This design comes from an exercise in tuning for small area on the open sky130 flow, not from production work. RTL that was checked went through simulation tests only; none was proved equivalent to the original. Not every run is shown, and edits may drop behaviour that the tests do not exercise. Function not checked in runs 2 to 5, 7 to 11 and 13 to 16: the RTL went through the layout flow alone. Power figures rest on the tool's default switching activity, not on a simulated workload.

## flow/run.sh

```bash
#!/bin/bash
# synth_recipe.tcl (not shown) runs the flow's synth.tcl, then flattens the netlist and writes it again
# the make line also repeats each setting of config.mk as NAME=value (left out here)
make -C /OpenROAD-flow-scripts/flow DESIGN_CONFIG=/design/flow/config.mk WORK_HOME=/design/flow/orfs CLKGATE_MAP_FILE= SYNTH_SCRIPT=/design/flow/synth_recipe.tcl finish
```

## flow/design.v

```verilog
module add_32(
    input  [31:0] a,
    input  [31:0] b,
    output [31:0] c
);
    assign c = a + b;
endmodule
module REG32(
    input             clk,
    input             rst,
    input             CE,
    input      [31:0] D,
    output reg [31:0] Q
);
    always @(posedge clk or posedge rst) begin
        if (rst) Q <= 32'b0;
        else if (CE) Q <= D;
    end
endmodule
module Pipeline_IF(
    input wire clk_IF,
    input wire rst_IF,
    input wire en_IF,
    input wire [31:0] PC_in_IF,
    input wire PCSrc,
    output wire[31:0] PC_out_IF
);
    wire [31:0] Four_dout;
    assign Four_dout = 32'd4;
    wire [31:0] add_32_c;
    wire [31:0] MUX_o;
    wire [31:0] PC_out_Q; 
    add_32 add_32_0(
        .a(Four_dout),
        .b(PC_out_Q),
        .c(add_32_c)
    );
    REG32 PC(
        .clk(clk_IF),
        .rst(rst_IF),
        .CE(en_IF),
        .D(MUX_o),
        .Q(PC_out_Q)
    );
    assign MUX_o = (PCSrc == 1'b0) ? add_32_c : PC_in_IF;
    assign PC_out_IF = PC_out_Q;
endmodule
module IF_reg_ID(
    input wire clk_IFID,
    input wire rst_IFID,
    input wire en_IFID,
    input wire[31:0] PC_in_IFID,
    input wire[31:0] inst_in_IFID,
    output reg [31:0] PC_out_IFID,
    output reg [31:0] inst_out_IFID
);
always @(posedge clk_IFID or posedge rst_IFID) begin
    if (rst_IFID == 1'b1) begin 
        PC_out_IFID <= 32'b0;
        inst_out_IFID <= 32'b0;
    end
    else if (en_IFID == 1'b1) begin
        PC_out_IFID <= PC_in_IFID;
        inst_out_IFID <= inst_in_IFID;
    end
end
endmodule
module Regs(    input clk,
				input rst,
				input [4:0] Rs1_addr, 
				input [4:0] Rs2_addr, 
				input [4:0] Wt_addr, 
				input [31:0]Wt_data, 
				input RegWrite, 
				output [31:0] Rs1_data, 
				output [31:0] Rs2_data
    );
    reg [31:0] register [1:31];
        integer i;
    assign Rs1_data = (Rs1_addr == 0 )? 0 : register[Rs1_addr];
    assign Rs2_data = (Rs2_addr == 0 )? 0 : register[Rs2_addr];
    always @(posedge  clk or posedge rst)begin
        if(rst == 1) for(i = 1; i < 32; i=i+1) register[i] <= 0;
        else if ((Wt_addr != 0) && (RegWrite == 1)) register[Wt_addr] <= Wt_data;
    end 
endmodule
module ImmGen(
  input [2:0]   ImmSel,
  input [31:0]  inst_field,
  output reg [31:0] Imm_out
);
    always @(*) begin
        case(ImmSel) 
        3'b001: Imm_out <= {{20{inst_field[31]}}, inst_field[31:20]};
        3'b010: Imm_out <= {{20{inst_field[31]}}, inst_field[31:25] , inst_field[11:7]};
        3'b011: Imm_out <= {{20{inst_field[31]}}, inst_field[7],inst_field[30:25],inst_field[11:8],1'b0};
        3'b100: Imm_out <= {{12{inst_field[31]}}, inst_field[19:12],inst_field[20],inst_field[30:21],1'b0};
        3'b000: Imm_out <= {inst_field[31:12], 12'h000};
        default: Imm_out <= 32'b0;
        endcase
    end
endmodule
module SCPU_ctrl(
  input [4:0]       OPcode, 
  input [2:0]       Fun3,
  input             Fun7,
  input             MIO_ready,
  output reg [2:0]  ImmSel,
  output reg        ALUSrc_B,
  output reg [1:0]  MemtoReg,
  output reg [1:0]  Jump,
  output reg        Branch,
  output reg        BranchN,
  output reg        RegWrite,
  output reg        MemRW,
  output reg [3:0]  ALU_Control,
  output reg        CPU_MIO
);
  wire [3:0] Fun;
  assign Fun = {Fun3, Fun7};
  always @* begin
    {ALUSrc_B, MemtoReg, RegWrite, MemRW, Branch, BranchN, Jump, ALU_Control, ImmSel} = 16'b0;
    case(OPcode)
    5'b01100:  
        case(Fun)
            4'b0000: begin {ALUSrc_B, MemtoReg, RegWrite, MemRW, Branch, BranchN, Jump, ALU_Control, ImmSel} = {1'b0, 2'b0, 1'b1, 1'b0, 1'b0, 1'b0, 2'b0, 4'b0010, 3'b0}; end  
            4'b0001: begin {ALUSrc_B, MemtoReg, RegWrite, MemRW, Branch, BranchN, Jump, ALU_Control, ImmSel} = {1'b0, 2'b0, 1'b1, 1'b0, 1'b0, 1'b0, 2'b0, 4'b0110, 3'b0}; end  
            4'b0010: begin {ALUSrc_B, MemtoReg, RegWrite, MemRW, Branch, BranchN, Jump, ALU_Control, ImmSel} = {1'b0, 2'b0, 1'b1, 1'b0, 1'b0, 1'b0, 2'b0, 4'b1110, 3'b0}; end  
            4'b0100: begin {ALUSrc_B, MemtoReg, RegWrite, MemRW, Branch, BranchN, Jump, ALU_Control, ImmSel} = {1'b0, 2'b0, 1'b1, 1'b0, 1'b0, 1'b0, 2'b0, 4'b0111, 3'b0}; end  
            4'b0110: begin {ALUSrc_B, MemtoReg, RegWrite, MemRW, Branch, BranchN, Jump, ALU_Control, ImmSel} = {1'b0, 2'b0, 1'b1, 1'b0, 1'b0, 1'b0, 2'b0, 4'b1001, 3'b0}; end  
            4'b1000: begin {ALUSrc_B, MemtoReg, RegWrite, MemRW, Branch, BranchN, Jump, ALU_Control, ImmSel} = {1'b0, 2'b0, 1'b1, 1'b0, 1'b0, 1'b0, 2'b0, 4'b1100, 3'b0}; end  
            4'b1010: begin {ALUSrc_B, MemtoReg, RegWrite, MemRW, Branch, BranchN, Jump, ALU_Control, ImmSel} = {1'b0, 2'b0, 1'b1, 1'b0, 1'b0, 1'b0, 2'b0, 4'b1101, 3'b0}; end  
            4'b1011: begin {ALUSrc_B, MemtoReg, RegWrite, MemRW, Branch, BranchN, Jump, ALU_Control, ImmSel} = {1'b0, 2'b0, 1'b1, 1'b0, 1'b0, 1'b0, 2'b0, 4'b1111, 3'b0}; end  
            4'b1100: begin {ALUSrc_B, MemtoReg, RegWrite, MemRW, Branch, BranchN, Jump, ALU_Control, ImmSel} = {1'b0, 2'b0, 1'b1, 1'b0, 1'b0, 1'b0, 2'b0, 4'b0001, 3'b0}; end  
            4'b1110: begin {ALUSrc_B, MemtoReg, RegWrite, MemRW, Branch, BranchN, Jump, ALU_Control, ImmSel} = {1'b0, 2'b0, 1'b1, 1'b0, 1'b0, 1'b0, 2'b0, 4'b0000, 3'b0}; end  
        endcase
    5'b00000: begin {ALUSrc_B, MemtoReg, RegWrite, MemRW, Branch, BranchN, Jump, ALU_Control, ImmSel} = {1'b1, 2'b1, 1'b1, 1'b0, 1'b0, 1'b0, 2'b0, 4'b0010, 3'b001}; end  
    5'b01000: begin {ALUSrc_B, MemtoReg, RegWrite, MemRW, Branch, BranchN, Jump, ALU_Control, ImmSel} = {1'b1, 2'b0, 1'b0, 1'b1, 1'b0, 1'b0, 2'b0, 4'b0010, 3'b010}; end  
    5'b00100:   
        case(Fun3)
            3'b000: begin {ALUSrc_B, MemtoReg, RegWrite, MemRW, Branch, BranchN, Jump, ALU_Control, ImmSel} = {1'b1, 2'b0, 1'b1, 1'b0, 1'b0, 1'b0, 2'b0, 4'b0010, 3'b001}; end  
            3'b010: begin {ALUSrc_B, MemtoReg, RegWrite, MemRW, Branch, BranchN, Jump, ALU_Control, ImmSel} = {1'b1, 2'b0, 1'b1, 1'b0, 1'b0, 1'b0, 2'b0, 4'b0111, 3'b001}; end  
            3'b011: begin {ALUSrc_B, MemtoReg, RegWrite, MemRW, Branch, BranchN, Jump, ALU_Control, ImmSel} = {1'b1, 2'b0, 1'b1, 1'b0, 1'b0, 1'b0, 2'b0, 4'b1001, 3'b001}; end  
            3'b100: begin {ALUSrc_B, MemtoReg, RegWrite, MemRW, Branch, BranchN, Jump, ALU_Control, ImmSel} = {1'b1, 2'b0, 1'b1, 1'b0, 1'b0, 1'b0, 2'b0, 4'b1100, 3'b001}; end  
            3'b110: begin {ALUSrc_B, MemtoReg, RegWrite, MemRW, Branch, BranchN, Jump, ALU_Control, ImmSel} = {1'b1, 2'b0, 1'b1, 1'b0, 1'b0, 1'b0, 2'b0, 4'b0001, 3'b001}; end  
            3'b111: begin {ALUSrc_B, MemtoReg, RegWrite, MemRW, Branch, BranchN, Jump, ALU_Control, ImmSel} = {1'b1, 2'b0, 1'b1, 1'b0, 1'b0, 1'b0, 2'b0, 4'b0000, 3'b001}; end  
            3'b001: begin {ALUSrc_B, MemtoReg, RegWrite, MemRW, Branch, BranchN, Jump, ALU_Control, ImmSel} = {1'b1, 2'b0, 1'b1, 1'b0, 1'b0, 1'b0, 2'b0, 4'b1110, 3'b001}; end  
            3'b101: 
            begin 
                if (Fun7 == 1'b0) begin {ALUSrc_B, MemtoReg, RegWrite, MemRW, Branch, BranchN, Jump, ALU_Control, ImmSel} = {1'b1, 2'b0, 1'b1, 1'b0, 1'b0, 1'b0, 2'b0, 4'b1101, 3'b001}; end  
                else if (Fun7 == 1'b1) begin {ALUSrc_B, MemtoReg, RegWrite, MemRW, Branch, BranchN, Jump, ALU_Control, ImmSel} = {1'b1, 2'b0, 1'b1, 1'b0, 1'b0, 1'b0, 2'b0, 4'b1111, 3'b001}; end  
            end
        endcase
    5'b11000:  
        case(Fun3) 
        3'b000: begin {ALUSrc_B, MemtoReg, RegWrite, MemRW, Branch, BranchN, Jump, ALU_Control, ImmSel} = {1'b0, 2'b0, 1'b0, 1'b0, 1'b1, 1'b0, 2'b0, 4'b0110, 3'b011}; end  
        3'b001: begin {ALUSrc_B, MemtoReg, RegWrite, MemRW, Branch, BranchN, Jump, ALU_Control, ImmSel} = {1'b0, 2'b0, 1'b0, 1'b0, 1'b0, 1'b1, 2'b0, 4'b0110, 3'b011}; end  
        endcase
    5'b11011: begin {ALUSrc_B, MemtoReg, RegWrite, MemRW, Branch, BranchN, Jump, ALU_Control, ImmSel} = {1'b0, 2'b10, 1'b1, 1'b0, 1'b0, 1'b0, 2'b1, 4'b0, 3'b100}; end  
    5'b11001: begin {ALUSrc_B, MemtoReg, RegWrite, MemRW, Branch, BranchN, Jump, ALU_Control, ImmSel} = {1'b1, 2'b10, 1'b1, 1'b0, 1'b0, 1'b0, 2'b10, 4'b0010, 3'b001}; end  
    5'b01101: begin {ALUSrc_B, MemtoReg, RegWrite, MemRW, Branch, BranchN, Jump, ALU_Control, ImmSel} = {1'b0, 2'b11, 1'b1, 1'b0, 1'b0, 1'b0, 2'b0, 4'b0, 3'b000}; end  
    default: begin {ALUSrc_B, MemtoReg, RegWrite, MemRW, Branch, BranchN, Jump, ALU_Control, ImmSel} = {1'b0, 2'b00, 1'b0, 1'b0, 1'b0, 1'b0, 2'b0, 4'b0, 3'b000}; end 
        endcase 
        CPU_MIO = MIO_ready;
  end
endmodule
module Pipeline_ID (
    clk_ID, rst_ID, RegWrite_in_ID, Rd_addr_ID, 
  Wt_data_ID, Inst_in_ID, Rd_addr_out_ID, Rs1_out_ID, Rs2_out_ID, Imm_out_ID, ALUSrc_B_ID, 
  ALU_control_ID, Branch_ID, BranchN_ID, MemRW_ID, Jump_ID, MemtoReg_ID, RegWrite_out_ID)
 ;
  input clk_ID;
  input rst_ID;
  input RegWrite_in_ID;
  input [4:0]Rd_addr_ID;
  input [31:0]Wt_data_ID;
  input [31:0]Inst_in_ID;
  output [4:0]Rd_addr_out_ID;
  output [31:0]Rs1_out_ID;
  output [31:0]Rs2_out_ID;
  output [31:0]Imm_out_ID;
  output ALUSrc_B_ID;
  output [3:0]ALU_control_ID;
  output Branch_ID;
  output BranchN_ID;
  output MemRW_ID;
  output [1:0] Jump_ID;
  output [1:0]MemtoReg_ID;
  output RegWrite_out_ID;
    wire [2:0] SCPU_ctrl_ImmSel;
    Regs Regs_0(
        .clk(clk_ID),
        .rst(rst_ID),
        .RegWrite(RegWrite_in_ID),
        .Wt_data(Wt_data_ID),
        .Wt_addr(Rd_addr_ID),
        .Rs1_addr(Inst_in_ID[19:15]),
        .Rs2_addr(Inst_in_ID[24:20]),
        .Rs1_data(Rs1_out_ID),
        .Rs2_data(Rs2_out_ID)
    );
    ImmGen ImmGen_0(
        .ImmSel(SCPU_ctrl_ImmSel),
        .inst_field(Inst_in_ID),
        .Imm_out(Imm_out_ID)
    );
    SCPU_ctrl SCPU_ctrl_0(
        .OPcode(Inst_in_ID[6:2]),
        .Fun3(Inst_in_ID[14:12]),
        .Fun7(Inst_in_ID[30]),
        .MIO_ready(1'b0),
        .ImmSel(SCPU_ctrl_ImmSel),
        .ALUSrc_B(ALUSrc_B_ID),
        .ALU_Control(ALU_control_ID),
        .Branch(Branch_ID),
        .BranchN(BranchN_ID),
        .MemRW(MemRW_ID),
        .Jump(Jump_ID),
        .MemtoReg(MemtoReg_ID),
        .RegWrite(RegWrite_out_ID)
    );
    assign Rd_addr_out_ID = Inst_in_ID[11:7];
endmodule
module ID_reg_Ex(
    input clk_IDEX,
    input rst_IDEX,
    input en_IDEX,
    input [31:0] PC_in_IDEX,
    input [4:0] Rd_addr_IDEX,
    input [31:0] Rs1_in_IDEX,
    input [31:0] Rs2_in_IDEX,
    input [31:0] Imm_in_IDEX,
    input ALUSrc_B_in_IDEX,
    input [3:0] ALU_control_in_IDEX,
    input Branch_in_IDEX,
    input BranchN_in_IDEX,
    input MemRW_in_IDEX,
    input [1:0] Jump_in_IDEX,
    input [1:0] MemtoReg_in_IDEX,
    input RegWrite_in_IDEX,
    output reg [31:0] PC_out_IDEX,
    output reg [4:0] Rd_addr_out_IDEX,
    output reg [31:0] Rs1_out_IDEX,
    output reg [31:0] Rs2_out_IDEX,
    output reg [31:0] Imm_out_IDEX,
    output reg ALUSrc_B_out_IDEX,
    output reg [3:0] ALU_control_out_IDEX,
    output reg Branch_out_IDEX,
    output reg BranchN_out_IDEX,
    output reg MemRW_out_IDEX,
    output reg [1:0] Jump_out_IDEX,
    output reg [1:0] MemtoReg_out_IDEX,
    output reg RegWrite_out_IDEX
);  
    always @ (posedge clk_IDEX or posedge rst_IDEX) begin
        if (rst_IDEX) begin
            PC_out_IDEX <= 32'b0;
            Rd_addr_out_IDEX <= 5'b0;
            Rs1_out_IDEX <= 32'b0;
            Rs2_out_IDEX <= 32'b0;
            Imm_out_IDEX <= 32'b0;
            ALUSrc_B_out_IDEX <= 1'b0;
            ALU_control_out_IDEX <= 4'b0;
            Branch_out_IDEX <= 1'b0;
            BranchN_out_IDEX <= 1'b0;
            MemRW_out_IDEX <= 1'b0;
            Jump_out_IDEX <= 2'b0;
            MemtoReg_out_IDEX <= 2'b0;
            RegWrite_out_IDEX <= 1'b0;
        end
        else if (en_IDEX == 1'b1) begin
            PC_out_IDEX <= PC_in_IDEX;
            Rd_addr_out_IDEX <= Rd_addr_IDEX;
            Rs1_out_IDEX <= Rs1_in_IDEX;
            Rs2_out_IDEX <= Rs2_in_IDEX;
            Imm_out_IDEX <= Imm_in_IDEX;
            ALUSrc_B_out_IDEX <= ALUSrc_B_in_IDEX;
            ALU_control_out_IDEX <= ALU_control_in_IDEX;
            Branch_out_IDEX <= Branch_in_IDEX;
            BranchN_out_IDEX <= BranchN_in_IDEX;
            MemRW_out_IDEX <= MemRW_in_IDEX;
            Jump_out_IDEX <= Jump_in_IDEX;
            MemtoReg_out_IDEX <= MemtoReg_in_IDEX;
            RegWrite_out_IDEX <= RegWrite_in_IDEX;
        end
    end
endmodule
module ALU (
  input [31:0]  A,
  input [31:0]  B,
  input [3:0]   ALU_operation,
  output [31:0]  res,
  output        zero
);
reg [31:0] temp;
always @(*) begin
case (ALU_operation)
            4'b0000: temp <= A&B;  
            4'b0001: temp <= A|B;  
            4'b0010: temp <= A+B;  
            4'b1100: temp <= A^B;  
            4'b0110: temp <= A-B;  
            4'b1101: temp <= A >> B[4:0];  
            4'b0111: temp <= $signed(A) < $signed(B) ? 1:0;  
            4'b1110: temp <= A << B[4:0];  
            4'b1111: temp <= A >>> B[4:0];  
            4'b1001: temp <= $unsigned(A) < $unsigned(B) ? 1:0;  
  default : temp <= 0;
endcase
end
assign zero = temp == 0 ? 1 : 0 ;
assign res = temp;
endmodule
module Pipeline_Ex(
    input [31:0] PC_in_EX,
    input [31:0] Rs1_in_EX,
    input [31:0] Rs2_in_EX,
    input [31:0] Imm_in_EX,
    input ALUSrc_B_in_EX,
    input [3:0] ALU_control_in_EX,
    output [31:0] PC_out_EX,
    output [31:0] PC4_out_EX,
    output zero_out_EX,
    output [31:0] ALU_out_EX,
    output [31:0] Rs2_out_EX
);
assign PC_out_EX = PC_in_EX + Imm_in_EX;
assign PC4_out_EX = PC_in_EX + 4;
assign Rs2_out_EX = Rs2_in_EX;
wire [31:0] B;
assign B = ALUSrc_B_in_EX ? Imm_in_EX : Rs2_in_EX;
ALU alu_inst(
    .A(Rs1_in_EX),
    .B(B),
    .ALU_operation(ALU_control_in_EX),
    .res(ALU_out_EX),
    .zero(zero_out_EX)
);
endmodule
module Ex_reg_Mem(clk_EXMem, rst_EXMem, en_EXMem, PC_in_EXMem, 
  PC4_in_EXMem, Rd_addr_EXMem, zero_in_EXMem, ALU_in_EXMem, Rs2_in_EXMem, Branch_in_EXMem, 
  BranchN_in_EXMem, MemRW_in_EXMem, Junp_in_EXMem, MemtoReg_in_EXMem, RegWrite_in_EXMem, 
  PC_out_EXMem, PC4_out_EXMem, Rd_addr_out_EXMem, zero_out_EXMem, ALU_out_EXMem, 
  Rs2_out_EXMem, Branch_out_EXMem, BranchN_out_EXMem, MemRW_out_EXMem, Jump_out_EXMem, 
  MemtoReg_out_EXMem, RegWrite_out_EXMem)
 ;
  input clk_EXMem;
  input rst_EXMem;
  input en_EXMem;
  input [31:0]PC_in_EXMem;
  input [31:0]PC4_in_EXMem;
  input [4:0]Rd_addr_EXMem;
  input zero_in_EXMem;
  input [31:0]ALU_in_EXMem;
  input [31:0]Rs2_in_EXMem;
  input Branch_in_EXMem;
  input BranchN_in_EXMem;
  input MemRW_in_EXMem;
  input [1:0] Junp_in_EXMem;
  input [1:0]MemtoReg_in_EXMem;
  input RegWrite_in_EXMem;
  output reg [31:0]PC_out_EXMem;
  output reg [31:0]PC4_out_EXMem;
  output reg [4:0]Rd_addr_out_EXMem;
  output reg zero_out_EXMem;
  output reg [31:0]ALU_out_EXMem;
  output reg [31:0]Rs2_out_EXMem;
  output reg Branch_out_EXMem;
  output reg BranchN_out_EXMem;
  output reg MemRW_out_EXMem;
  output reg [1:0] Jump_out_EXMem;
  output reg [1:0]MemtoReg_out_EXMem;
  output reg RegWrite_out_EXMem;
  always @(posedge clk_EXMem or posedge rst_EXMem) begin
    if(rst_EXMem) begin 
        PC_out_EXMem <= 32'b0;
        PC4_out_EXMem <= 32'b0;
        Rd_addr_out_EXMem <= 5'b0;
        zero_out_EXMem <= 1'b0;
        ALU_out_EXMem <= 32'b0;
        Rs2_out_EXMem <= 32'b0;
        Branch_out_EXMem <= 1'b0;
        BranchN_out_EXMem <= 1'b0;
        MemRW_out_EXMem <= 1'b0;
        Jump_out_EXMem <= 2'b0;
        MemtoReg_out_EXMem <= 2'b0;
        RegWrite_out_EXMem <= 1'b0;
        end
        else if(en_EXMem == 1'b1) begin
        PC_out_EXMem <= PC_in_EXMem;
        PC4_out_EXMem <= PC4_in_EXMem;
        Rd_addr_out_EXMem <= Rd_addr_EXMem;
        zero_out_EXMem <= zero_in_EXMem;
        ALU_out_EXMem <= ALU_in_EXMem;
        Rs2_out_EXMem <= Rs2_in_EXMem;
        Branch_out_EXMem <= Branch_in_EXMem;
        BranchN_out_EXMem <= BranchN_in_EXMem;
        MemRW_out_EXMem <= MemRW_in_EXMem;
        Jump_out_EXMem <= Junp_in_EXMem;
        MemtoReg_out_EXMem <= MemtoReg_in_EXMem;
        RegWrite_out_EXMem <= RegWrite_in_EXMem;
    end
  end
endmodule
module Pipeline_Mem(
    input Branch_in_Mem,
    input zero_in_Mem,
    input BranchN_in_Mem,
    input [1:0] Jump_in_Mem,
    output PCSrc
);
assign PCSrc = (Branch_in_Mem & zero_in_Mem) | (BranchN_in_Mem & ~zero_in_Mem) | Jump_in_Mem[0] | Jump_in_Mem[1];
endmodule
module Mem_reg_WB(clk_MemWB, rst_MemWB, en_MemWB, PC4_in_MemWB, 
  Rd_addr_MemWB, ALU_in_MemWB, DMem_data_MemWB, MemtoReg_in_MemWB, RegWrite_in_MemWB, 
  PC4_out_MemWB, Rd_addr_out_MemWB, ALU_out_MemWB, DMem_data_out_MemWB, MemtoReg_out_MemWB, 
  RegWrite_out_MemWB)
 ;
  input clk_MemWB;
  input rst_MemWB;
  input en_MemWB;
  input [31:0]PC4_in_MemWB;
  input [4:0]Rd_addr_MemWB;
  input [31:0]ALU_in_MemWB;
  input [31:0]DMem_data_MemWB;
  input [1:0]MemtoReg_in_MemWB;
  input RegWrite_in_MemWB;
  output reg [31:0]PC4_out_MemWB;
  output reg [4:0]Rd_addr_out_MemWB;
  output reg [31:0]ALU_out_MemWB;
  output reg [31:0]DMem_data_out_MemWB;
  output reg [1:0]MemtoReg_out_MemWB;
  output reg RegWrite_out_MemWB;
always @(posedge clk_MemWB or posedge rst_MemWB) begin
    if(rst_MemWB) begin 
        PC4_out_MemWB <= 32'b0;
        Rd_addr_out_MemWB <= 5'b0;
        ALU_out_MemWB <= 32'b0;
        DMem_data_out_MemWB <= 32'b0;
        MemtoReg_out_MemWB <= 2'b0;
        RegWrite_out_MemWB <= 1'b0;
    end
    else if(en_MemWB == 1'b1) begin
        PC4_out_MemWB <= PC4_in_MemWB;
        Rd_addr_out_MemWB <= Rd_addr_MemWB;
        ALU_out_MemWB <= ALU_in_MemWB;
        DMem_data_out_MemWB <= DMem_data_MemWB;
        MemtoReg_out_MemWB <= MemtoReg_in_MemWB;
        RegWrite_out_MemWB <= RegWrite_in_MemWB;
    end
end
endmodule
module Pipeline_WB(
    input [1:0] MemtoReg_in_WB,
    input [31:0] ALU_in_WB,
    input [31:0] DMem_data_WB,
    input [31:0] PC4_in_WB,
    output reg [31:0] Data_out_WB   
);
always @(*) begin
    case(MemtoReg_in_WB)
        2'b00: Data_out_WB <= ALU_in_WB;
        2'b01: Data_out_WB <= DMem_data_WB;
        2'b10: Data_out_WB <= PC4_in_WB;
        2'b11: Data_out_WB <= PC4_in_WB;
    endcase
end
endmodule
module Pipeline_CPU(
    input clk,
    input rst,
    input[31:0] Data_in,
    input[31:0] inst_IF,
    output[31:0] PC_out_IF,
    output[31:0] PC_out_ID,
    output[31:0] inst_ID,
    output[31:0] PC_out_EX,
    output       MemRW_Ex,
    output       MemRW_Mem,
    output[31:0] Addr_out,
    output[31:0] Data_out,
    output[31:0] Data_out_WB
);
    wire b1_dout;
    assign b1_dout = 1'b1;
    wire [31:0] Instruction_Fetch_PC_out_IF;
    wire [31:0] IF_reg_ID_PC_out_IFID;
    wire [31:0] IF_reg_ID_inst_out_IFID;
    wire [4:0] Instruction_Decoder_Rd_addr_out_ID;
    wire [31:0] Instruction_Decoder_Rs1_out_ID;
    wire [31:0] Instruction_Decoder_Rs2_out_ID;
    wire [31:0] Instruction_Decoder_Imm_out_ID;
    wire Instruction_Decoder_ALUSrc_B_ID;
    wire [3:0] Instruction_Decoder_ALU_control_ID;
    wire  Instruction_Decoder_Branch_ID;
    wire  Instruction_Decoder_BranchN_ID;
    wire  Instruction_Decoder_MemRW_ID;
    wire  [1:0] Instruction_Decoder_Jump_ID;
    wire [1:0] Instruction_Decoder_MemtoReg_ID;
    wire  Instruction_Decoder_RegWrite_out_ID;
    wire [31:0] ID_reg_EX_PC_out_IDEX;
    wire [4:0] ID_reg_EX_Rd_addr_out_IDEX;
    wire [31:0] ID_reg_EX_Rs1_out_IDEX;
    wire [31:0] ID_reg_EX_Rs2_out_IDEX;
    wire [31:0] ID_reg_EX_Imm_out_IDEX;
    wire ID_reg_EX_ALUSrc_B_out_IDEX;
    wire [3:0] ID_reg_EX_ALU_control_out_IDEX;
    wire ID_reg_EX_Branch_out_IDEX;
    wire ID_reg_EX_BranchN_out_IDEX;
    wire ID_reg_EX_MemRW_out_IDEX;
    wire [1:0] ID_reg_EX_Jump_out_IDEX;
    wire [1:0] ID_reg_EX_MemtoReg_out_IDEX;
    wire ID_reg_EX_RegWrite_out_IDEX;
    wire [31:0] Execute_PC_out_EX;
    wire [31:0] Execute_PC4_out_EX;
    wire Execute_zero_out_EX;
    wire [31:0] Execute_ALU_out_EX;
    wire [31:0] Execute_Rs2_out_EX;
    wire [31:0] Ex_reg_Mem_PC_out_EXMem;
    wire [31:0] Ex_reg_Mem_PC4_out_EXMem;
    wire [4:0] Ex_reg_Mem_Rd_addr_out_EXMem;
    wire Ex_reg_Mem_zero_out_EXMem;
    wire [31:0] Ex_reg_Mem_ALU_out_EXMem;
    wire [31:0] Ex_reg_Mem_Rs2_out_EXMem;
    wire Ex_reg_Mem_Branch_out_EXMem;
    wire Ex_reg_Mem_BranchN_out_EXMem;
    wire Ex_reg_Mem_MemRW_out_EXMem;
    wire [1:0] Ex_reg_Mem_Jump_out_EXMem;
    wire [1:0] Ex_reg_Mem_MemtoReg_out_EXMem;
    wire Ex_reg_Mem_RegWrite_out_EXMem;
    wire Memory_Access_PCSrc;
    wire [31:0] Mem_reg_WB_PC4_out_MemWB;
    wire [4:0] Mem_reg_WB_Rd_addr_out_MemWB;
    wire [31:0] Mem_reg_WB_ALU_out_MemWB;
    wire [31:0] Mem_reg_WB_DMem_data_out_MemWB;
    wire [1:0] Mem_reg_WB_MemtoReg_out_MemWB;
    wire Mem_reg_WB_RegWrite_out_MemWB;
    wire [31:0] Write_Back_Data_out_WB;
    Pipeline_IF Instruction_Fetch (
        .clk_IF(clk),
        .rst_IF(rst),
        .en_IF(b1_dout),
        .PC_in_IF(Ex_reg_Mem_PC_out_EXMem),
        .PCSrc(Memory_Access_PCSrc),
        .PC_out_IF(Instruction_Fetch_PC_out_IF)
    );
    IF_reg_ID IF_reg_ID (
        .clk_IFID(clk),
        .rst_IFID(rst),
        .en_IFID(b1_dout),
        .PC_in_IFID(Instruction_Fetch_PC_out_IF),
        .inst_in_IFID(inst_IF),
        .PC_out_IFID(IF_reg_ID_PC_out_IFID),
        .inst_out_IFID(IF_reg_ID_inst_out_IFID)  
    );
    Pipeline_ID Instruction_Decoder (
        .clk_ID(clk),
        .rst_ID(rst),
        .RegWrite_in_ID(Mem_reg_WB_RegWrite_out_MemWB),
        .Rd_addr_ID(Mem_reg_WB_Rd_addr_out_MemWB),
        .Wt_data_ID(Write_Back_Data_out_WB),
        .Inst_in_ID(IF_reg_ID_inst_out_IFID),
        .Rd_addr_out_ID(Instruction_Decoder_Rd_addr_out_ID),
        .Rs1_out_ID(Instruction_Decoder_Rs1_out_ID),
        .Rs2_out_ID(Instruction_Decoder_Rs2_out_ID),
        .Imm_out_ID(Instruction_Decoder_Imm_out_ID),
        .ALUSrc_B_ID(Instruction_Decoder_ALUSrc_B_ID),
        .ALU_control_ID(Instruction_Decoder_ALU_control_ID),
        .Branch_ID(Instruction_Decoder_Branch_ID),
        .BranchN_ID(Instruction_Decoder_BranchN_ID),
        .MemRW_ID(Instruction_Decoder_MemRW_ID),
        .Jump_ID(Instruction_Decoder_Jump_ID),
        .MemtoReg_ID(Instruction_Decoder_MemtoReg_ID),
        .RegWrite_out_ID(Instruction_Decoder_RegWrite_out_ID)
    );
    ID_reg_Ex ID_reg_Ex(
        .clk_IDEX(clk),
        .rst_IDEX(rst),
        .en_IDEX(b1_dout),
        .PC_in_IDEX(IF_reg_ID_PC_out_IFID),
        .Rd_addr_IDEX(Instruction_Decoder_Rd_addr_out_ID),
        .Rs1_in_IDEX(Instruction_Decoder_Rs1_out_ID),
        .Rs2_in_IDEX(Instruction_Decoder_Rs2_out_ID),
        .Imm_in_IDEX(Instruction_Decoder_Imm_out_ID),
        .ALUSrc_B_in_IDEX(Instruction_Decoder_ALUSrc_B_ID),
        .ALU_control_in_IDEX(Instruction_Decoder_ALU_control_ID),
        .Branch_in_IDEX(Instruction_Decoder_Branch_ID),
        .BranchN_in_IDEX(Instruction_Decoder_BranchN_ID),
        .MemRW_in_IDEX(Instruction_Decoder_MemRW_ID),
        .Jump_in_IDEX(Instruction_Decoder_Jump_ID),
        .MemtoReg_in_IDEX(Instruction_Decoder_MemtoReg_ID),
        .RegWrite_in_IDEX(Instruction_Decoder_RegWrite_out_ID),
        .PC_out_IDEX(ID_reg_EX_PC_out_IDEX),
        .Rd_addr_out_IDEX(ID_reg_EX_Rd_addr_out_IDEX),
        .Rs1_out_IDEX(ID_reg_EX_Rs1_out_IDEX),
        .Rs2_out_IDEX(ID_reg_EX_Rs2_out_IDEX),
        .Imm_out_IDEX(ID_reg_EX_Imm_out_IDEX),
        .ALUSrc_B_out_IDEX(ID_reg_EX_ALUSrc_B_out_IDEX),
        .ALU_control_out_IDEX(ID_reg_EX_ALU_control_out_IDEX),
        .Branch_out_IDEX(ID_reg_EX_Branch_out_IDEX),
        .BranchN_out_IDEX(ID_reg_EX_BranchN_out_IDEX),
        .MemRW_out_IDEX(ID_reg_EX_MemRW_out_IDEX),
        .Jump_out_IDEX(ID_reg_EX_Jump_out_IDEX),
        .MemtoReg_out_IDEX(ID_reg_EX_MemtoReg_out_IDEX),
        .RegWrite_out_IDEX(ID_reg_EX_RegWrite_out_IDEX)
    );
    Pipeline_Ex Execute (
        .PC_in_EX(ID_reg_EX_PC_out_IDEX),
        .Rs1_in_EX(ID_reg_EX_Rs1_out_IDEX),
        .Rs2_in_EX(ID_reg_EX_Rs2_out_IDEX),
        .Imm_in_EX(ID_reg_EX_Imm_out_IDEX),
        .ALUSrc_B_in_EX(ID_reg_EX_ALUSrc_B_out_IDEX),
        .ALU_control_in_EX(ID_reg_EX_ALU_control_out_IDEX),
        .PC_out_EX(Execute_PC_out_EX),
        .PC4_out_EX(Execute_PC4_out_EX),
        .zero_out_EX(Execute_zero_out_EX),
        .ALU_out_EX(Execute_ALU_out_EX),
        .Rs2_out_EX(Execute_Rs2_out_EX)
    );
    Ex_reg_Mem Ex_reg_Mem(
        .clk_EXMem(clk),
        .rst_EXMem(rst),
        .en_EXMem(b1_dout),
        .Rd_addr_EXMem(ID_reg_EX_Rd_addr_out_IDEX),
        .PC_in_EXMem(Execute_PC_out_EX),
        .PC4_in_EXMem(Execute_PC4_out_EX),
        .zero_in_EXMem(Execute_zero_out_EX),
        .ALU_in_EXMem(Execute_ALU_out_EX),
        .Rs2_in_EXMem(Execute_Rs2_out_EX),
        .Branch_in_EXMem(ID_reg_EX_Branch_out_IDEX),
        .BranchN_in_EXMem(ID_reg_EX_BranchN_out_IDEX),
        .MemRW_in_EXMem(ID_reg_EX_MemRW_out_IDEX),
        .Junp_in_EXMem(ID_reg_EX_Jump_out_IDEX),
        .MemtoReg_in_EXMem(ID_reg_EX_MemtoReg_out_IDEX),
        .RegWrite_in_EXMem(ID_reg_EX_RegWrite_out_IDEX),
        .PC_out_EXMem(Ex_reg_Mem_PC_out_EXMem),
        .PC4_out_EXMem(Ex_reg_Mem_PC4_out_EXMem),
        .Rd_addr_out_EXMem(Ex_reg_Mem_Rd_addr_out_EXMem),
        .zero_out_EXMem(Ex_reg_Mem_zero_out_EXMem),
        .ALU_out_EXMem(Ex_reg_Mem_ALU_out_EXMem),
        .Rs2_out_EXMem(Ex_reg_Mem_Rs2_out_EXMem),
        .Branch_out_EXMem(Ex_reg_Mem_Branch_out_EXMem),
        .BranchN_out_EXMem(Ex_reg_Mem_BranchN_out_EXMem),
        .MemRW_out_EXMem(Ex_reg_Mem_MemRW_out_EXMem),
        .Jump_out_EXMem(Ex_reg_Mem_Jump_out_EXMem),
        .MemtoReg_out_EXMem(Ex_reg_Mem_MemtoReg_out_EXMem),
        .RegWrite_out_EXMem(Ex_reg_Mem_RegWrite_out_EXMem)
    );
    Pipeline_Mem Memory_Access (
        .zero_in_Mem(Ex_reg_Mem_zero_out_EXMem),
        .Branch_in_Mem(Ex_reg_Mem_Branch_out_EXMem),
        .BranchN_in_Mem(Ex_reg_Mem_BranchN_out_EXMem),
        .Jump_in_Mem(Ex_reg_Mem_Jump_out_EXMem),
        .PCSrc(Memory_Access_PCSrc)
    );
    Mem_reg_WB Mem_reg_WB(
        .clk_MemWB(clk),
        .rst_MemWB(rst),
        .en_MemWB(b1_dout),
        .DMem_data_MemWB(Data_in),
        .PC4_in_MemWB(Ex_reg_Mem_PC4_out_EXMem), 
        .Rd_addr_MemWB(Ex_reg_Mem_Rd_addr_out_EXMem),
        .ALU_in_MemWB(Ex_reg_Mem_ALU_out_EXMem),
        .MemtoReg_in_MemWB(Ex_reg_Mem_MemtoReg_out_EXMem),
        .RegWrite_in_MemWB(Ex_reg_Mem_RegWrite_out_EXMem),
        .PC4_out_MemWB(Mem_reg_WB_PC4_out_MemWB),
        .Rd_addr_out_MemWB(Mem_reg_WB_Rd_addr_out_MemWB),
        .ALU_out_MemWB(Mem_reg_WB_ALU_out_MemWB),
        .DMem_data_out_MemWB(Mem_reg_WB_DMem_data_out_MemWB),
        .MemtoReg_out_MemWB(Mem_reg_WB_MemtoReg_out_MemWB),
        .RegWrite_out_MemWB(Mem_reg_WB_RegWrite_out_MemWB)
    );
    Pipeline_WB Write_Back(
        .PC4_in_WB(Mem_reg_WB_PC4_out_MemWB),
        .ALU_in_WB(Mem_reg_WB_ALU_out_MemWB),
        .DMem_data_WB(Mem_reg_WB_DMem_data_out_MemWB),
        .MemtoReg_in_WB(Mem_reg_WB_MemtoReg_out_MemWB),
        .Data_out_WB(Write_Back_Data_out_WB)
    );
    assign Data_out_WB = Write_Back_Data_out_WB;
    assign MemRW_Mem = Ex_reg_Mem_MemRW_out_EXMem;
    assign MemRW_Ex = ID_reg_EX_MemRW_out_IDEX;
    assign Data_out = Ex_reg_Mem_Rs2_out_EXMem;
    assign Addr_out = Ex_reg_Mem_ALU_out_EXMem;
    assign PC_out_IF = Instruction_Fetch_PC_out_IF;
    assign PC_out_ID = IF_reg_ID_PC_out_IFID;
    assign PC_out_EX = Execute_PC_out_EX;
    assign inst_ID = IF_reg_ID_inst_out_IFID;
endmodule
```

## flow/config.mk

```make
export PLATFORM = sky130hd
export DESIGN_NAME = Pipeline_CPU
export DESIGN_NICKNAME = Pipeline_CPU
export VERILOG_FILES = /design/flow/design.v
export SDC_FILE = /design/flow/constraint.sdc
export NUM_CORES = 8
export LEC_CHECK = 0
export CAP_MARGIN = 20
export CORE_MARGIN = 2
export CORE_UTILIZATION = 30
export SLEW_MARGIN = 20
```

## flow/constraint.sdc

```tcl
create_clock -name core_clock -period 6.3 [get_ports {clk}]
set_input_delay 1.2600 -clock core_clock [delete_from_list [all_inputs] [get_ports {clk}]]
set_output_delay 1.2600 -clock core_clock [all_outputs]
set_load 0.01 [all_outputs]
```

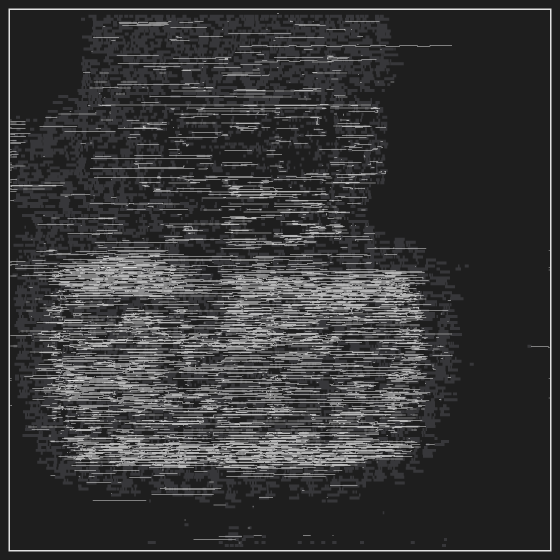
**Above:** run 1 (signal wires on met3).
Cells faint in the background.
longest straight run: 246 um
main direction: horizontal
wire length on this layer: 48.9 mm
nets with wire on the layer: 1047
met3 routing resource usage after global routing: 10.5%
count of vias placed by the detailed router: 69.0k

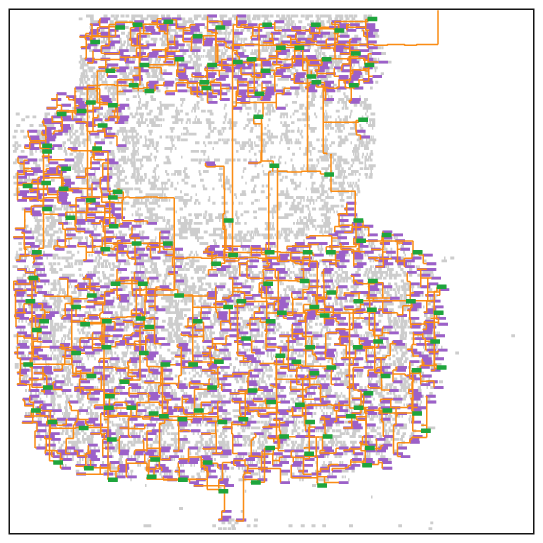
**Above:** run 1 (clock distribution).
[flip-flops] purple | count: 1480
[clock wires] orange | length: 19500 um
[clock-net drivers] green | count: 157
routed clock nets: 158
flops lie: widely spread
reported clock group power: 9.68 mW
clock latency reported for the late side of the worst-skew pair: 0.88 ns
Clk network pwr share: 37.1%

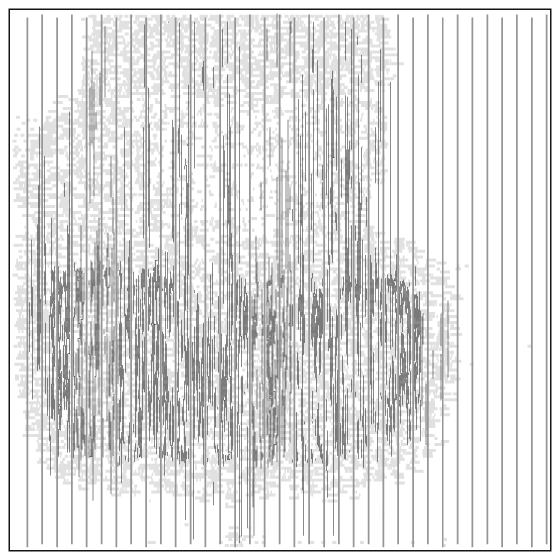
**Above:** run 1 (M4 wires).
Supply wires on this layer in gray. Cells faint in the background.
longest straight run: 380 um
main direction: vertical

[run 1: power breakdown]
| part | internal, mW | switching [mW] |
|---|---|---|
| clock network | 5.45 | 4.23 |
| logic | 1.82 | 3.05 |
| registers | 10.5 | 1.04 |
| total | 17.8 | 8.31 |
[run 1: metrics by stage]
step	setup WS [ns]	cells	util (%)	power (mW)	hold WS [ns]
final	0.186	10900	35.7	26.1	0.317
after global routing	0.00577	10900	35.7	26.9	0.319
after CTS	0.0418	10900	35.6	26.1	0.318
after detailed placement	0.314	10600	33.4	16.4	0.335
after global placement	0.261	10600	33.4	16.4	0.331
after floorplan	-15.45	7502	-	13.7	0.331
[run 1: repair_timing]
item | CTS | global route
setup endpoints to repair | 5 | 4
gates resized for setup | 13 | 7
pin swaps | 1 | 2
buffers inserted | 0 | 1
[run 1: flip-flops by register name, indices dropped and copies added (netlist names), 32 cells and up]
signal                               flops
Ex_reg_Mem.ALU_out_EXMem                32
Ex_reg_Mem.PC4_out_EXMem                32
Ex_reg_Mem.PC_out_EXMem                 32
Ex_reg_Mem.Rs2_out_EXMem                32
ID_reg_Ex.Imm_out_IDEX                  32
ID_reg_Ex.PC_out_IDEX                   32
ID_reg_Ex.Rs1_out_IDEX                  32
ID_reg_Ex.Rs2_out_IDEX                  32
IF_reg_ID.PC_out_IFID                   32
IF_reg_ID.inst_out_IFID                 32
Instruction_Decoder.Regs_0.register    992
Instruction_Fetch.PC.Q                  32
Mem_reg_WB.ALU_out_MemWB                32
Mem_reg_WB.DMem_data_out_MemWB          32
Mem_reg_WB.PC4_out_MemWB                32
[run 1: cell type report]
| class | count | area (sq um) | area share, % |
|---|---|---|---|
| sequential | 1480 | 37000 | 43.6 |
| multi-input combinational | 5231 | 32800 | 38.5 |
| clock inverter | 73 | 908 | 1.07 |
| antenna | 21 | 52.6 | 0.0618 |
| clock buffer | 215 | 4410 | 5.18 |
| tap | 3167 | 3960 | 4.66 |
| inverter | 164 | 622 | 0.731 |
| timing repair buffer | 568 | 5290 | 6.21 |
[run 1: Yosys cell counts (26+ instances only)]
master                     count  area (sq um)
sky130_fd_sc_hd__clkbuf_1    558          2090
sky130_fd_sc_hd__xnor2_1      63           552
sky130_fd_sc_hd__a222oi_1     65           651
sky130_fd_sc_hd__nor2_1      266           998
sky130_fd_sc_hd__mux4_2       39           878
sky130_fd_sc_hd__nand3_1     147           736
sky130_fd_sc_hd__a22o_1      259          2270
sky130_fd_sc_hd__mux2i_1     122          1220
sky130_fd_sc_hd__a22oi_1     347          2610
sky130_fd_sc_hd__ha_1        147          1840
sky130_fd_sc_hd__a21oi_1     282          1410
sky130_fd_sc_hd__o21ai_0    1108          5550
sky130_fd_sc_hd__nor3_1      119           596
sky130_fd_sc_hd__and3_1       26           163
sky130_fd_sc_hd__o22ai_1      42           263
sky130_fd_sc_hd__a221oi_1    266          2330
sky130_fd_sc_hd__xor2_1       37           324
sky130_fd_sc_hd__inv_1       158           593
sky130_fd_sc_hd__a21o_1       49           368
sky130_fd_sc_hd__nand4_1     154           963
sky130_fd_sc_hd__dfrtp_1    1480         37000
sky130_fd_sc_hd__buf_1        39           146
sky130_fd_sc_hd__nor2b_1      29           181
sky130_fd_sc_hd__nand2_1    1280          4800
[run 1: worst reg2reg max path: stages (launching register included)]
cell	delay, ns
sky130_fd_sc_hd__dfrtp_2	0.62
sky130_fd_sc_hd__buf_4	0.34
sky130_fd_sc_hd__mux2i_4	0.41
sky130_fd_sc_hd__ha_1	0.36
sky130_fd_sc_hd__a211o_1	0.35
sky130_fd_sc_hd__a311oi_1	0.46
sky130_fd_sc_hd__o32ai_1	0.32
sky130_fd_sc_hd__a211oi_1	0.68
sky130_fd_sc_hd__o41a_1	0.42
sky130_fd_sc_hd__a21oi_1	0.26
sky130_fd_sc_hd__a221oi_1	0.35
sky130_fd_sc_hd__mux2i_1	0.13
sky130_fd_sc_hd__nor3b_1	0.22
sky130_fd_sc_hd__nand4_1	0.20
sky130_fd_sc_hd__or3_1	0.46
sky130_fd_sc_hd__nor4_2	0.14
[run 1: layer usage]
metal	GRT usage (%)	vias up	wire length, um
met5	0.294	-	138
met4	20.6	15	32000
met3	10.5	1723	48900
met2	41.8	5602	153000
met1	39.0	34000	144000
li1	-	27700	-
==> qor.yml, run 1 <==
run_status: "finished clean"
grt_setup_unrepaired: "false"
most_common_cell_after_layout_fill_and_taps_aside: "sky130_fd_sc_hd__dfrtp_1"
synth-seq-cells: 1480
antenna_violations_before_repair: 19
die-width_um: 494
finalHoldViolCount: 0
average_cell_area_after_synthesis_sq_um: 9.60
vias_per_cell: 6.32
antenna_left: 0
synth_top_family_by_area: "compound AO/OA/AOI/OAI gates"
drt-initial-drc-count: 12300
critical_path_depth: 14
portBuffers: 291
cts_max_level: 4
yosys.cell_types.count: 98
postSynthCellCount: 7502
slew-limit-headroom_pct: 2.37
grt_max_degree: 175
finalSetupTns_ns: 0
path_class: "register to primary output"
yosysWarningCount: 11
core_area_sq_um: 238000
regToRegSetupSlack_ns: 0.49
worst_hold_path.num_cells: 0
cp_cell_sequence: "ha_1 > a21o_1 > a21oi_2 > o211ai_1 > a221o_1 > a211oi_4 > o21ai_2 > a221o_1 > a311o_1 > o31ai_2 > o21ai_1 > a21oi_1 > xnor2_1 > dlygate4sd2_1"
dieHeight_um: 494
timing.clock.skew_ns: 0.0779
drc_errors: 0
first_pass_grt_wire_length_um: 524000
layout.cell_area.non_filler_sq_um: 85000
cp_data_arrival_time_ns: 4.85
timing.critical_path.required_ns: 5.04
synth_adder_area_share_pct: 2.64
totalWireLength_um: 377000
yosys.area_share.xor_xnor_pct: 1.22
worst-r2r-cell-count: 15
clock_tree_from_tritoncts: "done"
power_leakage_nw: 35.8
floorplan.die_area_sq_um: 244000
synth-edff-count: 0
detail_route.first_pass.iterations: 12
setup_crit_start_kind: "register"
nNetsFinal: 7818
synth_async_sr_flop_share_pct: 100
detailedPlacementHpwl_um: 241000
final_layout_size_suffix_gt1_share_pct: 9.80
crit_family: "compound AO/OA/AOI/OAI gates"
drt-wirelength-per-cell_um: 34.6
timing.hold.worst.class: "register to register"
crit_path_start: "ID_reg_Ex.Imm_out_IDEX[1]"
cell_chosen_for_the_clock_root: "sky130_fd_sc_hd__clkbuf_16"
cp_slowest_cell: "sky130_fd_sc_hd__a221o_1"
via_count_of_the_first_global_routing_pass: 65800
initial_core_util_pct: 30.2
vdd_drop_max_v: 0.000323
place_area_sq_um: 79600
synth-main-ff-cell: "sky130_fd_sc_hd__dfrtp_1"
tightest_slew_ns: 1.45
worst_setup_path_end_kind: "primary output"
place.gp.congestion: 1.01
yosys-mux-area-fraction_pct: 3.31
report.final.setup_viol: 0
post_synth_instance_area_sq_um: 72000
cap_violations: 0
clock_path_buffers: 3
synth_compound_gate_area_share_pct: 24.2
capturing_instance_or_port_of_the_critical_path: "PC_out_EX[31]"
synth.yosys.seq_area_share_pct: 51.4
ios: 292
timing_max_transition_violations_final: 0
cellPowerDensity_nw_per_um2: 307
timing.critical_path.mode_cell: "sky130_fd_sc_hd__a221o_1"
period_share_pct: 97.1
clock_sink_count: 1480
slowest_delay_ns: 0.44
worstReg2RegEnd: "Ex_reg_Mem.zero_out_EXMem"
area.growth.synth_to_final_pct: 18.1
fillerInstances: 23900
highest_attainable_clock_frequency_ghz: 0.164
grt.overflow.total: 0
crit_fanout: 3
mostFrequentLayoutCells: "sky130_fd_sc_hd__dfrtp_1, sky130_fd_sc_hd__nand2_1, sky130_fd_sc_hd__o21ai_0"
rows: 179
synth-simple-area-share_pct: 12.9
clk_pin_slew_ns: 0.06
cts_hold_repair.buffers: 0
grt_use_total_pct: 30.1
timing.hold.worst.start: "Ex_reg_Mem.PC4_out_EXMem[10]"
timing.final.crit_period_ns: 6.11
whs_endpoint: "Mem_reg_WB.PC4_out_MemWB[10]"
critical_path.n_buffers_inverters: 1
tritoncts.num_buffers: 157
worst_r2r_startpoint: "ID_reg_Ex.ALUSrc_B_out_IDEX"
--- run 2 (changed files replaced; the others as in run 1) ---
==> flow/design.v <==
module add_32(
    input  [31:0] a,
    input  [31:0] b,
    output [31:0] c
);
    assign c = a + b;
endmodule
module REG32(
    input             clk,
    input             rst,
    input             CE,
    input      [31:0] D,
    output reg [31:0] Q
);
    always @(posedge clk or posedge rst) begin
        if (rst) Q <= 32'b0;
        else if (CE) Q <= D;
    end
endmodule
module Pipeline_IF(
    input wire clk_IF,
    input wire rst_IF,
    input wire [31:0] PC_in_IF,
    input wire PCSrc,
    output wire [31:0] PC_out_IF
);
    wire [31:0] PC_q;
    wire [31:0] PC_next = PCSrc ? PC_in_IF : {PC_q[31:2] + 30'd1, PC_q[1:0]};
    REG32 PC(
        .clk(clk_IF),
        .rst(rst_IF),
        .CE(1'b1),
        .D(PC_next),
        .Q(PC_q)
    );
    assign PC_out_IF = PC_q;
endmodule
module IF_reg_ID(
    input wire clk_IFID,
    input wire rst_IFID,
    input wire[31:0] PC_in_IFID,
    input wire[31:0] inst_in_IFID,
    output reg [31:0] PC_out_IFID,
    output reg [31:0] inst_out_IFID
);
always @(posedge clk_IFID or posedge rst_IFID) begin
    if (rst_IFID) begin
        PC_out_IFID <= 32'b0;
        inst_out_IFID <= 32'b0;
    end
    else begin
        PC_out_IFID <= PC_in_IFID;
        inst_out_IFID <= inst_in_IFID;
    end
end
endmodule
module Regs(
    input clk,
    input rst,
    input [4:0] Rs1_addr,
    input [4:0] Rs2_addr,
    input [4:0] Wt_addr,
    input [31:0] Wt_data,
    input RegWrite,
    output reg [31:0] Rs1_data,
    output reg [31:0] Rs2_data
);
    reg [32*32-1:32] register;
    reg [31:1] valid;
    wire [31:1] we;
    wire [31:1] sel1, sel2;
    genvar i;
    generate
        for (i = 1; i < 32; i = i + 1) begin : dec
            assign we[i] = RegWrite && (Wt_addr == i);
            assign sel1[i] = valid[i] && (Rs1_addr == i);
            assign sel2[i] = valid[i] && (Rs2_addr == i);
        end
    endgenerate
    integer k;
    always @(posedge clk) begin
        for (k = 1; k < 32; k = k + 1)
            if (we[k]) register[k*32 +: 32] <= Wt_data;
    end
    always @(posedge clk or posedge rst) begin
        if (rst) valid <= 31'b0;
        else valid <= valid | we;
    end
    always @(*) begin
        Rs1_data = 32'b0;
        Rs2_data = 32'b0;
        for (k = 1; k < 32; k = k + 1) begin
            Rs1_data = Rs1_data | ({32{sel1[k]}} & register[k*32 +: 32]);
            Rs2_data = Rs2_data | ({32{sel2[k]}} & register[k*32 +: 32]);
        end
    end
endmodule
module ImmGen(
  input [2:0]   ImmSel,
  input [31:2]  inst_field,
  output reg [31:0] Imm_out
);
    always @(*) begin
        case(ImmSel)
        3'b001: Imm_out = {{20{inst_field[31]}}, inst_field[31:20]};
        3'b010: Imm_out = {{20{inst_field[31]}}, inst_field[31:25], inst_field[11:7]};
        3'b011: Imm_out = {{20{inst_field[31]}}, inst_field[7], inst_field[30:25], inst_field[11:8], 1'b0};
        3'b100: Imm_out = {{12{inst_field[31]}}, inst_field[19:12], inst_field[20], inst_field[30:21], 1'b0};
        default: Imm_out = {inst_field[31:12], 12'h000};
        endcase
    end
endmodule
module SCPU_ctrl(
  input [4:0]       OPcode,
  input [2:0]       Fun3,
  input             Fun7,
  output reg [2:0]  ImmSel,
  output reg        ALUSrc_B,
  output reg        MemtoReg,    
  output reg        PCtoReg,     
  output reg [1:0]  Br,
  output reg        RegWrite,
  output reg        MemRW,
  output reg [3:0]  ALU_Control
);
  localparam AND = 4'b0000, OR = 4'b0001, XOR = 4'b0010,
             ADD = 4'b0100, SUB = 4'b0101,
             SLL = 4'b1000, SRL = 4'b1001,
             SLT = 4'b1100, SLTU = 4'b1101;
  always @* begin
    ImmSel = 3'b000; ALUSrc_B = 1'b0; MemtoReg = 1'b0; PCtoReg = 1'b0;
    Br = 2'b00; RegWrite = 1'b0; MemRW = 1'b0; ALU_Control = AND;
    case (OPcode)
    5'b01100: begin  
        RegWrite = 1'b1;
        case ({Fun3, Fun7})
            4'b0000: ALU_Control = ADD;
            4'b0001: ALU_Control = SUB;
            4'b0010: ALU_Control = SLL;
            4'b0100: ALU_Control = SLT;
            4'b0110: ALU_Control = SLTU;
            4'b1000: ALU_Control = XOR;
            4'b1010: ALU_Control = SRL;
            4'b1011: ALU_Control = SRL;    
            4'b1100: ALU_Control = OR;
            4'b1110: ALU_Control = AND;
            default: RegWrite = 1'b0;
        endcase
    end
    5'b00000: begin  
        ALUSrc_B = 1'b1; MemtoReg = 1'b1; RegWrite = 1'b1; ALU_Control = ADD; ImmSel = 3'b001;
    end
    5'b01000: begin  
        ALUSrc_B = 1'b1; MemRW = 1'b1; ALU_Control = ADD; ImmSel = 3'b010;
    end
    5'b00100: begin  
        ALUSrc_B = 1'b1; RegWrite = 1'b1; ImmSel = 3'b001;
        case (Fun3)
            3'b000: ALU_Control = ADD;
            3'b010: ALU_Control = SLT;
            3'b011: ALU_Control = SLTU;
            3'b100: ALU_Control = XOR;
            3'b110: ALU_Control = OR;
            3'b111: ALU_Control = AND;
            3'b001: ALU_Control = SLL;
            3'b101: ALU_Control = SRL;
        endcase
    end
    5'b11000: begin  
        case (Fun3)
            3'b000: begin Br = 2'b01; ALU_Control = SUB; ImmSel = 3'b011; end
            3'b001: begin Br = 2'b10; ALU_Control = SUB; ImmSel = 3'b011; end
            default: ;
        endcase
    end
    5'b11011: begin  
        PCtoReg = 1'b1; RegWrite = 1'b1; Br = 2'b11; ImmSel = 3'b100;
    end
    5'b11001: begin  
        ALUSrc_B = 1'b1; PCtoReg = 1'b1; RegWrite = 1'b1; Br = 2'b11; ALU_Control = ADD; ImmSel = 3'b001;
    end
    5'b01101: begin  
        PCtoReg = 1'b1; RegWrite = 1'b1;
    end
    default: ;
    endcase
  end
endmodule
module Pipeline_ID (
    input clk_ID,
    input rst_ID,
    input RegWrite_in_ID,
    input [4:0] Rd_addr_ID,
    input [31:0] Wt_data_ID,
    input [31:2] Inst_in_ID,
    output [4:0] Rd_addr_out_ID,
    output [31:0] Rs1_out_ID,
    output [31:0] Rs2_out_ID,
    output [31:0] Imm_out_ID,
    output ALUSrc_B_ID,
    output [3:0] ALU_control_ID,
    output [1:0] Br_ID,
    output MemRW_ID,
    output MemtoReg_ID,
    output PCtoReg_ID,
    output RegWrite_out_ID
);
    wire [2:0] ImmSel;
    Regs Regs_0(
        .clk(clk_ID),
        .rst(rst_ID),
        .RegWrite(RegWrite_in_ID),
        .Wt_data(Wt_data_ID),
        .Wt_addr(Rd_addr_ID),
        .Rs1_addr(Inst_in_ID[19:15]),
        .Rs2_addr(Inst_in_ID[24:20]),
        .Rs1_data(Rs1_out_ID),
        .Rs2_data(Rs2_out_ID)
    );
    ImmGen ImmGen_0(
        .ImmSel(ImmSel),
        .inst_field(Inst_in_ID),
        .Imm_out(Imm_out_ID)
    );
    SCPU_ctrl SCPU_ctrl_0(
        .OPcode(Inst_in_ID[6:2]),
        .Fun3(Inst_in_ID[14:12]),
        .Fun7(Inst_in_ID[30]),
        .ImmSel(ImmSel),
        .ALUSrc_B(ALUSrc_B_ID),
        .MemtoReg(MemtoReg_ID),
        .PCtoReg(PCtoReg_ID),
        .Br(Br_ID),
        .RegWrite(RegWrite_out_ID),
        .MemRW(MemRW_ID),
        .ALU_Control(ALU_control_ID)
    );
    assign Rd_addr_out_ID = Inst_in_ID[11:7];
endmodule
module ID_reg_Ex(
    input clk_IDEX,
    input rst_IDEX,
    input [31:0] PC_in_IDEX,
    input [31:0] inst_in_IDEX,
    output reg [31:0] PC_out_IDEX,
    output [31:2] inst_out_IDEX
);
    reg [31:2] ir;
    always @ (posedge clk_IDEX or posedge rst_IDEX) begin
        if (rst_IDEX) begin
            PC_out_IDEX <= 32'b0;
            ir <= 30'b0;
        end
        else begin
            PC_out_IDEX <= PC_in_IDEX;
            ir <= {inst_in_IDEX[31:3], ~inst_in_IDEX[2]};
        end
    end
    assign inst_out_IDEX = {ir[31:3], ~ir[2]};
endmodule
module ALU (
  input [31:0]  A,
  input [31:0]  B,
  input [3:0]   ALU_operation,
  output reg [31:0] res
);
  wire sub = ALU_operation[3] | ALU_operation[0];
  wire [31:0] Bx = B ^ {32{sub}};
  wire [32:0] sum = {1'b0, A} + {1'b0, Bx} + {32'b0, sub};
  wire ltu = ~sum[32];
  wire lt = (A[31] ^ B[31]) ? A[31] : sum[31];
  wire left = ~ALU_operation[0];
  function [31:0] rev(input [31:0] x);
    integer j;
    for (j = 0; j < 32; j = j + 1) rev[j] = x[31-j];
  endfunction
  wire [31:0] sh_in = left ? rev(A) : A;
  wire [31:0] sh = sh_in >> B[4:0];
  wire [31:0] sh_out = left ? rev(sh) : sh;
  always @(*) begin
    case (ALU_operation[3:2])
      2'b00: case (ALU_operation[1:0])
               2'b00: res = A & B;
               2'b01: res = A | B;
               default: res = A ^ B;
             endcase
      2'b01: res = sum[31:0];
      2'b10: res = sh_out;
      default: res = {31'b0, ALU_operation[0] ? ltu : lt};
    endcase
  end
endmodule
module Pipeline_Ex(
    input [31:0] PC_in_EX,
    input [31:0] Rs1_in_EX,
    input [31:0] Rs2_in_EX,
    input [31:0] Imm_in_EX,
    input ALUSrc_B_in_EX,
    input [3:0] ALU_control_in_EX,
    output [31:0] PC_out_EX,
    output [31:0] PC4_out_EX,
    output [31:0] ALU_out_EX
);
add_32 target(
    .a(PC_in_EX),
    .b(Imm_in_EX),
    .c(PC_out_EX)
);
assign PC4_out_EX = {PC_in_EX[31:2] + 30'd1, PC_in_EX[1:0]};
ALU alu_inst(
    .A(Rs1_in_EX),
    .B(ALUSrc_B_in_EX ? Imm_in_EX : Rs2_in_EX),
    .ALU_operation(ALU_control_in_EX),
    .res(ALU_out_EX)
);
endmodule
module Ex_reg_Mem(
  input clk_EXMem,
  input rst_EXMem,
  input [31:0] PC_in_EXMem,
  input [31:0] PC4_in_EXMem,
  input [4:0] Rd_addr_EXMem,
  input [31:0] ALU_in_EXMem,
  input [31:0] Rs2_in_EXMem,
  input [1:0] Br_in_EXMem,
  input MemRW_in_EXMem,
  input MemtoReg_in_EXMem,
  input PCtoReg_in_EXMem,
  input RegWrite_in_EXMem,
  output reg [31:0] PC_out_EXMem,
  output reg [31:0] PC4_out_EXMem,
  output reg [4:0] Rd_addr_out_EXMem,
  output reg [31:0] ALU_out_EXMem,
  output reg [31:0] Rs2_out_EXMem,
  output reg [1:0] Br_out_EXMem,
  output reg MemRW_out_EXMem,
  output reg MemtoReg_out_EXMem,
  output reg PCtoReg_out_EXMem,
  output reg RegWrite_out_EXMem
);
  always @(posedge clk_EXMem) begin
    PC_out_EXMem <= PC_in_EXMem;
    PC4_out_EXMem <= PC4_in_EXMem;
    Rd_addr_out_EXMem <= Rd_addr_EXMem;
  end
  always @(posedge clk_EXMem or posedge rst_EXMem) begin
    if (rst_EXMem) begin
      ALU_out_EXMem <= 32'b0;
      Rs2_out_EXMem <= 32'b0;
      Br_out_EXMem <= 2'b0;
      MemRW_out_EXMem <= 1'b0;
      MemtoReg_out_EXMem <= 1'b0;
      PCtoReg_out_EXMem <= 1'b0;
      RegWrite_out_EXMem <= 1'b0;
    end
    else begin
      ALU_out_EXMem <= ALU_in_EXMem;
      Rs2_out_EXMem <= Rs2_in_EXMem;
      Br_out_EXMem <= Br_in_EXMem;
      MemRW_out_EXMem <= MemRW_in_EXMem;
      MemtoReg_out_EXMem <= MemtoReg_in_EXMem;
      PCtoReg_out_EXMem <= PCtoReg_in_EXMem;
      RegWrite_out_EXMem <= RegWrite_in_EXMem;
    end
  end
endmodule
module Pipeline_Mem(
    input [1:0] Br_in_Mem,
    input [31:0] ALU_in_Mem,
    output PCSrc
);
wire zero = ~|ALU_in_Mem;
assign PCSrc = (Br_in_Mem == 2'b11) | (Br_in_Mem == 2'b01 & zero) | (Br_in_Mem == 2'b10 & ~zero);
endmodule
module Mem_reg_WB(
  input clk_MemWB,
  input rst_MemWB,
  input [31:0] Data_in_MemWB,
  input [4:0] Rd_addr_MemWB,
  input RegWrite_in_MemWB,
  output reg [31:0] Data_out_MemWB,
  output reg [31:0] Wt_data_MemWB,
  output reg [4:0] Wt_addr_MemWB,
  output reg RegWrite_out_MemWB
);
  reg [4:0] Rd_addr_q;
  reg RegWrite_q;
  always @(posedge clk_MemWB) begin
    Rd_addr_q <= Rd_addr_MemWB;
    Wt_data_MemWB <= Data_out_MemWB;
    Wt_addr_MemWB <= Rd_addr_q;
  end
  always @(posedge clk_MemWB or posedge rst_MemWB) begin
    if (rst_MemWB) begin
      Data_out_MemWB <= 32'b0;
      RegWrite_q <= 1'b0;
      RegWrite_out_MemWB <= 1'b0;
    end
    else begin
      Data_out_MemWB <= Data_in_MemWB;
      RegWrite_q <= RegWrite_in_MemWB;
      RegWrite_out_MemWB <= RegWrite_q;
    end
  end
endmodule
module Pipeline_WB(
    input MemtoReg_in_WB,
    input PCtoReg_in_WB,
    input [31:0] ALU_in_WB,
    input [31:0] DMem_data_WB,
    input [31:0] PC4_in_WB,
    output [31:0] Data_out_WB
);
assign Data_out_WB = MemtoReg_in_WB ? DMem_data_WB : PCtoReg_in_WB ? PC4_in_WB : ALU_in_WB;
endmodule
module Pipeline_CPU(
    input clk,
    input rst,
    input[31:0] Data_in,
    input[31:0] inst_IF,
    output[31:0] PC_out_IF,
    output[31:0] PC_out_ID,
    output[31:0] inst_ID,
    output[31:0] PC_out_EX,
    output       MemRW_Ex,
    output       MemRW_Mem,
    output[31:0] Addr_out,
    output[31:0] Data_out,
    output[31:0] Data_out_WB
);
    wire [31:0] pc_if;
    wire [31:0] pc_id, inst_id;
    wire [31:0] pc_ex;
    wire [31:2] ir_ex;
    wire [4:0]  rd_ex;
    wire [31:0] rs1_ex, rs2_ex, imm_ex;
    wire        alusrc_ex, memrw_ex, memtoreg_ex, pctoreg_ex, regwrite_ex;
    wire [3:0]  aluctl_ex;
    wire [1:0]  br_ex;
    wire [31:0] target_ex, pc4_ex, alu_ex;
    wire [31:0] target_mem, pc4_mem, alu_mem, rs2_mem;
    wire [4:0]  rd_mem;
    wire [1:0]  br_mem;
    wire        memrw_mem, memtoreg_mem, pctoreg_mem, regwrite_mem;
    wire        pcsrc;
    wire [31:0] wb_next, wb_data, wt_data;
    wire [4:0]  wt_addr;
    wire        wt_en;
    Pipeline_IF Instruction_Fetch (
        .clk_IF(clk),
        .rst_IF(rst),
        .PC_in_IF(target_mem),
        .PCSrc(pcsrc),
        .PC_out_IF(pc_if)
    );
    IF_reg_ID IF_reg_ID (
        .clk_IFID(clk),
        .rst_IFID(rst),
        .PC_in_IFID(pc_if),
        .inst_in_IFID(inst_IF),
        .PC_out_IFID(pc_id),
        .inst_out_IFID(inst_id)
    );
    ID_reg_Ex ID_reg_Ex (
        .clk_IDEX(clk),
        .rst_IDEX(rst),
        .PC_in_IDEX(pc_id),
        .inst_in_IDEX(inst_id),
        .PC_out_IDEX(pc_ex),
        .inst_out_IDEX(ir_ex)
    );
    Pipeline_ID Instruction_Decoder (
        .clk_ID(clk),
        .rst_ID(rst),
        .RegWrite_in_ID(wt_en),
        .Rd_addr_ID(wt_addr),
        .Wt_data_ID(wt_data),
        .Inst_in_ID(ir_ex),
        .Rd_addr_out_ID(rd_ex),
        .Rs1_out_ID(rs1_ex),
        .Rs2_out_ID(rs2_ex),
        .Imm_out_ID(imm_ex),
        .ALUSrc_B_ID(alusrc_ex),
        .ALU_control_ID(aluctl_ex),
        .Br_ID(br_ex),
        .MemRW_ID(memrw_ex),
        .MemtoReg_ID(memtoreg_ex),
        .PCtoReg_ID(pctoreg_ex),
        .RegWrite_out_ID(regwrite_ex)
    );
    Pipeline_Ex Execute (
        .PC_in_EX(pc_ex),
        .Rs1_in_EX(rs1_ex),
        .Rs2_in_EX(rs2_ex),
        .Imm_in_EX(imm_ex),
        .ALUSrc_B_in_EX(alusrc_ex),
        .ALU_control_in_EX(aluctl_ex),
        .PC_out_EX(target_ex),
        .PC4_out_EX(pc4_ex),
        .ALU_out_EX(alu_ex)
    );
    Ex_reg_Mem Ex_reg_Mem (
        .clk_EXMem(clk),
        .rst_EXMem(rst),
        .PC_in_EXMem(target_ex),
        .PC4_in_EXMem(pc4_ex),
        .Rd_addr_EXMem(rd_ex),
        .ALU_in_EXMem(alu_ex),
        .Rs2_in_EXMem(rs2_ex),
        .Br_in_EXMem(br_ex),
        .MemRW_in_EXMem(memrw_ex),
        .MemtoReg_in_EXMem(memtoreg_ex),
        .PCtoReg_in_EXMem(pctoreg_ex),
        .RegWrite_in_EXMem(regwrite_ex),
        .PC_out_EXMem(target_mem),
        .PC4_out_EXMem(pc4_mem),
        .Rd_addr_out_EXMem(rd_mem),
        .ALU_out_EXMem(alu_mem),
        .Rs2_out_EXMem(rs2_mem),
        .Br_out_EXMem(br_mem),
        .MemRW_out_EXMem(memrw_mem),
        .MemtoReg_out_EXMem(memtoreg_mem),
        .PCtoReg_out_EXMem(pctoreg_mem),
        .RegWrite_out_EXMem(regwrite_mem)
    );
    Pipeline_Mem Memory_Access (
        .Br_in_Mem(br_mem),
        .ALU_in_Mem(alu_mem),
        .PCSrc(pcsrc)
    );
    Pipeline_WB Write_Back (
        .MemtoReg_in_WB(memtoreg_mem),
        .PCtoReg_in_WB(pctoreg_mem),
        .ALU_in_WB(alu_mem),
        .DMem_data_WB(Data_in),
        .PC4_in_WB(pc4_mem),
        .Data_out_WB(wb_next)
    );
    Mem_reg_WB Mem_reg_WB (
        .clk_MemWB(clk),
        .rst_MemWB(rst),
        .Data_in_MemWB(wb_next),
        .Rd_addr_MemWB(rd_mem),
        .RegWrite_in_MemWB(regwrite_mem),
        .Data_out_MemWB(wb_data),
        .Wt_data_MemWB(wt_data),
        .Wt_addr_MemWB(wt_addr),
        .RegWrite_out_MemWB(wt_en)
    );
    assign PC_out_IF = pc_if;
    assign PC_out_ID = pc_id;
    assign inst_ID = inst_id;
    assign PC_out_EX = target_ex;
    assign MemRW_Ex = memrw_ex;
    assign MemRW_Mem = memrw_mem;
    assign Addr_out = alu_mem;
    assign Data_out = rs2_mem;
    assign Data_out_WB = wb_data;
endmodule
==> qor.yml, run 2 <==
period_share_pct: 106
finalHoldViolCount: 0
portBuffers: 291
run_status: "complete, but fails checks"
place_area_sq_um: 74300
slew-limit-headroom_pct: 7.60
cts_max_level: 4
nNetsFinal: 6182
mostFrequentLayoutCells: "sky130_fd_sc_hd__edfxtp_1, sky130_fd_sc_hd__nand3_1, sky130_fd_sc_hd__buf_4"
timing.critical_path.mode_cell: "sky130_fd_sc_hd__a21oi_2"
detailedPlacementHpwl_um: 221000
antenna_left: 0
cellPowerDensity_nw_per_um2: 327
synth.yosys.seq_area_share_pct: 61.0
initial_core_util_pct: 30.1
synth-main-ff-cell: "sky130_fd_sc_hd__edfxtp_1"
timing_max_transition_violations_final: 0
yosys.cell_types.count: 91
power_mw: 26.2
synth-seq-cells: 1396
cts_hold_repair.buffers: 0
synth_async_sr_flop_share_pct: 21.0
drc_errors: 0
hold-worst-slack_ns: 0.313
area.growth.synth_to_final_pct: 24.2
synth.cells.most_frequent: "sky130_fd_sc_hd__edfxtp_1, sky130_fd_sc_hd__nand3_1, sky130_fd_sc_hd__a22oi_1"
layout.cell_area.non_filler_sq_um: 80100
first_pass_grt_wire_length_um: 461000
clock_tree_from_tritoncts: "done"
stdcell_count: 9009
grt_setup_unrepaired: "true"
rows: 170
place_inst: 8643
highest_attainable_clock_frequency_ghz: 0.150
fillerInstances: 20600
grt_max_degree: 151
cap_violations: 0
cp_cell_sequence: "nand3b_1 > nor4b_2 > buf_4 > o21a_1 > or2_1 > a22o_1 > ha_1 > a21o_1 > a21oi_2 > o21ai_2 > a2111oi_4 > buf_4 > o21ai_4 > a21oi_2 > a311oi_2 > o31ai_2 > o21ai_2 > or4_4 > a31o_2 > a21oi_2 > xnor2_2 > buf_2"
number_of_flip_flops_in_the_largest_register: 992
place.gp.congestion: 1.00
check-failures: "negative setup slack"
final_layout_size_suffix_gt1_share_pct: 17.6
slowest_delay_ns: 0.42
timing.final.crit_period_ns: 6.67
most_common_cell_in_the_netlist: "sky130_fd_sc_hd__edfxtp_1"
vias_per_cell: 6.51
register_name_with_the_most_flops: "Instruction_Decoder.Regs_0.register"
synthTopCellsByArea: "sky130_fd_sc_hd__edfxtp_1, sky130_fd_sc_hd__dfrtp_1, sky130_fd_sc_hd__nand3_1, sky130_fd_sc_hd__a22oi_1, sky130_fd_sc_hd__dfxtp_1"
finish.utilization_pct: 37.4
ios: 292
path_class: "register to primary output"
crit_fanout: 2
timing.hold.worst.class: "register to register"
worst-r2r-cell-count: 18
tritoncts.num_buffers: 149
report.final.setup_viol: 3
regToRegSetupSlack_ns: 0.13
placement.setup.worst_slack_ns: -0.610
clk_pin_slew_ns: 0.06
clock_path_buffers: 3
drt-wirelength-per-cell_um: 38.2
worst_setup_path_end_kind: "primary output"
most_common_cell_after_layout_fill_and_taps_aside: "sky130_fd_sc_hd__edfxtp_1"
vdd_drop_max_v: 0.000291
post_synth_instance_area_sq_um: 64500
yosysWarningCount: 9
power_leakage_nw: 29.8
synthDominantAreaCellType: "sky130_fd_sc_hd__edfxtp_1"
cp_slowest_cell: "sky130_fd_sc_hd__or4_4"
synth_top_area_share_pct: 46.2
drt-initial-drc-count: 11400
average_cell_area_after_synthesis_sq_um: 12.0
cell_chosen_for_the_clock_root: "sky130_fd_sc_hd__clkbuf_16"
synth-edff-count: 992
dieHeight_um: 468
floorplan.die_area_sq_um: 219000
die-width_um: 468
core_area_sq_um: 214000
worst_hold_path.num_cells: 0
antenna_violations_before_repair: 21
detail_route.first_pass.iterations: 12
postSynthCellCount: 5361
tightest_slew_ns: 1.38
cp_data_arrival_time_ns: 5.41
via_count_of_the_first_global_routing_pass: 55300
timing.critical_path.required_ns: 5.04
finalSetupTns_ns: -0.740
clock_sink_count: 1396
setup_crit_start_kind: "register"
timing.final.ws_setup_ns: -0.372
grt.overflow.total: 0
-- run 2: path summary, 6_finish.rpt --
kind                                          from                          end
setup / recovery                   ID_reg_Ex.ir[4]                PC_out_EX[31]
hold reg to reg            Mem_reg_WB.Rd_addr_q[2]  Mem_reg_WB.Wt_addr_MemWB[2]
hold / removal             Mem_reg_WB.Rd_addr_q[2]  Mem_reg_WB.Wt_addr_MemWB[2]
max in group asynchronous                      rst     ID_reg_Ex.PC_out_IDEX[1]
setup reg to reg                  ID_reg_Ex.ir[17]  Ex_reg_Mem.ALU_out_EXMem[0]
min in group asynchronous                      rst    IF_reg_ID.PC_out_IFID[27]
-- run 2: critical path: cells and delay by family, from the launching register on --
kind                       cells  cell delay (ns)
and+or+nand+nor                4             0.98
buffers and inverters          3             0.49
DFF                            1             0.37
AOI/OAI and AO/OA             13             2.39
xor gates and xnor gates       1             0.14
adders and majority gates      1             0.24
-- run 2: per-layer routing --
metal | share of wire (%) | vias to the layer above | global-route usage [%]
met1 | 37 | 28900 | 39.6
met2 | 39 | 5874 | 41.0
li1 | - | 22300 | -
met4 | 7.5 | 32 | 18.2
met3 | 16 | 1547 | 13.7
met5 | 0.14 | - | 0.395
-- run 2: logic make-up after synthesis --
group	count (synthesis)	share of synthesized area, %
multiplexers	211	3.36
buffers and inverters	487	3.08
AO/OA/AOI/OAI	1133	12.8
flip-flops	1396	61.0
XOR/XNOR	137	1.86
adder cells (fa/ha/maj)	133	2.60
AND/OR/NAND/NOR	1864	15.3
-- run 2: what timing repair did --
action | in CTS | in global routing
setup buffers | 20 | 5
setup endpoints to repair | 25 | 27
resized for setup | 85 | 53
hold endpoints to repair | 0 | 0
pin swaps | 30 | 26
-- run 2: cell type report --
| type | count | area (sq um) | share of cell area [%] |
|---|---|---|---|
| sequential | 1396 | 39400 | 49.1 |
| multi-input combinational | 3478 | 24000 | 30.0 |
| timing repair buffer | 862 | 7680 | 9.59 |
| clock buffer | 200 | 4250 | 5.31 |
| tap | 2838 | 3550 | 4.43 |
| clock inverter | 77 | 736 | 0.919 |
| inverter | 96 | 364 | 0.455 |
| antenna | 62 | 155 | 0.194 |
-- run 2: report_power, final --
part	switching [mW]	internal, mW
registers	1.06	10.8
clock network	4.01	5.12
logic	2.98	2.24
total	8.06	18.1
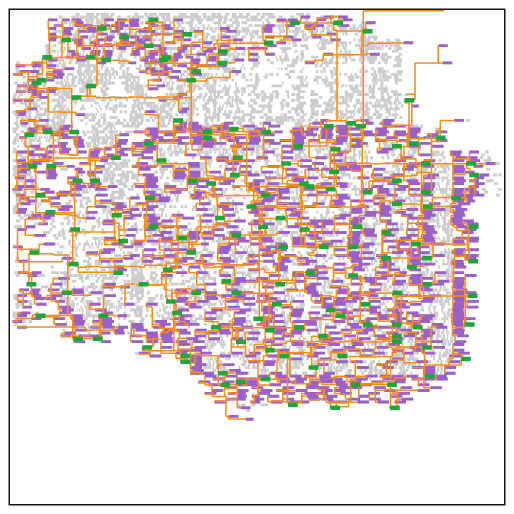
**Above:** run 2 (clock distribution).
[clock-net drivers] green | count: 149
[flip-flops] purple | count: 1396
[clock wires] orange | length: 18200 um
routed clock nets: 150
reported clock group power: 9.14 mW
clock latency reported for the late side of the worst-skew pair: 0.83 ns
Clk network pwr share: 34.9%
maximum clock skew at final layout: 0.0427 ns

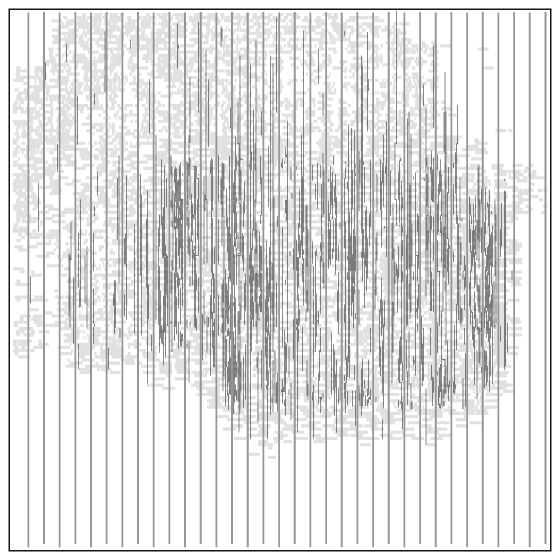
**Above:** run 2 (M4 wires).
Supply wires on this layer in gray. Cells faint in the background.
longest straight run: 325 um
wire length on this layer: 25.9 mm
nets with wire on the layer: 337
share of all routed wire: 7.6%
DRT Wirelength: 344000 um
count of vias placed by the detailed router: 58.7k

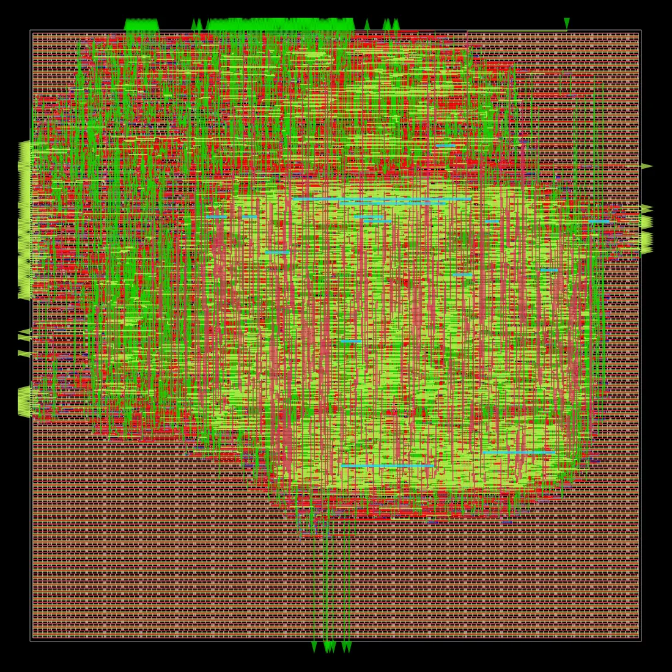
**Above:** run 2 (the routed nets).
Total Routing Usage GR: 30.4%
DR WL met3: 56600 um

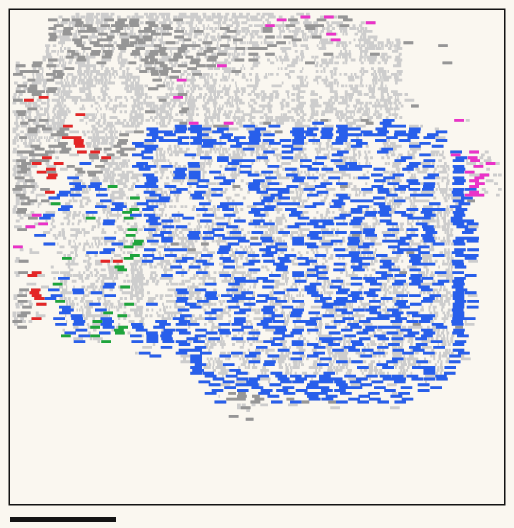
**Above:** run 2 (where the registers sit).
Bar = 100 um.
| netlist name | color | sequential cells |
|---|---|---|
| ID_reg_Ex.ir | red | 30 |
| Instruction_Decoder.Regs_0.valid | green | 31 |
| Ex_reg_Mem.Rs2_out_EXMem | magenta | 32 |
| Instruction_Decoder.Regs_0.register | blue | 992 |

==> run 3, diff against run 2 <==
--- a/flow/design.v
+++ b/flow/design.v
@@ -3,5 +3,39 @@
     input  [31:0] b,
-    output [31:0] c
+    input         ci,
+    output [31:0] c,
+    output        co
+);
+    reg [31:0] p, g;
+    integer i, j;
+    always @* begin
+        p = a ^ b;
+        g = a & b;
+        g[0] = g[0] | (p[0] & ci);
+        for (i = 1; i <= 5; i = i + 1)
+            for (j = 2**i - 1; j < 32; j = j + 2**i) begin
+                g[j] = g[j] | (p[j] & g[j - 2**(i-1)]);
+                p[j] = p[j] & p[j - 2**(i-1)];
+            end
+        for (i = 5; i > 0; i = i - 1)
+            for (j = 2**i + 2**(i-1) - 1; j < 32; j = j + 2**i) begin
+                g[j] = g[j] | (p[j] & g[j - 2**(i-1)]);
+                p[j] = p[j] & p[j - 2**(i-1)];
+            end
+    end
+    assign c = a ^ b ^ {g[30:0], ci};
+    assign co = g[31];
+endmodule
+module inc30(
+    input  [31:0] a,
+    output [31:0] y
 );
-    assign c = a + b;
+    wire [32:2] cy;
+    assign cy[2] = 1'b1;
+    genvar i;
+    generate
+        for (i = 2; i < 32; i = i + 1) begin : carry
+            assign cy[i+1] = cy[i] & a[i];
+        end
+    endgenerate
+    assign y = {a[31:2] ^ cy[31:2], a[1:0]};
 endmodule
@@ -10,3 +44,2 @@
     input             rst,
-    input             CE,
     input      [31:0] D,
@@ -16,3 +49,3 @@
         if (rst) Q <= 32'b0;
-        else if (CE) Q <= D;
+        else Q <= D;
     end
@@ -27,3 +60,5 @@
     wire [31:0] PC_q;
-    wire [31:0] PC_next = PCSrc ? PC_in_IF : {PC_q[31:2] + 30'd1, PC_q[1:0]};
+    wire [31:0] PC_4;
+    inc30 pc4(.a(PC_q), .y(PC_4));
+    wire [31:0] PC_next = PCSrc ? PC_in_IF : PC_4;
     REG32 PC(
@@ -31,3 +66,2 @@
         .rst(rst_IF),
-        .CE(1'b1),
         .D(PC_next),
@@ -59,4 +93,6 @@
     input rst,
-    input [4:0] Rs1_addr,
-    input [4:0] Rs2_addr,
+    input [3:0] Rs1_lo,      
+    input [7:0] Rs1_hi,      
+    input [3:0] Rs2_lo,
+    input [7:0] Rs2_hi,
     input [4:0] Wt_addr,
@@ -64,4 +100,4 @@
     input RegWrite,
-    output reg [31:0] Rs1_data,
-    output reg [31:0] Rs2_data
+    output [31:0] Rs1_data,
+    output [31:0] Rs2_data
 );
@@ -71,3 +107,3 @@
     wire [31:1] sel1, sel2;
-    genvar i;
+    genvar i, b;
     generate
@@ -75,4 +111,4 @@
             assign we[i] = RegWrite && (Wt_addr == i);
-            assign sel1[i] = valid[i] && (Rs1_addr == i);
-            assign sel2[i] = valid[i] && (Rs2_addr == i);
+            assign sel1[i] = valid[i] & Rs1_lo[i % 4] & Rs1_hi[i / 4];
+            assign sel2[i] = valid[i] & Rs2_lo[i % 4] & Rs2_hi[i / 4];
         end
@@ -88,25 +124,30 @@
     end
-    always @(*) begin
-        Rs1_data = 32'b0;
-        Rs2_data = 32'b0;
-        for (k = 1; k < 32; k = k + 1) begin
-            Rs1_data = Rs1_data | ({32{sel1[k]}} & register[k*32 +: 32]);
-            Rs2_data = Rs2_data | ({32{sel2[k]}} & register[k*32 +: 32]);
+    generate
+        for (b = 0; b < 32; b = b + 1) begin : rd
+            wire [31:1] col;
+            for (i = 1; i < 32; i = i + 1) begin : c
+                assign col[i] = register[i*32 + b];
+            end
+            rf_rbit r1(.d(col), .s(sel1), .y(Rs1_data[b]));
+            rf_rbit r2(.d(col), .s(sel2), .y(Rs2_data[b]));
         end
-    end
+    endgenerate
+endmodule
+module rf_rbit(input [31:1] d, input [31:1] s, output y);
+    assign y = |(d & s);
 endmodule
 module ImmGen(
-  input [2:0]   ImmSel,
+  input [3:0]   ImmType,      
   input [31:2]  inst_field,
-  output reg [31:0] Imm_out
+  output [31:0] Imm_out
 );
-    always @(*) begin
-        case(ImmSel)
-        3'b001: Imm_out = {{20{inst_field[31]}}, inst_field[31:20]};
-        3'b010: Imm_out = {{20{inst_field[31]}}, inst_field[31:25], inst_field[11:7]};
-        3'b011: Imm_out = {{20{inst_field[31]}}, inst_field[7], inst_field[30:25], inst_field[11:8], 1'b0};
-        3'b100: Imm_out = {{12{inst_field[31]}}, inst_field[19:12], inst_field[20], inst_field[30:21], 1'b0};
-        default: Imm_out = {inst_field[31:12], 12'h000};
-        endcase
-    end
+    wire [31:0] i_imm = {{20{inst_field[31]}}, inst_field[31:20]};
+    wire [31:0] s_imm = {{20{inst_field[31]}}, inst_field[31:25], inst_field[11:7]};
+    wire [31:0] b_imm = {{20{inst_field[31]}}, inst_field[7], inst_field[30:25], inst_field[11:8], 1'b0};
+    wire [31:0] j_imm = {{12{inst_field[31]}}, inst_field[19:12], inst_field[20], inst_field[30:21], 1'b0};
+    wire [31:0] u_imm = {inst_field[31:12], 12'h000};
+    wire u = ~|ImmType;
+    assign Imm_out = ({32{ImmType[0]}} & i_imm) | ({32{ImmType[1]}} & s_imm)
+                   | ({32{ImmType[2]}} & b_imm) | ({32{ImmType[3]}} & j_imm)
+                   | ({32{u}} & u_imm);
 endmodule
@@ -116,3 +157,2 @@
   input             Fun7,
-  output reg [2:0]  ImmSel,
   output reg        ALUSrc_B,
@@ -130,3 +170,3 @@
   always @* begin
-    ImmSel = 3'b000; ALUSrc_B = 1'b0; MemtoReg = 1'b0; PCtoReg = 1'b0;
+    ALUSrc_B = 1'b0; MemtoReg = 1'b0; PCtoReg = 1'b0;
     Br = 2'b00; RegWrite = 1'b0; MemRW = 1'b0; ALU_Control = AND;
@@ -150,9 +190,9 @@
     5'b00000: begin  
-        ALUSrc_B = 1'b1; MemtoReg = 1'b1; RegWrite = 1'b1; ALU_Control = ADD; ImmSel = 3'b001;
+        ALUSrc_B = 1'b1; MemtoReg = 1'b1; RegWrite = 1'b1; ALU_Control = ADD;
     end
     5'b01000: begin  
-        ALUSrc_B = 1'b1; MemRW = 1'b1; ALU_Control = ADD; ImmSel = 3'b010;
+        ALUSrc_B = 1'b1; MemRW = 1'b1; ALU_Control = ADD;
     end
     5'b00100: begin  
-        ALUSrc_B = 1'b1; RegWrite = 1'b1; ImmSel = 3'b001;
+        ALUSrc_B = 1'b1; RegWrite = 1'b1;
         case (Fun3)
@@ -170,4 +210,4 @@
         case (Fun3)
-            3'b000: begin Br = 2'b01; ALU_Control = SUB; ImmSel = 3'b011; end
-            3'b001: begin Br = 2'b10; ALU_Control = SUB; ImmSel = 3'b011; end
+            3'b000: begin Br = 2'b01; ALU_Control = SUB; end
+            3'b001: begin Br = 2'b10; ALU_Control = SUB; end
             default: ;
@@ -176,6 +216,6 @@
     5'b11011: begin  
-        PCtoReg = 1'b1; RegWrite = 1'b1; Br = 2'b11; ImmSel = 3'b100;
+        PCtoReg = 1'b1; RegWrite = 1'b1; Br = 2'b11;
     end
     5'b11001: begin  
-        ALUSrc_B = 1'b1; PCtoReg = 1'b1; RegWrite = 1'b1; Br = 2'b11; ALU_Control = ADD; ImmSel = 3'b001;
+        ALUSrc_B = 1'b1; PCtoReg = 1'b1; RegWrite = 1'b1; Br = 2'b11; ALU_Control = ADD;
     end
@@ -195,2 +235,7 @@
     input [31:2] Inst_in_ID,
+    input [3:0] ImmType_ID,
+    input [3:0] Rs1_lo_ID,
+    input [7:0] Rs1_hi_ID,
+    input [3:0] Rs2_lo_ID,
+    input [7:0] Rs2_hi_ID,
     output [4:0] Rd_addr_out_ID,
@@ -207,3 +252,2 @@
 );
-    wire [2:0] ImmSel;
     Regs Regs_0(
@@ -214,4 +258,6 @@
         .Wt_addr(Rd_addr_ID),
-        .Rs1_addr(Inst_in_ID[19:15]),
-        .Rs2_addr(Inst_in_ID[24:20]),
+        .Rs1_lo(Rs1_lo_ID),
+        .Rs1_hi(Rs1_hi_ID),
+        .Rs2_lo(Rs2_lo_ID),
+        .Rs2_hi(Rs2_hi_ID),
         .Rs1_data(Rs1_out_ID),
@@ -220,3 +266,3 @@
     ImmGen ImmGen_0(
-        .ImmSel(ImmSel),
+        .ImmType(ImmType_ID),
         .inst_field(Inst_in_ID),
@@ -228,3 +274,2 @@
         .Fun7(Inst_in_ID[30]),
-        .ImmSel(ImmSel),
         .ALUSrc_B(ALUSrc_B_ID),
@@ -245,5 +290,16 @@
     output reg [31:0] PC_out_IDEX,
-    output [31:2] inst_out_IDEX
+    output [31:2] inst_out_IDEX,
+    output reg [3:0] ImmType_out_IDEX,   
+    output reg [3:0] Rs1_lo_IDEX,
+    output reg [7:0] Rs1_hi_IDEX,
+    output reg [3:0] Rs2_lo_IDEX,
+    output reg [7:0] Rs2_hi_IDEX
 );
     reg [31:2] ir;
+    wire [4:0] op = inst_in_IDEX[6:2];
+    wire [3:0] imm_type;
+    assign imm_type[0] = op == 5'b00000 || op == 5'b00100 || op == 5'b11001;
+    assign imm_type[1] = op == 5'b01000;
+    assign imm_type[2] = op == 5'b11000 && inst_in_IDEX[14:13] == 2'b00;
+    assign imm_type[3] = op == 5'b11011;
     always @ (posedge clk_IDEX or posedge rst_IDEX) begin
@@ -252,2 +308,7 @@
             ir <= 30'b0;
+            ImmType_out_IDEX <= 4'b0;
+            Rs1_lo_IDEX <= 4'b0;
+            Rs1_hi_IDEX <= 8'b0;
+            Rs2_lo_IDEX <= 4'b0;
+            Rs2_hi_IDEX <= 8'b0;
         end
@@ -256,2 +317,7 @@
             ir <= {inst_in_IDEX[31:3], ~inst_in_IDEX[2]};
+            ImmType_out_IDEX <= imm_type;
+            Rs1_lo_IDEX <= 4'b1 << inst_in_IDEX[16:15];
+            Rs1_hi_IDEX <= 8'b1 << inst_in_IDEX[19:17];
+            Rs2_lo_IDEX <= 4'b1 << inst_in_IDEX[21:20];
+            Rs2_hi_IDEX <= 8'b1 << inst_in_IDEX[24:22];
         end
@@ -268,4 +334,6 @@
   wire [31:0] Bx = B ^ {32{sub}};
-  wire [32:0] sum = {1'b0, A} + {1'b0, Bx} + {32'b0, sub};
-  wire ltu = ~sum[32];
+  wire [31:0] sum;
+  wire co;
+  add_32 adder(.a(A), .b(Bx), .ci(sub), .c(sum), .co(co));
+  wire ltu = ~co;
   wire lt = (A[31] ^ B[31]) ? A[31] : sum[31];
@@ -286,3 +354,3 @@
              endcase
-      2'b01: res = sum[31:0];
+      2'b01: res = sum;
       2'b10: res = sh_out;
@@ -306,5 +374,7 @@
     .b(Imm_in_EX),
+    .ci(1'b0),
+    .co(),
     .c(PC_out_EX)
 );
-assign PC4_out_EX = {PC_in_EX[31:2] + 30'd1, PC_in_EX[1:0]};
+inc30 pc4(.a(PC_in_EX), .y(PC4_out_EX));
 ALU alu_inst(
@@ -434,2 +504,5 @@
     wire [31:2] ir_ex;
+    wire [3:0]  immtype_ex;
+    wire [3:0]  rs1lo_ex, rs2lo_ex;
+    wire [7:0]  rs1hi_ex, rs2hi_ex;
     wire [4:0]  rd_ex;
@@ -469,3 +542,8 @@
         .PC_out_IDEX(pc_ex),
-        .inst_out_IDEX(ir_ex)
+        .inst_out_IDEX(ir_ex),
+        .ImmType_out_IDEX(immtype_ex),
+        .Rs1_lo_IDEX(rs1lo_ex),
+        .Rs1_hi_IDEX(rs1hi_ex),
+        .Rs2_lo_IDEX(rs2lo_ex),
+        .Rs2_hi_IDEX(rs2hi_ex)
     );
@@ -478,2 +556,7 @@
         .Inst_in_ID(ir_ex),
+        .ImmType_ID(immtype_ex),
+        .Rs1_lo_ID(rs1lo_ex),
+        .Rs1_hi_ID(rs1hi_ex),
+        .Rs2_lo_ID(rs2lo_ex),
+        .Rs2_hi_ID(rs2hi_ex),
         .Rd_addr_out_ID(rd_ex),
==> flow/flow/run.sh (new file) <==
#!/bin/bash
# Layout flow: the standard flow (standard.sh), with the port buffers
# made from the smallest buffer cell and the clock tree built without
# dummy loads.  Each step's full log is under orfs/logs; the output of
# standard.sh itself goes to standard.log.
set -e
export BUFFER_PORTS_ARGS="-buffer_cell sky130_fd_sc_hd__buf_1"
export CTS_ARGS="-sink_clustering_enable -repair_clock_nets -buf_list "sky130_fd_sc_hd__clkbuf_8" -sink_clustering_size 16 -sink_clustering_max_diameter 50 -dont_use_dummy_load"
bash standard.sh > standard.log 2>&1
==> flow/standard.sh (new file) <==
#!/bin/bash
# synth_recipe.tcl (not shown) runs the flow's synth.tcl, then flattens the netlist and writes it again
# the make line also repeats each setting of config.mk as NAME=value (left out here)
make -C /OpenROAD-flow-scripts/flow DESIGN_CONFIG=/design/flow/config.mk WORK_HOME=/design/flow/orfs CLKGATE_MAP_FILE= SYNTH_SCRIPT=/design/flow/synth_recipe.tcl "${@:-finish}"
--- a/flow/config.mk
+++ b/flow/config.mk
@@ -9,3 +9,8 @@
 export CORE_MARGIN = 2
-export CORE_UTILIZATION = 30
+export CORE_UTILIZATION = 60
+export CTS_BUF_LIST = sky130_fd_sc_hd__clkbuf_8
+export CTS_CLUSTER_DIAMETER = 100
+export CTS_CLUSTER_SIZE = 30
+export GPL_TIMING_DRIVEN = 0
 export SLEW_MARGIN = 20
+export SYNTH_HIERARCHICAL = 1
removed: flow/run.sh
==> qor.yml, run 3 <==
dieHeight_um: 328
clock_sink_count: 1424
clock_path_buffers: 3
detail_route.first_pass.iterations: 8
multi_input_gate_area_sq_um: 22200
nNetsFinal: 5174
timing.final.ws_setup_ns: -0.00877
area.growth.synth_to_final_pct: 12.3
hold-worst-slack_ns: 0.331
timing.critical_path.required_ns: 5.04
check-failures: "negative setup slack"
cp_data_arrival_time_ns: 5.05
timing.hold.worst.class: "register to register"
vdd_drop_max_v: 0.000317
rows: 118
path_class: "register to primary output"
antenna_left: 0
cell_chosen_for_the_clock_root: "sky130_fd_sc_hd__clkbuf_8"
grt_max_degree: 67
met3_routing_resource_usage_after_global_routing_pct: 13.0
met1_demand_to_capacity_share_in_global_routing_pct: 60.9
core_area_sq_um: 104000
global_route.peak_usage_layer: "met1"
post_synth_instance_area_sq_um: 63000
first_pass_grt_wire_length_um: 329000
stdcell_count: 6279
postSynthCellCount: 4360
grt_use_total_pct: 43.4
power_leakage_nw: 25.4
insertion_delay_ns: 0.87
report.final.setup_viol: 1
timing_max_transition_violations_final: 0
mostFrequentLayoutCells: "sky130_fd_sc_hd__edfxtp_1, sky130_fd_sc_hd__a22oi_1, sky130_fd_sc_hd__dfrtp_1"
register_name_with_the_most_flops: "Instruction_Decoder.Regs_0.register"
route.vias.total: 47300
globalRouteMet2Util_pct: 60.7
tightest_slew_ns: 1.19
place.gp.congestion: 1.08
number_of_flip_flops_in_the_largest_register: 992
grt_setup_unrepaired: "true"
clk_pin_slew_ns: 0.09
place_inst: 6130
layout.cell_area.non_filler_sq_um: 70700
slew-limit-headroom_pct: 20.9
initial_core_util_pct: 60.7
ios: 292
final_layout_size_suffix_gt1_share_pct: 15.2
run_status: "complete, but fails checks"
most_common_cell_after_layout_fill_and_taps_aside: "sky130_fd_sc_hd__edfxtp_1"
average_cell_area_after_synthesis_sq_um: 14.4
period_share_pct: 100
cts_hold_repair.buffers: 0
fillerInstances: 7246
detailedPlacementHpwl_um: 174000
worst-r2r-cell-count: 23
drt-initial-drc-count: 8133
via_count_of_the_first_global_routing_pass: 44500
clock_tree_from_tritoncts: "done"
antenna_violations_before_repair: 21
cap_violations: 0
portBuffers: 291
run 3: per-layer routing:
metal / share of wire (%) / vias to the layer above / routed length, um
met1: 37 / 23500 / 87400
li1: - / 18900 / -
met2: 42 / 4106 / 98600
met4: 7.1 / 16 / 16900
met5: 0.069 / - / 164
met3: 14 / 733 / 34200
run 3: worst paths after layout:
check | start | end | slack (ns)
max | ID_reg_Ex.ImmType_out_IDEX[2] | PC_out_EX[25] | -0.009
min | Mem_reg_WB.Rd_addr_q[4] | Mem_reg_WB.Wt_addr_MemWB[4] | 0.33
max reg2reg | ID_reg_Ex.Rs2_lo_IDEX[1] | Ex_reg_Mem.ALU_out_EXMem[0] | 0
min reg2reg | Mem_reg_WB.Rd_addr_q[4] | Mem_reg_WB.Wt_addr_MemWB[4] | 0.33
max in group asynchronous | rst | ID_reg_Ex.PC_out_IDEX[7] | 4.69
min in group asynchronous | rst | Instruction_Fetch.PC.Q[26] | 0.70
run 3: layout make-up:
type,count,area share [%]
inverters,137,0.741
well taps,1380,2.44
multi-input cells,2662,31.4
plain buffers,123,1.34
flip-flops and latches,1424,56.7
diodes,10,0.0354
repair buffers,424,5.10
clock buffers,119,2.32
run 3: power by group:
part | leakage, nW | internal [mW] | total [mW] | switching, mW
Combinational | 10.4 | 1.32 | 3.65 | 2.33
Clock | 0.856 | 1.67 | 4.57 | 2.90
Sequential | 14.1 | 10.9 | 11.8 | 0.854
run 3: worst max-delay path, stage by stage, from the launching register on:
cell and delay (ns):
sky130_fd_sc_hd__dfrtp_1 0.47, sky130_fd_sc_hd__buf_2 0.28, sky130_fd_sc_hd__o31ai_4 0.32, sky130_fd_sc_hd__buf_12 0.18, sky130_fd_sc_hd__nand3_1 0.31, sky130_fd_sc_hd__ha_1 0.46, sky130_fd_sc_hd__a21oi_1 0.27, sky130_fd_sc_hd__o21ai_0 0.20
sky130_fd_sc_hd__a221oi_2 0.37, sky130_fd_sc_hd__nor2b_2 0.29, sky130_fd_sc_hd__inv_1 0.08, sky130_fd_sc_hd__fa_1 0.37, sky130_fd_sc_hd__xor2_1 0.29, sky130_fd_sc_hd__buf_1 0.31
run 3: timing repair:
item,in CTS,in global routing
setup endpoints to repair,47,26
pin swaps,16,29
buffers inserted,9,22
endpoints found under the hold margin,0,0
gates cloned,2,3
gates resized for setup,57,68
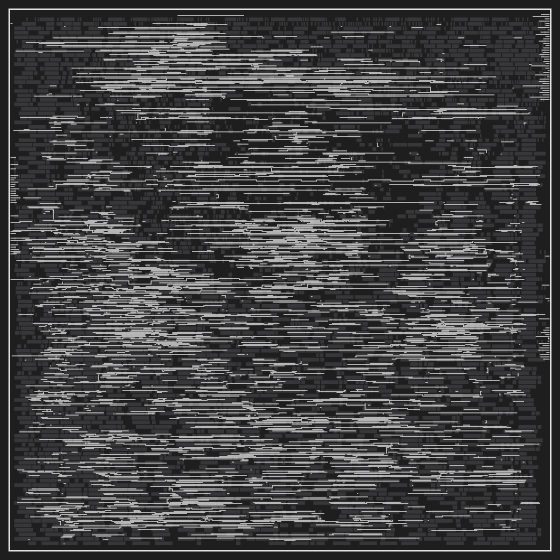
**Above:** run 3 (signal wires on met3).
Cells faint in the background.
longest straight run: 257 um
share of all routed wire: 14%
wire length on this layer: 34.2 mm
nets with wire on the layer: 952

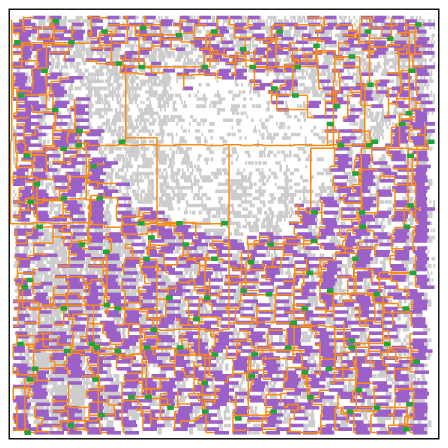
**Above:** run 3 (clock distribution).
[flip-flops] purple | count: 1424
[clock-net drivers] green | count: 119
[clock wires] orange | length: 14800 um
flops lie: widely spread
routed clock nets: 120
reported clock group power: 4.57 mW
maximum clock skew at final layout: 0.125 ns

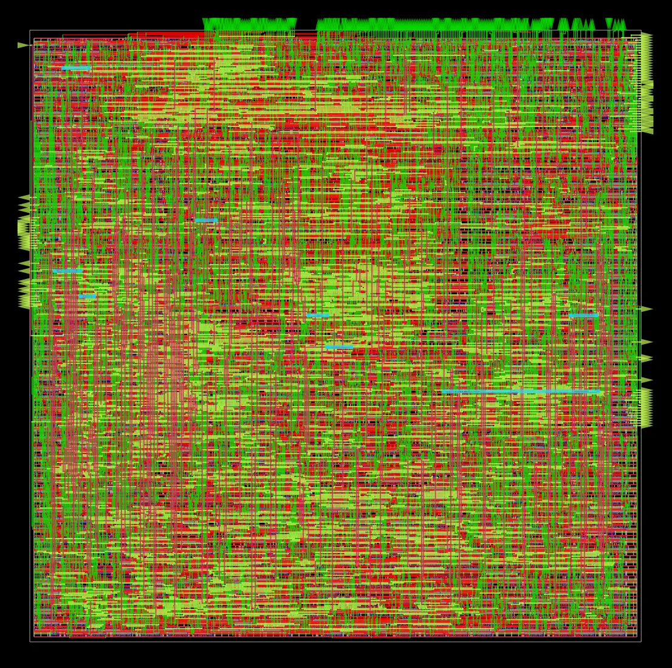
**Above:** run 3 (the routed nets).
detailed-routed wire length on met2: 98600 um
DR WL met3: 34200 um
DRT Wirelength: 237000 um
average wire per standard cell: 37.8 um
routed metal-1 wirelength: 87400 um

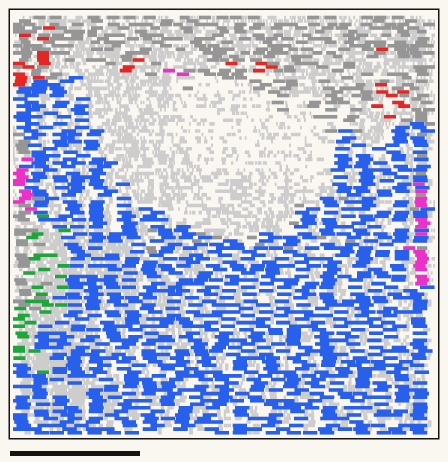
**Above:** run 3 (where the registers sit).
Bar = 100 um.
Final Core Density: 68.1%
sequential fraction of total cell area: 56.7%
Sequential Power: 11.8 mW
area taken by flip-flops and latches: 40100 sq um

==> run 4, diff against run 3 <==
--- a/flow/config.mk
+++ b/flow/config.mk
@@ -10,6 +10,4 @@
 export CORE_UTILIZATION = 60
-export CTS_BUF_LIST = sky130_fd_sc_hd__clkbuf_8
-export CTS_CLUSTER_DIAMETER = 100
-export CTS_CLUSTER_SIZE = 30
 export GPL_TIMING_DRIVEN = 0
+export SETUP_SLACK_MARGIN = 0.15
 export SLEW_MARGIN = 20
==> qor.yml, run 4 <==
run_status: "complete, but fails checks"
check-failures: "negative setup slack"
via_count_of_the_first_global_routing_pass: 44800
place_area_sq_um: 68300
swShare_pct: 30.5
vdd_drop_max_v: 0.000320
cp_data_arrival_time_ns: 7.05
vias_per_cell: 7.52
post_synth_instance_area_sq_um: 63000
nNetsFinal: 5209
area.growth.synth_to_final_pct: 13.2
worst_setup_path_end_kind: "register"
clock_sink_count: 1424
most_common_cell_after_layout_fill_and_taps_aside: "sky130_fd_sc_hd__edfxtp_1"
timing.hold.worst.class: "register to register"
regToRegSetupSlack_ns: -0.15
antenna_left: 0
clock_tree_from_tritoncts: "done"
dieHeight_um: 328
grt_max_degree: 67
crit_fanout: 9
timing.critical_path.required_ns: 6.90
ios: 292
clock_path_buffers: 3
highest_attainable_clock_frequency_ghz: 0.155
path_class: "register to register"
rows: 118
register_name_with_the_most_flops: "Instruction_Decoder.Regs_0.register"
grt_setup_unrepaired: "true"
finalSetupTns_ns: -0.260
detail_route.first_pass.iterations: 10
cap_violations: 0
drc_errors: 0
postSynthCellCount: 4360
core_area_sq_um: 104000
first_pass_grt_wire_length_um: 332000
mostFrequentLayoutCells: "sky130_fd_sc_hd__edfxtp_1, sky130_fd_sc_hd__a22oi_1, sky130_fd_sc_hd__dfrtp_1"
hold-worst-slack_ns: 0.332
timing_max_transition_violations_final: 0
detailedPlacementHpwl_um: 174000
layout.cell_area.non_filler_sq_um: 71300
antenna_violations_before_repair: 27
place_inst: 6130
tightest_slew_ns: 1.19
power_mw: 20.1
finalHoldViolCount: 0
grt_use_total_pct: 43.9
timing.final.ws_setup_ns: -0.152
setup_crit_start_kind: "register"
cts_hold_repair.buffers: 0
final_layout_size_suffix_gt1_share_pct: 16.3
grt.overflow.total: 0
cellPowerDensity_nw_per_um2: 282
fillerInstances: 7182
tritoncts.num_buffers: 119
report.final.setup_viol: 4
cp_slowest_cell: "sky130_fd_sc_hd__or4_4"
die-width_um: 328
place.gp.congestion: 1.08
multi_input_gate_area_sq_um: 22400
yosysWarningCount: 15
combPwrFrac_pct: 18.5
seq_power_share_pct: 58.8
average_cell_area_after_synthesis_sq_um: 14.4
clk_pin_slew_ns: 0.09
timing.critical_path.mode_cell: "sky130_fd_sc_hd__fa_2"
number_of_flip_flops_in_the_largest_register: 992
cell_chosen_for_the_clock_root: "sky130_fd_sc_hd__clkbuf_8"
slew-limit-headroom_pct: 20.7
drt-wirelength-per-cell_um: 38.0
p_int_mw: 14.0
floorplan.die_area_sq_um: 108000
placement.setup.worst_slack_ns: -1.56
portBuffers: 291
slowest_delay_ns: 0.56
power_leakage_nw: 25.7
drt-initial-drc-count: 8564
period_share_pct: 102
initial_core_util_pct: 60.7
power.net_switching_mw: 6.12
stdcell_count: 6315
timing.final.crit_period_ns: 6.45
cts_max_level: 3
## run 4: layout make-up
type,count,share of cell area [%]
diodes,11,0.0386
plain buffers,135,1.54
clock buffers,119,2.30
inverters,137,0.735
multi-input cells,2661,31.4
flip-flops and latches,1424,56.2
well taps,1380,2.42
repair buffers,448,5.39
## run 4: worst paths after layout
kind,start,to,cells after the start
worst max-delay path,ID_reg_Ex.Rs2_lo_IDEX[1],Ex_reg_Mem.ALU_out_EXMem[0],28
worst min-delay path,Mem_reg_WB.Rd_addr_q[4],Mem_reg_WB.Wt_addr_MemWB[4],0
worst max register to register,ID_reg_Ex.Rs2_lo_IDEX[1],Ex_reg_Mem.ALU_out_EXMem[0],28
worst min register to register,Mem_reg_WB.Rd_addr_q[4],Mem_reg_WB.Wt_addr_MemWB[4],0
max in group asynchronous,rst,ID_reg_Ex.PC_out_IDEX[7],3
min in group asynchronous,rst,Instruction_Fetch.PC.Q[24],2
## run 4: power groups by stage
stage	Sequential, mW	Combinational [mW]	Clock [mW]
after floorplan	11.7	1.90	0
after global placement	11.9	3.36	0
after detailed placement	11.9	3.43	0
after CTS	11.8	3.53	4.53
after global routing	11.9	3.91	4.84
final	11.8	3.71	4.57
## run 4: what timing repair did
item                                    4_1_cts  5_1_grt
setup buffers                                32       22
pin swaps                                    32       36
hold endpoints to repair                      0        0
endpoints found under the setup margin       53       35
cloned                                        2        3
resized for setup                           117       84
## run 4: critical path, delay by kind of cell, from the launching register on
kind            cells  cell delay, ns
compound gates      9            1.99
xor+xnor            2            0.18
fa+ha+maj           3            0.82
buf+inv             6            0.65
flops               1            0.52
mux                 2            0.61
simple gates        6            1.36
## run 4: per-layer routing
| layer | GRT usage (%) | share of wire (%) | up-vias |
|---|---|---|---|
| li1 | - | - | 19000 |
| met1 | 60.9 | 36 | 23600 |
| met2 | 61.0 | 42 | 4128 |
| met3 | 14.2 | 15 | 741 |
| met4 | 24.8 | 7.0 | 20 |
| met5 | 0.577 | 0.085 | - |
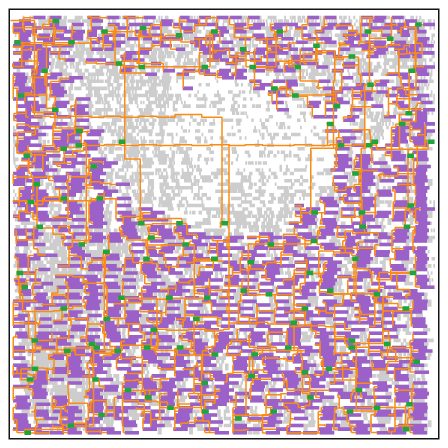
**Above:** run 4 (clock distribution).
[clock-net drivers] green | count: 119
[clock wires] orange | length: 14700 um
[flip-flops] purple | count: 1424
routed clock nets: 120
maximum clock skew at final layout: 0.124 ns
Clk network pwr share: 22.8%
clock latency reported for the late side of the worst-skew pair: 0.87 ns

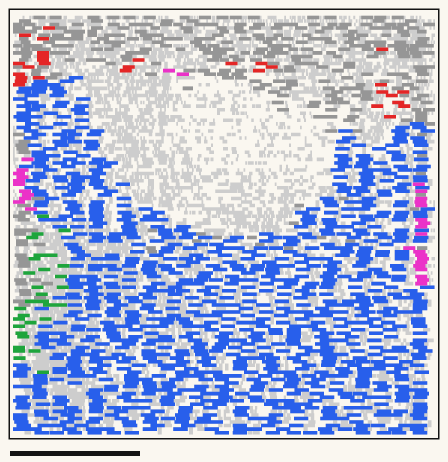
**Above:** run 4 (where the registers sit).
Bar = 100 um.
Final Core Density: 68.7%
area taken by flip-flops and latches: 40100 sq um
sequential fraction of total cell area: 56.2%

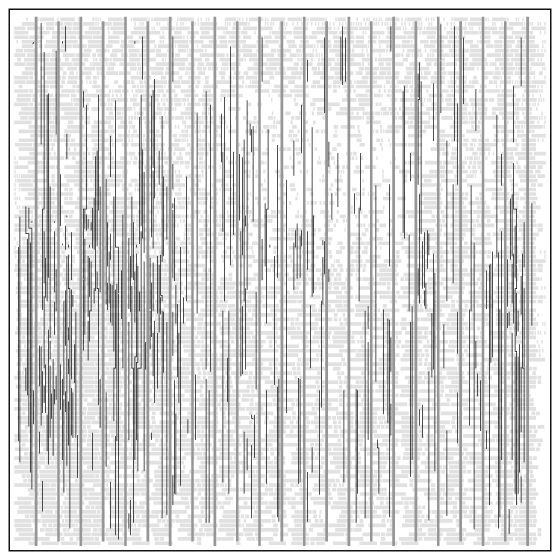
**Above:** run 4 (M4 wires).
Supply wires on this layer in gray. Cells faint in the background.
count of vias placed by the detailed router: 47.5k
DRT Wirelength: 240000 um

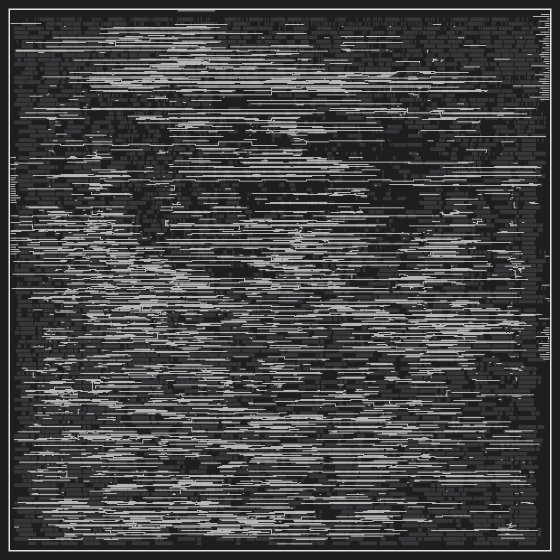
**Above:** run 4 (signal wires on met3).
Cells faint in the background.
met3 routing resource usage after global routing: 14.2%

==> run 5, diff against run 4 <==
--- a/flow/config.mk
+++ b/flow/config.mk
@@ -7,3 +7,3 @@
 export LEC_CHECK = 0
-export CAP_MARGIN = 20
+export CAP_MARGIN = 0
 export CORE_MARGIN = 2
@@ -12,3 +12,3 @@
 export SETUP_SLACK_MARGIN = 0.15
-export SLEW_MARGIN = 20
+export SLEW_MARGIN = 0
 export SYNTH_HIERARCHICAL = 1
==> qor.yml, run 5 <==
timing.final.crit_period_ns: 6.41
finalSetupTns_ns: -0.188
floorplan.die_area_sq_um: 108000
tritoncts.num_buffers: 119
timing.hold.worst.class: "register to register"
clock_sink_count: 1424
fillerInstances: 7233
highest_attainable_clock_frequency_ghz: 0.156
crit_fanout: 16
power_mw: 20.1
average_cell_area_after_synthesis_sq_um: 14.4
cap_violations: 0
grt_use_total_pct: 43.6
timing.critical_path.required_ns: 6.89
register_name_with_the_most_flops: "Instruction_Decoder.Regs_0.register"
timing.final.ws_setup_ns: -0.108
clk_network_pwr_share_pct: 22.8
worstReg2RegEnd: "Ex_reg_Mem.ALU_out_EXMem[0]"
via_count_of_the_first_global_routing_pass: 44400
antenna_violations_before_repair: 28
initial_core_util_pct: 60.7
path_class: "register to register"
grt.overflow.total: 0
worst-r2r-cell-count: 23
detail_route.first_pass.iterations: 7
clock_path_buffers: 3
cp_data_arrival_time_ns: 7.00
grt_max_degree: 65
period_share_pct: 102
ios: 292
vias_per_cell: 7.48
most_common_cell_after_layout_fill_and_taps_aside: "sky130_fd_sc_hd__edfxtp_1"
route.vias.total: 47100
regToRegSetupSlack_ns: -0.11
worst_r2r_startpoint: "ID_reg_Ex.Rs2_lo_IDEX[1]"
post_synth_instance_area_sq_um: 63000
tightest_slew_ns: 1.38
clk_pin_slew_ns: 0.09
placement.setup.worst_slack_ns: -1.58
vdd_drop_max_v: 0.000324
p_int_mw: 14.0
seq_power_share_pct: 58.8
mostFrequentLayoutCells: "sky130_fd_sc_hd__edfxtp_1, sky130_fd_sc_hd__a22oi_1, sky130_fd_sc_hd__dfrtp_1"
cts_max_level: 3
nNetsFinal: 5183
finish.utilization_pct: 68.0
cell_chosen_for_the_clock_root: "sky130_fd_sc_hd__clkbuf_8"
final_layout_size_suffix_gt1_share_pct: 15.5
finalHoldViolCount: 0
yosysWarningCount: 15
drt-initial-drc-count: 8235
timing_max_transition_violations_final: 0
grt_setup_unrepaired: "true"
rows: 118
core_area_sq_um: 104000
first_pass_grt_wire_length_um: 330000
power_leakage_nw: 25.4
dieHeight_um: 328
combPwrFrac_pct: 18.4
number_of_flip_flops_in_the_largest_register: 992
report.final.setup_viol: 2
power.net_switching_mw: 6.11
check-failures: "negative setup slack"
antenna_left: 0
area.growth.synth_to_final_pct: 12.1
capturing_instance_or_port_of_the_critical_path: "Ex_reg_Mem.ALU_out_EXMem[0]"
run_status: "complete, but fails checks"
postSynthCellCount: 4360
setup_crit_start_kind: "register"
portBuffers: 291
==> run 5: area by class of cell <==
cell class	count	area (sq um)	share of cell area, %
inverter	137	522	0.739
sequential	1424	40100	56.7
buffer	134	1130	1.60
clock buffer	119	1640	2.32
tap	1380	1730	2.45
multi-input combinational	2663	22300	31.6
timing repair buffer	421	3150	4.46
antenna	15	37.5	0.0532
==> run 5: power groups by stage <==
stage          Clock, mW  Combinational [mW]  Sequential, mW
2_1_floorplan          0                1.90            11.7
3_3_place_gp           0                3.36            11.9
3_5_place_dp           0                3.42            11.9
4_1_cts             4.54                3.52            11.8
5_1_grt             4.84                3.89            11.9
6_report            4.56                3.70            11.8
==> run 5: critical path, stage by stage (launching register included) <==
cell,delay [ns]
sky130_fd_sc_hd__dfrtp_4,0.55
sky130_fd_sc_hd__buf_6,0.19
sky130_fd_sc_hd__buf_4,0.18
sky130_fd_sc_hd__and3_4,0.28
sky130_fd_sc_hd__a22o_1,0.26
sky130_fd_sc_hd__a221oi_2,0.18
sky130_fd_sc_hd__nand3_1,0.25
sky130_fd_sc_hd__or4_1,0.77
sky130_fd_sc_hd__mux2_4,0.41
sky130_fd_sc_hd__xnor2_1,0.18
sky130_fd_sc_hd__ha_1,0.29
sky130_fd_sc_hd__nand2_1,0.06
sky130_fd_sc_hd__a21oi_1,0.30
sky130_fd_sc_hd__nand4b_4,0.17
sky130_fd_sc_hd__a2111oi_4,0.47
sky130_fd_sc_hd__nor2_2,0.11
sky130_fd_sc_hd__nor2_2,0.15
sky130_fd_sc_hd__fa_2,0.23
sky130_fd_sc_hd__xor2_2,0.07
sky130_fd_sc_hd__mux2_4,0.29
sky130_fd_sc_hd__o2111ai_4,0.23
sky130_fd_sc_hd__o21ai_2,0.11
sky130_fd_sc_hd__a211oi_2,0.18
sky130_fd_sc_hd__o211ai_1,0.22
==> run 5: worst min-delay path by stage <==
stage,slack (ns),cells after the start,to,start
after floorplan,0.31,0,Mem_reg_WB.Rd_addr_q[0],Ex_reg_Mem.Rd_addr_out_EXMem[0]
after global placement,0.31,0,Mem_reg_WB.Wt_addr_MemWB[4],Mem_reg_WB.Rd_addr_q[4]
after detailed placement,0.31,0,Mem_reg_WB.Wt_addr_MemWB[1],Mem_reg_WB.Rd_addr_q[1]
after CTS,0.33,0,Mem_reg_WB.Wt_addr_MemWB[1],Mem_reg_WB.Rd_addr_q[1]
after global routing,0.34,0,Mem_reg_WB.Wt_addr_MemWB[1],Mem_reg_WB.Rd_addr_q[1]
final,0.33,0,Mem_reg_WB.Wt_addr_MemWB[4],Mem_reg_WB.Rd_addr_q[4]
==> run 5: through the flow <==
stage / cell area, sq um / instances
3_3_place_gp: 65800 / 6031
2_1_floorplan: 63000 / 4360
3_5_place_dp: 67600 / 6104
6_report: 70600 / 6293
4_1_cts: 70100 / 6257
5_1_grt: 70600 / 6279
==> run 5: timing repair <==
item,CTS,global route
resized for setup,134,76
hold buffers,0,0
endpoints found under the setup margin,52,35
pin swaps,31,27
gates cloned,3,2
buffers inserted,35,20
==> run 5: layer usage <==
| metal | track usage [%] | routed length, um | part of all wire (%) |
|---|---|---|---|
| met4 | 25.0 | 17100 | 7.2 |
| met3 | 14.9 | 34500 | 14 |
| met5 | 0 | 181 | 0.076 |
| met1 | 60.1 | 87600 | 37 |
| met2 | 60.6 | 99200 | 42 |
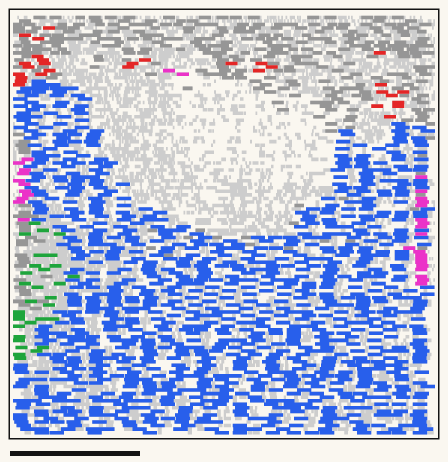
**Above:** run 5 (where the registers sit).
Bar = 100 um.
| netlist name | color | sequential cells |
|---|---|---|
| Instruction_Decoder.Regs_0.valid | green | 31 |
| Ex_reg_Mem.Rs2_out_EXMem | magenta | 32 |
| Instruction_Decoder.Regs_0.register | blue | 992 |
| ID_reg_Ex.ir | red | 30 |
not colored: 339

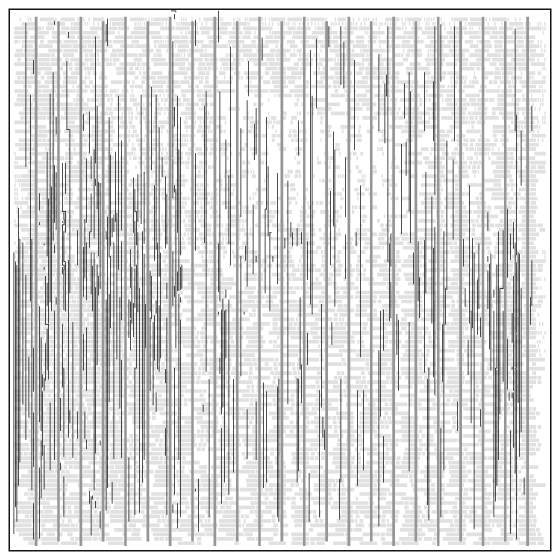
**Above:** run 5 (M4 wires).
Supply wires on this layer in gray. Cells faint in the background.
main direction: vertical
share of all routed wire: 7.2%
longest straight run: 171 um

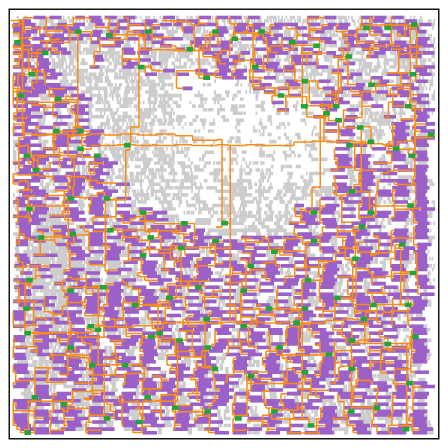
**Above:** run 5 (clock distribution).
[clock-net drivers] green | count: 119
[flip-flops] purple | count: 1424
[clock wires] orange | length: 14700 um
routed clock nets: 120
reported clock group power: 4.56 mW
maximum clock skew at final layout: 0.109 ns
clock latency reported for the late side of the worst-skew pair: 0.86 ns

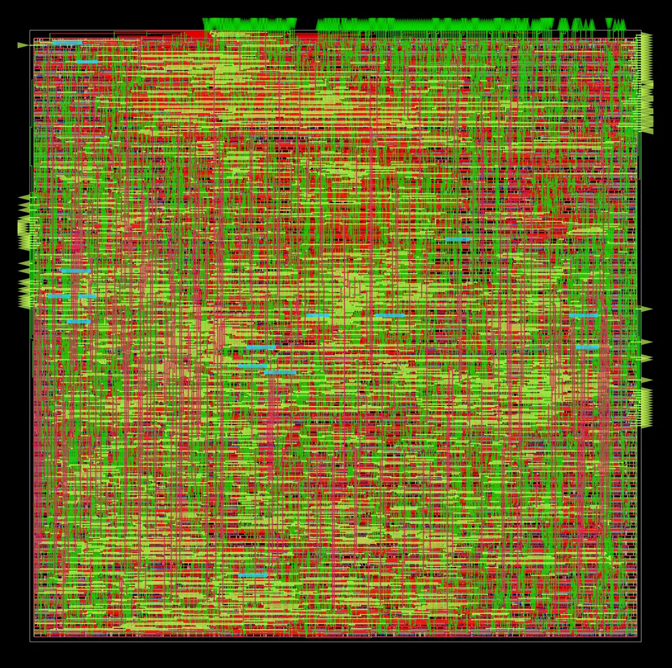
**Above:** run 5 (the routed nets).
DRT Wirelength: 239000 um
routed metal-1 wirelength: 87600 um
DR WL met3: 34500 um
detailed-routed wire length on met2: 99200 um
average wire per standard cell: 37.9 um

==> run 6, diff against run 5 <==
--- a/flow/design.v
+++ b/flow/design.v
@@ -136,3 +136,50 @@
 module rf_rbit(input [31:1] d, input [31:1] s, output y);
-    assign y = |(d & s);
+    wire [10:0] t;
+    genvar i;
+    generate
+        for (i = 0; i < 10; i = i + 1) begin : g
+            cell_aoi222 u(.a1(d[3*i+1]), .a2(s[3*i+1]), .b1(d[3*i+2]), .b2(s[3*i+2]),
+                          .c1(d[3*i+3]), .c2(s[3*i+3]), .y(t[i]));
+        end
+    endgenerate
+    cell_nand2 u10(.a(d[31]), .b(s[31]), .y(t[10]));
+    wire u0, u1, u2;
+    cell_nand4 n0(.a(t[0]), .b(t[1]), .c(t[2]), .d(t[3]), .y(u0));
+    cell_nand4 n1(.a(t[4]), .b(t[5]), .c(t[6]), .d(t[7]), .y(u1));
+    cell_nand3 n2(.a(t[8]), .b(t[9]), .c(t[10]), .y(u2));
+    cell_or3 o(.a(u0), .b(u1), .c(u2), .y(y));
+endmodule
+module cell_aoi222(input a1, a2, b1, b2, c1, c2, output y);
+    assign y = ~((a1 & a2) | (b1 & b2) | (c1 & c2));
+endmodule
+module cell_nand2(input a, b, output y);
+    assign y = ~(a & b);
+endmodule
+module cell_nand3(input a, b, c, output y);
+    assign y = ~(a & b & c);
+endmodule
+module cell_nand4(input a, b, c, d, output y);
+    assign y = ~(a & b & c & d);
+endmodule
+module cell_or3(input a, b, c, output y);
+    assign y = a | b | c;
+endmodule
+module cell_inv(input a, output y);
+    assign y = ~a;
+endmodule
+module cell_nor2(input a, b, output y);
+    assign y = ~(a | b);
+endmodule
+module cell_xor2(input a, b, output y);
+    assign y = a ^ b;
+endmodule
+module cell_aoi22(input a1, a2, b1, b2, output y);
+    assign y = ~((a1 & a2) | (b1 & b2));
+endmodule
+module cell_mux2i(input a0, a1, s, output y);
+    assign y = ~(s ? a1 : a0);
+endmodule
+module cell_ha(input a, b, output c, output s);
+    assign c = a & b;
+    assign s = a ^ b;
 endmodule
@@ -330,31 +377,90 @@
   input [3:0]   ALU_operation,
-  output reg [31:0] res
+  output [31:0] res
 );
-  wire sub = ALU_operation[3] | ALU_operation[0];
-  wire [31:0] Bx = B ^ {32{sub}};
-  wire [31:0] sum;
+  wire [3:0] op = ALU_operation;
+  wire sub = op[2] & (op[3] | op[0]);
+  wire c_and = op[3:1] == 3'b000;                    
+  wire c_xor = op[3:2] == 2'b00 & (op[1] | op[0]);   
+  wire s_sum = op[3:2] == 2'b01;
+  wire s_sr  = op[3:2] == 2'b10 & op[0];
+  wire s_sl  = op[3:2] == 2'b10 & ~op[0];
+  wire s_lt  = op[3:2] == 2'b11;
+  wire [31:0] g, p, sum;
   wire co;
-  add_32 adder(.a(A), .b(Bx), .ci(sub), .c(sum), .co(co));
-  wire ltu = ~co;
-  wire lt = (A[31] ^ B[31]) ? A[31] : sum[31];
-  wire left = ~ALU_operation[0];
-  function [31:0] rev(input [31:0] x);
-    integer j;
-    for (j = 0; j < 32; j = j + 1) rev[j] = x[31-j];
-  endfunction
-  wire [31:0] sh_in = left ? rev(A) : A;
-  wire [31:0] sh = sh_in >> B[4:0];
-  wire [31:0] sh_out = left ? rev(sh) : sh;
-  always @(*) begin
-    case (ALU_operation[3:2])
-      2'b00: case (ALU_operation[1:0])
-               2'b00: res = A & B;
-               2'b01: res = A | B;
-               default: res = A ^ B;
-             endcase
-      2'b01: res = sum;
-      2'b10: res = sh_out;
-      default: res = {31'b0, ALU_operation[0] ? ltu : lt};
-    endcase
+  genvar i;
+  generate
+    for (i = 0; i < 32; i = i + 1) begin : pg
+      wire bx;
+      cell_xor2 x(.a(B[i]), .b(sub), .y(bx));
+      cell_ha h(.a(A[i]), .b(bx), .c(g[i]), .s(p[i]));
+    end
+  endgenerate
+  alu_carry carry(.p(p), .g(g), .ci(sub), .s(sum), .co(co));
+  wire lt = op[0] ? ~co : (p[31] ? sum[31] : A[31]);
+  wire lt_n;
+  cell_nand2 ltn(.a(s_lt), .b(lt), .y(lt_n));
+  wire [31:0] sr;
+  alu_shift shifter(.A(A), .s(B[4:0]), .left(~op[0]), .sr(sr));
+  generate
+    for (i = 0; i < 32; i = i + 1) begin : rb
+      wire n1, n2;
+      cell_aoi22 l(.a1(c_and), .a2(g[i]), .b1(c_xor), .b2(p[i]), .y(n1));
+      cell_aoi222 m(.a1(s_sum), .a2(sum[i]), .b1(s_sr), .b2(sr[i]), .c1(s_sl), .c2(sr[31-i]), .y(n2));
+      if (i == 0) begin : b0
+        cell_nand3 o(.a(n1), .b(n2), .c(lt_n), .y(res[i]));
+      end else begin : bn
+        cell_nand2 o(.a(n1), .b(n2), .y(res[i]));
+      end
+    end
+  endgenerate
+endmodule
+module alu_carry(
+  input  [31:0] p,
+  input  [31:0] g,
+  input         ci,
+  output [31:0] s,
+  output        co
+);
+  reg [31:0] pp, gg;
+  integer i, j;
+  always @* begin
+    pp = p;
+    gg = g;
+    gg[0] = gg[0] | (pp[0] & ci);
+    for (i = 1; i <= 5; i = i + 1)
+      for (j = 2**i - 1; j < 32; j = j + 2**i) begin
+        gg[j] = gg[j] | (pp[j] & gg[j - 2**(i-1)]);
+        pp[j] = pp[j] & pp[j - 2**(i-1)];
+      end
+    for (i = 5; i > 0; i = i - 1)
+      for (j = 2**i + 2**(i-1) - 1; j < 32; j = j + 2**i) begin
+        gg[j] = gg[j] | (pp[j] & gg[j - 2**(i-1)]);
+        pp[j] = pp[j] & pp[j - 2**(i-1)];
+      end
   end
+  assign s = p ^ {gg[30:0], ci};
+  assign co = gg[31];
+endmodule
+module alu_shift(input [31:0] A, input [4:0] s, input left, output [31:0] sr);
+  wire [31:0] v [0:5];
+  wire [4:0] sn;
+  genvar i, k;
+  generate
+    for (i = 0; i < 32; i = i + 1) begin : r
+      cell_mux2i m(.a0(A[i]), .a1(A[31-i]), .s(left), .y(v[0][i]));   
+    end
+    for (k = 0; k < 5; k = k + 1) begin : st
+      cell_inv si(.a(s[k]), .y(sn[k]));
+      for (i = 0; i < 32; i = i + 1) begin : b
+        if (i + 2**k < 32) begin : m
+          cell_mux2i m(.a0(v[k][i]), .a1(v[k][i + 2**k]), .s(s[k]), .y(v[k+1][i]));
+        end else if (k % 2 == 0) begin : z
+          cell_nor2 z(.a(s[k]), .b(v[k][i]), .y(v[k+1][i]));
+        end else begin : z
+          cell_nand2 z(.a(sn[k]), .b(v[k][i]), .y(v[k+1][i]));
+        end
+      end
+    end
+  endgenerate
+  assign sr = v[5];
 endmodule
@@ -483,3 +589,14 @@
 );
-assign Data_out_WB = MemtoReg_in_WB ? DMem_data_WB : PCtoReg_in_WB ? PC4_in_WB : ALU_in_WB;
+wire s_mem = MemtoReg_in_WB;
+wire s_pc = ~MemtoReg_in_WB & PCtoReg_in_WB;
+wire s_alu = ~MemtoReg_in_WB & ~PCtoReg_in_WB;
+genvar i;
+generate
+    for (i = 0; i < 32; i = i + 1) begin : m
+        wire n;
+        cell_aoi222 u(.a1(s_mem), .a2(DMem_data_WB[i]), .b1(s_pc), .b2(PC4_in_WB[i]),
+                      .c1(s_alu), .c2(ALU_in_WB[i]), .y(n));
+        cell_inv v(.a(n), .y(Data_out_WB[i]));
+    end
+endgenerate
 endmodule
--- a/flow/config.mk
+++ b/flow/config.mk
@@ -7,3 +7,3 @@
 export LEC_CHECK = 0
-export CAP_MARGIN = 0
+export CAP_MARGIN = 20
 export CORE_MARGIN = 2
@@ -11,4 +11,4 @@
 export GPL_TIMING_DRIVEN = 0
-export SETUP_SLACK_MARGIN = 0.15
-export SLEW_MARGIN = 0
+export SETUP_SLACK_MARGIN = 0.1
+export SLEW_MARGIN = 20
 export SYNTH_HIERARCHICAL = 1
==> qor.yml, run 6 <==
detail_route.first_pass.iterations: 17
timing.final.crit_period_ns: 6.14
register_name_with_the_most_flops: "Instruction_Decoder.Regs_0.register"
drc_errors: 0
power_mw: 19.6
timing.critical_path.required_ns: 7.02
cts_hold_repair.buffers: 0
area.growth.synth_to_final_pct: 14.1
grt_max_degree: 58
detailedPlacementHpwl_um: 154000
highest_attainable_clock_frequency_ghz: 0.163
cap_violations: 0
cp_data_arrival_time_ns: 6.86
report.final.setup_viol: 0
drt-initial-drc-count: 10700
cell_chosen_for_the_clock_root: "sky130_fd_sc_hd__clkbuf_8"
postSynthCellCount: 3559
tritoncts.num_buffers: 131
core_area_sq_um: 96600
die-width_um: 316
clk_pin_slew_ns: 0.10
first_pass_grt_wire_length_um: 306000
setup_crit_start_kind: "register"
portBuffers: 291
floorplan.die_area_sq_um: 99800
path_class: "register to register"
cts_max_level: 4
clock_sink_count: 1424
finalHoldViolCount: 0
final_layout_size_suffix_gt1_share_pct: 15.5
timing_max_transition_violations_final: 0
ios: 292
grt_setup_unrepaired: "true"
place.gp.congestion: 0.976
antenna_left: 0
cellPowerDensity_nw_per_um2: 295
fillerInstances: 6360
crit_fanout: 8
mostFrequentLayoutCells: "sky130_fd_sc_hd__edfxtp_1, sky130_fd_sc_hd__a222oi_1, sky130_fd_sc_hd__dfrtp_1"
worst_setup_path_end_kind: "register"
most_common_cell_after_layout_fill_and_taps_aside: "sky130_fd_sc_hd__edfxtp_1"
hold-worst-slack_ns: 0.323
nNetsFinal: 4354
clock_tree_from_tritoncts: "done"
timing.hold.worst.class: "register to register"
initial_core_util_pct: 60.4
tightest_slew_ns: 1.22
rows: 114
vdd_drop_max_v: 0.000354
yosysWarningCount: 16
via_count_of_the_first_global_routing_pass: 42300
vias_per_cell: 7.94
grt.overflow.total: 0
antenna_violations_before_repair: 18
grt_use_total_pct: 44.0
number_of_flip_flops_in_the_largest_register: 992
dieHeight_um: 316
average_cell_area_after_synthesis_sq_um: 16.4
post_synth_instance_area_sq_um: 58400
period_share_pct: 97.5
run_status: "finished clean"
clock_path_buffers: 3
slew-limit-headroom_pct: 18.9
power_leakage_nw: 24.7
## run 6: area by class of cell
cell class                 count  area (sq um)  share of cell area [%]
tap                         1276          1600                    2.40
multi-input combinational   1987         18100                    27.2
buffer                        70           558                   0.838
clock buffer                 131          1800                    2.71
sequential                  1424         40100                    60.2
antenna                        9          22.5                  0.0338
inverter                      80           308                   0.462
timing repair buffer         439          4100                    6.15
## run 6: worst paths after layout
path / start / end / slack [ns] / cells after the start
hold / removal: Ex_reg_Mem.Rd_addr_out_EXMem[3] / Mem_reg_WB.Rd_addr_q[3] / 0.32 / 0
hold reg to reg: Ex_reg_Mem.Rd_addr_out_EXMem[3] / Mem_reg_WB.Rd_addr_q[3] / 0.32 / 0
max in group asynchronous: rst / ID_reg_Ex.PC_out_IDEX[31] / 4.81 / 3
min in group asynchronous: rst / Ex_reg_Mem.Rs2_out_EXMem[17] / 0.65 / 2
setup reg to reg: ID_reg_Ex.Rs2_lo_IDEX[3] / Ex_reg_Mem.ALU_out_EXMem[31] / 0.16 / 23
setup / recovery: ID_reg_Ex.Rs2_lo_IDEX[3] / Ex_reg_Mem.ALU_out_EXMem[31] / 0.16 / 23
## run 6: worst max-delay path, cell delays in order, from the launching register on
cell	delay [ns]
sky130_fd_sc_hd__dfrtp_2	0.52
sky130_fd_sc_hd__and3_4	0.24
sky130_fd_sc_hd__a222oi_1	0.49
sky130_fd_sc_hd__nand4_1	0.38
sky130_fd_sc_hd__or3_4	0.52
sky130_fd_sc_hd__mux2_8	0.36
sky130_fd_sc_hd__xor2_1	0.16
sky130_fd_sc_hd__ha_1	0.32
sky130_fd_sc_hd__ha_2	0.18
sky130_fd_sc_hd__or2_4	0.24
sky130_fd_sc_hd__ha_4	0.17
sky130_fd_sc_hd__o211ai_1	0.17
sky130_fd_sc_hd__buf_4	0.18
sky130_fd_sc_hd__a211oi_2	0.07
sky130_fd_sc_hd__nor3_2	0.29
sky130_fd_sc_hd__o31ai_4	0.14
sky130_fd_sc_hd__a41oi_4	0.34
sky130_fd_sc_hd__o211a_1	0.24
sky130_fd_sc_hd__nor2_1	0.06
sky130_fd_sc_hd__ha_2	0.19
sky130_fd_sc_hd__nor2_4	0.13
sky130_fd_sc_hd__xnor2_2	0.09
sky130_fd_sc_hd__a222oi_1	0.41
sky130_fd_sc_hd__nand2_1	0.11
## run 6: routing by layer
| layer | track usage (%) | part of all wire (%) |
|---|---|---|
| met3 | 17.3 | 16 |
| met4 | 30.6 | 8.7 |
| met2 | 64.7 | 43 |
| met1 | 53.5 | 32 |
| met5 | 0.663 | 0.10 |
## run 6: stage by stage
step                setup TNS (ns)  util [%]  setup WS [ns]  area, sq um  cells
floorplan                        0         -          0.491        58400   3559
global placement            -27.13      63.2          -1.31        61000   5126
finish                           0      68.9          0.157        66600   5416
global route                     0      68.9         0.0231        66600   5409
detailed placement           -4.72      66.5         -0.466        64200   5250
CTS                              0      68.5          0.100        66200   5387
## run 6: where the power goes
group | total (mW) | internal (mW) | switching, mW
clock | 4.75 | 1.86 | 2.90
sequential | 11.7 | 10.9 | 0.808
combinational | 3.15 | 1.22 | 1.93
## run 6: what timing repair did
action                                  4_1_cts  5_1_grt
gates cloned                                  1        1
gates resized for setup                      23       49
hold endpoints to repair                      0        0
pin swaps                                     9       26
endpoints found under the setup margin       31       19
buffers inserted                              5       19
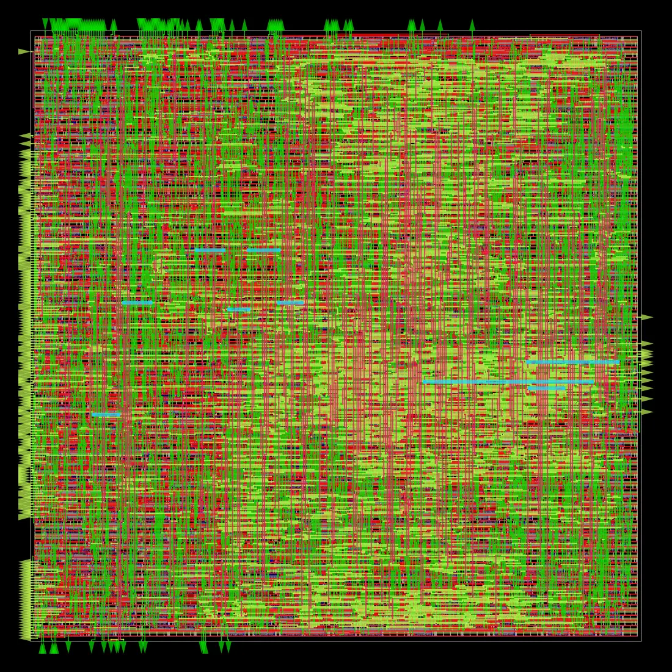
**Above:** run 6 (the routed nets).
detailed-routed wire length on met2: 95800 um
Highest Signal Layer: met5
average wire per standard cell: 40.7 um
DRT Wirelength: 221000 um
count of vias placed by the detailed router: 43.0k

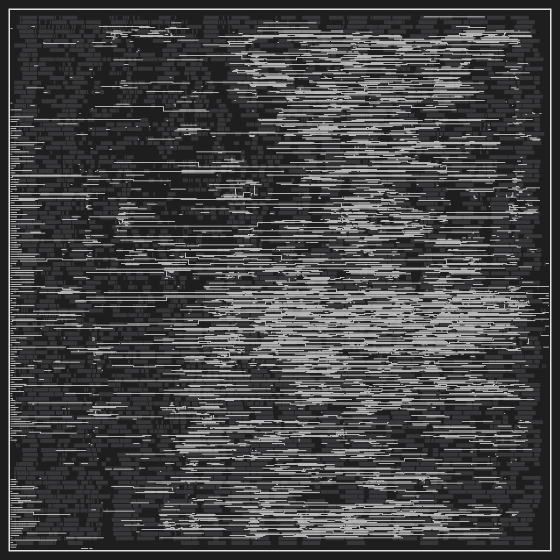
**Above:** run 6 (signal wires on met3).
Cells faint in the background.
share of all routed wire: 16%
wire length on this layer: 34.9 mm
met3 routing resource usage after global routing: 17.3%

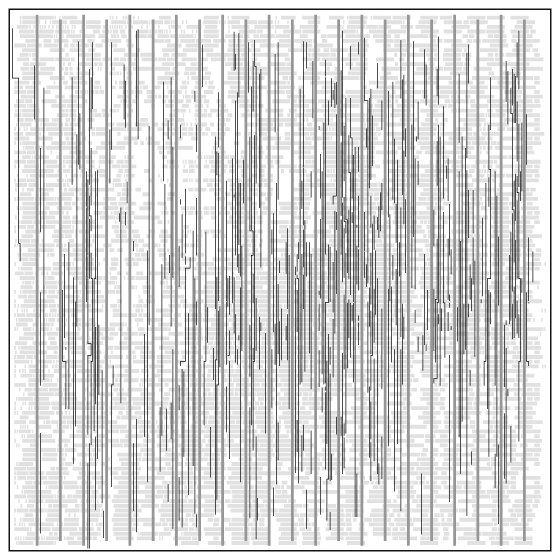
**Above:** run 6 (M4 wires).
Supply wires on this layer in gray. Cells faint in the background.
wire length on this layer: 19200 um
main direction: vertical
longest straight run: 216 um
share of all routed wire: 8.7%
nets with wire on the layer: 276

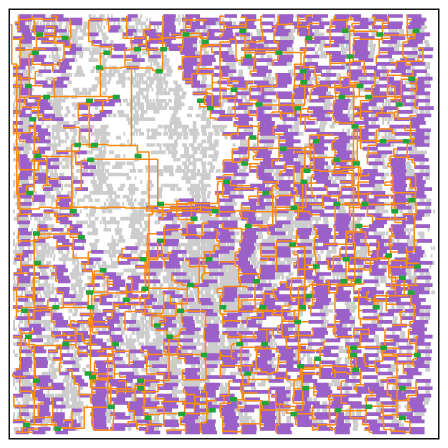
**Above:** run 6 (clock distribution).
[clock wires] orange | length: 14400 um
[clock-net drivers] green | count: 131
[flip-flops] purple | count: 1424
flops lie: widely spread
routed clock nets: 132
clock latency reported for the late side of the worst-skew pair: 0.88 ns
Clk network pwr share: 24.2%
reported clock group power: 4.75 mW
maximum clock skew at final layout: 0.0952 ns

==> run 7, diff against run 6 <==
--- a/flow/design.v
+++ b/flow/design.v
@@ -93,6 +93,4 @@
     input rst,
-    input [3:0] Rs1_lo,      
-    input [7:0] Rs1_hi,      
-    input [3:0] Rs2_lo,
-    input [7:0] Rs2_hi,
+    input [4:0] Rs1_addr,
+    input [4:0] Rs2_addr,
     input [4:0] Wt_addr,
@@ -111,4 +109,4 @@
             assign we[i] = RegWrite && (Wt_addr == i);
-            assign sel1[i] = valid[i] & Rs1_lo[i % 4] & Rs1_hi[i / 4];
-            assign sel2[i] = valid[i] & Rs2_lo[i % 4] & Rs2_hi[i / 4];
+            assign sel1[i] = valid[i] & (Rs1_addr == i);
+            assign sel2[i] = valid[i] & (Rs2_addr == i);
         end
@@ -281,19 +279,6 @@
     input [31:0] Wt_data_ID,
-    input [31:2] Inst_in_ID,
-    input [3:0] ImmType_ID,
-    input [3:0] Rs1_lo_ID,
-    input [7:0] Rs1_hi_ID,
-    input [3:0] Rs2_lo_ID,
-    input [7:0] Rs2_hi_ID,
-    output [4:0] Rd_addr_out_ID,
+    input [31:0] Inst_in_ID,
     output [31:0] Rs1_out_ID,
     output [31:0] Rs2_out_ID,
-    output [31:0] Imm_out_ID,
-    output ALUSrc_B_ID,
-    output [3:0] ALU_control_ID,
-    output [1:0] Br_ID,
-    output MemRW_ID,
-    output MemtoReg_ID,
-    output PCtoReg_ID,
-    output RegWrite_out_ID
+    output [3:0] ImmType_ID     
 );
@@ -305,6 +290,4 @@
         .Wt_addr(Rd_addr_ID),
-        .Rs1_lo(Rs1_lo_ID),
-        .Rs1_hi(Rs1_hi_ID),
-        .Rs2_lo(Rs2_lo_ID),
-        .Rs2_hi(Rs2_hi_ID),
+        .Rs1_addr(Inst_in_ID[19:15]),
+        .Rs2_addr(Inst_in_ID[24:20]),
         .Rs1_data(Rs1_out_ID),
@@ -312,20 +295,7 @@
     );
-    ImmGen ImmGen_0(
-        .ImmType(ImmType_ID),
-        .inst_field(Inst_in_ID),
-        .Imm_out(Imm_out_ID)
-    );
-    SCPU_ctrl SCPU_ctrl_0(
-        .OPcode(Inst_in_ID[6:2]),
-        .Fun3(Inst_in_ID[14:12]),
-        .Fun7(Inst_in_ID[30]),
-        .ALUSrc_B(ALUSrc_B_ID),
-        .MemtoReg(MemtoReg_ID),
-        .PCtoReg(PCtoReg_ID),
-        .Br(Br_ID),
-        .RegWrite(RegWrite_out_ID),
-        .MemRW(MemRW_ID),
-        .ALU_Control(ALU_control_ID)
-    );
-    assign Rd_addr_out_ID = Inst_in_ID[11:7];
+    wire [4:0] op = Inst_in_ID[6:2];
+    assign ImmType_ID[0] = op == 5'b00000 || op == 5'b00100 || op == 5'b11001;
+    assign ImmType_ID[1] = op == 5'b01000;
+    assign ImmType_ID[2] = op == 5'b11000 && Inst_in_ID[14:13] == 2'b00;
+    assign ImmType_ID[3] = op == 5'b11011;
 endmodule
@@ -336,17 +306,17 @@
     input [31:0] inst_in_IDEX,
+    input [3:0] ImmType_in_IDEX,
+    input [31:0] Rs1_in_IDEX,
+    input [31:0] Rs2_in_IDEX,
     output reg [31:0] PC_out_IDEX,
     output [31:2] inst_out_IDEX,
-    output reg [3:0] ImmType_out_IDEX,   
-    output reg [3:0] Rs1_lo_IDEX,
-    output reg [7:0] Rs1_hi_IDEX,
-    output reg [3:0] Rs2_lo_IDEX,
-    output reg [7:0] Rs2_hi_IDEX
+    output [3:0] ImmType_out_IDEX,     
+    output reg [31:0] Rs1_out_IDEX,
+    output reg [31:0] Rs2_out_IDEX
 );
+    localparam [31:2] INV = 30'b0 | (30'b1 << (4 - 2)) | (30'b111 << (12 - 2));
     reg [31:2] ir;
-    wire [4:0] op = inst_in_IDEX[6:2];
-    wire [3:0] imm_type;
-    assign imm_type[0] = op == 5'b00000 || op == 5'b00100 || op == 5'b11001;
-    assign imm_type[1] = op == 5'b01000;
-    assign imm_type[2] = op == 5'b11000 && inst_in_IDEX[14:13] == 2'b00;
-    assign imm_type[3] = op == 5'b11011;
+    reg [3:0] it;    
+    always @ (posedge clk_IDEX) begin
+        Rs1_out_IDEX <= Rs1_in_IDEX;
+    end
     always @ (posedge clk_IDEX or posedge rst_IDEX) begin
@@ -355,7 +325,4 @@
             ir <= 30'b0;
-            ImmType_out_IDEX <= 4'b0;
-            Rs1_lo_IDEX <= 4'b0;
-            Rs1_hi_IDEX <= 8'b0;
-            Rs2_lo_IDEX <= 4'b0;
-            Rs2_hi_IDEX <= 8'b0;
+            it <= 4'b0;
+            Rs2_out_IDEX <= 32'b0;
         end
@@ -363,11 +330,9 @@
             PC_out_IDEX <= PC_in_IDEX;
-            ir <= {inst_in_IDEX[31:3], ~inst_in_IDEX[2]};
-            ImmType_out_IDEX <= imm_type;
-            Rs1_lo_IDEX <= 4'b1 << inst_in_IDEX[16:15];
-            Rs1_hi_IDEX <= 8'b1 << inst_in_IDEX[19:17];
-            Rs2_lo_IDEX <= 4'b1 << inst_in_IDEX[21:20];
-            Rs2_hi_IDEX <= 8'b1 << inst_in_IDEX[24:22];
+            ir <= inst_in_IDEX[31:2] ^ INV;
+            it <= ImmType_in_IDEX ^ 4'b0001;
+            Rs2_out_IDEX <= Rs2_in_IDEX;
         end
     end
-    assign inst_out_IDEX = {ir[31:3], ~ir[2]};
+    assign inst_out_IDEX = ir ^ INV;
+    assign ImmType_out_IDEX = it ^ 4'b0001;
 endmodule
@@ -468,14 +433,40 @@
     input [31:0] PC_in_EX,
+    input [31:2] Inst_in_EX,
+    input [3:0] ImmType_in_EX,
     input [31:0] Rs1_in_EX,
     input [31:0] Rs2_in_EX,
-    input [31:0] Imm_in_EX,
-    input ALUSrc_B_in_EX,
-    input [3:0] ALU_control_in_EX,
     output [31:0] PC_out_EX,
     output [31:0] PC4_out_EX,
-    output [31:0] ALU_out_EX
+    output [31:0] ALU_out_EX,
+    output [4:0] Rd_addr_EX,
+    output [1:0] Br_EX,
+    output MemRW_EX,
+    output MemtoReg_EX,
+    output PCtoReg_EX,
+    output RegWrite_EX
+);
+wire [31:0] imm;
+wire alusrc;
+wire [3:0] aluctl;
+ImmGen ImmGen_0(
+    .ImmType(ImmType_in_EX),
+    .inst_field(Inst_in_EX),
+    .Imm_out(imm)
+);
+SCPU_ctrl SCPU_ctrl_0(
+    .OPcode(Inst_in_EX[6:2]),
+    .Fun3(Inst_in_EX[14:12]),
+    .Fun7(Inst_in_EX[30]),
+    .ALUSrc_B(alusrc),
+    .MemtoReg(MemtoReg_EX),
+    .PCtoReg(PCtoReg_EX),
+    .Br(Br_EX),
+    .RegWrite(RegWrite_EX),
+    .MemRW(MemRW_EX),
+    .ALU_Control(aluctl)
 );
+assign Rd_addr_EX = Inst_in_EX[11:7];
 add_32 target(
     .a(PC_in_EX),
-    .b(Imm_in_EX),
+    .b(imm),
     .ci(1'b0),
@@ -487,4 +478,4 @@
     .A(Rs1_in_EX),
-    .B(ALUSrc_B_in_EX ? Imm_in_EX : Rs2_in_EX),
-    .ALU_operation(ALU_control_in_EX),
+    .B(alusrc ? imm : Rs2_in_EX),
+    .ALU_operation(aluctl),
     .res(ALU_out_EX)
@@ -557,12 +548,7 @@
   output reg [31:0] Data_out_MemWB,
-  output reg [31:0] Wt_data_MemWB,
-  output reg [4:0] Wt_addr_MemWB,
+  output reg [4:0] Rd_addr_out_MemWB,
   output reg RegWrite_out_MemWB
 );
-  reg [4:0] Rd_addr_q;
-  reg RegWrite_q;
   always @(posedge clk_MemWB) begin
-    Rd_addr_q <= Rd_addr_MemWB;
-    Wt_data_MemWB <= Data_out_MemWB;
-    Wt_addr_MemWB <= Rd_addr_q;
+    Rd_addr_out_MemWB <= Rd_addr_MemWB;
   end
@@ -571,3 +557,2 @@
       Data_out_MemWB <= 32'b0;
-      RegWrite_q <= 1'b0;
       RegWrite_out_MemWB <= 1'b0;
@@ -576,4 +561,3 @@
       Data_out_MemWB <= Data_in_MemWB;
-      RegWrite_q <= RegWrite_in_MemWB;
-      RegWrite_out_MemWB <= RegWrite_q;
+      RegWrite_out_MemWB <= RegWrite_in_MemWB;
     end
@@ -618,12 +602,9 @@
     wire [31:0] pc_if;
-    wire [31:0] pc_id, inst_id;
-    wire [31:0] pc_ex;
+    wire [31:0] pc_id, inst_id, rs1_id, rs2_id;
+    wire [3:0]  immtype_id;
+    wire [31:0] pc_ex, rs1_ex, rs2_ex;
     wire [31:2] ir_ex;
     wire [3:0]  immtype_ex;
-    wire [3:0]  rs1lo_ex, rs2lo_ex;
-    wire [7:0]  rs1hi_ex, rs2hi_ex;
     wire [4:0]  rd_ex;
-    wire [31:0] rs1_ex, rs2_ex, imm_ex;
-    wire        alusrc_ex, memrw_ex, memtoreg_ex, pctoreg_ex, regwrite_ex;
-    wire [3:0]  aluctl_ex;
+    wire        memrw_ex, memtoreg_ex, pctoreg_ex, regwrite_ex;
     wire [1:0]  br_ex;
@@ -635,5 +616,5 @@
     wire        pcsrc;
-    wire [31:0] wb_next, wb_data, wt_data;
-    wire [4:0]  wt_addr;
-    wire        wt_en;
+    wire [31:0] wb_next, wb_data;
+    wire [4:0]  rd_wb;
+    wire        regwrite_wb;
     Pipeline_IF Instruction_Fetch (
@@ -653,2 +634,13 @@
     );
+    Pipeline_ID Instruction_Decoder (
+        .clk_ID(clk),
+        .rst_ID(rst),
+        .RegWrite_in_ID(regwrite_wb),
+        .Rd_addr_ID(rd_wb),
+        .Wt_data_ID(wb_data),
+        .Inst_in_ID(inst_id),
+        .Rs1_out_ID(rs1_id),
+        .Rs2_out_ID(rs2_id),
+        .ImmType_ID(immtype_id)
+    );
     ID_reg_Ex ID_reg_Ex (
@@ -658,2 +650,5 @@
         .inst_in_IDEX(inst_id),
+        .ImmType_in_IDEX(immtype_id),
+        .Rs1_in_IDEX(rs1_id),
+        .Rs2_in_IDEX(rs2_id),
         .PC_out_IDEX(pc_ex),
@@ -661,30 +656,4 @@
         .ImmType_out_IDEX(immtype_ex),
-        .Rs1_lo_IDEX(rs1lo_ex),
-        .Rs1_hi_IDEX(rs1hi_ex),
-        .Rs2_lo_IDEX(rs2lo_ex),
-        .Rs2_hi_IDEX(rs2hi_ex)
-    );
-    Pipeline_ID Instruction_Decoder (
-        .clk_ID(clk),
-        .rst_ID(rst),
-        .RegWrite_in_ID(wt_en),
-        .Rd_addr_ID(wt_addr),
-        .Wt_data_ID(wt_data),
-        .Inst_in_ID(ir_ex),
-        .ImmType_ID(immtype_ex),
-        .Rs1_lo_ID(rs1lo_ex),
-        .Rs1_hi_ID(rs1hi_ex),
-        .Rs2_lo_ID(rs2lo_ex),
-        .Rs2_hi_ID(rs2hi_ex),
-        .Rd_addr_out_ID(rd_ex),
-        .Rs1_out_ID(rs1_ex),
-        .Rs2_out_ID(rs2_ex),
-        .Imm_out_ID(imm_ex),
-        .ALUSrc_B_ID(alusrc_ex),
-        .ALU_control_ID(aluctl_ex),
-        .Br_ID(br_ex),
-        .MemRW_ID(memrw_ex),
-        .MemtoReg_ID(memtoreg_ex),
-        .PCtoReg_ID(pctoreg_ex),
-        .RegWrite_out_ID(regwrite_ex)
+        .Rs1_out_IDEX(rs1_ex),
+        .Rs2_out_IDEX(rs2_ex)
     );
@@ -692,10 +661,15 @@
         .PC_in_EX(pc_ex),
+        .Inst_in_EX(ir_ex),
+        .ImmType_in_EX(immtype_ex),
         .Rs1_in_EX(rs1_ex),
         .Rs2_in_EX(rs2_ex),
-        .Imm_in_EX(imm_ex),
-        .ALUSrc_B_in_EX(alusrc_ex),
-        .ALU_control_in_EX(aluctl_ex),
         .PC_out_EX(target_ex),
         .PC4_out_EX(pc4_ex),
-        .ALU_out_EX(alu_ex)
+        .ALU_out_EX(alu_ex),
+        .Rd_addr_EX(rd_ex),
+        .Br_EX(br_ex),
+        .MemRW_EX(memrw_ex),
+        .MemtoReg_EX(memtoreg_ex),
+        .PCtoReg_EX(pctoreg_ex),
+        .RegWrite_EX(regwrite_ex)
     );
@@ -745,5 +719,4 @@
         .Data_out_MemWB(wb_data),
-        .Wt_data_MemWB(wt_data),
-        .Wt_addr_MemWB(wt_addr),
-        .RegWrite_out_MemWB(wt_en)
+        .Rd_addr_out_MemWB(rd_wb),
+        .RegWrite_out_MemWB(regwrite_wb)
     );
--- a/flow/config.mk
+++ b/flow/config.mk
@@ -11,3 +11,2 @@
 export GPL_TIMING_DRIVEN = 0
-export SETUP_SLACK_MARGIN = 0.1
 export SLEW_MARGIN = 20
==> qor.yml, run 7 <==
run_status: "finished clean"
power.net_switching_mw: 5.93
timing.clock.skew_ns: 0.107
drc_errors: 0
area.growth.synth_to_final_pct: 13.4
floorplan.die_area_sq_um: 100000
slowest_delay_ns: 0.54
clock_tree_from_tritoncts: "done"
finalHoldViolCount: 0
initial_core_util_pct: 60.5
timing_max_transition_violations_final: 0
cp_data_arrival_time_ns: 4.93
cellPowerDensity_nw_per_um2: 302
place.gp.congestion: 1.02
clock_path_buffers: 3
clock_sink_count: 1426
die-width_um: 316
postSynthCellCount: 3573
worst_r2r_startpoint: "Instruction_Fetch.PC.Q[3]"
power_mw: 20.0
grt_max_degree: 63
vdd_drop_max_v: 0.000221
cell_chosen_for_the_clock_root: "sky130_fd_sc_hd__clkbuf_8"
setup_crit_start_kind: "register"
grt_use_total_pct: 43.7
timing.final.ws_setup_ns: 0.112
layout.cell_area.non_filler_sq_um: 66300
clk_pin_slew_ns: 0.10
insertion_delay_ns: 0.88
detail_route.first_pass.iterations: 14
register_name_with_the_most_flops: "Instruction_Decoder.Regs_0.register"
dieHeight_um: 316
timing.hold.worst.start: "Ex_reg_Mem.RegWrite_out_EXMem"
timing.critical_path.required_ns: 5.04
post_synth_instance_area_sq_um: 58500
via_count_of_the_first_global_routing_pass: 41800
cp_cell_sequence: "buf_4 > buf_2 > o31ai_4 > nand3_1 > ha_1 > nand4_1 > or3_1 > o22a_4 > and3_1 > o31ai_2 > fa_1 > xor2_1 > buf_1"
drt-initial-drc-count: 11000
seq_power_share_pct: 59.7
swShare_pct: 29.6
number_of_flip_flops_in_the_largest_register: 992
core_area_sq_um: 96700
combPwrFrac_pct: 16.2
cts_max_level: 4
first_pass_grt_wire_length_um: 305000
critical_path.n_buffers_inverters: 3
place_area_sq_um: 64300
mostFrequentLayoutCells: "sky130_fd_sc_hd__edfxtp_1, sky130_fd_sc_hd__a222oi_1, sky130_fd_sc_hd__dfrtp_1"
slew-limit-headroom_pct: 19.3
crit_family: "simple AND/OR/NAND/NOR gates"
report.final.setup_viol: 0
crit_path_start: "ID_reg_Ex.it[2]"
final_layout_size_suffix_gt1_share_pct: 14.9
timing.final.crit_period_ns: 6.19
vias_per_cell: 7.96
cp_slowest_cell: "sky130_fd_sc_hd__ha_1"
detailedPlacementHpwl_um: 154000
cap_violations: 0
most_common_cell_after_layout_fill_and_taps_aside: "sky130_fd_sc_hd__edfxtp_1"
clk_network_pwr_share_pct: 24.1
placement.setup.worst_slack_ns: -0.0944
yosysWarningCount: 16
timing.hold.worst.class: "register to register"
crit_fanout: 10
ios: 292
average_cell_area_after_synthesis_sq_um: 16.4
tightest_slew_ns: 1.21
rows: 114
fillerInstances: 6507
p_int_mw: 14.1
highest_attainable_clock_frequency_ghz: 0.162
power_leakage_nw: 24.7
path_class: "register to primary output"
portBuffers: 291
nNetsFinal: 4363
grt.overflow.total: 0
finalSetupTns_ns: 0
antenna_violations_before_repair: 20
hold-worst-slack_ns: 0.333
period_share_pct: 98.2
antenna_left: 0
tritoncts.num_buffers: 133
cts_hold_repair.buffers: 0
worst_setup_path_end_kind: "primary output"
-- run 7: stage by stage --
step,cells,util [%]
final,5427,68.6
after global routing,5417,68.6
after CTS,5410,68.4
after detailed placement,5276,66.5
after global placement,5140,63.3
after floorplan,3573,-
-- run 7: cell type report --
type                    count  area, sq um  area share, %
flip-flops and latches   1426        40200           60.5
multi-input cells        1986        17900           27.0
repair buffers            433         3870           5.83
clock buffers             133         1830           2.76
well taps                1276         1600           2.41
plain buffers              76          598          0.902
inverters                  86          333          0.502
diodes                     11         27.5         0.0415
-- run 7: metal layers --
layer | part of all wire, % | GRT usage (%) | up-vias
li1 | - | - | 16800
met1 | 32 | 53.7 | 21100
met2 | 43 | 65.0 | 4248
met3 | 15 | 14.8 | 982
met4 | 9.2 | 31.8 | 14
met5 | 0.083 | 0.900 | -
-- run 7: path summary, 6_finish.rpt --
check | end | slack, ns | cells after the start
max in group asynchronous | Instruction_Decoder.Regs_0.valid[3] | 4.97 | 2
worst min register to register | Mem_reg_WB.RegWrite_out_MemWB | 0.33 | 0
min in group asynchronous | IF_reg_ID.PC_out_IFID[29] | 0.57 | 2
worst max register to register | Instruction_Fetch.PC.Q[31] | 0.22 | 30
worst min-delay path | Mem_reg_WB.RegWrite_out_MemWB | 0.33 | 0
worst max-delay path | PC_out_EX[23] | 0.11 | 13
-- run 7: timing repair --
| item | CTS | global route |
|---|---|---|
| setup buffers | 1 | 5 |
| cloned | 0 | 1 |
| setup endpoints to repair | 15 | 16 |
| resized for setup | 3 | 14 |
| pin swaps | 0 | 3 |
| endpoints found under the hold margin | 0 | 0 |
-- run 7: power by group through the flow --
stage                     registers, mW  logic (mW)  clock network, mW
final                              12.0        3.24               4.82
after global routing               12.0        3.44               5.12
after CTS                          11.9        3.16               4.78
after detailed placement           12.1        3.14                  0
after global placement             12.1        3.02                  0
after floorplan                    11.7        1.75                  0
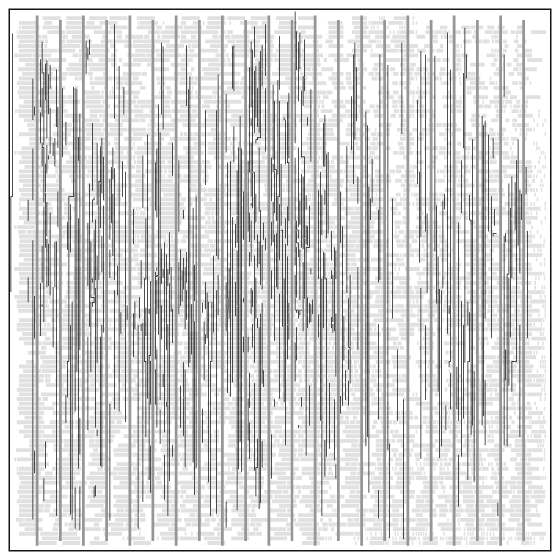
**Above:** run 7 (M4 wires).
Supply wires on this layer in gray. Cells faint in the background.
count of vias placed by the detailed router: 43.2k
DRT Wirelength: 222000 um

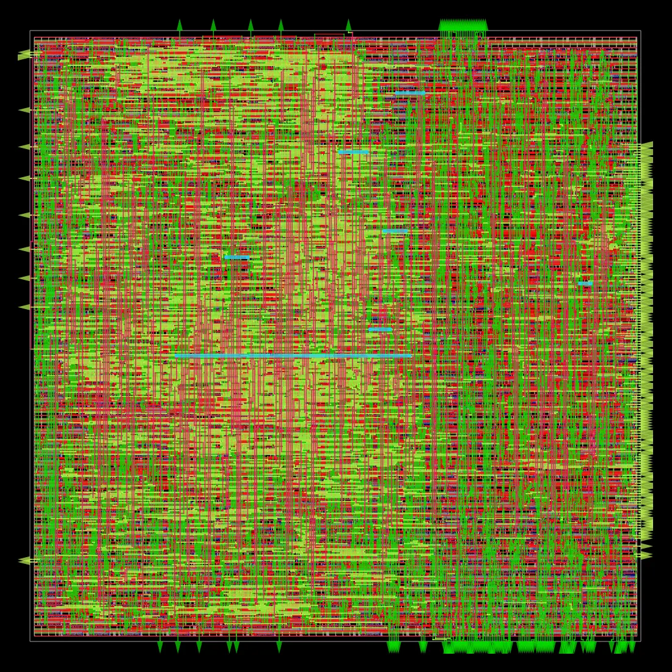
**Above:** run 7 (the routed nets).
detailed-routed wire length on met2: 95800 um
DR WL met3: 34100 um
average wire per standard cell: 41.0 um

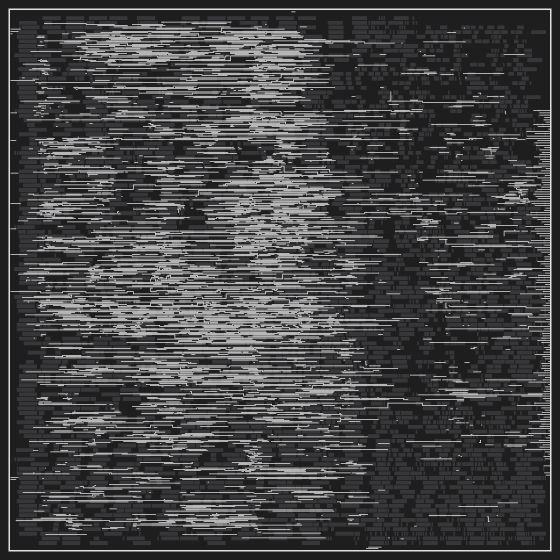
**Above:** run 7 (signal wires on met3).
Cells faint in the background.
nets with wire on the layer: 995
wire length on this layer: 34.1 mm

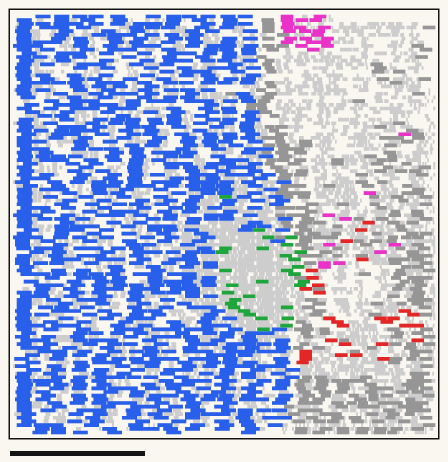
**Above:** run 7 (where the registers sit).
Bar = 100 um.
| netlist name | color | sequential cells |
|---|---|---|
| Ex_reg_Mem.Rs2_out_EXMem | magenta | 32 |
| Instruction_Decoder.Regs_0.register | blue | 992 |
| Instruction_Decoder.Regs_0.valid | green | 31 |
| ID_reg_Ex.ir | red | 30 |
not colored: 341

==> run 8, diff against run 7 <==
==> flow/flow/run.sh (replaced) <==
#!/bin/bash
# Layout flow: the standard flow (standard.sh) with three changes:
#  - the port buffers are the smallest buffer cell (buf_1);
#  - the clock tree is built from clkbuf_8 in clusters of at most 16
#    sinks, without dummy loads;
#  - the largest buffers (buf_8 and up) are not used, so that repair
#    buffers the high-fanout nets with small buffers.
# Each step's full log is under orfs/logs; standard.sh's own output goes
# to standard.log.
set -e
PLATFORM_DONT_USE="$(sed -n '/^export DONT_USE_CELLS += /,/^#/p' $FLOW_HOME/platforms/sky130hd/config.mk | grep -o 'sky130_fd_sc_hd__[a-z0-9_]*' | tr '\n' ' ')"
EXTRA_DONT_USE="sky130_fd_sc_hd__buf_8 sky130_fd_sc_hd__buf_12 sky130_fd_sc_hd__buf_16 sky130_fd_sc_hd__bufbuf_8 sky130_fd_sc_hd__bufbuf_16"
export BUFFER_PORTS_ARGS="-buffer_cell sky130_fd_sc_hd__buf_1"
export CTS_ARGS="-sink_clustering_enable -repair_clock_nets -buf_list sky130_fd_sc_hd__clkbuf_8 -sink_clustering_size 16 -sink_clustering_max_diameter 50 -dont_use_dummy_load"
bash standard.sh "DONT_USE_CELLS=$PLATFORM_DONT_USE $EXTRA_DONT_USE" finish > standard.log 2>&1
==> qor.yml, run 8 <==
number_of_flip_flops_in_the_largest_register: 992
slowest_delay_ns: 0.52
core_area_sq_um: 96600
global_route.peak_usage_layer: "met2"
vdd_drop_max_v: 0.000245
antenna_left: 0
clock_tree_from_tritoncts: "done"
detail_route.first_pass.iterations: 14
timing.clock.skew_ns: 0.101
timing.hold.worst.class: "register to register"
clk_network_pwr_share_pct: 23.8
timing.critical_path.mode_cell: "sky130_fd_sc_hd__o31ai_4"
detailedPlacementHpwl_um: 155000
tightest_slew_ns: 1.36
portBuffers: 291
dieHeight_um: 316
ios: 292
cell_chosen_for_the_clock_root: "sky130_fd_sc_hd__clkbuf_8"
place.gp.congestion: 1.03
cp_cell_sequence: "buf_4 > buf_6 > o31ai_4 > nand3_1 > ha_1 > a21oi_1 > o21ai_1 > a221oi_2 > o21a_1 > o31ai_4 > a31o_1 > fa_1 > xor2_1 > buf_1"
yosysWarningCount: 16
antenna_violations_before_repair: 18
highest_attainable_clock_frequency_ghz: 0.162
power_mw: 19.9
worst_hold_path.num_cells: 0
slew-limit-headroom_pct: 9.30
initial_core_util_pct: 60.5
worst_setup_path_end_kind: "primary output"
timing.critical_path.required_ns: 5.04
power.net_switching_mw: 5.88
grt.overflow.total: 0
final_layout_size_suffix_gt1_share_pct: 15.0
setup_crit_start_kind: "register"
vias_per_cell: 7.93
clk_pin_slew_ns: 0.08
worst-r2r-cell-count: 30
cp_data_arrival_time_ns: 4.91
cellPowerDensity_nw_per_um2: 307
drc_errors: 0
timing.final.crit_period_ns: 6.17
combPwrFrac_pct: 16.6
globalRouteMet2Util_pct: 65.8
insertion_delay_ns: 0.90
mostFrequentLayoutCells: "sky130_fd_sc_hd__edfxtp_1, sky130_fd_sc_hd__a222oi_1, sky130_fd_sc_hd__dfrtp_1"
finalHoldViolCount: 0
average_cell_area_after_synthesis_sq_um: 16.4
most_common_cell_after_layout_fill_and_taps_aside: "sky130_fd_sc_hd__edfxtp_1"
post_synth_instance_area_sq_um: 58400
p_int_mw: 14.1
drt-initial-drc-count: 10700
finalSetupTns_ns: 0
clock_sink_count: 1426
power_leakage_nw: 24.4
nNetsFinal: 4367
seq_power_share_pct: 59.6
register_name_with_the_most_flops: "Instruction_Decoder.Regs_0.register"
timing_max_transition_violations_final: 0
via_count_of_the_first_global_routing_pass: 41800
met1_demand_to_capacity_share_in_global_routing_pct: 53.3
tritoncts.num_buffers: 131
period_share_pct: 97.9
cts_hold_repair.buffers: 0
die-width_um: 316
cap_violations: 0
area.growth.synth_to_final_pct: 11.3
floorplan.die_area_sq_um: 99900
swShare_pct: 29.5
postSynthCellCount: 3573
first_pass_grt_wire_length_um: 308000
crit_fanout: 10
cp_slowest_cell: "sky130_fd_sc_hd__nand3_1"
worst_r2r_startpoint: "Instruction_Fetch.PC.Q[2]"
crit_path_start: "ID_reg_Ex.it[1]"
rows: 114
clock_path_buffers: 3
path_class: "register to primary output"
run_status: "finished clean"
timing.hold.worst.start: "Ex_reg_Mem.Rd_addr_out_EXMem[2]"
cts_max_level: 4
report.final.setup_viol: 0
drt-wirelength-per-cell_um: 41.1
grt_max_degree: 71
run 8: metrics by stage:
stage	hold WS (ns)	area (sq um)	std cells	setup WS [ns]	utilization, %
after floorplan	0.310	58400	3573	0.363	-
after global placement	0.322	61100	5140	-1.45	63.3
after detailed placement	0.319	62900	5276	-0.358	65.2
after CTS	0.318	64800	5411	0.0198	67.1
after global routing	0.315	65000	5423	-0.00547	67.3
final	0.315	65000	5435	0.129	67.3
run 8: critical path, delay by kind of cell, from the launching register on:
family	cells	cell delay, ns
AO/OA/AOI/OAI	7	1.65
adder cells (fa/ha/maj)	2	0.75
AND/OR/NAND/NOR	1	0.52
buffers and inverters	3	0.49
flip-flops	1	0.38
XOR/XNOR	1	0.26
run 8: repair_timing:
action	in CTS	in global routing
endpoints found under the setup margin	15	12
pin swaps	3	4
buffers inserted	3	5
cloned	1	0
gates resized for setup	5	21
run 8: power groups by stage:
stage,combinational (mW),clock (mW),sequential (mW)
final,3.30,4.75,11.9
after global routing,3.48,5.09,11.9
after CTS,3.22,4.74,11.9
after detailed placement,3.19,0,12.1
after global placement,3.09,0,12.0
after floorplan,1.74,0,11.7
run 8: routing by layer:
layer	vias up	wire, um
met3	975	34600
met5	-	54
met1	21100	71100
met2	4204	96600
li1	16800	-
met4	4	21100
run 8: final timing paths:
kind / to / slack [ns]
min in group asynchronous: Mem_reg_WB.Data_out_MemWB[0] / 0.51
max in group asynchronous: ID_reg_Ex.ir[30] / 4.66
min: Mem_reg_WB.Rd_addr_out_MemWB[2] / 0.32
max: PC_out_EX[31] / 0.13
max reg2reg: Instruction_Fetch.PC.Q[31] / 0.22
min reg2reg: Mem_reg_WB.Rd_addr_out_MemWB[2] / 0.32
run 8: final cells by class:
cell class,count,area (sq um)
Fill cell,6645,31600
Tap cell,1276,1600
Antenna cell,15,37.5
Buffer,76,558
Multi-Input combinational cell,1986,17900
Sequential cell,1426,40100
Inverter,86,333
Clock buffer,131,1800
Timing Repair Buffer,439,2590
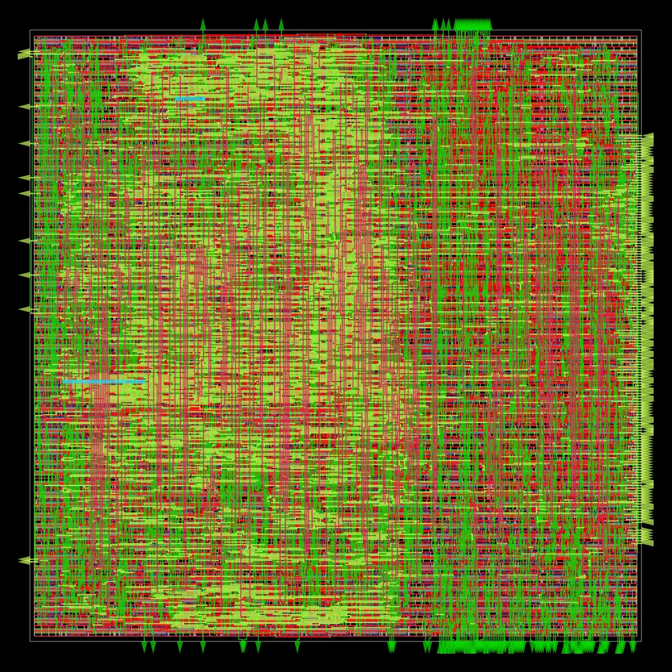
**Above:** run 8 (the routed nets).
count of vias placed by the detailed router: 43.1k
DRT Wirelength: 223000 um
Total Routing Usage GR: 44.4%

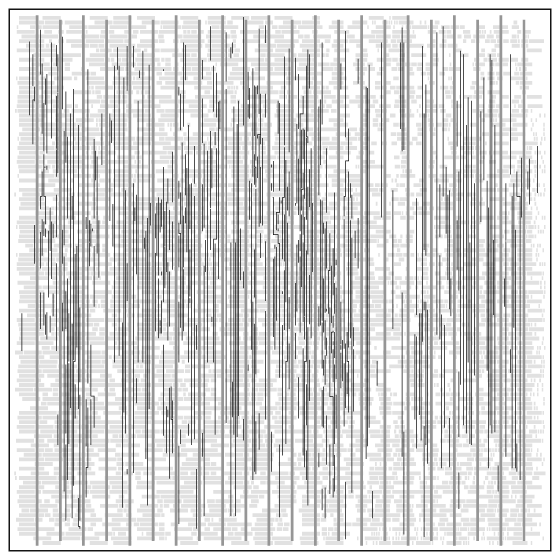
**Above:** run 8 (M4 wires).
Supply wires on this layer in gray. Cells faint in the background.
main direction: vertical
wire length on this layer: 21.1 mm
longest straight run: 218 um
share of all routed wire: 9.4%
nets with wire on the layer: 274

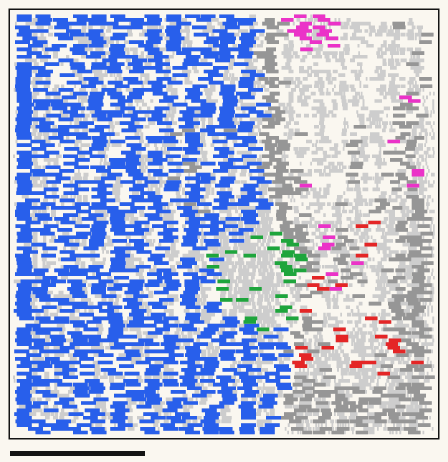
**Above:** run 8 (where the registers sit).
Bar = 100 um.
| netlist name | color | sequential cells |
|---|---|---|
| Instruction_Decoder.Regs_0.valid | green | 31 |
| Instruction_Decoder.Regs_0.register | blue | 992 |
| ID_reg_Ex.ir | red | 30 |
| Ex_reg_Mem.Rs2_out_EXMem | magenta | 32 |
not colored: 341

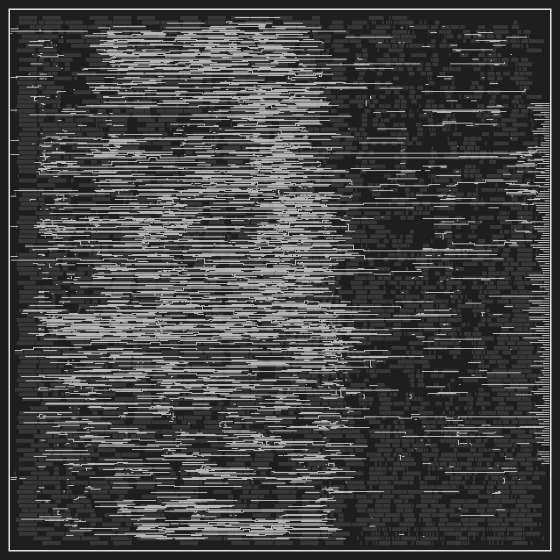
**Above:** run 8 (signal wires on met3).
Cells faint in the background.
wire length on this layer: 34.6 mm
share of all routed wire: 15%
met3 routing resource usage after global routing: 16.5%

==> run 9, diff against run 8 <==
--- a/flow/design.v
+++ b/flow/design.v
@@ -340,3 +340,3 @@
   input [31:0]  A,
-  input [31:0]  B,
+  input [31:0]  B_n,          
   input [3:0]   ALU_operation,
@@ -345,3 +345,3 @@
   wire [3:0] op = ALU_operation;
-  wire sub = op[2] & (op[3] | op[0]);
+  wire sub_n = ~(op[2] & (op[3] | op[0]));
   wire c_and = op[3:1] == 3'b000;                    
@@ -358,3 +358,3 @@
       wire bx;
-      cell_xor2 x(.a(B[i]), .b(sub), .y(bx));
+      cell_xor2 x(.a(B_n[i]), .b(sub_n), .y(bx));    
       cell_ha h(.a(A[i]), .b(bx), .c(g[i]), .s(p[i]));
@@ -362,3 +362,3 @@
   endgenerate
-  alu_carry carry(.p(p), .g(g), .ci(sub), .s(sum), .co(co));
+  alu_carry carry(.p(p), .g(g), .ci(~sub_n), .s(sum), .co(co));
   wire lt = op[0] ? ~co : (p[31] ? sum[31] : A[31]);
@@ -367,3 +367,3 @@
   wire [31:0] sr;
-  alu_shift shifter(.A(A), .s(B[4:0]), .left(~op[0]), .sr(sr));
+  alu_shift shifter(.A(A), .s_n(B_n[4:0]), .left(~op[0]), .sr(sr));
   generate
@@ -371,3 +371,3 @@
       wire n1, n2;
-      cell_aoi22 l(.a1(c_and), .a2(g[i]), .b1(c_xor), .b2(p[i]), .y(n1));
+      cell_aoi222 l(.a1(c_and), .a2(g[i]), .b1(c_xor), .b2(p[i]), .c1(1'b0), .c2(1'b0), .y(n1));
       cell_aoi222 m(.a1(s_sum), .a2(sum[i]), .b1(s_sr), .b2(sr[i]), .c1(s_sl), .c2(sr[31-i]), .y(n2));
@@ -408,5 +408,5 @@
 endmodule
-module alu_shift(input [31:0] A, input [4:0] s, input left, output [31:0] sr);
+module alu_shift(input [31:0] A, input [4:0] s_n, input left, output [31:0] sr);
   wire [31:0] v [0:5];
-  wire [4:0] sn;
+  wire [4:0] s;
   genvar i, k;
@@ -417,6 +417,6 @@
     for (k = 0; k < 5; k = k + 1) begin : st
-      cell_inv si(.a(s[k]), .y(sn[k]));
+      cell_inv si(.a(s_n[k]), .y(s[k]));
       for (i = 0; i < 32; i = i + 1) begin : b
         if (i + 2**k < 32) begin : m
-          cell_mux2i m(.a0(v[k][i]), .a1(v[k][i + 2**k]), .s(s[k]), .y(v[k+1][i]));
+          cell_mux2i m(.a0(v[k][i + 2**k]), .a1(v[k][i]), .s(s_n[k]), .y(v[k+1][i]));
         end else if (k % 2 == 0) begin : z
@@ -424,3 +424,3 @@
         end else begin : z
-          cell_nand2 z(.a(sn[k]), .b(v[k][i]), .y(v[k+1][i]));
+          cell_nand2 z(.a(s_n[k]), .b(v[k][i]), .y(v[k+1][i]));
         end
@@ -476,5 +476,12 @@
 inc30 pc4(.a(PC_in_EX), .y(PC4_out_EX));
+wire [31:0] b_n;
+genvar i;
+generate
+    for (i = 0; i < 32; i = i + 1) begin : bsel
+        cell_mux2i m(.a0(Rs2_in_EX[i]), .a1(imm[i]), .s(alusrc), .y(b_n[i]));
+    end
+endgenerate
 ALU alu_inst(
     .A(Rs1_in_EX),
-    .B(alusrc ? imm : Rs2_in_EX),
+    .B_n(b_n),
     .ALU_operation(aluctl),
==> qor.yml, run 9 <==
run_status: "finished clean"
power_mw: 19.6
grt_use_total_pct: 44.0
timing.hold.worst.class: "register to register"
clock_tree_from_tritoncts: "done"
timing.critical_path.required_ns: 5.04
via_count_of_the_first_global_routing_pass: 42200
cap_violations: 0
timing.clock.skew_ns: 0.122
antenna_violations_before_repair: 33
final_layout_size_suffix_gt1_share_pct: 13.1
initial_core_util_pct: 60.3
rows: 114
post_synth_instance_area_sq_um: 58200
clock_sink_count: 1426
detailedPlacementHpwl_um: 155000
detail_route.first_pass.iterations: 15
setup_crit_start_kind: "register"
number_of_flip_flops_in_the_largest_register: 992
cts_hold_repair.buffers: 0
clk_pin_slew_ns: 0.08
antenna_left: 0
slew-limit-headroom_pct: 23.4
floorplan.die_area_sq_um: 99500
register_name_with_the_most_flops: "Instruction_Decoder.Regs_0.register"
tightest_slew_ns: 1.15
cp_data_arrival_time_ns: 4.86
path_class: "register to primary output"
first_pass_grt_wire_length_um: 306000
timing.final.crit_period_ns: 6.12
fillerInstances: 6641
grt.overflow.total: 0
drt-wirelength-per-cell_um: 40.4
place.gp.congestion: 1.03
portBuffers: 291
area.growth.synth_to_final_pct: 11.6
drc_errors: 0
insertion_delay_ns: 0.90
ios: 292
grt_setup_unrepaired: "true"
cellPowerDensity_nw_per_um2: 303
worst_setup_path_end_kind: "primary output"
average_cell_area_after_synthesis_sq_um: 16.3
tritoncts.num_buffers: 120
most_common_cell_after_layout_fill_and_taps_aside: "sky130_fd_sc_hd__edfxtp_1"
core_area_sq_um: 96400
clock_path_buffers: 3
yosysWarningCount: 16
worst-r2r-cell-count: 25
postSynthCellCount: 3579
period_share_pct: 97.1
nNetsFinal: 4428
finalHoldViolCount: 0
report.final.setup_viol: 0
dieHeight_um: 315
highest_attainable_clock_frequency_ghz: 0.163
timing_max_transition_violations_final: 0
worst_hold_path.num_cells: 0
mostFrequentLayoutCells: "sky130_fd_sc_hd__edfxtp_1, sky130_fd_sc_hd__a222oi_1, sky130_fd_sc_hd__dfrtp_1"
die-width_um: 315
vdd_drop_max_v: 0.000234
stdcell_count: 5494
vias_per_cell: 7.91
grt_max_degree: 65
cell_chosen_for_the_clock_root: "sky130_fd_sc_hd__clkbuf_8"
cts_max_level: 3
crit_fanout: 10
drt-initial-drc-count: 10500
power_leakage_nw: 24.8
place_inst: 5355
run 9: worst paths after layout:
kind | start | to | slack, ns
max in group asynchronous | rst | ID_reg_Ex.Rs2_out_IDEX[7] | 4.67
setup reg to reg | ID_reg_Ex.ir[2] | Ex_reg_Mem.ALU_out_EXMem[27] | 0.22
min in group asynchronous | rst | Mem_reg_WB.RegWrite_out_MemWB | 0.58
hold / removal | Ex_reg_Mem.Rd_addr_out_EXMem[3] | Mem_reg_WB.Rd_addr_out_MemWB[3] | 0.35
hold reg to reg | Ex_reg_Mem.Rd_addr_out_EXMem[3] | Mem_reg_WB.Rd_addr_out_MemWB[3] | 0.35
setup / recovery | ID_reg_Ex.it[2] | PC_out_EX[31] | 0.18
run 9: cell type report:
class / count / area (sq um) / share of cell area, %
Sequential cell: 1426 / 40100 / 61.8
Multi-Input combinational cell: 2053 / 18000 / 27.8
Timing Repair Buffer: 443 / 2640 / 4.06
Clock buffer: 120 / 1650 / 2.54
Tap cell: 1276 / 1600 / 2.46
Buffer: 72 / 499 / 0.769
Inverter: 91 / 354 / 0.545
Antenna cell: 13 / 32.5 / 0.0501
run 9: worst max-delay path, cell delays in order (launching register included):
cell and delay, ns:
sky130_fd_sc_hd__dfrtp_1 0.38, sky130_fd_sc_hd__buf_4 0.15, sky130_fd_sc_hd__buf_2 0.18, sky130_fd_sc_hd__o31ai_4 0.38, sky130_fd_sc_hd__nand3_1 0.43, sky130_fd_sc_hd__ha_1 0.43, sky130_fd_sc_hd__nand2_1 0.16, sky130_fd_sc_hd__o21ai_1 0.12
sky130_fd_sc_hd__a221oi_2 0.34, sky130_fd_sc_hd__o21ai_1 0.11, sky130_fd_sc_hd__a21o_2 0.25, sky130_fd_sc_hd__a31o_1 0.25, sky130_fd_sc_hd__fa_1 0.42, sky130_fd_sc_hd__xor2_2 0.26, sky130_fd_sc_hd__buf_1 0.19
run 9: through the flow:
step / setup WS [ns] / utilization [%] / setup TNS (ns) / area [sq um] / hold WS [ns]
after global placement: -1.75 / 63.4 / -77.82 / 61200 / 0.321
after CTS: 0.0152 / 67.2 / 0 / 64800 / 0.350
final: 0.182 / 67.4 / 0 / 64900 / 0.345
after floorplan: 0.00140 / - / 0 / 58500 / 0.310
after detailed placement: -0.366 / 65.4 / -2.33 / 63100 / 0.313
after global routing: -0.0248 / 67.3 / -0.0287 / 64900 / 0.356
run 9: routing by layer:
layer / GRT usage (%) / routed length [um]
met2: 66.8 / 97300
met3: 16.4 / 34200
met4: 28.9 / 19200
met5: 0 / 257
met1: 53.0 / 70900
run 9: report_power, final:
group / internal [mW] / leakage [nW] / switching, mW / total (mW)
Combinational: 1.19 / 9.90 / 2.04 / 3.23
Sequential: 11.0 / 14.0 / 0.926 / 11.9
Clock: 1.68 / 0.863 / 2.85 / 4.53
run 9: what timing repair did:
action	CTS	global route
gates resized for setup	7	15
setup endpoints to repair	17	9
cloned	0	0
setup buffers	2	0
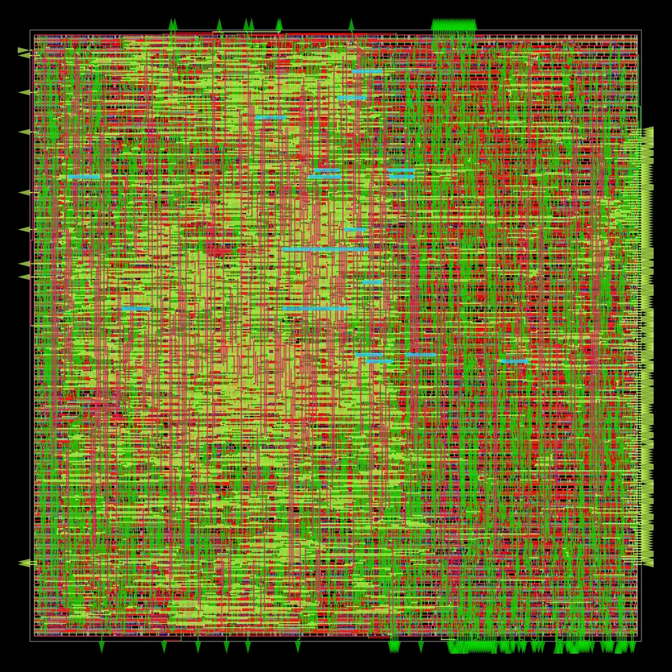
**Above:** run 9 (the routed nets).
DRT Wirelength: 222000 um
detailed-routed wire length on met2: 97300 um
DR WL met3: 34200 um

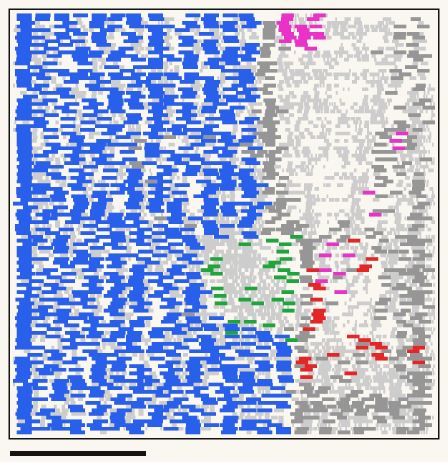
**Above:** run 9 (where the registers sit).
Bar = 100 um.
Final Core Density: 67.4%
sequential fraction of total cell area: 61.8%

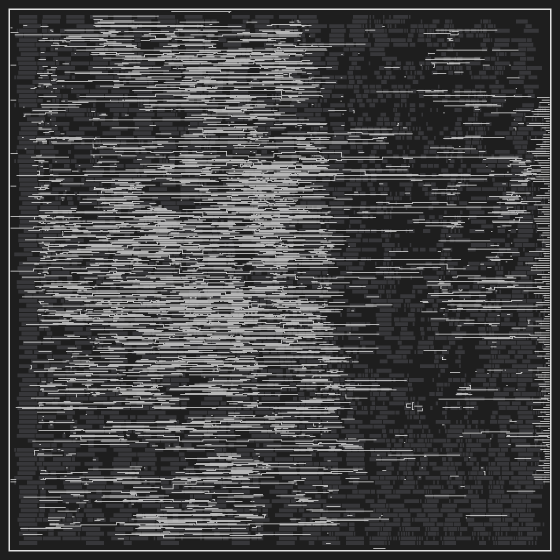
**Above:** run 9 (signal wires on met3).
Cells faint in the background.
share of all routed wire: 15%
main direction: horizontal
met3 routing resource usage after global routing: 16.4%
count of vias placed by the detailed router: 43.4k

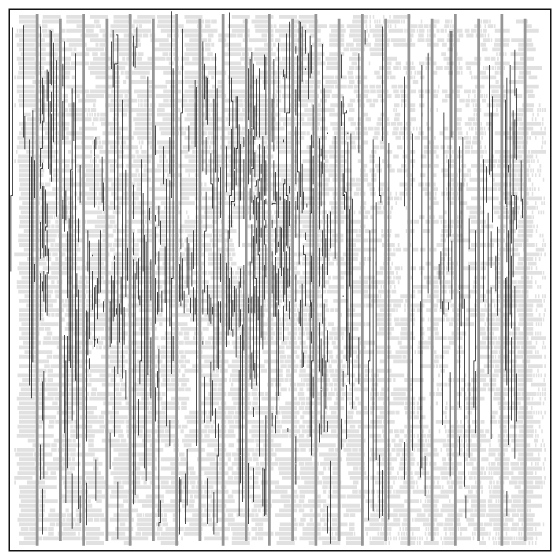
**Above:** run 9 (M4 wires).
Supply wires on this layer in gray. Cells faint in the background.
nets with wire on the layer: 279
longest straight run: 235 um
main direction: vertical

==> run 10, diff against run 9 <==
--- a/flow/flow/run.sh
+++ b/flow/flow/run.sh
@@ -5,2 +5,4 @@
 #    sinks, without dummy loads;
+#  - after global routing, gates off the critical paths are downsized
+#    (RECOVER_POWER);
 #  - the largest buffers (buf_8 and up) are not used, so that repair
@@ -14,2 +16,2 @@
 export CTS_ARGS="-sink_clustering_enable -repair_clock_nets -buf_list sky130_fd_sc_hd__clkbuf_8 -sink_clustering_size 16 -sink_clustering_max_diameter 50 -dont_use_dummy_load"
-bash standard.sh "DONT_USE_CELLS=$PLATFORM_DONT_USE $EXTRA_DONT_USE" finish > standard.log 2>&1
+bash standard.sh "DONT_USE_CELLS=$PLATFORM_DONT_USE $EXTRA_DONT_USE" RECOVER_POWER=100 finish > standard.log 2>&1
==> qor.yml, run 10 <==
finalHoldViolCount: 0
cts_max_level: 3
drt-wirelength-per-cell_um: 40.3
cp_cell_sequence: "buf_4 > buf_2 > o31ai_4 > nand3_2 > ha_1 > a21oi_1 > o21ai_0 > a32oi_1 > o41ai_4 > a21o_2 > a31o_1 > fa_1 > xor2_2 > buf_1"
cp_data_arrival_time_ns: 4.88
grt_use_total_pct: 44.0
yosysWarningCount: 16
slew-limit-headroom_pct: -113
cell_chosen_for_the_clock_root: "sky130_fd_sc_hd__clkbuf_8"
grt_max_degree: 65
highest_attainable_clock_frequency_ghz: 0.163
drc_errors: 0
cp_slowest_cell: "sky130_fd_sc_hd__ha_1"
detail_route.first_pass.iterations: 14
clk_pin_slew_ns: 0.09
cellPowerDensity_nw_per_um2: 303
average_cell_area_after_synthesis_sq_um: 16.3
multi_input_gate_area_sq_um: 18000
grt.overflow.total: 0
cap_violations: 7
cts_hold_repair.buffers: 0
tritoncts.num_buffers: 120
stdcell_count: 5496
hold-worst-slack_ns: 0.345
tightest_slew_ns: 3.19
fillerInstances: 6681
run_status: "complete, but fails checks"
ios: 292
setup_crit_start_kind: "register"
area.growth.synth_to_final_pct: 11.4
drt-initial-drc-count: 10300
grt_setup_unrepaired: "true"
most_common_cell_after_layout_fill_and_taps_aside: "sky130_fd_sc_hd__edfxtp_1"
slowest_delay_ns: 0.43
path_class: "register to primary output"
power_leakage_nw: 24.7
place.gp.congestion: 1.03
vias_per_cell: 7.88
layout.area.seq_sq_um: 40100
timing_max_transition_violations_final: 268
place_inst: 5355
final_layout_size_suffix_gt1_share_pct: 12.2
register_name_with_the_most_flops: "Instruction_Decoder.Regs_0.register"
rows: 114
timing.hold.worst.class: "register to register"
post_synth_instance_area_sq_um: 58200
die-width_um: 315
clock_sink_count: 1426
postSynthCellCount: 3579
portBuffers: 291
first_pass_grt_wire_length_um: 306000
timing.critical_path.required_ns: 5.04
number_of_flip_flops_in_the_largest_register: 992
timing.final.crit_period_ns: 6.14
antenna_left: 0
timing.clock.skew_ns: 0.121
nNetsFinal: 4428
antenna_violations_before_repair: 33
worst_setup_path_end_kind: "primary output"
initial_core_util_pct: 60.3
dieHeight_um: 315
crit_fanout: 10
vdd_drop_max_v: 0.000235
period_share_pct: 97.5
report.final.setup_viol: 0
mostFrequentLayoutCells: "sky130_fd_sc_hd__edfxtp_1, sky130_fd_sc_hd__a222oi_1, sky130_fd_sc_hd__dfrtp_1"
core_area_sq_um: 96400
clock_tree_from_tritoncts: "done"
clock_path_buffers: 3
detailedPlacementHpwl_um: 155000
check-failures: "max-capacitance violations, max-slew violations"
via_count_of_the_first_global_routing_pass: 42200
floorplan.die_area_sq_um: 99500
run 10: layer usage:
metal  global-route usage [%]  routed length [um]
met5                        0                 343
met4                     28.9               18700
met3                     16.4               34300
met2                     66.8               97700
met1                     53.0               70400
run 10: report_power, final:
part / switching, mW / total (mW) / internal (mW)
combinational: 2.04 / 3.22 / 1.18
clock: 2.83 / 4.51 / 1.68
sequential: 0.924 / 11.9 / 11.0
total: 5.79 / 19.6 / 13.8
run 10: per-stage QoR:
stage	power (mW)	setup TNS, ns	instance area, sq um	utilization, %	setup WS [ns]
final	19.6	0	64900	67.3	0.156
after global routing	20.2	-0.0287	64800	67.2	-0.0248
after CTS	19.5	0	64800	67.2	0.0152
after detailed placement	15.2	-2.33	63100	65.4	-0.366
after floorplan	13.4	0	58500	-	0.00140
after global placement	15.0	-77.82	61200	63.4	-1.75
run 10: worst max-delay path: cells and delay by family, from the launching register on:
| family | cells | cell delay [ns] |
|---|---|---|
| adders and majority gates | 2 | 0.84 |
| and+or+nand+nor | 1 | 0.30 |
| AOI/OAI and AO/OA | 7 | 1.77 |
| buffers and inverters | 3 | 0.52 |
| xor gates and xnor gates | 1 | 0.26 |
| DFF | 1 | 0.38 |
run 10: timing repair:
action                                 in CTS  in global routing
endpoints found under the hold margin       0                  0
resized for setup                           7                 15
setup buffers                               2                  0
setup endpoints to repair                  17                  9
run 10: worst paths after layout:
| check | endpoint | slack [ns] | startpoint | cells after the start |
|---|---|---|---|---|
| max in group asynchronous | Ex_reg_Mem.ALU_out_EXMem[4] | 2.23 | rst | 3 |
| worst min-delay path | Mem_reg_WB.Rd_addr_out_MemWB[1] | 0.35 | Ex_reg_Mem.Rd_addr_out_EXMem[1] | 0 |
| min in group asynchronous | Mem_reg_WB.RegWrite_out_MemWB | 0.48 | rst | 2 |
| worst min register to register | Mem_reg_WB.Rd_addr_out_MemWB[1] | 0.35 | Ex_reg_Mem.Rd_addr_out_EXMem[1] | 0 |
| worst max-delay path | PC_out_EX[31] | 0.16 | ID_reg_Ex.it[2] | 14 |
| worst max register to register | Instruction_Fetch.PC.Q[31] | 0.24 | Instruction_Fetch.PC.Q[2] | 30 |
run 10: layout make-up:
type	count	area share, %
Timing Repair Buffer	443	4.00
Inverter	91	0.536
Buffer	72	0.722
Antenna cell	15	0.0579
Tap cell	1276	2.46
Sequential cell	1426	61.9
Clock buffer	120	2.55
Multi-Input combinational cell	2053	27.8
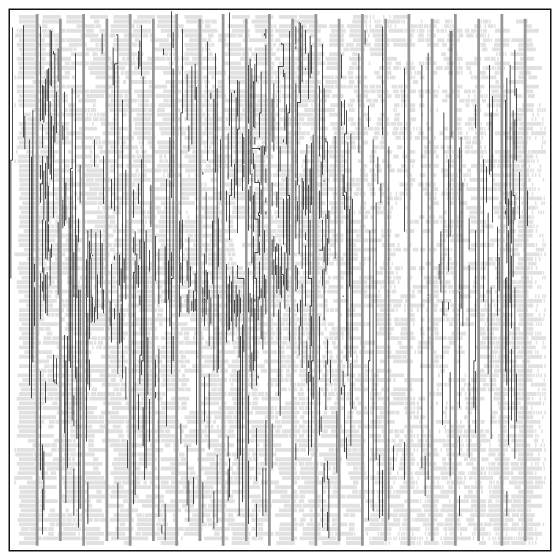
**Above:** run 10 (M4 wires).
Supply wires on this layer in gray. Cells faint in the background.
wire length on this layer: 18700 um
share of all routed wire: 8.5%
main direction: vertical
count of vias placed by the detailed router: 43.3k
DRT Wirelength: 221000 um

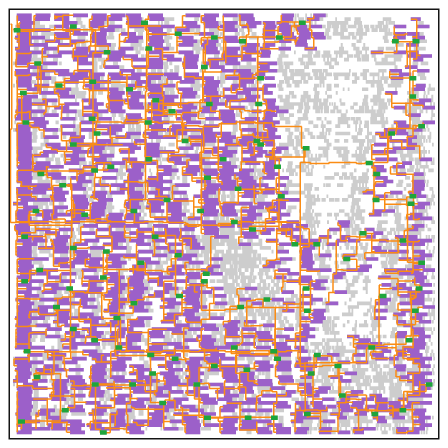
**Above:** run 10 (clock distribution).
[clock-net drivers] green | count: 120
[clock wires] orange | length: 14100 um
[flip-flops] purple | count: 1426
routed clock nets: 121
flops lie: widely spread
clock latency reported for the late side of the worst-skew pair: 0.90 ns
reported clock group power: 4.51 mW

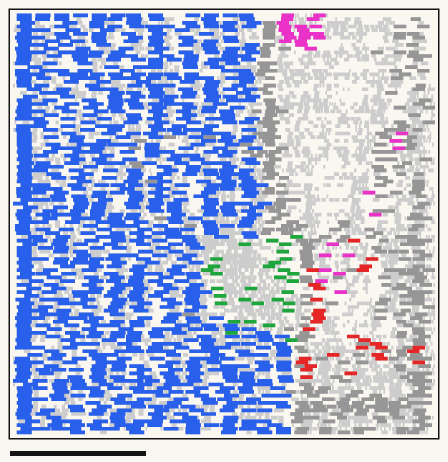
**Above:** run 10 (where the registers sit).
Bar = 100 um.
| netlist name | color | sequential cells |
|---|---|---|
| Instruction_Decoder.Regs_0.register | blue | 992 |
| Instruction_Decoder.Regs_0.valid | green | 31 |
| Ex_reg_Mem.Rs2_out_EXMem | magenta | 32 |
| ID_reg_Ex.ir | red | 30 |

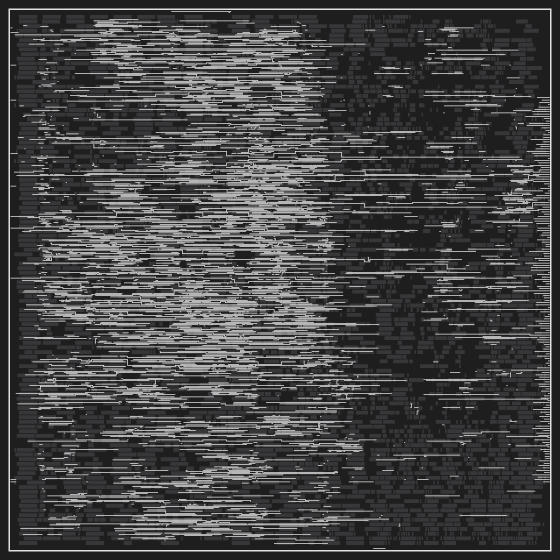
**Above:** run 10 (signal wires on met3).
Cells faint in the background.
nets with wire on the layer: 988
main direction: horizontal
wire length on this layer: 34.3 mm
longest straight run: 150 um
share of all routed wire: 15%

==> run 11, diff against run 10 <==
==> flow/flow/run.sh (replaced) <==
#!/bin/bash
# Layout flow: the standard flow (standard.sh) with these changes:
#  - the port buffers are the smallest buffer cell (buf_1);
#  - the clock tree is built from clkbuf_8 in clusters of at most 16
#    sinks, without dummy loads;
#  - the larger buffers (buf_6 and up) are not used, so that repair
#    buffers the high-fanout nets with small buffers;
#  - the buffers synthesis made are removed before placement
#    (REMOVE_ABC_BUFFERS), as the standard flow's timing-driven
#    placement would.
# Each step's full log is under orfs/logs; standard.sh's own output goes
# to standard.log.
set -e
PLATFORM_DONT_USE="$(sed -n '/^export DONT_USE_CELLS += /,/^#/p' $FLOW_HOME/platforms/sky130hd/config.mk | grep -o 'sky130_fd_sc_hd__[a-z0-9_]*' | tr '\n' ' ')"
EXTRA_DONT_USE="sky130_fd_sc_hd__buf_6 sky130_fd_sc_hd__buf_8 sky130_fd_sc_hd__buf_12 sky130_fd_sc_hd__buf_16 sky130_fd_sc_hd__bufbuf_8 sky130_fd_sc_hd__bufbuf_16"
export BUFFER_PORTS_ARGS="-buffer_cell sky130_fd_sc_hd__buf_1"
export CTS_ARGS="-sink_clustering_enable -repair_clock_nets -buf_list sky130_fd_sc_hd__clkbuf_8 -sink_clustering_size 16 -sink_clustering_max_diameter 50 -dont_use_dummy_load"
bash standard.sh "DONT_USE_CELLS=$PLATFORM_DONT_USE $EXTRA_DONT_USE" REMOVE_ABC_BUFFERS=1 finish > standard.log 2>&1
==> qor.yml, run 11 <==
register_name_with_the_most_flops: "Instruction_Decoder.Regs_0.register"
timing.critical_path.mode_cell: "sky130_fd_sc_hd__buf_1"
portBuffers: 291
crit_family: "compound AO/OA/AOI/OAI gates"
antenna_left: 0
first_pass_grt_wire_length_um: 296000
most_common_cell_after_layout_fill_and_taps_aside: "sky130_fd_sc_hd__edfxtp_1"
detail_route.first_pass.iterations: 15
crit_path_start: "ID_reg_Ex.it[1]"
grt_max_degree: 58
post_synth_instance_area_sq_um: 58200
timing.hold.worst.class: "register to register"
floorplan.die_area_sq_um: 99500
number_of_flip_flops_in_the_largest_register: 992
detailedPlacementHpwl_um: 150000
average_cell_area_after_synthesis_sq_um: 16.3
clock_tree_from_tritoncts: "done"
grt.overflow.total: 0
layout.cell_area.non_filler_sq_um: 64100
period_share_pct: 99.4
tightest_slew_ns: 1.09
highest_attainable_clock_frequency_ghz: 0.160
multi_input_gate_area_sq_um: 18000
clock_path_buffers: 3
antenna_violations_before_repair: 21
die-width_um: 315
path_class: "register to primary output"
cts_max_level: 4
run_status: "finished clean"
slew-limit-headroom_pct: 27.4
hold-worst-slack_ns: 0.322
place.gp.congestion: 1.04
slowest_delay_ns: 0.58
setup_crit_start_kind: "register"
finalHoldViolCount: 0
area.growth.synth_to_final_pct: 10.2
worst_r2r_startpoint: "Instruction_Fetch.PC.Q[2]"
finalSetupTns_ns: 0
cellPowerDensity_nw_per_um2: 310
postSynthCellCount: 3579
core_area_sq_um: 96400
nNetsFinal: 4371
final_layout_size_suffix_gt1_share_pct: 12.5
crit_fanout: 14
mostFrequentLayoutCells: "sky130_fd_sc_hd__edfxtp_1, sky130_fd_sc_hd__a222oi_1, sky130_fd_sc_hd__buf_1"
insertion_delay_ns: 0.87
cp_cell_sequence: "o31ai_4 > buf_1 > buf_1 > nand3_1 > ha_1 > a21oi_2 > o21ai_1 > a221oi_2 > o21ai_1 > a21o_2 > a31o_1 > fa_1 > xor2_2 > buf_1"
clock_sink_count: 1426
report.final.setup_viol: 0
ios: 292
timing_max_transition_violations_final: 0
clk_pin_slew_ns: 0.10
drt-initial-drc-count: 9879
cap_violations: 0
via_count_of_the_first_global_routing_pass: 40400
cell_chosen_for_the_clock_root: "sky130_fd_sc_hd__clkbuf_8"
drt-wirelength-per-cell_um: 39.6
vdd_drop_max_v: 0.000231
initial_core_util_pct: 60.3
tritoncts.num_buffers: 134
drc_errors: 0
yosysWarningCount: 16
dieHeight_um: 315
worst_setup_path_end_kind: "primary output"
place_area_sq_um: 62000
fillerInstances: 6825
cp_data_arrival_time_ns: 5.00
cts_hold_repair.buffers: 0
layout.area.seq_sq_um: 40200
timing.final.crit_period_ns: 6.26
timing.hold.worst.start: "Ex_reg_Mem.Rd_addr_out_EXMem[3]"
critical_path.n_buffers_inverters: 3
rows: 114
cp_slowest_cell: "sky130_fd_sc_hd__dfrtp_1"
timing.critical_path.required_ns: 5.04
power_leakage_nw: 24.4
vias_per_cell: 7.77
==> run 11: cell type report <==
| type | instances | share of cell area [%] |
|---|---|---|
| Timing Repair inverter | 1 | 0.00781 |
| Tap cell | 1276 | 2.49 |
| Clock buffer | 134 | 2.88 |
| Multi-Input combinational cell | 2053 | 28.1 |
| Inverter | 91 | 0.558 |
| Timing Repair Buffer | 443 | 3.30 |
| Sequential cell | 1426 | 62.6 |
| Antenna cell | 12 | 0.0468 |
==> run 11: worst paths after layout <==
kind / endpoint / slack [ns] / cells past startpoint
setup / recovery: PC_out_EX[31] / 0.04 / 14
hold / removal: Mem_reg_WB.Rd_addr_out_MemWB[3] / 0.32 / 0
setup reg to reg: Instruction_Fetch.PC.Q[31] / 0.19 / 30
hold reg to reg: Mem_reg_WB.Rd_addr_out_MemWB[3] / 0.32 / 0
max in group asynchronous: ID_reg_Ex.PC_out_IDEX[5] / 4.34 / 3
min in group asynchronous: Ex_reg_Mem.Rs2_out_EXMem[25] / 0.65 / 2
==> run 11: per-stage QoR <==
stage / utilization (%) / setup WS, ns / cells / power (mW)
floorplan: - / -4.26 / 3570 / 13.4
global placement: 62.9 / -8.06 / 5137 / 15.0
detailed placement: 64.3 / -0.630 / 5270 / 15.1
CTS: 66.3 / 0.00683 / 5412 / 19.8
global route: 66.5 / -0.0397 / 5426 / 20.5
finish: 66.5 / 0.0361 / 5436 / 19.9
==> run 11: power breakdown <==
group	total, mW	internal [mW]	switching (mW)	leakage (nW)
sequential	11.9	11.0	0.983	14.0
combinational	3.13	1.14	1.99	9.46
clock	4.83	1.90	2.94	0.963
total	19.9	14.0	5.91	24.4
==> run 11: layer usage <==
metal  routed length [um]  track usage, %
met2                95000            64.3
met1                71300            53.9
met4                16100            25.2
met5                  212           0.900
met3                32700            14.2
==> run 11: worst register-to-register path, delay by kind of cell, from the launching register on <==
family / cells / cell delay [ns]
adder cells (fa/ha/maj): 28 / 5.18
XOR/XNOR: 1 / 0.16
flip-flops: 1 / 0.40
multiplexers: 1 / 0.26
==> run 11: repair_timing <==
item / CTS / global route
buffers inserted: 8 / 11
endpoints found under the hold margin: 0 / 0
endpoints found under the setup margin: 27 / 29
cloned: 0 / 1
gates resized for setup: 4 / 26
pin swaps: 2 / 2
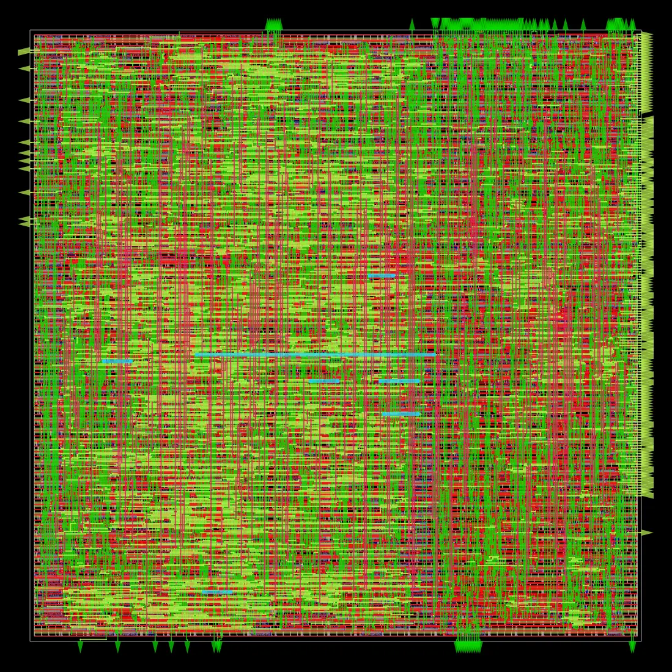
**Above:** run 11 (the routed nets).
count of vias placed by the detailed router: 42.2k
Total Routing Usage GR: 42.6%

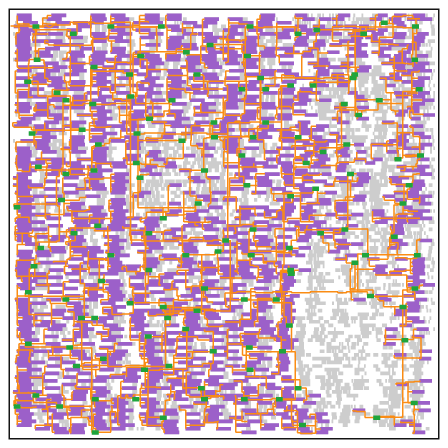
**Above:** run 11 (clock distribution).
[flip-flops] purple | count: 1426
[clock-net drivers] green | count: 134
[clock wires] orange | length: 15000 um
flops lie: widely spread
maximum clock skew at final layout: 0.0996 ns
reported clock group power: 4.83 mW

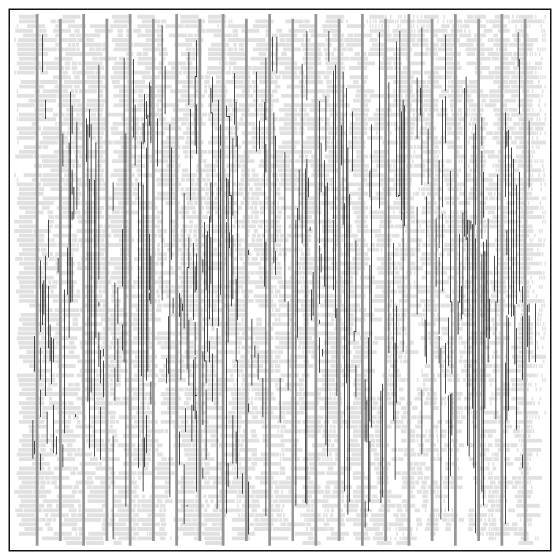
**Above:** run 11 (M4 wires).
Supply wires on this layer in gray. Cells faint in the background.
wire length on this layer: 16100 um
main direction: vertical
share of all routed wire: 7.5%

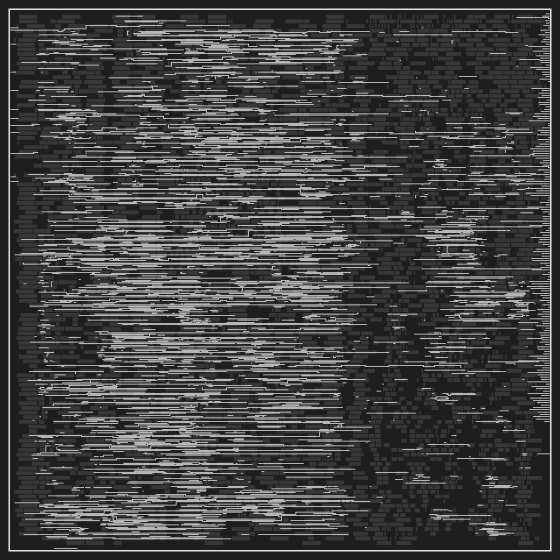
**Above:** run 11 (signal wires on met3).
Cells faint in the background.
nets with wire on the layer: 1063
main direction: horizontal
met3 routing resource usage after global routing: 14.2%
DRT Wirelength: 215000 um

==> run 12, diff against run 11 <==
--- a/flow/design.v
+++ b/flow/design.v
@@ -368,14 +368,4 @@
   alu_shift shifter(.A(A), .s_n(B_n[4:0]), .left(~op[0]), .sr(sr));
-  generate
-    for (i = 0; i < 32; i = i + 1) begin : rb
-      wire n1, n2;
-      cell_aoi222 l(.a1(c_and), .a2(g[i]), .b1(c_xor), .b2(p[i]), .c1(1'b0), .c2(1'b0), .y(n1));
-      cell_aoi222 m(.a1(s_sum), .a2(sum[i]), .b1(s_sr), .b2(sr[i]), .c1(s_sl), .c2(sr[31-i]), .y(n2));
-      if (i == 0) begin : b0
-        cell_nand3 o(.a(n1), .b(n2), .c(lt_n), .y(res[i]));
-      end else begin : bn
-        cell_nand2 o(.a(n1), .b(n2), .y(res[i]));
-      end
-    end
-  endgenerate
+  alu_result result(.g(g), .p(p), .sum(sum), .sr(sr), .lt_n(lt_n),
+                    .c_and(c_and), .c_xor(c_xor), .s_sum(s_sum), .s_sr(s_sr), .s_sl(s_sl), .res(res));
 endmodule
@@ -409,19 +399,54 @@
 module alu_shift(input [31:0] A, input [4:0] s_n, input left, output [31:0] sr);
-  wire [31:0] v [0:5];
+  wire [31:0] v0, v1, v2, v3, v4, v5;
   wire [4:0] s;
-  genvar i, k;
+  genvar k;
+  generate
+    for (k = 0; k < 5; k = k + 1) begin : si
+      cell_inv i(.a(s_n[k]), .y(s[k]));
+    end
+  endgenerate
+  alu_shift_rev r(.a(A), .left(left), .left_n(~left), .y(v0));
+  alu_shift_stage #(.K(0), .INV(1)) s0(.v(v0), .s(s[0]), .s_n(s_n[0]), .y(v1));
+  alu_shift_stage #(.K(1), .INV(0)) s1(.v(v1), .s(s[1]), .s_n(s_n[1]), .y(v2));
+  alu_shift_stage #(.K(2), .INV(1)) s2(.v(v2), .s(s[2]), .s_n(s_n[2]), .y(v3));
+  alu_shift_stage #(.K(3), .INV(0)) s3(.v(v3), .s(s[3]), .s_n(s_n[3]), .y(v4));
+  alu_shift_stage #(.K(4), .INV(1)) s4(.v(v4), .s(s[4]), .s_n(s_n[4]), .y(v5));
+  assign sr = v5;
+endmodule
+module alu_shift_rev(input [31:0] a, input left, input left_n, output [31:0] y);
+  genvar i;
+  generate
+    for (i = 0; i < 32; i = i + 1) begin : b
+      assign y[i] = ~((left & a[31-i]) | (left_n & a[i]));
+    end
+  endgenerate
+endmodule
+module alu_shift_stage #(parameter K = 0, parameter INV = 0) (
+  input [31:0] v, input s, input s_n, output [31:0] y);    
+  genvar i;
   generate
-    for (i = 0; i < 32; i = i + 1) begin : r
-      cell_mux2i m(.a0(A[i]), .a1(A[31-i]), .s(left), .y(v[0][i]));   
+    for (i = 0; i < 32; i = i + 1) begin : b
+      if (i + 2**K < 32) begin : m
+        assign y[i] = ~((s & v[i + 2**K]) | (s_n & v[i]));
+      end else if (INV) begin : z
+        assign y[i] = ~(s | (s_n & v[i]));
+      end else begin : z
+        assign y[i] = ~(s_n & v[i]);
+      end
     end
-    for (k = 0; k < 5; k = k + 1) begin : st
-      cell_inv si(.a(s_n[k]), .y(s[k]));
-      for (i = 0; i < 32; i = i + 1) begin : b
-        if (i + 2**k < 32) begin : m
-          cell_mux2i m(.a0(v[k][i + 2**k]), .a1(v[k][i]), .s(s_n[k]), .y(v[k+1][i]));
-        end else if (k % 2 == 0) begin : z
-          cell_nor2 z(.a(s[k]), .b(v[k][i]), .y(v[k+1][i]));
-        end else begin : z
-          cell_nand2 z(.a(s_n[k]), .b(v[k][i]), .y(v[k+1][i]));
-        end
+  endgenerate
+endmodule
+module alu_result(
+  input [31:0] g, p, sum, sr, input lt_n,
+  input c_and, c_xor, s_sum, s_sr, s_sl,
+  output [31:0] res);
+  genvar i;
+  generate
+    for (i = 0; i < 32; i = i + 1) begin : b
+      wire n1 = ~((c_and & g[i]) | (c_xor & p[i]));
+      wire n2 = ~((s_sum & sum[i]) | (s_sr & sr[i]) | (s_sl & sr[31-i]));
+      if (i == 0) begin : b0
+        assign res[i] = ~(n1 & n2 & lt_n);
+      end else begin : bn
+        assign res[i] = ~(n1 & n2);
       end
@@ -429,3 +454,2 @@
   endgenerate
-  assign sr = v[5];
 endmodule
@@ -477,8 +501,3 @@
 wire [31:0] b_n;
-genvar i;
-generate
-    for (i = 0; i < 32; i = i + 1) begin : bsel
-        cell_mux2i m(.a0(Rs2_in_EX[i]), .a1(imm[i]), .s(alusrc), .y(b_n[i]));
-    end
-endgenerate
+bmux bsel(.rs2(Rs2_in_EX), .imm(imm), .s(alusrc), .s_n(~alusrc), .y_n(b_n));
 ALU alu_inst(
@@ -490,2 +509,5 @@
 endmodule
+module bmux(input [31:0] rs2, imm, input s, input s_n, output [31:0] y_n);    
+    assign y_n = ~((imm & {32{s}}) | (rs2 & {32{s_n}}));
+endmodule
 module Ex_reg_Mem(
==> qor.yml, run 12 <==
run_status: "finished clean"
initial_core_util_pct: 60.4
cap_violations: 0
cp_cell_sequence: "inv_1 > nor4_4 > buf_4 > nor2b_1 > ha_1 > a21o_2 > a211oi_4 > nor4_4 > o21ai_1 > a31oi_1 > fa_1 > xor2_1 > buf_1"
cts_hold_repair.buffers: 0
clock_path_buffers: 3
regToRegSetupSlack_ns: 0.26
period_share_pct: 97.0
post_synth_instance_area_sq_um: 58400
drc_errors: 0
floorplan.die_area_sq_um: 99800
whs_endpoint: "Mem_reg_WB.Rd_addr_out_MemWB[4]"
via_count_of_the_first_global_routing_pass: 41400
ios: 292
cp_slowest_cell: "sky130_fd_sc_hd__nor2b_1"
vdd_drop_max_v: 0.000246
average_cell_area_after_synthesis_sq_um: 16.0
worst_r2r_startpoint: "ID_reg_Ex.ir[12]"
finalHoldViolCount: 0
placement.setup.worst_slack_ns: -0.513
detailedPlacementHpwl_um: 155000
vias_per_cell: 8.00
rows: 114
number_of_flip_flops_in_the_largest_register: 992
timing.critical_path.mode_cell: "sky130_fd_sc_hd__nor4_4"
cts_max_level: 3
power_leakage_nw: 23.4
clock_tree_from_tritoncts: "done"
slowest_delay_ns: 0.71
slew-limit-headroom_pct: 14.4
final_layout_size_suffix_gt1_share_pct: 13.4
drt-initial-drc-count: 10700
tightest_slew_ns: 1.28
highest_attainable_clock_frequency_ghz: 0.164
first_pass_grt_wire_length_um: 303000
timing.hold.worst.class: "register to register"
core_area_sq_um: 96600
detail_route.first_pass.iterations: 15
clk_pin_slew_ns: 0.10
yosysWarningCount: 15
area.growth.synth_to_final_pct: 8.85
timing_max_transition_violations_final: 0
dieHeight_um: 316
antenna_left: 0
timing.hold.worst.start: "Ex_reg_Mem.Rd_addr_out_EXMem[4]"
insertion_delay_ns: 0.85
nNetsFinal: 4328
place.gp.congestion: 0.987
timing.critical_path.required_ns: 5.04
grt_max_degree: 57
worst_hold_path.num_cells: 0
finalSetupTns_ns: 0
worst-r2r-cell-count: 27
worstReg2RegEnd: "Ex_reg_Mem.ALU_out_EXMem[0]"
antenna_violations_before_repair: 21
setup_crit_start_kind: "register"
cp_data_arrival_time_ns: 4.85
cell_chosen_for_the_clock_root: "sky130_fd_sc_hd__clkbuf_8"
register_name_with_the_most_flops: "Instruction_Decoder.Regs_0.register"
portBuffers: 291
grt.overflow.total: 0
cellPowerDensity_nw_per_um2: 313
tritoncts.num_buffers: 120
report.final.setup_viol: 0
postSynthCellCount: 3648
grt_use_total_pct: 43.3
most_common_cell_after_layout_fill_and_taps_aside: "sky130_fd_sc_hd__edfxtp_1"
place_inst: 5238
stdcell_count: 5390
worst_setup_path_end_kind: "primary output"
timing.final.ws_setup_ns: 0.186
clock_sink_count: 1426
path_class: "register to primary output"
timing.final.crit_period_ns: 6.11
die-width_um: 316
crit_fanout: 14
timing.clock.skew_ns: 0.128
mostFrequentLayoutCells: "sky130_fd_sc_hd__edfxtp_1, sky130_fd_sc_hd__a222oi_1, sky130_fd_sc_hd__dfrtp_1"
==> run 12: worst max-delay path by stage <==
stage               cells past startpoint                      endpoint  slack (ns)             from
finish                                 13                 PC_out_EX[31]        0.19  ID_reg_Ex.it[0]
global route                           13                 PC_out_EX[29]      -0.005  ID_reg_Ex.it[0]
CTS                                    24   Ex_reg_Mem.ALU_out_EXMem[0]        0.01  ID_reg_Ex.ir[2]
detailed placement                     25   Ex_reg_Mem.ALU_out_EXMem[0]       -0.51  ID_reg_Ex.ir[5]
global placement                       23   Ex_reg_Mem.ALU_out_EXMem[0]       -9.00  ID_reg_Ex.ir[2]
floorplan                              21  Ex_reg_Mem.ALU_out_EXMem[21]       -4.29  ID_reg_Ex.ir[2]
==> run 12: final cells by class <==
type                    count  area (sq um)
inverters                  92           368
multi-input cells        2002         17500
flip-flops and latches   1426         40100
clock buffers             120          1650
repair buffers            465          2270
diodes                      9          22.5
fillers                  6832         33000
well taps                1276          1600
==> run 12: layer usage <==
layer / vias up / global-route usage, % / wire [um]
met2: 4139 / 64.6 / 95600
met5: - / 0 / 146
met1: 21100 / 53.5 / 70400
li1: 17000 / - / -
met4: 22 / 28.9 / 18600
met3: 892 / 15.4 / 33300
==> run 12: worst max-delay path, delay by kind of cell, from the launching register on <==
family / cells / cell delay, ns
AOI/OAI and AO/OA: 4 / 0.71
xor gates and xnor gates: 1 / 0.35
adders and majority gates: 2 / 0.57
buffers and inverters: 3 / 0.76
DFF: 1 / 0.37
and+or+nand+nor: 3 / 1.28
==> run 12: where the power goes <==
part,switching (mW),leakage [nW],internal [mW]
Clock,2.84,0.863,1.68
Combinational,2.14,8.38,1.22
Sequential,1.01,14.2,11.0
==> run 12: metrics by stage <==
step           instance area, sq um  total power [mW]  util [%]  hold slack, ns
2_1_floorplan                 57500              13.6         -           0.310
3_3_place_gp                  60200              15.3      62.3           0.320
3_5_place_dp                  61600              15.4      63.8           0.314
4_1_cts                       63300              19.8      65.6           0.341
5_1_grt                       63500              20.5      65.8           0.348
6_report                      63500              19.9      65.8           0.342
==> run 12: what timing repair did <==
item | in CTS | in global routing
gates cloned | 0 | 0
endpoints found under the setup margin | 32 | 24
setup buffers | 7 | 11
gates resized for setup | 7 | 17
pin swaps | 1 | 3
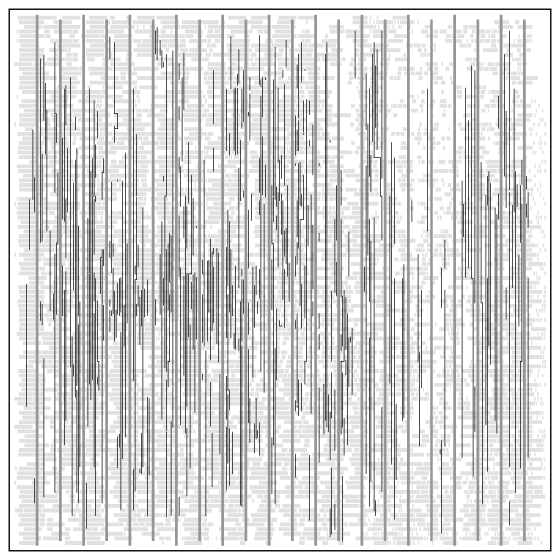
**Above:** run 12 (M4 wires).
Supply wires on this layer in gray. Cells faint in the background.
longest straight run: 225 um
main direction: vertical
nets with wire on the layer: 253
share of all routed wire: 8.5%
wire length on this layer: 18600 um
count of vias placed by the detailed router: 43.1k
DRT Wirelength: 218000 um

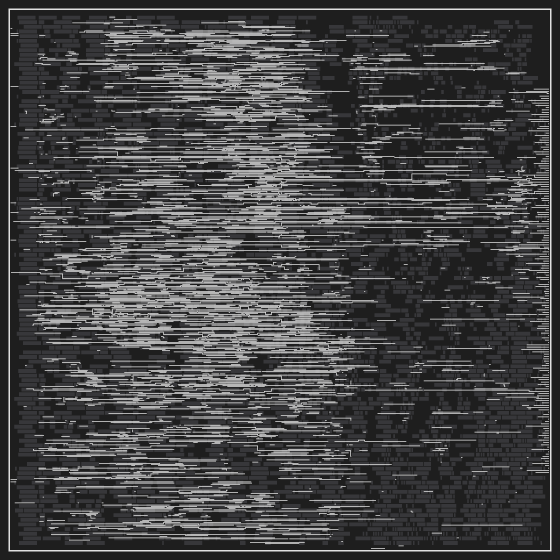
**Above:** run 12 (signal wires on met3).
Cells faint in the background.
wire length on this layer: 33.3 mm
longest straight run: 173 um
main direction: horizontal
nets with wire on the layer: 1022
share of all routed wire: 15%
met3 routing resource usage after global routing: 15.4%

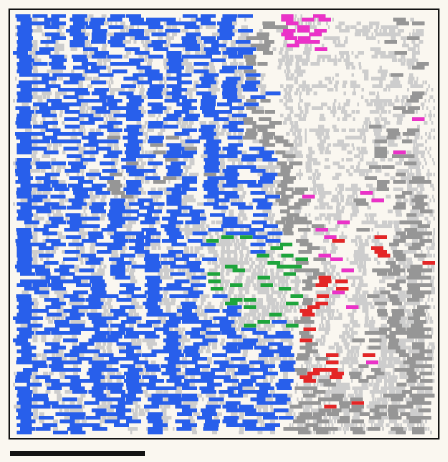
**Above:** run 12 (where the registers sit).
Bar = 100 um.
| netlist name | color | sequential cells |
|---|---|---|
| Instruction_Decoder.Regs_0.valid | green | 31 |
| ID_reg_Ex.ir | red | 30 |
| Instruction_Decoder.Regs_0.register | blue | 992 |
| Ex_reg_Mem.Rs2_out_EXMem | magenta | 32 |
not colored: 341

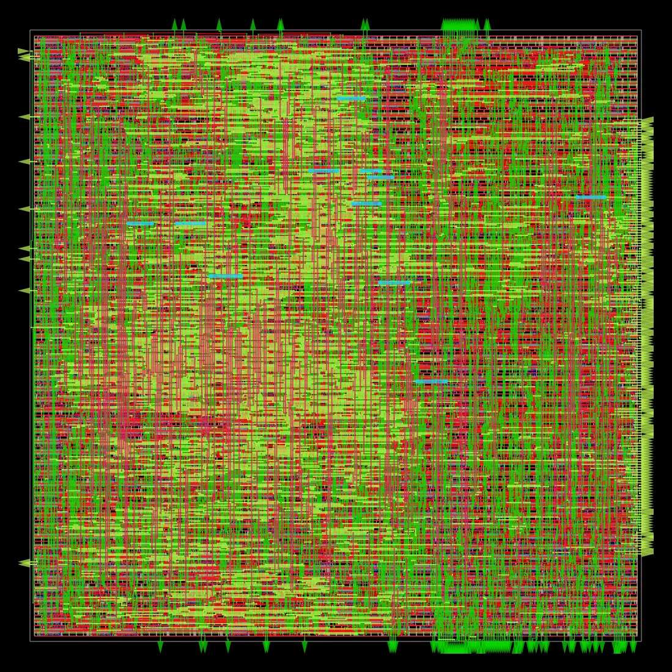
**Above:** run 12 (the routed nets).
average wire per standard cell: 40.4 um
detailed-routed wire length on met2: 95600 um
routed metal-1 wirelength: 70400 um

==> run 13, diff against run 12 <==
--- a/flow/design.v
+++ b/flow/design.v
@@ -57,2 +57,3 @@
     input wire PCSrc,
+    input wire PCSrc_n,      
     output wire [31:0] PC_out_IF
@@ -62,3 +63,4 @@
     inc30 pc4(.a(PC_q), .y(PC_4));
-    wire [31:0] PC_next = PCSrc ? PC_in_IF : PC_4;
+    wire [31:0] PC_next;
+    pc_mux m(.target(PC_in_IF), .pc4(PC_4), .s(PCSrc), .s_n(PCSrc_n), .y(PC_next));
     REG32 PC(
@@ -71,2 +73,5 @@
 endmodule
+module pc_mux(input [31:0] target, pc4, input s, input s_n, output [31:0] y);
+    assign y = (target & {32{s}}) | (pc4 & {32{s_n}});
+endmodule
 module IF_reg_ID(
@@ -202,3 +207,2 @@
   input             Fun7,
-  output reg        ALUSrc_B,
   output reg        MemtoReg,    
@@ -215,3 +219,3 @@
   always @* begin
-    ALUSrc_B = 1'b0; MemtoReg = 1'b0; PCtoReg = 1'b0;
+    MemtoReg = 1'b0; PCtoReg = 1'b0;
     Br = 2'b00; RegWrite = 1'b0; MemRW = 1'b0; ALU_Control = AND;
@@ -235,9 +239,9 @@
     5'b00000: begin  
-        ALUSrc_B = 1'b1; MemtoReg = 1'b1; RegWrite = 1'b1; ALU_Control = ADD;
+        MemtoReg = 1'b1; RegWrite = 1'b1; ALU_Control = ADD;
     end
     5'b01000: begin  
-        ALUSrc_B = 1'b1; MemRW = 1'b1; ALU_Control = ADD;
+        MemRW = 1'b1; ALU_Control = ADD;
     end
     5'b00100: begin  
-        ALUSrc_B = 1'b1; RegWrite = 1'b1;
+        RegWrite = 1'b1;
         case (Fun3)
@@ -264,3 +268,3 @@
     5'b11001: begin  
-        ALUSrc_B = 1'b1; PCtoReg = 1'b1; RegWrite = 1'b1; Br = 2'b11; ALU_Control = ADD;
+        PCtoReg = 1'b1; RegWrite = 1'b1; Br = 2'b11; ALU_Control = ADD;
     end
@@ -282,3 +286,5 @@
     output [31:0] Rs2_out_ID,
-    output [3:0] ImmType_ID     
+    output [3:0] ImmType_ID,    
+    output ALUSrc_B_ID,         
+    output Sub_ID               
 );
@@ -300,2 +306,7 @@
     assign ImmType_ID[3] = op == 5'b11011;
+    wire [2:0] f3 = Inst_in_ID[14:12];
+    assign ALUSrc_B_ID = op == 5'b00000 || op == 5'b01000 || op == 5'b00100 || op == 5'b11001;
+    assign Sub_ID = (op == 5'b01100 && (f3 == 3'b000 && Inst_in_ID[30] || f3 == 3'b010 && !Inst_in_ID[30] || f3 == 3'b011 && !Inst_in_ID[30]))
+                 || (op == 5'b00100 && (f3 == 3'b010 || f3 == 3'b011))
+                 || (op == 5'b11000 && (f3 == 3'b000 || f3 == 3'b001));
 endmodule
@@ -309,2 +320,4 @@
     input [31:0] Rs2_in_IDEX,
+    input ALUSrc_B_in_IDEX,
+    input Sub_in_IDEX,
     output reg [31:0] PC_out_IDEX,
@@ -313,3 +326,5 @@
     output reg [31:0] Rs1_out_IDEX,
-    output reg [31:0] Rs2_out_IDEX
+    output reg [31:0] Rs2_out_IDEX,
+    output reg ALUSrc_B_n_out_IDEX,      
+    output reg Sub_out_IDEX
 );
@@ -327,2 +342,4 @@
             Rs2_out_IDEX <= 32'b0;
+            ALUSrc_B_n_out_IDEX <= 1'b0;
+            Sub_out_IDEX <= 1'b0;
         end
@@ -333,2 +350,4 @@
             Rs2_out_IDEX <= Rs2_in_IDEX;
+            ALUSrc_B_n_out_IDEX <= ~ALUSrc_B_in_IDEX;
+            Sub_out_IDEX <= Sub_in_IDEX;
         end
@@ -342,2 +361,3 @@
   input [3:0]   ALU_operation,
+  input         sub,           
   output [31:0] res
@@ -345,3 +365,3 @@
   wire [3:0] op = ALU_operation;
-  wire sub_n = ~(op[2] & (op[3] | op[0]));
+  wire sub_n = ~sub;
   wire c_and = op[3:1] == 3'b000;                    
@@ -461,2 +481,4 @@
     input [31:0] Rs2_in_EX,
+    input ALUSrc_B_n_in_EX,
+    input Sub_in_EX,
     output [31:0] PC_out_EX,
@@ -472,3 +494,2 @@
 wire [31:0] imm;
-wire alusrc;
 wire [3:0] aluctl;
@@ -483,3 +504,2 @@
     .Fun7(Inst_in_EX[30]),
-    .ALUSrc_B(alusrc),
     .MemtoReg(MemtoReg_EX),
@@ -501,3 +521,3 @@
 wire [31:0] b_n;
-bmux bsel(.rs2(Rs2_in_EX), .imm(imm), .s(alusrc), .s_n(~alusrc), .y_n(b_n));
+bmux bsel(.rs2(Rs2_in_EX), .imm(imm), .s(~ALUSrc_B_n_in_EX), .s_n(ALUSrc_B_n_in_EX), .y_n(b_n));
 ALU alu_inst(
@@ -506,2 +526,3 @@
     .ALU_operation(aluctl),
+    .sub(Sub_in_EX),
     .res(ALU_out_EX)
@@ -565,3 +586,4 @@
     input [31:0] ALU_in_Mem,
-    output PCSrc
+    output PCSrc,
+    output PCSrc_n
 );
@@ -569,2 +591,3 @@
 assign PCSrc = (Br_in_Mem == 2'b11) | (Br_in_Mem == 2'b01 & zero) | (Br_in_Mem == 2'b10 & ~zero);
+assign PCSrc_n = ~PCSrc;
 endmodule
@@ -633,2 +656,3 @@
     wire [3:0]  immtype_id;
+    wire        alusrc_id, sub_id, alusrc_n_ex, sub_ex;
     wire [31:0] pc_ex, rs1_ex, rs2_ex;
@@ -644,3 +668,3 @@
     wire        memrw_mem, memtoreg_mem, pctoreg_mem, regwrite_mem;
-    wire        pcsrc;
+    wire        pcsrc, pcsrc_n;
     wire [31:0] wb_next, wb_data;
@@ -653,2 +677,3 @@
         .PCSrc(pcsrc),
+        .PCSrc_n(pcsrc_n),
         .PC_out_IF(pc_if)
@@ -672,3 +697,5 @@
         .Rs2_out_ID(rs2_id),
-        .ImmType_ID(immtype_id)
+        .ImmType_ID(immtype_id),
+        .ALUSrc_B_ID(alusrc_id),
+        .Sub_ID(sub_id)
     );
@@ -682,2 +709,4 @@
         .Rs2_in_IDEX(rs2_id),
+        .ALUSrc_B_in_IDEX(alusrc_id),
+        .Sub_in_IDEX(sub_id),
         .PC_out_IDEX(pc_ex),
@@ -686,3 +715,5 @@
         .Rs1_out_IDEX(rs1_ex),
-        .Rs2_out_IDEX(rs2_ex)
+        .Rs2_out_IDEX(rs2_ex),
+        .ALUSrc_B_n_out_IDEX(alusrc_n_ex),
+        .Sub_out_IDEX(sub_ex)
     );
@@ -694,2 +725,4 @@
         .Rs2_in_EX(rs2_ex),
+        .ALUSrc_B_n_in_EX(alusrc_n_ex),
+        .Sub_in_EX(sub_ex),
         .PC_out_EX(target_ex),
@@ -731,3 +764,4 @@
         .ALU_in_Mem(alu_mem),
-        .PCSrc(pcsrc)
+        .PCSrc(pcsrc),
+        .PCSrc_n(pcsrc_n)
     );
==> qor.yml, run 13 <==
run_status: "finished clean"
rows: 114
crit_path_start: "ID_reg_Ex.it[2]"
area.growth.synth_to_final_pct: 9.03
finish.utilization_pct: 65.8
cts_hold_repair.buffers: 0
timing.clock.skew_ns: 0.0913
initial_core_util_pct: 60.4
grt_use_total_pct: 42.6
finalHoldViolCount: 0
vias_per_cell: 7.95
highest_attainable_clock_frequency_ghz: 0.164
timing_max_transition_violations_final: 0
clock_tree_from_tritoncts: "done"
register_name_with_the_most_flops: "Instruction_Decoder.Regs_0.register"
drt-initial-drc-count: 10800
worst_setup_path_end_kind: "primary output"
most_common_cell_after_layout_fill_and_taps_aside: "sky130_fd_sc_hd__edfxtp_1"
final_layout_size_suffix_gt1_share_pct: 12.8
tightest_slew_ns: 1.14
slew-limit-headroom_pct: 24.1
insertion_delay_ns: 0.88
cts_max_level: 4
place.gp.congestion: 1.08
portBuffers: 291
die-width_um: 315
nNetsFinal: 4313
antenna_violations_before_repair: 31
report.final.setup_viol: 0
mostFrequentLayoutCells: "sky130_fd_sc_hd__edfxtp_1, sky130_fd_sc_hd__a222oi_1, sky130_fd_sc_hd__dfrtp_1"
yosysWarningCount: 15
clock_path_buffers: 3
average_cell_area_after_synthesis_sq_um: 15.9
timing.hold.worst.start: "Ex_reg_Mem.Rd_addr_out_EXMem[2]"
postSynthCellCount: 3652
timing.critical_path.required_ns: 5.04
cell_chosen_for_the_clock_root: "sky130_fd_sc_hd__clkbuf_8"
clock_sink_count: 1428
detail_route.first_pass.iterations: 12
cap_violations: 0
crit_fanout: 13
period_share_pct: 96.9
ios: 292
placement.setup.worst_slack_ns: 0.0635
slowest_delay_ns: 0.59
dieHeight_um: 315
timing.hold.worst.class: "register to register"
detailedPlacementHpwl_um: 151000
core_area_sq_um: 96300
drc_errors: 0
post_synth_instance_area_sq_um: 58100
power_leakage_nw: 23.5
vdd_drop_max_v: 0.000205
timing.final.ws_setup_ns: 0.194
timing.final.crit_period_ns: 6.11
grt.overflow.total: 0
via_count_of_the_first_global_routing_pass: 40700
tritoncts.num_buffers: 134
worst_r2r_startpoint: "Instruction_Fetch.PC.Q[2]"
grt_max_degree: 73
setup_crit_start_kind: "register"
floorplan.die_area_sq_um: 99400
number_of_flip_flops_in_the_largest_register: 992
cp_slowest_cell: "sky130_fd_sc_hd__dfrtp_1"
timing.critical_path.mode_cell: "sky130_fd_sc_hd__fa_1"
cellPowerDensity_nw_per_um2: 310
cp_data_arrival_time_ns: 4.85
antenna_left: 0
==> run 13: path summary, 6_finish.rpt <==
path	to	slack (ns)	cells past startpoint
min in group asynchronous	IF_reg_ID.inst_out_IFID[15]	0.54	2
worst max-delay path	PC_out_EX[21]	0.19	12
worst min register to register	Mem_reg_WB.Rd_addr_out_MemWB[2]	0.34	0
worst max register to register	Instruction_Fetch.PC.Q[31]	0.23	30
worst min-delay path	Mem_reg_WB.Rd_addr_out_MemWB[2]	0.34	0
max in group asynchronous	ID_reg_Ex.Rs2_out_IDEX[26]	4.33	3
==> run 13: metal layers <==
metal	track usage [%]	up-vias	routed length, um
li1	-	17000	-
met1	54.1	21100	71100
met2	64.4	3982	93900
met3	12.1	781	31500
met4	28.2	20	17800
met5	0	-	124
==> run 13: critical path, delay by kind of cell, from the launching register on <==
kind / cells / cell delay, ns
AO/OA/AOI/OAI: 4 / 1.04
adder cells (fa/ha/maj): 2 / 0.86
AND/OR/NAND/NOR: 4 / 0.85
flip-flops: 1 / 0.59
XOR/XNOR: 1 / 0.41
buffers and inverters: 1 / 0.21
==> run 13: metrics by stage <==
stage                     hold slack (ns)  instances  instance area [sq um]  total power, mW  TNS [ns]
after CTS                           0.341       5362                  63200             19.5  -0.00977
after global placement              0.318       5091                  60000             14.8   -113.44
after floorplan                     0.310       3524                  57300             13.3     -3.40
final                               0.340       5384                  63400             19.7         0
after global routing                0.351       5370                  63300             20.2   -0.0201
after detailed placement            0.313       5222                  61300             14.9         0
==> run 13: final cells by class <==
type                       instances  area, sq um
multi-input combinational       2003        17200
inverter                          93          359
antenna                           18         45.0
timing repair buffer             432         2070
fill                            6869        32900
tap                             1276         1600
sequential                      1428        40200
clock buffer                     134         1840
==> run 13: report_power, final <==
part / switching, mW / internal (mW) / total, mW
registers: 0.911 / 10.9 / 11.8
logic: 1.97 / 1.04 / 3.00
clock network: 2.93 / 1.90 / 4.82
total: 5.80 / 13.9 / 19.7
==> run 13: timing repair <==
action	in CTS	in global routing
setup buffers	6	4
resized for setup	3	20
setup endpoints to repair	13	15
pin swaps	1	1
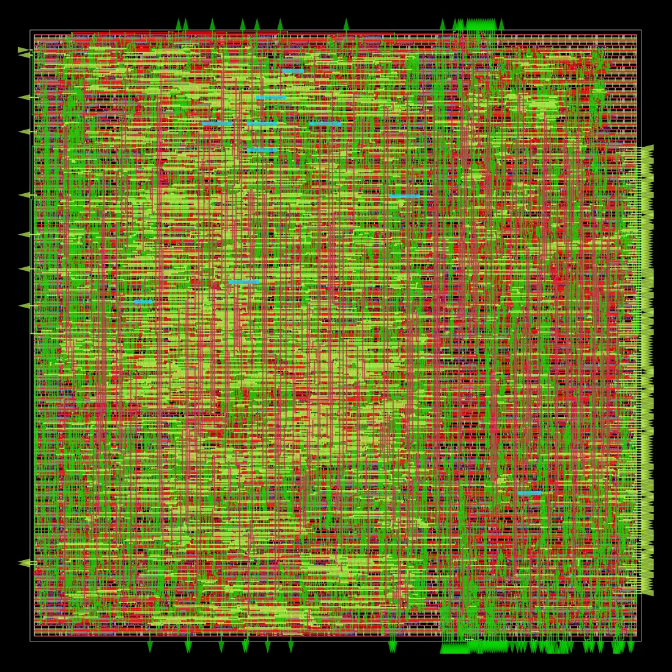
**Above:** run 13 (the routed nets).
routed metal-1 wirelength: 71100 um
DR WL met3: 31500 um
count of vias placed by the detailed router: 42.8k
average wire per standard cell: 39.8 um

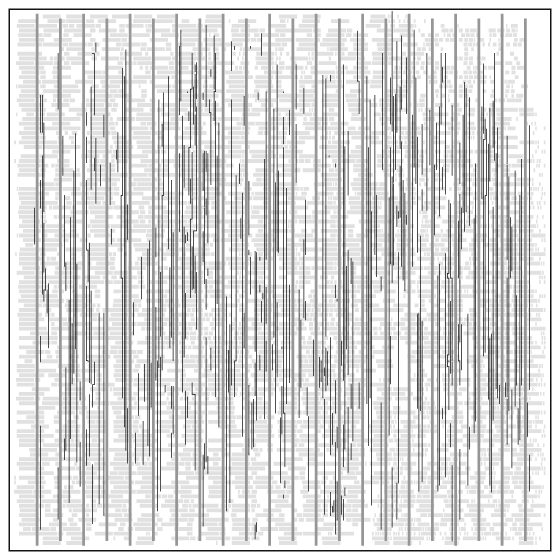
**Above:** run 13 (M4 wires).
Supply wires on this layer in gray. Cells faint in the background.
DRT Wirelength: 214000 um

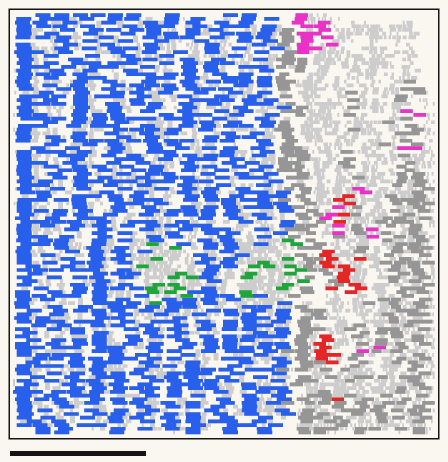
**Above:** run 13 (where the registers sit).
Bar = 100 um.
| netlist name | color | sequential cells |
|---|---|---|
| Instruction_Decoder.Regs_0.register | blue | 992 |
| Ex_reg_Mem.Rs2_out_EXMem | magenta | 32 |
| ID_reg_Ex.ir | red | 30 |
| Instruction_Decoder.Regs_0.valid | green | 31 |
not colored: 343

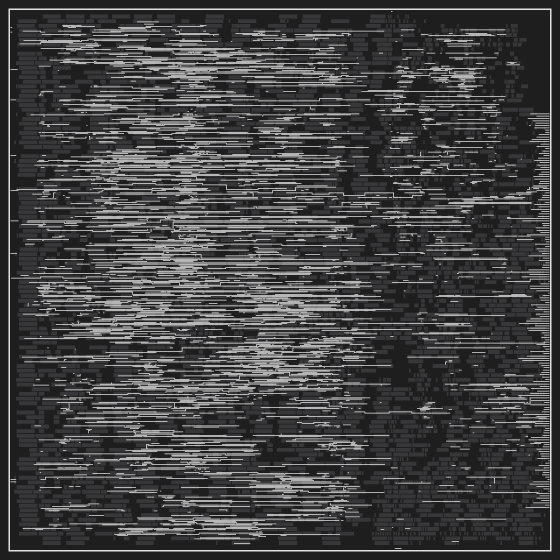
**Above:** run 13 (signal wires on met3).
Cells faint in the background.
longest straight run: 172 um
wire length on this layer: 31.5 mm
nets with wire on the layer: 1094
main direction: horizontal

==> run 14, diff against run 13 <==
--- a/flow/flow/run.sh
+++ b/flow/flow/run.sh
@@ -3,3 +3,3 @@
 #  - the port buffers are the smallest buffer cell (buf_1);
-#  - the clock tree is built from clkbuf_8 in clusters of at most 16
+#  - the clock tree is built from clkbuf_16 in clusters of at most 30
 #    sinks, without dummy loads;
@@ -16,3 +16,3 @@
 export BUFFER_PORTS_ARGS="-buffer_cell sky130_fd_sc_hd__buf_1"
-export CTS_ARGS="-sink_clustering_enable -repair_clock_nets -buf_list sky130_fd_sc_hd__clkbuf_8 -sink_clustering_size 16 -sink_clustering_max_diameter 50 -dont_use_dummy_load"
+export CTS_ARGS="-sink_clustering_enable -repair_clock_nets -buf_list sky130_fd_sc_hd__clkbuf_16 -sink_clustering_size 30 -sink_clustering_max_diameter 60 -dont_use_dummy_load"
 bash standard.sh "DONT_USE_CELLS=$PLATFORM_DONT_USE $EXTRA_DONT_USE" REMOVE_ABC_BUFFERS=1 finish > standard.log 2>&1
==> qor.yml, run 14 <==
run_status: "finished clean"
post_synth_instance_area_sq_um: 58100
antenna_violations_before_repair: 27
dieHeight_um: 315
path_class: "register to primary output"
power_leakage_nw: 23.7
core_area_sq_um: 96300
power_mw: 20.6
postSynthCellCount: 3652
cts_max_level: 3
cap_violations: 0
detail_route.first_pass.iterations: 17
grt.overflow.total: 0
hold-worst-slack_ns: 0.336
antenna_left: 0
placement.setup.worst_slack_ns: 0.0635
finish.utilization_pct: 66.4
whs_endpoint: "Mem_reg_WB.Rd_addr_out_MemWB[3]"
layout.cell_area.non_filler_sq_um: 63900
power.net_switching_mw: 5.85
worst_hold_path.num_cells: 0
cellPowerDensity_nw_per_um2: 322
drt-initial-drc-count: 10600
cp_data_arrival_time_ns: 4.97
tightest_slew_ns: 1.09
clock_tree_from_tritoncts: "done"
stdcell_count: 5341
grt_max_degree: 73
drc_errors: 0
worstReg2RegEnd: "Instruction_Fetch.PC.Q[31]"
place_inst: 5222
vdd_drop_max_v: 0.000279
worst_r2r_startpoint: "Instruction_Fetch.PC.Q[2]"
slew-limit-headroom_pct: 27.0
clock_sink_count: 1428
timing.final.ws_setup_ns: 0.0678
finalSetupTns_ns: 0
clock_path_buffers: 3
floorplan.die_area_sq_um: 99400
mostFrequentLayoutCells: "sky130_fd_sc_hd__edfxtp_1, sky130_fd_sc_hd__a222oi_1, sky130_fd_sc_hd__dfrtp_1"
timing.hold.worst.start: "Ex_reg_Mem.Rd_addr_out_EXMem[3]"
area.growth.synth_to_final_pct: 9.96
regToRegSetupSlack_ns: 0.20
portBuffers: 291
place_area_sq_um: 61300
highest_attainable_clock_frequency_ghz: 0.160
finalHoldViolCount: 0
timing_max_transition_violations_final: 0
most_common_cell_after_layout_fill_and_taps_aside: "sky130_fd_sc_hd__edfxtp_1"
crit_fanout: 14
p_int_mw: 14.7
swShare_pct: 28.4
seq_power_share_pct: 57.5
clk_pin_slew_ns: 0.09
setup_crit_start_kind: "register"
average_cell_area_after_synthesis_sq_um: 15.9
worst_setup_path_end_kind: "primary output"
period_share_pct: 98.9
final_layout_size_suffix_gt1_share_pct: 11.7
worst-r2r-cell-count: 30
yosysWarningCount: 15
timing.hold.worst.class: "register to register"
rows: 114
cts_hold_repair.buffers: 0
ios: 292
tritoncts.num_buffers: 99
timing.critical_path.required_ns: 5.04
vias_per_cell: 7.99
register_name_with_the_most_flops: "Instruction_Decoder.Regs_0.register"
grt_setup_unrepaired: "false"
detailedPlacementHpwl_um: 151000
==> run 14: area by class of cell <==
cell class | instances | area (sq um) | share of cell area [%]
clock buffer | 99 | 2480 | 3.88
tap | 1276 | 1600 | 2.50
multi-input combinational | 2003 | 17200 | 26.9
inverter | 93 | 359 | 0.562
timing repair buffer | 430 | 2060 | 3.22
antenna | 12 | 30.0 | 0.0470
sequential | 1428 | 40200 | 62.9
==> run 14: worst max path at each step <==
stage | from | end | depth (start not counted)
2_1_floorplan | ID_reg_Ex.ALUSrc_B_n_out_IDEX | Ex_reg_Mem.ALU_out_EXMem[21] | 19
3_3_place_gp | ID_reg_Ex.ALUSrc_B_n_out_IDEX | Ex_reg_Mem.ALU_out_EXMem[0] | 21
3_5_place_dp | Instruction_Fetch.PC.Q[2] | Instruction_Fetch.PC.Q[31] | 30
4_1_cts | Instruction_Fetch.PC.Q[2] | Instruction_Fetch.PC.Q[31] | 30
5_1_grt | Instruction_Fetch.PC.Q[2] | Instruction_Fetch.PC.Q[31] | 30
6_report | ID_reg_Ex.it[0] | PC_out_EX[21] | 14
==> run 14: timing repair <==
action                     4_1_cts  5_1_grt
resized for setup                1        7
pin swaps                        1        0
setup endpoints to repair        5        6
buffers inserted                 6        2
==> run 14: power by group through the flow <==
| stage | combinational, mW | clock (mW) | sequential (mW) |
|---|---|---|---|
| final | 3.00 | 5.73 | 11.8 |
| after CTS | 2.92 | 5.74 | 11.8 |
| after floorplan | 1.59 | 0 | 11.7 |
| after detailed placement | 2.90 | 0 | 12.0 |
| after global placement | 2.82 | 0 | 12.0 |
| after global routing | 3.20 | 6.05 | 11.9 |
==> run 14: metal layers <==
layer	vias to the layer above	GRT usage (%)	part of all wire (%)
met3	717	11.6	15
li1	16900	-	-
met4	16	27.3	8.0
met5	-	0	0.044
met1	21100	53.9	33
met2	3940	64.8	44
==> run 14: critical path, stage by stage (launching register included) <==
cell and delay [ns]:
sky130_fd_sc_hd__dfrtp_1 0.36, sky130_fd_sc_hd__inv_1 0.36, sky130_fd_sc_hd__nor4_4 0.10, sky130_fd_sc_hd__buf_4 0.19, sky130_fd_sc_hd__nor2b_1 0.78, sky130_fd_sc_hd__ha_1 0.43, sky130_fd_sc_hd__a21oi_1 0.23, sky130_fd_sc_hd__o211ai_2 0.15
sky130_fd_sc_hd__nand4b_2 0.21, sky130_fd_sc_hd__a21o_1 0.16, sky130_fd_sc_hd__nand3_1 0.10, sky130_fd_sc_hd__and2_1 0.20, sky130_fd_sc_hd__fa_1 0.38, sky130_fd_sc_hd__xor2_1 0.40, sky130_fd_sc_hd__buf_1 0.21
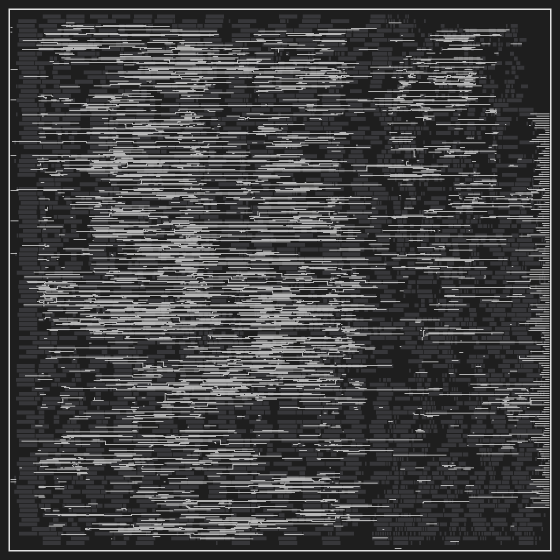
**Above:** run 14 (signal wires on met3).
Cells faint in the background.
count of vias placed by the detailed router: 42.7k
met3 routing resource usage after global routing: 11.6%
DRT Wirelength: 213000 um

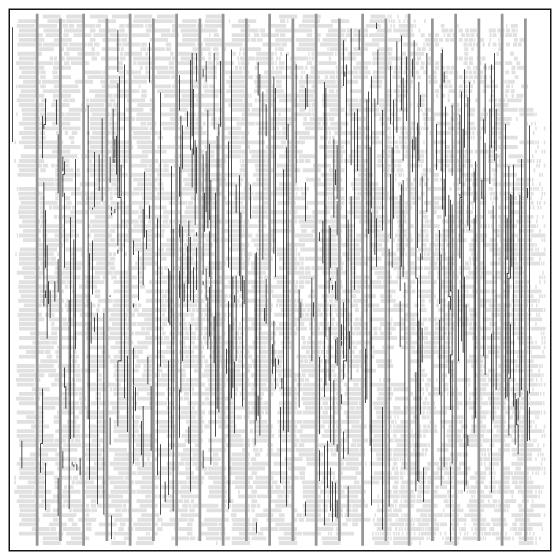
**Above:** run 14 (M4 wires).
Supply wires on this layer in gray. Cells faint in the background.
main direction: vertical
share of all routed wire: 8.0%

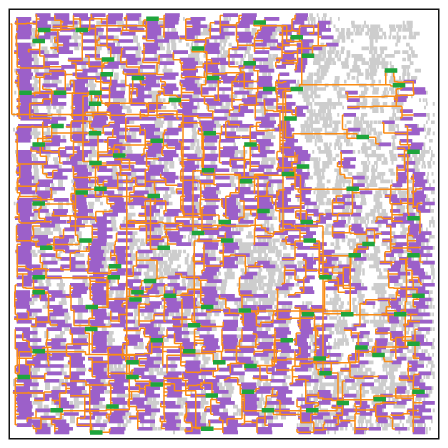
**Above:** run 14 (clock distribution).
Clk network pwr share: 27.9%
reported clock group power: 5.73 mW
maximum clock skew at final layout: 0.0753 ns
clock latency reported for the late side of the worst-skew pair: 0.74 ns

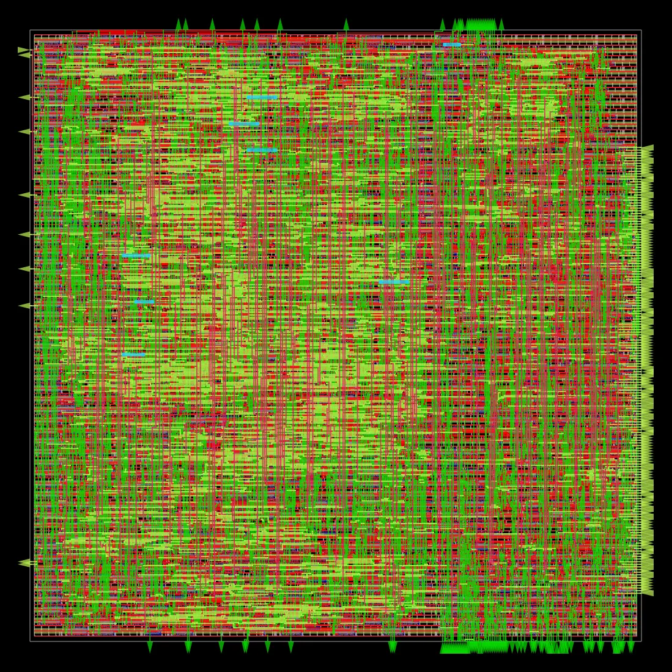
**Above:** run 14 (the routed nets).
average wire per standard cell: 39.9 um
Total Routing Usage GR: 42.4%

==> run 15, diff against run 14 <==
--- a/flow/design.v
+++ b/flow/design.v
@@ -7,21 +7,9 @@
 );
-    reg [31:0] p, g;
-    integer i, j;
-    always @* begin
-        p = a ^ b;
-        g = a & b;
-        g[0] = g[0] | (p[0] & ci);
-        for (i = 1; i <= 5; i = i + 1)
-            for (j = 2**i - 1; j < 32; j = j + 2**i) begin
-                g[j] = g[j] | (p[j] & g[j - 2**(i-1)]);
-                p[j] = p[j] & p[j - 2**(i-1)];
-            end
-        for (i = 5; i > 0; i = i - 1)
-            for (j = 2**i + 2**(i-1) - 1; j < 32; j = j + 2**i) begin
-                g[j] = g[j] | (p[j] & g[j - 2**(i-1)]);
-                p[j] = p[j] & p[j - 2**(i-1)];
-            end
-    end
-    assign c = a ^ b ^ {g[30:0], ci};
-    assign co = g[31];
+    wire [31:0] p, g;
+    add_pg pg(.a(a), .b(b), .p(p), .g(g));
+    alu_carry carry(.p(p), .g(g), .ci(ci), .s(c), .co(co));
+endmodule
+module add_pg(input [31:0] a, input [31:0] b, output [31:0] p, output [31:0] g);
+    assign p = a ^ b;
+    assign g = a & b;
 endmodule
@@ -108,4 +96,5 @@
     reg [31:1] valid;
-    wire [31:1] we;
+    wire [31:1] we, we_n;
     wire [31:1] sel1, sel2;
+    wire [32*32-1:32] next;
     genvar i, b;
@@ -114,2 +103,5 @@
             assign we[i] = RegWrite && (Wt_addr == i);
+            assign we_n[i] = ~we[i];
+            rf_wmux wm(.d(Wt_data), .q(register[i*32 +: 32]), .we(we[i]), .we_n(we_n[i]),
+                       .y(next[i*32 +: 32]));
             assign sel1[i] = valid[i] & (Rs1_addr == i);
@@ -120,4 +112,3 @@
     always @(posedge clk) begin
-        for (k = 1; k < 32; k = k + 1)
-            if (we[k]) register[k*32 +: 32] <= Wt_data;
+        register <= next;
     end
@@ -138,2 +129,5 @@
 endmodule
+module rf_wmux(input [31:0] d, input [31:0] q, input we, input we_n, output [31:0] y);
+    assign y = (d & {32{we}}) | (q & {32{we_n}});
+endmodule
 module rf_rbit(input [31:1] d, input [31:1] s, output y);
--- a/flow/flow/run.sh
+++ b/flow/flow/run.sh
@@ -3,3 +3,3 @@
 #  - the port buffers are the smallest buffer cell (buf_1);
-#  - the clock tree is built from clkbuf_16 in clusters of at most 30
+#  - the clock tree is built from clkbuf_8 in clusters of at most 16
 #    sinks, without dummy loads;
@@ -16,3 +16,3 @@
 export BUFFER_PORTS_ARGS="-buffer_cell sky130_fd_sc_hd__buf_1"
-export CTS_ARGS="-sink_clustering_enable -repair_clock_nets -buf_list sky130_fd_sc_hd__clkbuf_16 -sink_clustering_size 30 -sink_clustering_max_diameter 60 -dont_use_dummy_load"
+export CTS_ARGS="-sink_clustering_enable -repair_clock_nets -buf_list sky130_fd_sc_hd__clkbuf_8 -sink_clustering_size 16 -sink_clustering_max_diameter 50 -dont_use_dummy_load"
 bash standard.sh "DONT_USE_CELLS=$PLATFORM_DONT_USE $EXTRA_DONT_USE" REMOVE_ABC_BUFFERS=1 finish > standard.log 2>&1
==> qor.yml, run 15 <==
worst-r2r-cell-count: 30
grt_max_degree: 60
worst_r2r_startpoint: "Instruction_Fetch.PC.Q[2]"
post_synth_instance_area_sq_um: 58600
grt.overflow.total: 0
power_leakage_nw: 25.6
timing.critical_path.required_ns: 5.04
cellPowerDensity_nw_per_um2: 282
yosysWarningCount: 14
average_cell_area_after_synthesis_sq_um: 12.0
mostFrequentLayoutCells: "sky130_fd_sc_hd__dfxtp_1, sky130_fd_sc_hd__a22o_1, sky130_fd_sc_hd__a222oi_1"
clock_tree_from_tritoncts: "done"
report.final.setup_viol: 0
whs_endpoint: "Mem_reg_WB.Rd_addr_out_MemWB[1]"
run_status: "finished clean"
clk_pin_slew_ns: 0.10
detailedPlacementHpwl_um: 172000
timing.final.ws_setup_ns: 0.165
cell_chosen_for_the_clock_root: "sky130_fd_sc_hd__clkbuf_8"
cap_violations: 0
timing_max_transition_violations_final: 0
antenna_left: 0
core_area_sq_um: 96700
wl_met3_um: 40600
postSynthCellCount: 4876
routed.top_layer: "met5"
finalHoldViolCount: 0
ios: 292
number_of_flip_flops_in_the_largest_register: 992
via_count_of_the_first_global_routing_pass: 48700
power_mw: 17.8
cp_cell_sequence: "clkinvlp_4 > o41a_1 > a21o_4 > ha_1 > a21o_1 > a21o_1 > a21oi_1 > o21ai_0 > a41oi_4 > inv_1 > a31o_1 > ha_1 > nor2_1 > xnor2_1 > buf_1"
hold-worst-slack_ns: 0.327
tritoncts.num_buffers: 136
rows: 114
clock_path_buffers: 3
die-width_um: 316
antenna_violations_before_repair: 27
initial_core_util_pct: 60.6
timing.hold.worst.start: "Ex_reg_Mem.Rd_addr_out_EXMem[1]"
multi_input_gate_area_sq_um: 26300
cp_slowest_cell: "sky130_fd_sc_hd__o41a_1"
timing.hold.worst.class: "register to register"
slew-limit-headroom_pct: 24.4
grt_use_total_pct: 48.7
worstReg2RegEnd: "Instruction_Fetch.PC.Q[31]"
crit_fanout: 11
drc_errors: 0
most_common_cell_after_layout_fill_and_taps_aside: "sky130_fd_sc_hd__dfxtp_1"
final_layout_size_suffix_gt1_share_pct: 13.1
setup_crit_start_kind: "register"
vdd_drop_max_v: 0.000198
area.growth.synth_to_final_pct: 7.36
cts_max_level: 4
register_name_with_the_most_flops: "Instruction_Decoder.Regs_0.register"
fillerInstances: 7687
drt-initial-drc-count: 12700
cp_data_arrival_time_ns: 4.88
highest_attainable_clock_frequency_ghz: 0.163
timing.final.crit_period_ns: 6.14
portBuffers: 291
regToRegSetupSlack_ns: 0.26
path_class: "register to primary output"
place.gp.congestion: 1.02
first_pass_grt_wire_length_um: 354000
vias_per_cell: 8.24
tightest_slew_ns: 1.13
worst_hold_path.num_cells: 0
detail_route.first_pass.iterations: 14
dieHeight_um: 316
cts_hold_repair.buffers: 0
slowest_delay_ns: 0.73
placement.setup.worst_slack_ns: 0.0797
nNetsFinal: 5405
period_share_pct: 97.4
clock_sink_count: 1428
floorplan.die_area_sq_um: 100000
worst_setup_path_end_kind: "primary output"
[run 15: per-layer routing]
layer | up-vias | global-route usage, %
met3 | 1150 | 18.3
met5 | - | 0
met2 | 4963 | 67.6
met4 | 20 | 33.1
li1 | 21300 | -
met1 | 25900 | 62.8
[run 15: power by group]
group / switching, mW / internal, mW / leakage (nW)
combinational: 1.46 / 0.848 / 11.5
clock: 3.05 / 1.93 / 0.978
sequential: 0.680 / 9.80 / 13.1
total: 5.19 / 12.6 / 25.6
[run 15: worst max-delay path by stage]
stage | start | end
3_5_place_dp | Instruction_Fetch.PC.Q[2] | Instruction_Fetch.PC.Q[31]
3_3_place_gp | ID_reg_Ex.ALUSrc_B_n_out_IDEX | Ex_reg_Mem.ALU_out_EXMem[27]
4_1_cts | Instruction_Fetch.PC.Q[2] | Instruction_Fetch.PC.Q[31]
6_report | ID_reg_Ex.it[0] | PC_out_EX[27]
2_1_floorplan | ID_reg_Ex.ALUSrc_B_n_out_IDEX | Ex_reg_Mem.ALU_out_EXMem[21]
5_1_grt | ID_reg_Ex.it[0] | PC_out_EX[31]
[run 15: final cells by class]
class	count	area share [%]
sequential	1428	48.2
multi-input combinational	3052	41.9
timing repair buffer	488	3.93
clock buffer	136	2.98
tap	1276	2.54
inverter	75	0.470
antenna	14	0.0557
[run 15: repair_timing]
item,4_1_cts,5_1_grt
gates resized for setup,5,15
endpoints found under the setup margin,17,7
pin swaps,1,1
buffers inserted,5,10
[run 15: worst max-delay path: cells and delay by family, from the launching register on]
family,cells,cell delay (ns)
buffers and inverters,3,0.50
adders and majority gates,2,0.51
xor gates and xnor gates,1,0.21
DFF,1,0.38
and+or+nand+nor,1,0.11
AOI/OAI and AO/OA,8,2.31
[run 15: stage by stage]
step / cell area [sq um] / instances / setup TNS [ns]
after floorplan: 56300 / 4555 / -3.40
after global routing: 62900 / 6457 / -0.0241
after CTS: 62800 / 6445 / 0
after global placement: 59000 / 6122 / -155.64
after detailed placement: 60800 / 6304 / 0
final: 62900 / 6469 / 0
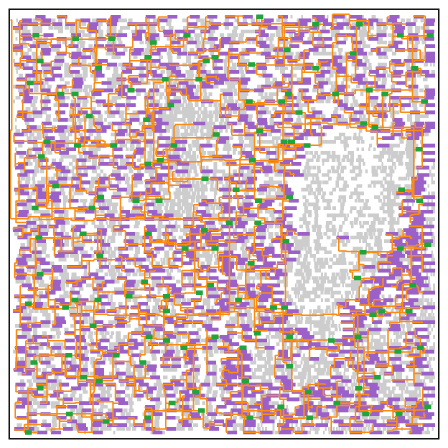
**Above:** run 15 (clock distribution).
clock latency reported for the late side of the worst-skew pair: 0.89 ns
Clk network pwr share: 28.0%
maximum clock skew at final layout: 0.120 ns
reported clock group power: 4.98 mW

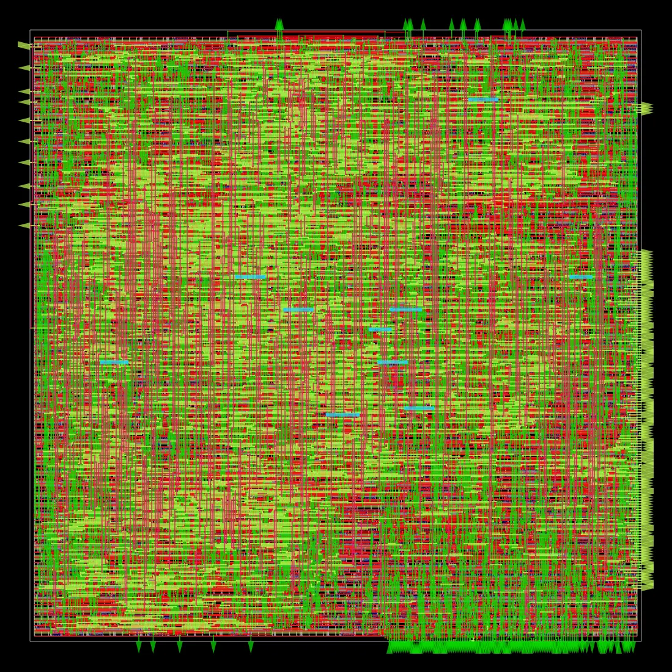
**Above:** run 15 (the routed nets).
DRT Wirelength: 253000 um
average wire per standard cell: 39.1 um
count of vias placed by the detailed router: 53.3k
detailed-routed wire length on met2: 101000 um
routed metal-1 wirelength: 89200 um

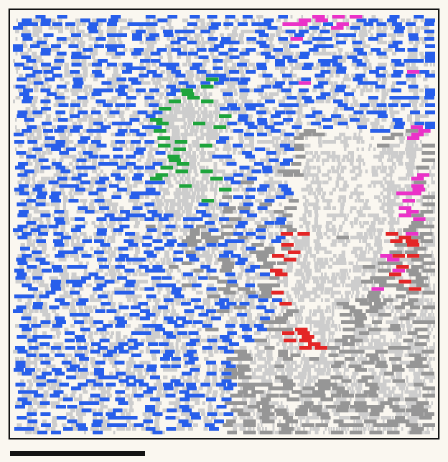
**Above:** run 15 (where the registers sit).
Bar = 100 um.
| netlist name | color | sequential cells |
|---|---|---|
| Instruction_Decoder.Regs_0.register | blue | 992 |
| Ex_reg_Mem.Rs2_out_EXMem | magenta | 32 |
| ID_reg_Ex.ir | red | 30 |
| Instruction_Decoder.Regs_0.valid | green | 31 |
Final Core Density: 65.0%
area taken by flip-flops and latches: 30300 sq um

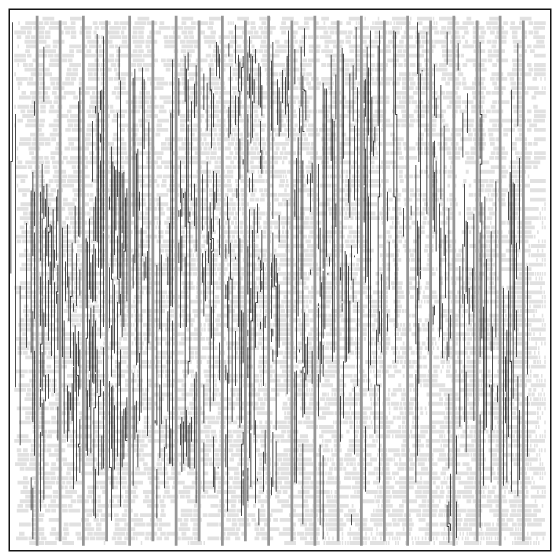
**Above:** run 15 (M4 wires).
Supply wires on this layer in gray. Cells faint in the background.

==> run 16, diff against run 15 <==
--- a/flow/flow/run.sh
+++ b/flow/flow/run.sh
@@ -3,3 +3,4 @@
 #  - the port buffers are the smallest buffer cell (buf_1);
-#  - the clock tree is built from clkbuf_8 in clusters of at most 16
+#  - the clock tree is built from clkbuf_8, with clkbuf_4 driving
+#    clusters of at most 10
 #    sinks, without dummy loads;
@@ -16,3 +17,3 @@
 export BUFFER_PORTS_ARGS="-buffer_cell sky130_fd_sc_hd__buf_1"
-export CTS_ARGS="-sink_clustering_enable -repair_clock_nets -buf_list sky130_fd_sc_hd__clkbuf_8 -sink_clustering_size 16 -sink_clustering_max_diameter 50 -dont_use_dummy_load"
+export CTS_ARGS="-sink_clustering_enable -repair_clock_nets -buf_list sky130_fd_sc_hd__clkbuf_8 -sink_clustering_buffer sky130_fd_sc_hd__clkbuf_4 -sink_clustering_size 10 -sink_clustering_max_diameter 40 -dont_use_dummy_load"
 bash standard.sh "DONT_USE_CELLS=$PLATFORM_DONT_USE $EXTRA_DONT_USE" REMOVE_ABC_BUFFERS=1 finish > standard.log 2>&1
==> qor.yml, run 16 <==
run_status: "finished clean"
core_area_sq_um: 96700
fillerInstances: 7751
layout.area.seq_sq_um: 30300
cts_max_level: 4
mostFrequentLayoutCells: "sky130_fd_sc_hd__dfxtp_1, sky130_fd_sc_hd__a22o_1, sky130_fd_sc_hd__a222oi_1"
report.final.setup_viol: 0
cell_chosen_for_the_clock_root: "sky130_fd_sc_hd__clkbuf_8"
tritoncts.num_buffers: 184
grt.overflow.total: 0
clock_sink_count: 1428
clock_path_buffers: 3
period_share_pct: 98.0
slowest_delay_ns: 0.72
crit_fanout: 11
detailedPlacementHpwl_um: 172000
most_common_cell_after_layout_fill_and_taps_aside: "sky130_fd_sc_hd__dfxtp_1"
slew-limit-headroom_pct: 14.7
drt-initial-drc-count: 12400
area.growth.synth_to_final_pct: 6.67
timing.final.ws_setup_ns: 0.128
via_count_of_the_first_global_routing_pass: 48900
cap_violations: 0
power_mw: 17.3
timing.hold.worst.class: "register to register"
nNetsFinal: 5451
post_synth_instance_area_sq_um: 58600
timing.final.crit_period_ns: 6.17
highest_attainable_clock_frequency_ghz: 0.162
final_layout_size_suffix_gt1_share_pct: 13.9
grt_use_total_pct: 48.7
average_cell_area_after_synthesis_sq_um: 12.0
die-width_um: 316
worst_hold_path.num_cells: 0
cellPowerDensity_nw_per_um2: 277
placement.setup.worst_slack_ns: 0.0797
cp_data_arrival_time_ns: 4.91
worst-r2r-cell-count: 30
cp_cell_sequence: "clkinvlp_4 > o41a_2 > a21o_1 > ha_1 > a21o_1 > a21o_1 > a21oi_1 > o21ai_0 > a41oi_4 > inv_1 > a31o_1 > ha_1 > nor2_1 > xnor2_1 > buf_1"
initial_core_util_pct: 60.6
timing.critical_path.mode_cell: "sky130_fd_sc_hd__a21o_1"
place.gp.congestion: 1.02
antenna_violations_before_repair: 25
power_leakage_nw: 25.5
finalHoldViolCount: 0
worst_setup_path_end_kind: "primary output"
drt-wirelength-per-cell_um: 38.9
postSynthCellCount: 4876
dieHeight_um: 316
setup_crit_start_kind: "register"
detail_route.first_pass.iterations: 14
multi_input_gate_area_sq_um: 26300
timing.critical_path.required_ns: 5.04
yosysWarningCount: 14
timing_max_transition_violations_final: 0
portBuffers: 291
grt_max_degree: 60
path_class: "register to primary output"
clk_pin_slew_ns: 0.11
rows: 114
first_pass_grt_wire_length_um: 354000
cp_slowest_cell: "sky130_fd_sc_hd__o41a_2"
tightest_slew_ns: 1.28
number_of_flip_flops_in_the_largest_register: 992
register_name_with_the_most_flops: "Instruction_Decoder.Regs_0.register"
vdd_drop_max_v: 0.000202
vias_per_cell: 8.27
drc_errors: 0
antenna_left: 0
floorplan.die_area_sq_um: 100000
clock_tree_from_tritoncts: "done"
ios: 292
[run 16: changes by cell type in the layout (fill, tap and decap cells not counted)]
| cell | before | now |
|---|---|---|
| sky130_fd_sc_hd__clkbuf_4 | 0 | 167 |
| sky130_fd_sc_hd__clkbuf_8 | 136 | 17 |
| sky130_fd_sc_hd__diode_2 | 14 | 12 |
| sky130_fd_sc_hd__a21o_1 | 68 | 69 |
| sky130_fd_sc_hd__a21o_4 | 1 | 0 |
| sky130_fd_sc_hd__buf_1 | 299 | 298 |
| sky130_fd_sc_hd__buf_2 | 27 | 26 |
| sky130_fd_sc_hd__nor2b_1 | 10 | 11 |
| sky130_fd_sc_hd__nor2b_2 | 7 | 6 |
| sky130_fd_sc_hd__o41a_1 | 1 | 0 |
| sky130_fd_sc_hd__o41a_2 | 0 | 1 |
[run 16: worst paths after layout]
check / slack [ns] / from / to
setup / recovery: 0.13 / ID_reg_Ex.it[0] / PC_out_EX[27]
hold / removal: 0.33 / Ex_reg_Mem.Rd_addr_out_EXMem[3] / Mem_reg_WB.Rd_addr_out_MemWB[3]
setup reg to reg: 0.25 / Instruction_Fetch.PC.Q[2] / Instruction_Fetch.PC.Q[31]
hold reg to reg: 0.33 / Ex_reg_Mem.Rd_addr_out_EXMem[3] / Mem_reg_WB.Rd_addr_out_MemWB[3]
max in group asynchronous: 4.19 / rst / ID_reg_Ex.Rs2_out_IDEX[7]
min in group asynchronous: 0.71 / rst / Instruction_Fetch.PC.Q[18]
[run 16: cell type report]
class	instances	area share (%)
diodes	12	0.0481
clock buffers	184	2.38
inverters	75	0.473
multi-input cells	3052	42.1
flip-flops and latches	1428	48.5
well taps	1276	2.56
repair buffers	486	3.94
[run 16: critical path, delay by kind of cell, from the launching register on]
family,cells,cell delay (ns)
AOI/OAI and AO/OA,8,2.32
xor gates and xnor gates,1,0.20
adders and majority gates,2,0.54
buffers and inverters,3,0.53
DFF,1,0.37
and+or+nand+nor,1,0.11
[run 16: timing repair]
action,CTS,global route
gates resized for setup,3,16
setup endpoints to repair,17,11
pin swaps,1,1
buffers inserted,5,8
hold buffers,0,0
[run 16: routing by layer]
| metal | track usage, % | up-vias | wire, um |
|---|---|---|---|
| met5 | 0 | - | 161 |
| met4 | 32.8 | 24 | 21400 |
| met3 | 18.1 | 1149 | 41200 |
| met2 | 67.9 | 5076 | 102000 |
| met1 | 63.0 | 26100 | 89000 |
| li1 | - | 21500 | - |
[run 16: metrics by stage]
stage               util [%]  hold slack [ns]  setup TNS (ns)  std cells  instance area (sq um)
floorplan                  -            0.310           -3.40       4555                  56300
global placement        61.0            0.317         -155.64       6122                  59000
detailed placement      62.9            0.315               0       6304                  60800
CTS                     64.5            0.327               0       6493                  62400
global route            64.6            0.324         -0.0277       6505                  62500
finish                  64.6            0.326               0       6513                  62500
[run 16: power breakdown]
group	internal (mW)	total, mW	switching, mW
Sequential	9.80	10.5	0.682
Combinational	0.845	2.31	1.46
Clock	1.47	4.49	3.02
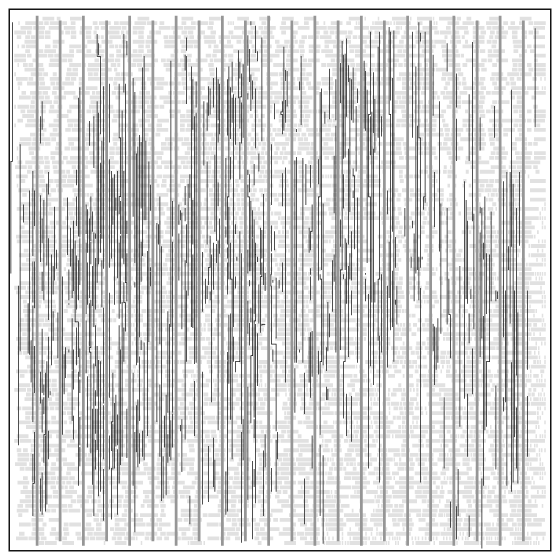
**Above:** run 16 (M4 wires).
Supply wires on this layer in gray. Cells faint in the background.
wire length on this layer: 21.4 mm
nets with wire on the layer: 335
share of all routed wire: 8.5%
main direction: vertical
DRT Wirelength: 254000 um
count of vias placed by the detailed router: 53.8k

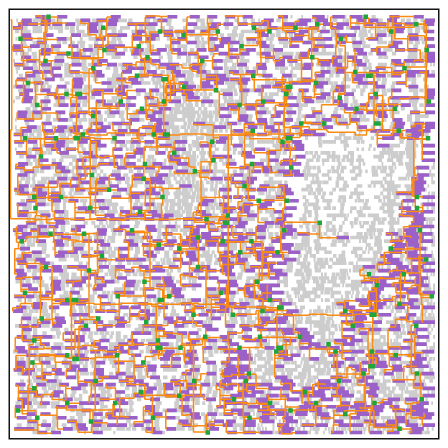
**Above:** run 16 (clock distribution).
[clock wires] orange | length: 15700 um
[clock-net drivers] green | count: 184
[flip-flops] purple | count: 1428
routed clock nets: 185
Clk network pwr share: 26.0%
maximum clock skew at final layout: 0.107 ns
clock latency reported for the late side of the worst-skew pair: 0.90 ns

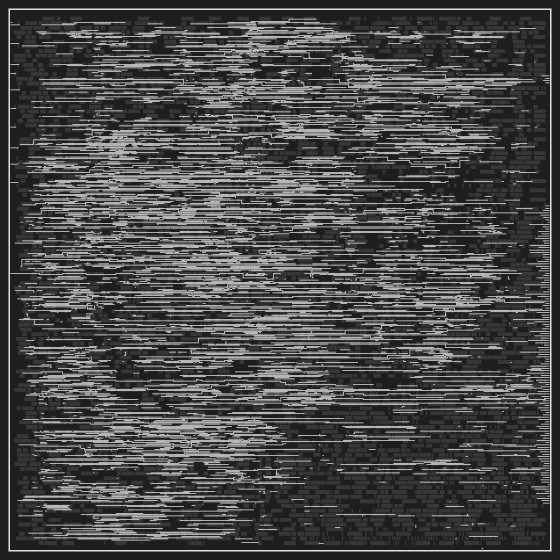
**Above:** run 16 (signal wires on met3).
Cells faint in the background.
share of all routed wire: 16%
nets with wire on the layer: 1166
wire length on this layer: 41.2 mm
longest straight run: 165 um

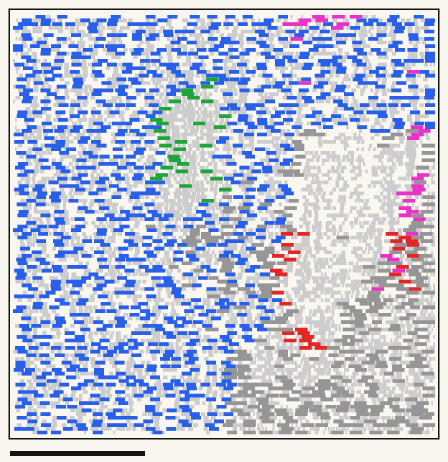
**Above:** run 16 (where the registers sit).
Bar = 100 um.
| netlist name | color | sequential cells |
|---|---|---|
| Instruction_Decoder.Regs_0.register | blue | 992 |
| Ex_reg_Mem.Rs2_out_EXMem | magenta | 32 |
| ID_reg_Ex.ir | red | 30 |
| Instruction_Decoder.Regs_0.valid | green | 31 |
not colored: 343
sequential fraction of total cell area: 48.5%
Sequential Power: 10.5 mW

## static timing again, ports no longer ideal
The results above use ideal ports. As a check the final layouts listed here were re-extracted and re-timed, cells and wires unchanged.
Step 1, drivers: a clkbuf_16 drives clk and a buf_2 each remaining input, both assumed.
Step 2 also shifts input and output timing later by t, the mid clock arrival at the registers, as if the neighbouring blocks saw the same clock.
a / b / c = ideal / step 1 / step 2; a / b = the first two.
run	t, ns	setup WS [ns]	worst setup path at the end	worst slew at a driven data input, ns
run 1	0.935	0.186 / 0.093 / 0.493	register to register	0.11
run 2	0.897	-0.372 / -0.462 / 0.129	register to register	0.07
run 3	0.889	-0.009 / -0.089 / 0.001	register to register	0.18
run 4	0.891	-0.152 / -0.152 / -0.152	register to register	0.18
run 5	0.886	-0.108 / -0.108 / -0.108	register to register	0.17
run 6	0.901	0.157 / 0.157 / 0.157	register to register	0.08
run 7	0.906	0.112 / 0.038 / 0.219	register to register	0.09
run 8	0.917	0.129 / 0.066 / 0.225	register to register	0.09
run 9	0.910	0.182 / 0.108 / 0.215	register to register	0.09
run 10	0.911	0.156 / 0.081 / 0.240	register to register	0.09
run 11	0.902	0.036 / -0.045 / 0.190	register to register	0.10
run 12	0.854	0.186 / 0.122 / 0.264	register to register	0.06
run 13	0.906	0.194 / 0.129 / 0.232	register to register	0.05
run 14	0.773	0.068 / -0.007 / 0.201	register to register	0.04
run 15	0.908	0.165 / 0.093 / 0.261	register to register	0.08
run 16	0.922	0.128 / 0.052 / 0.253	register to register	0.08
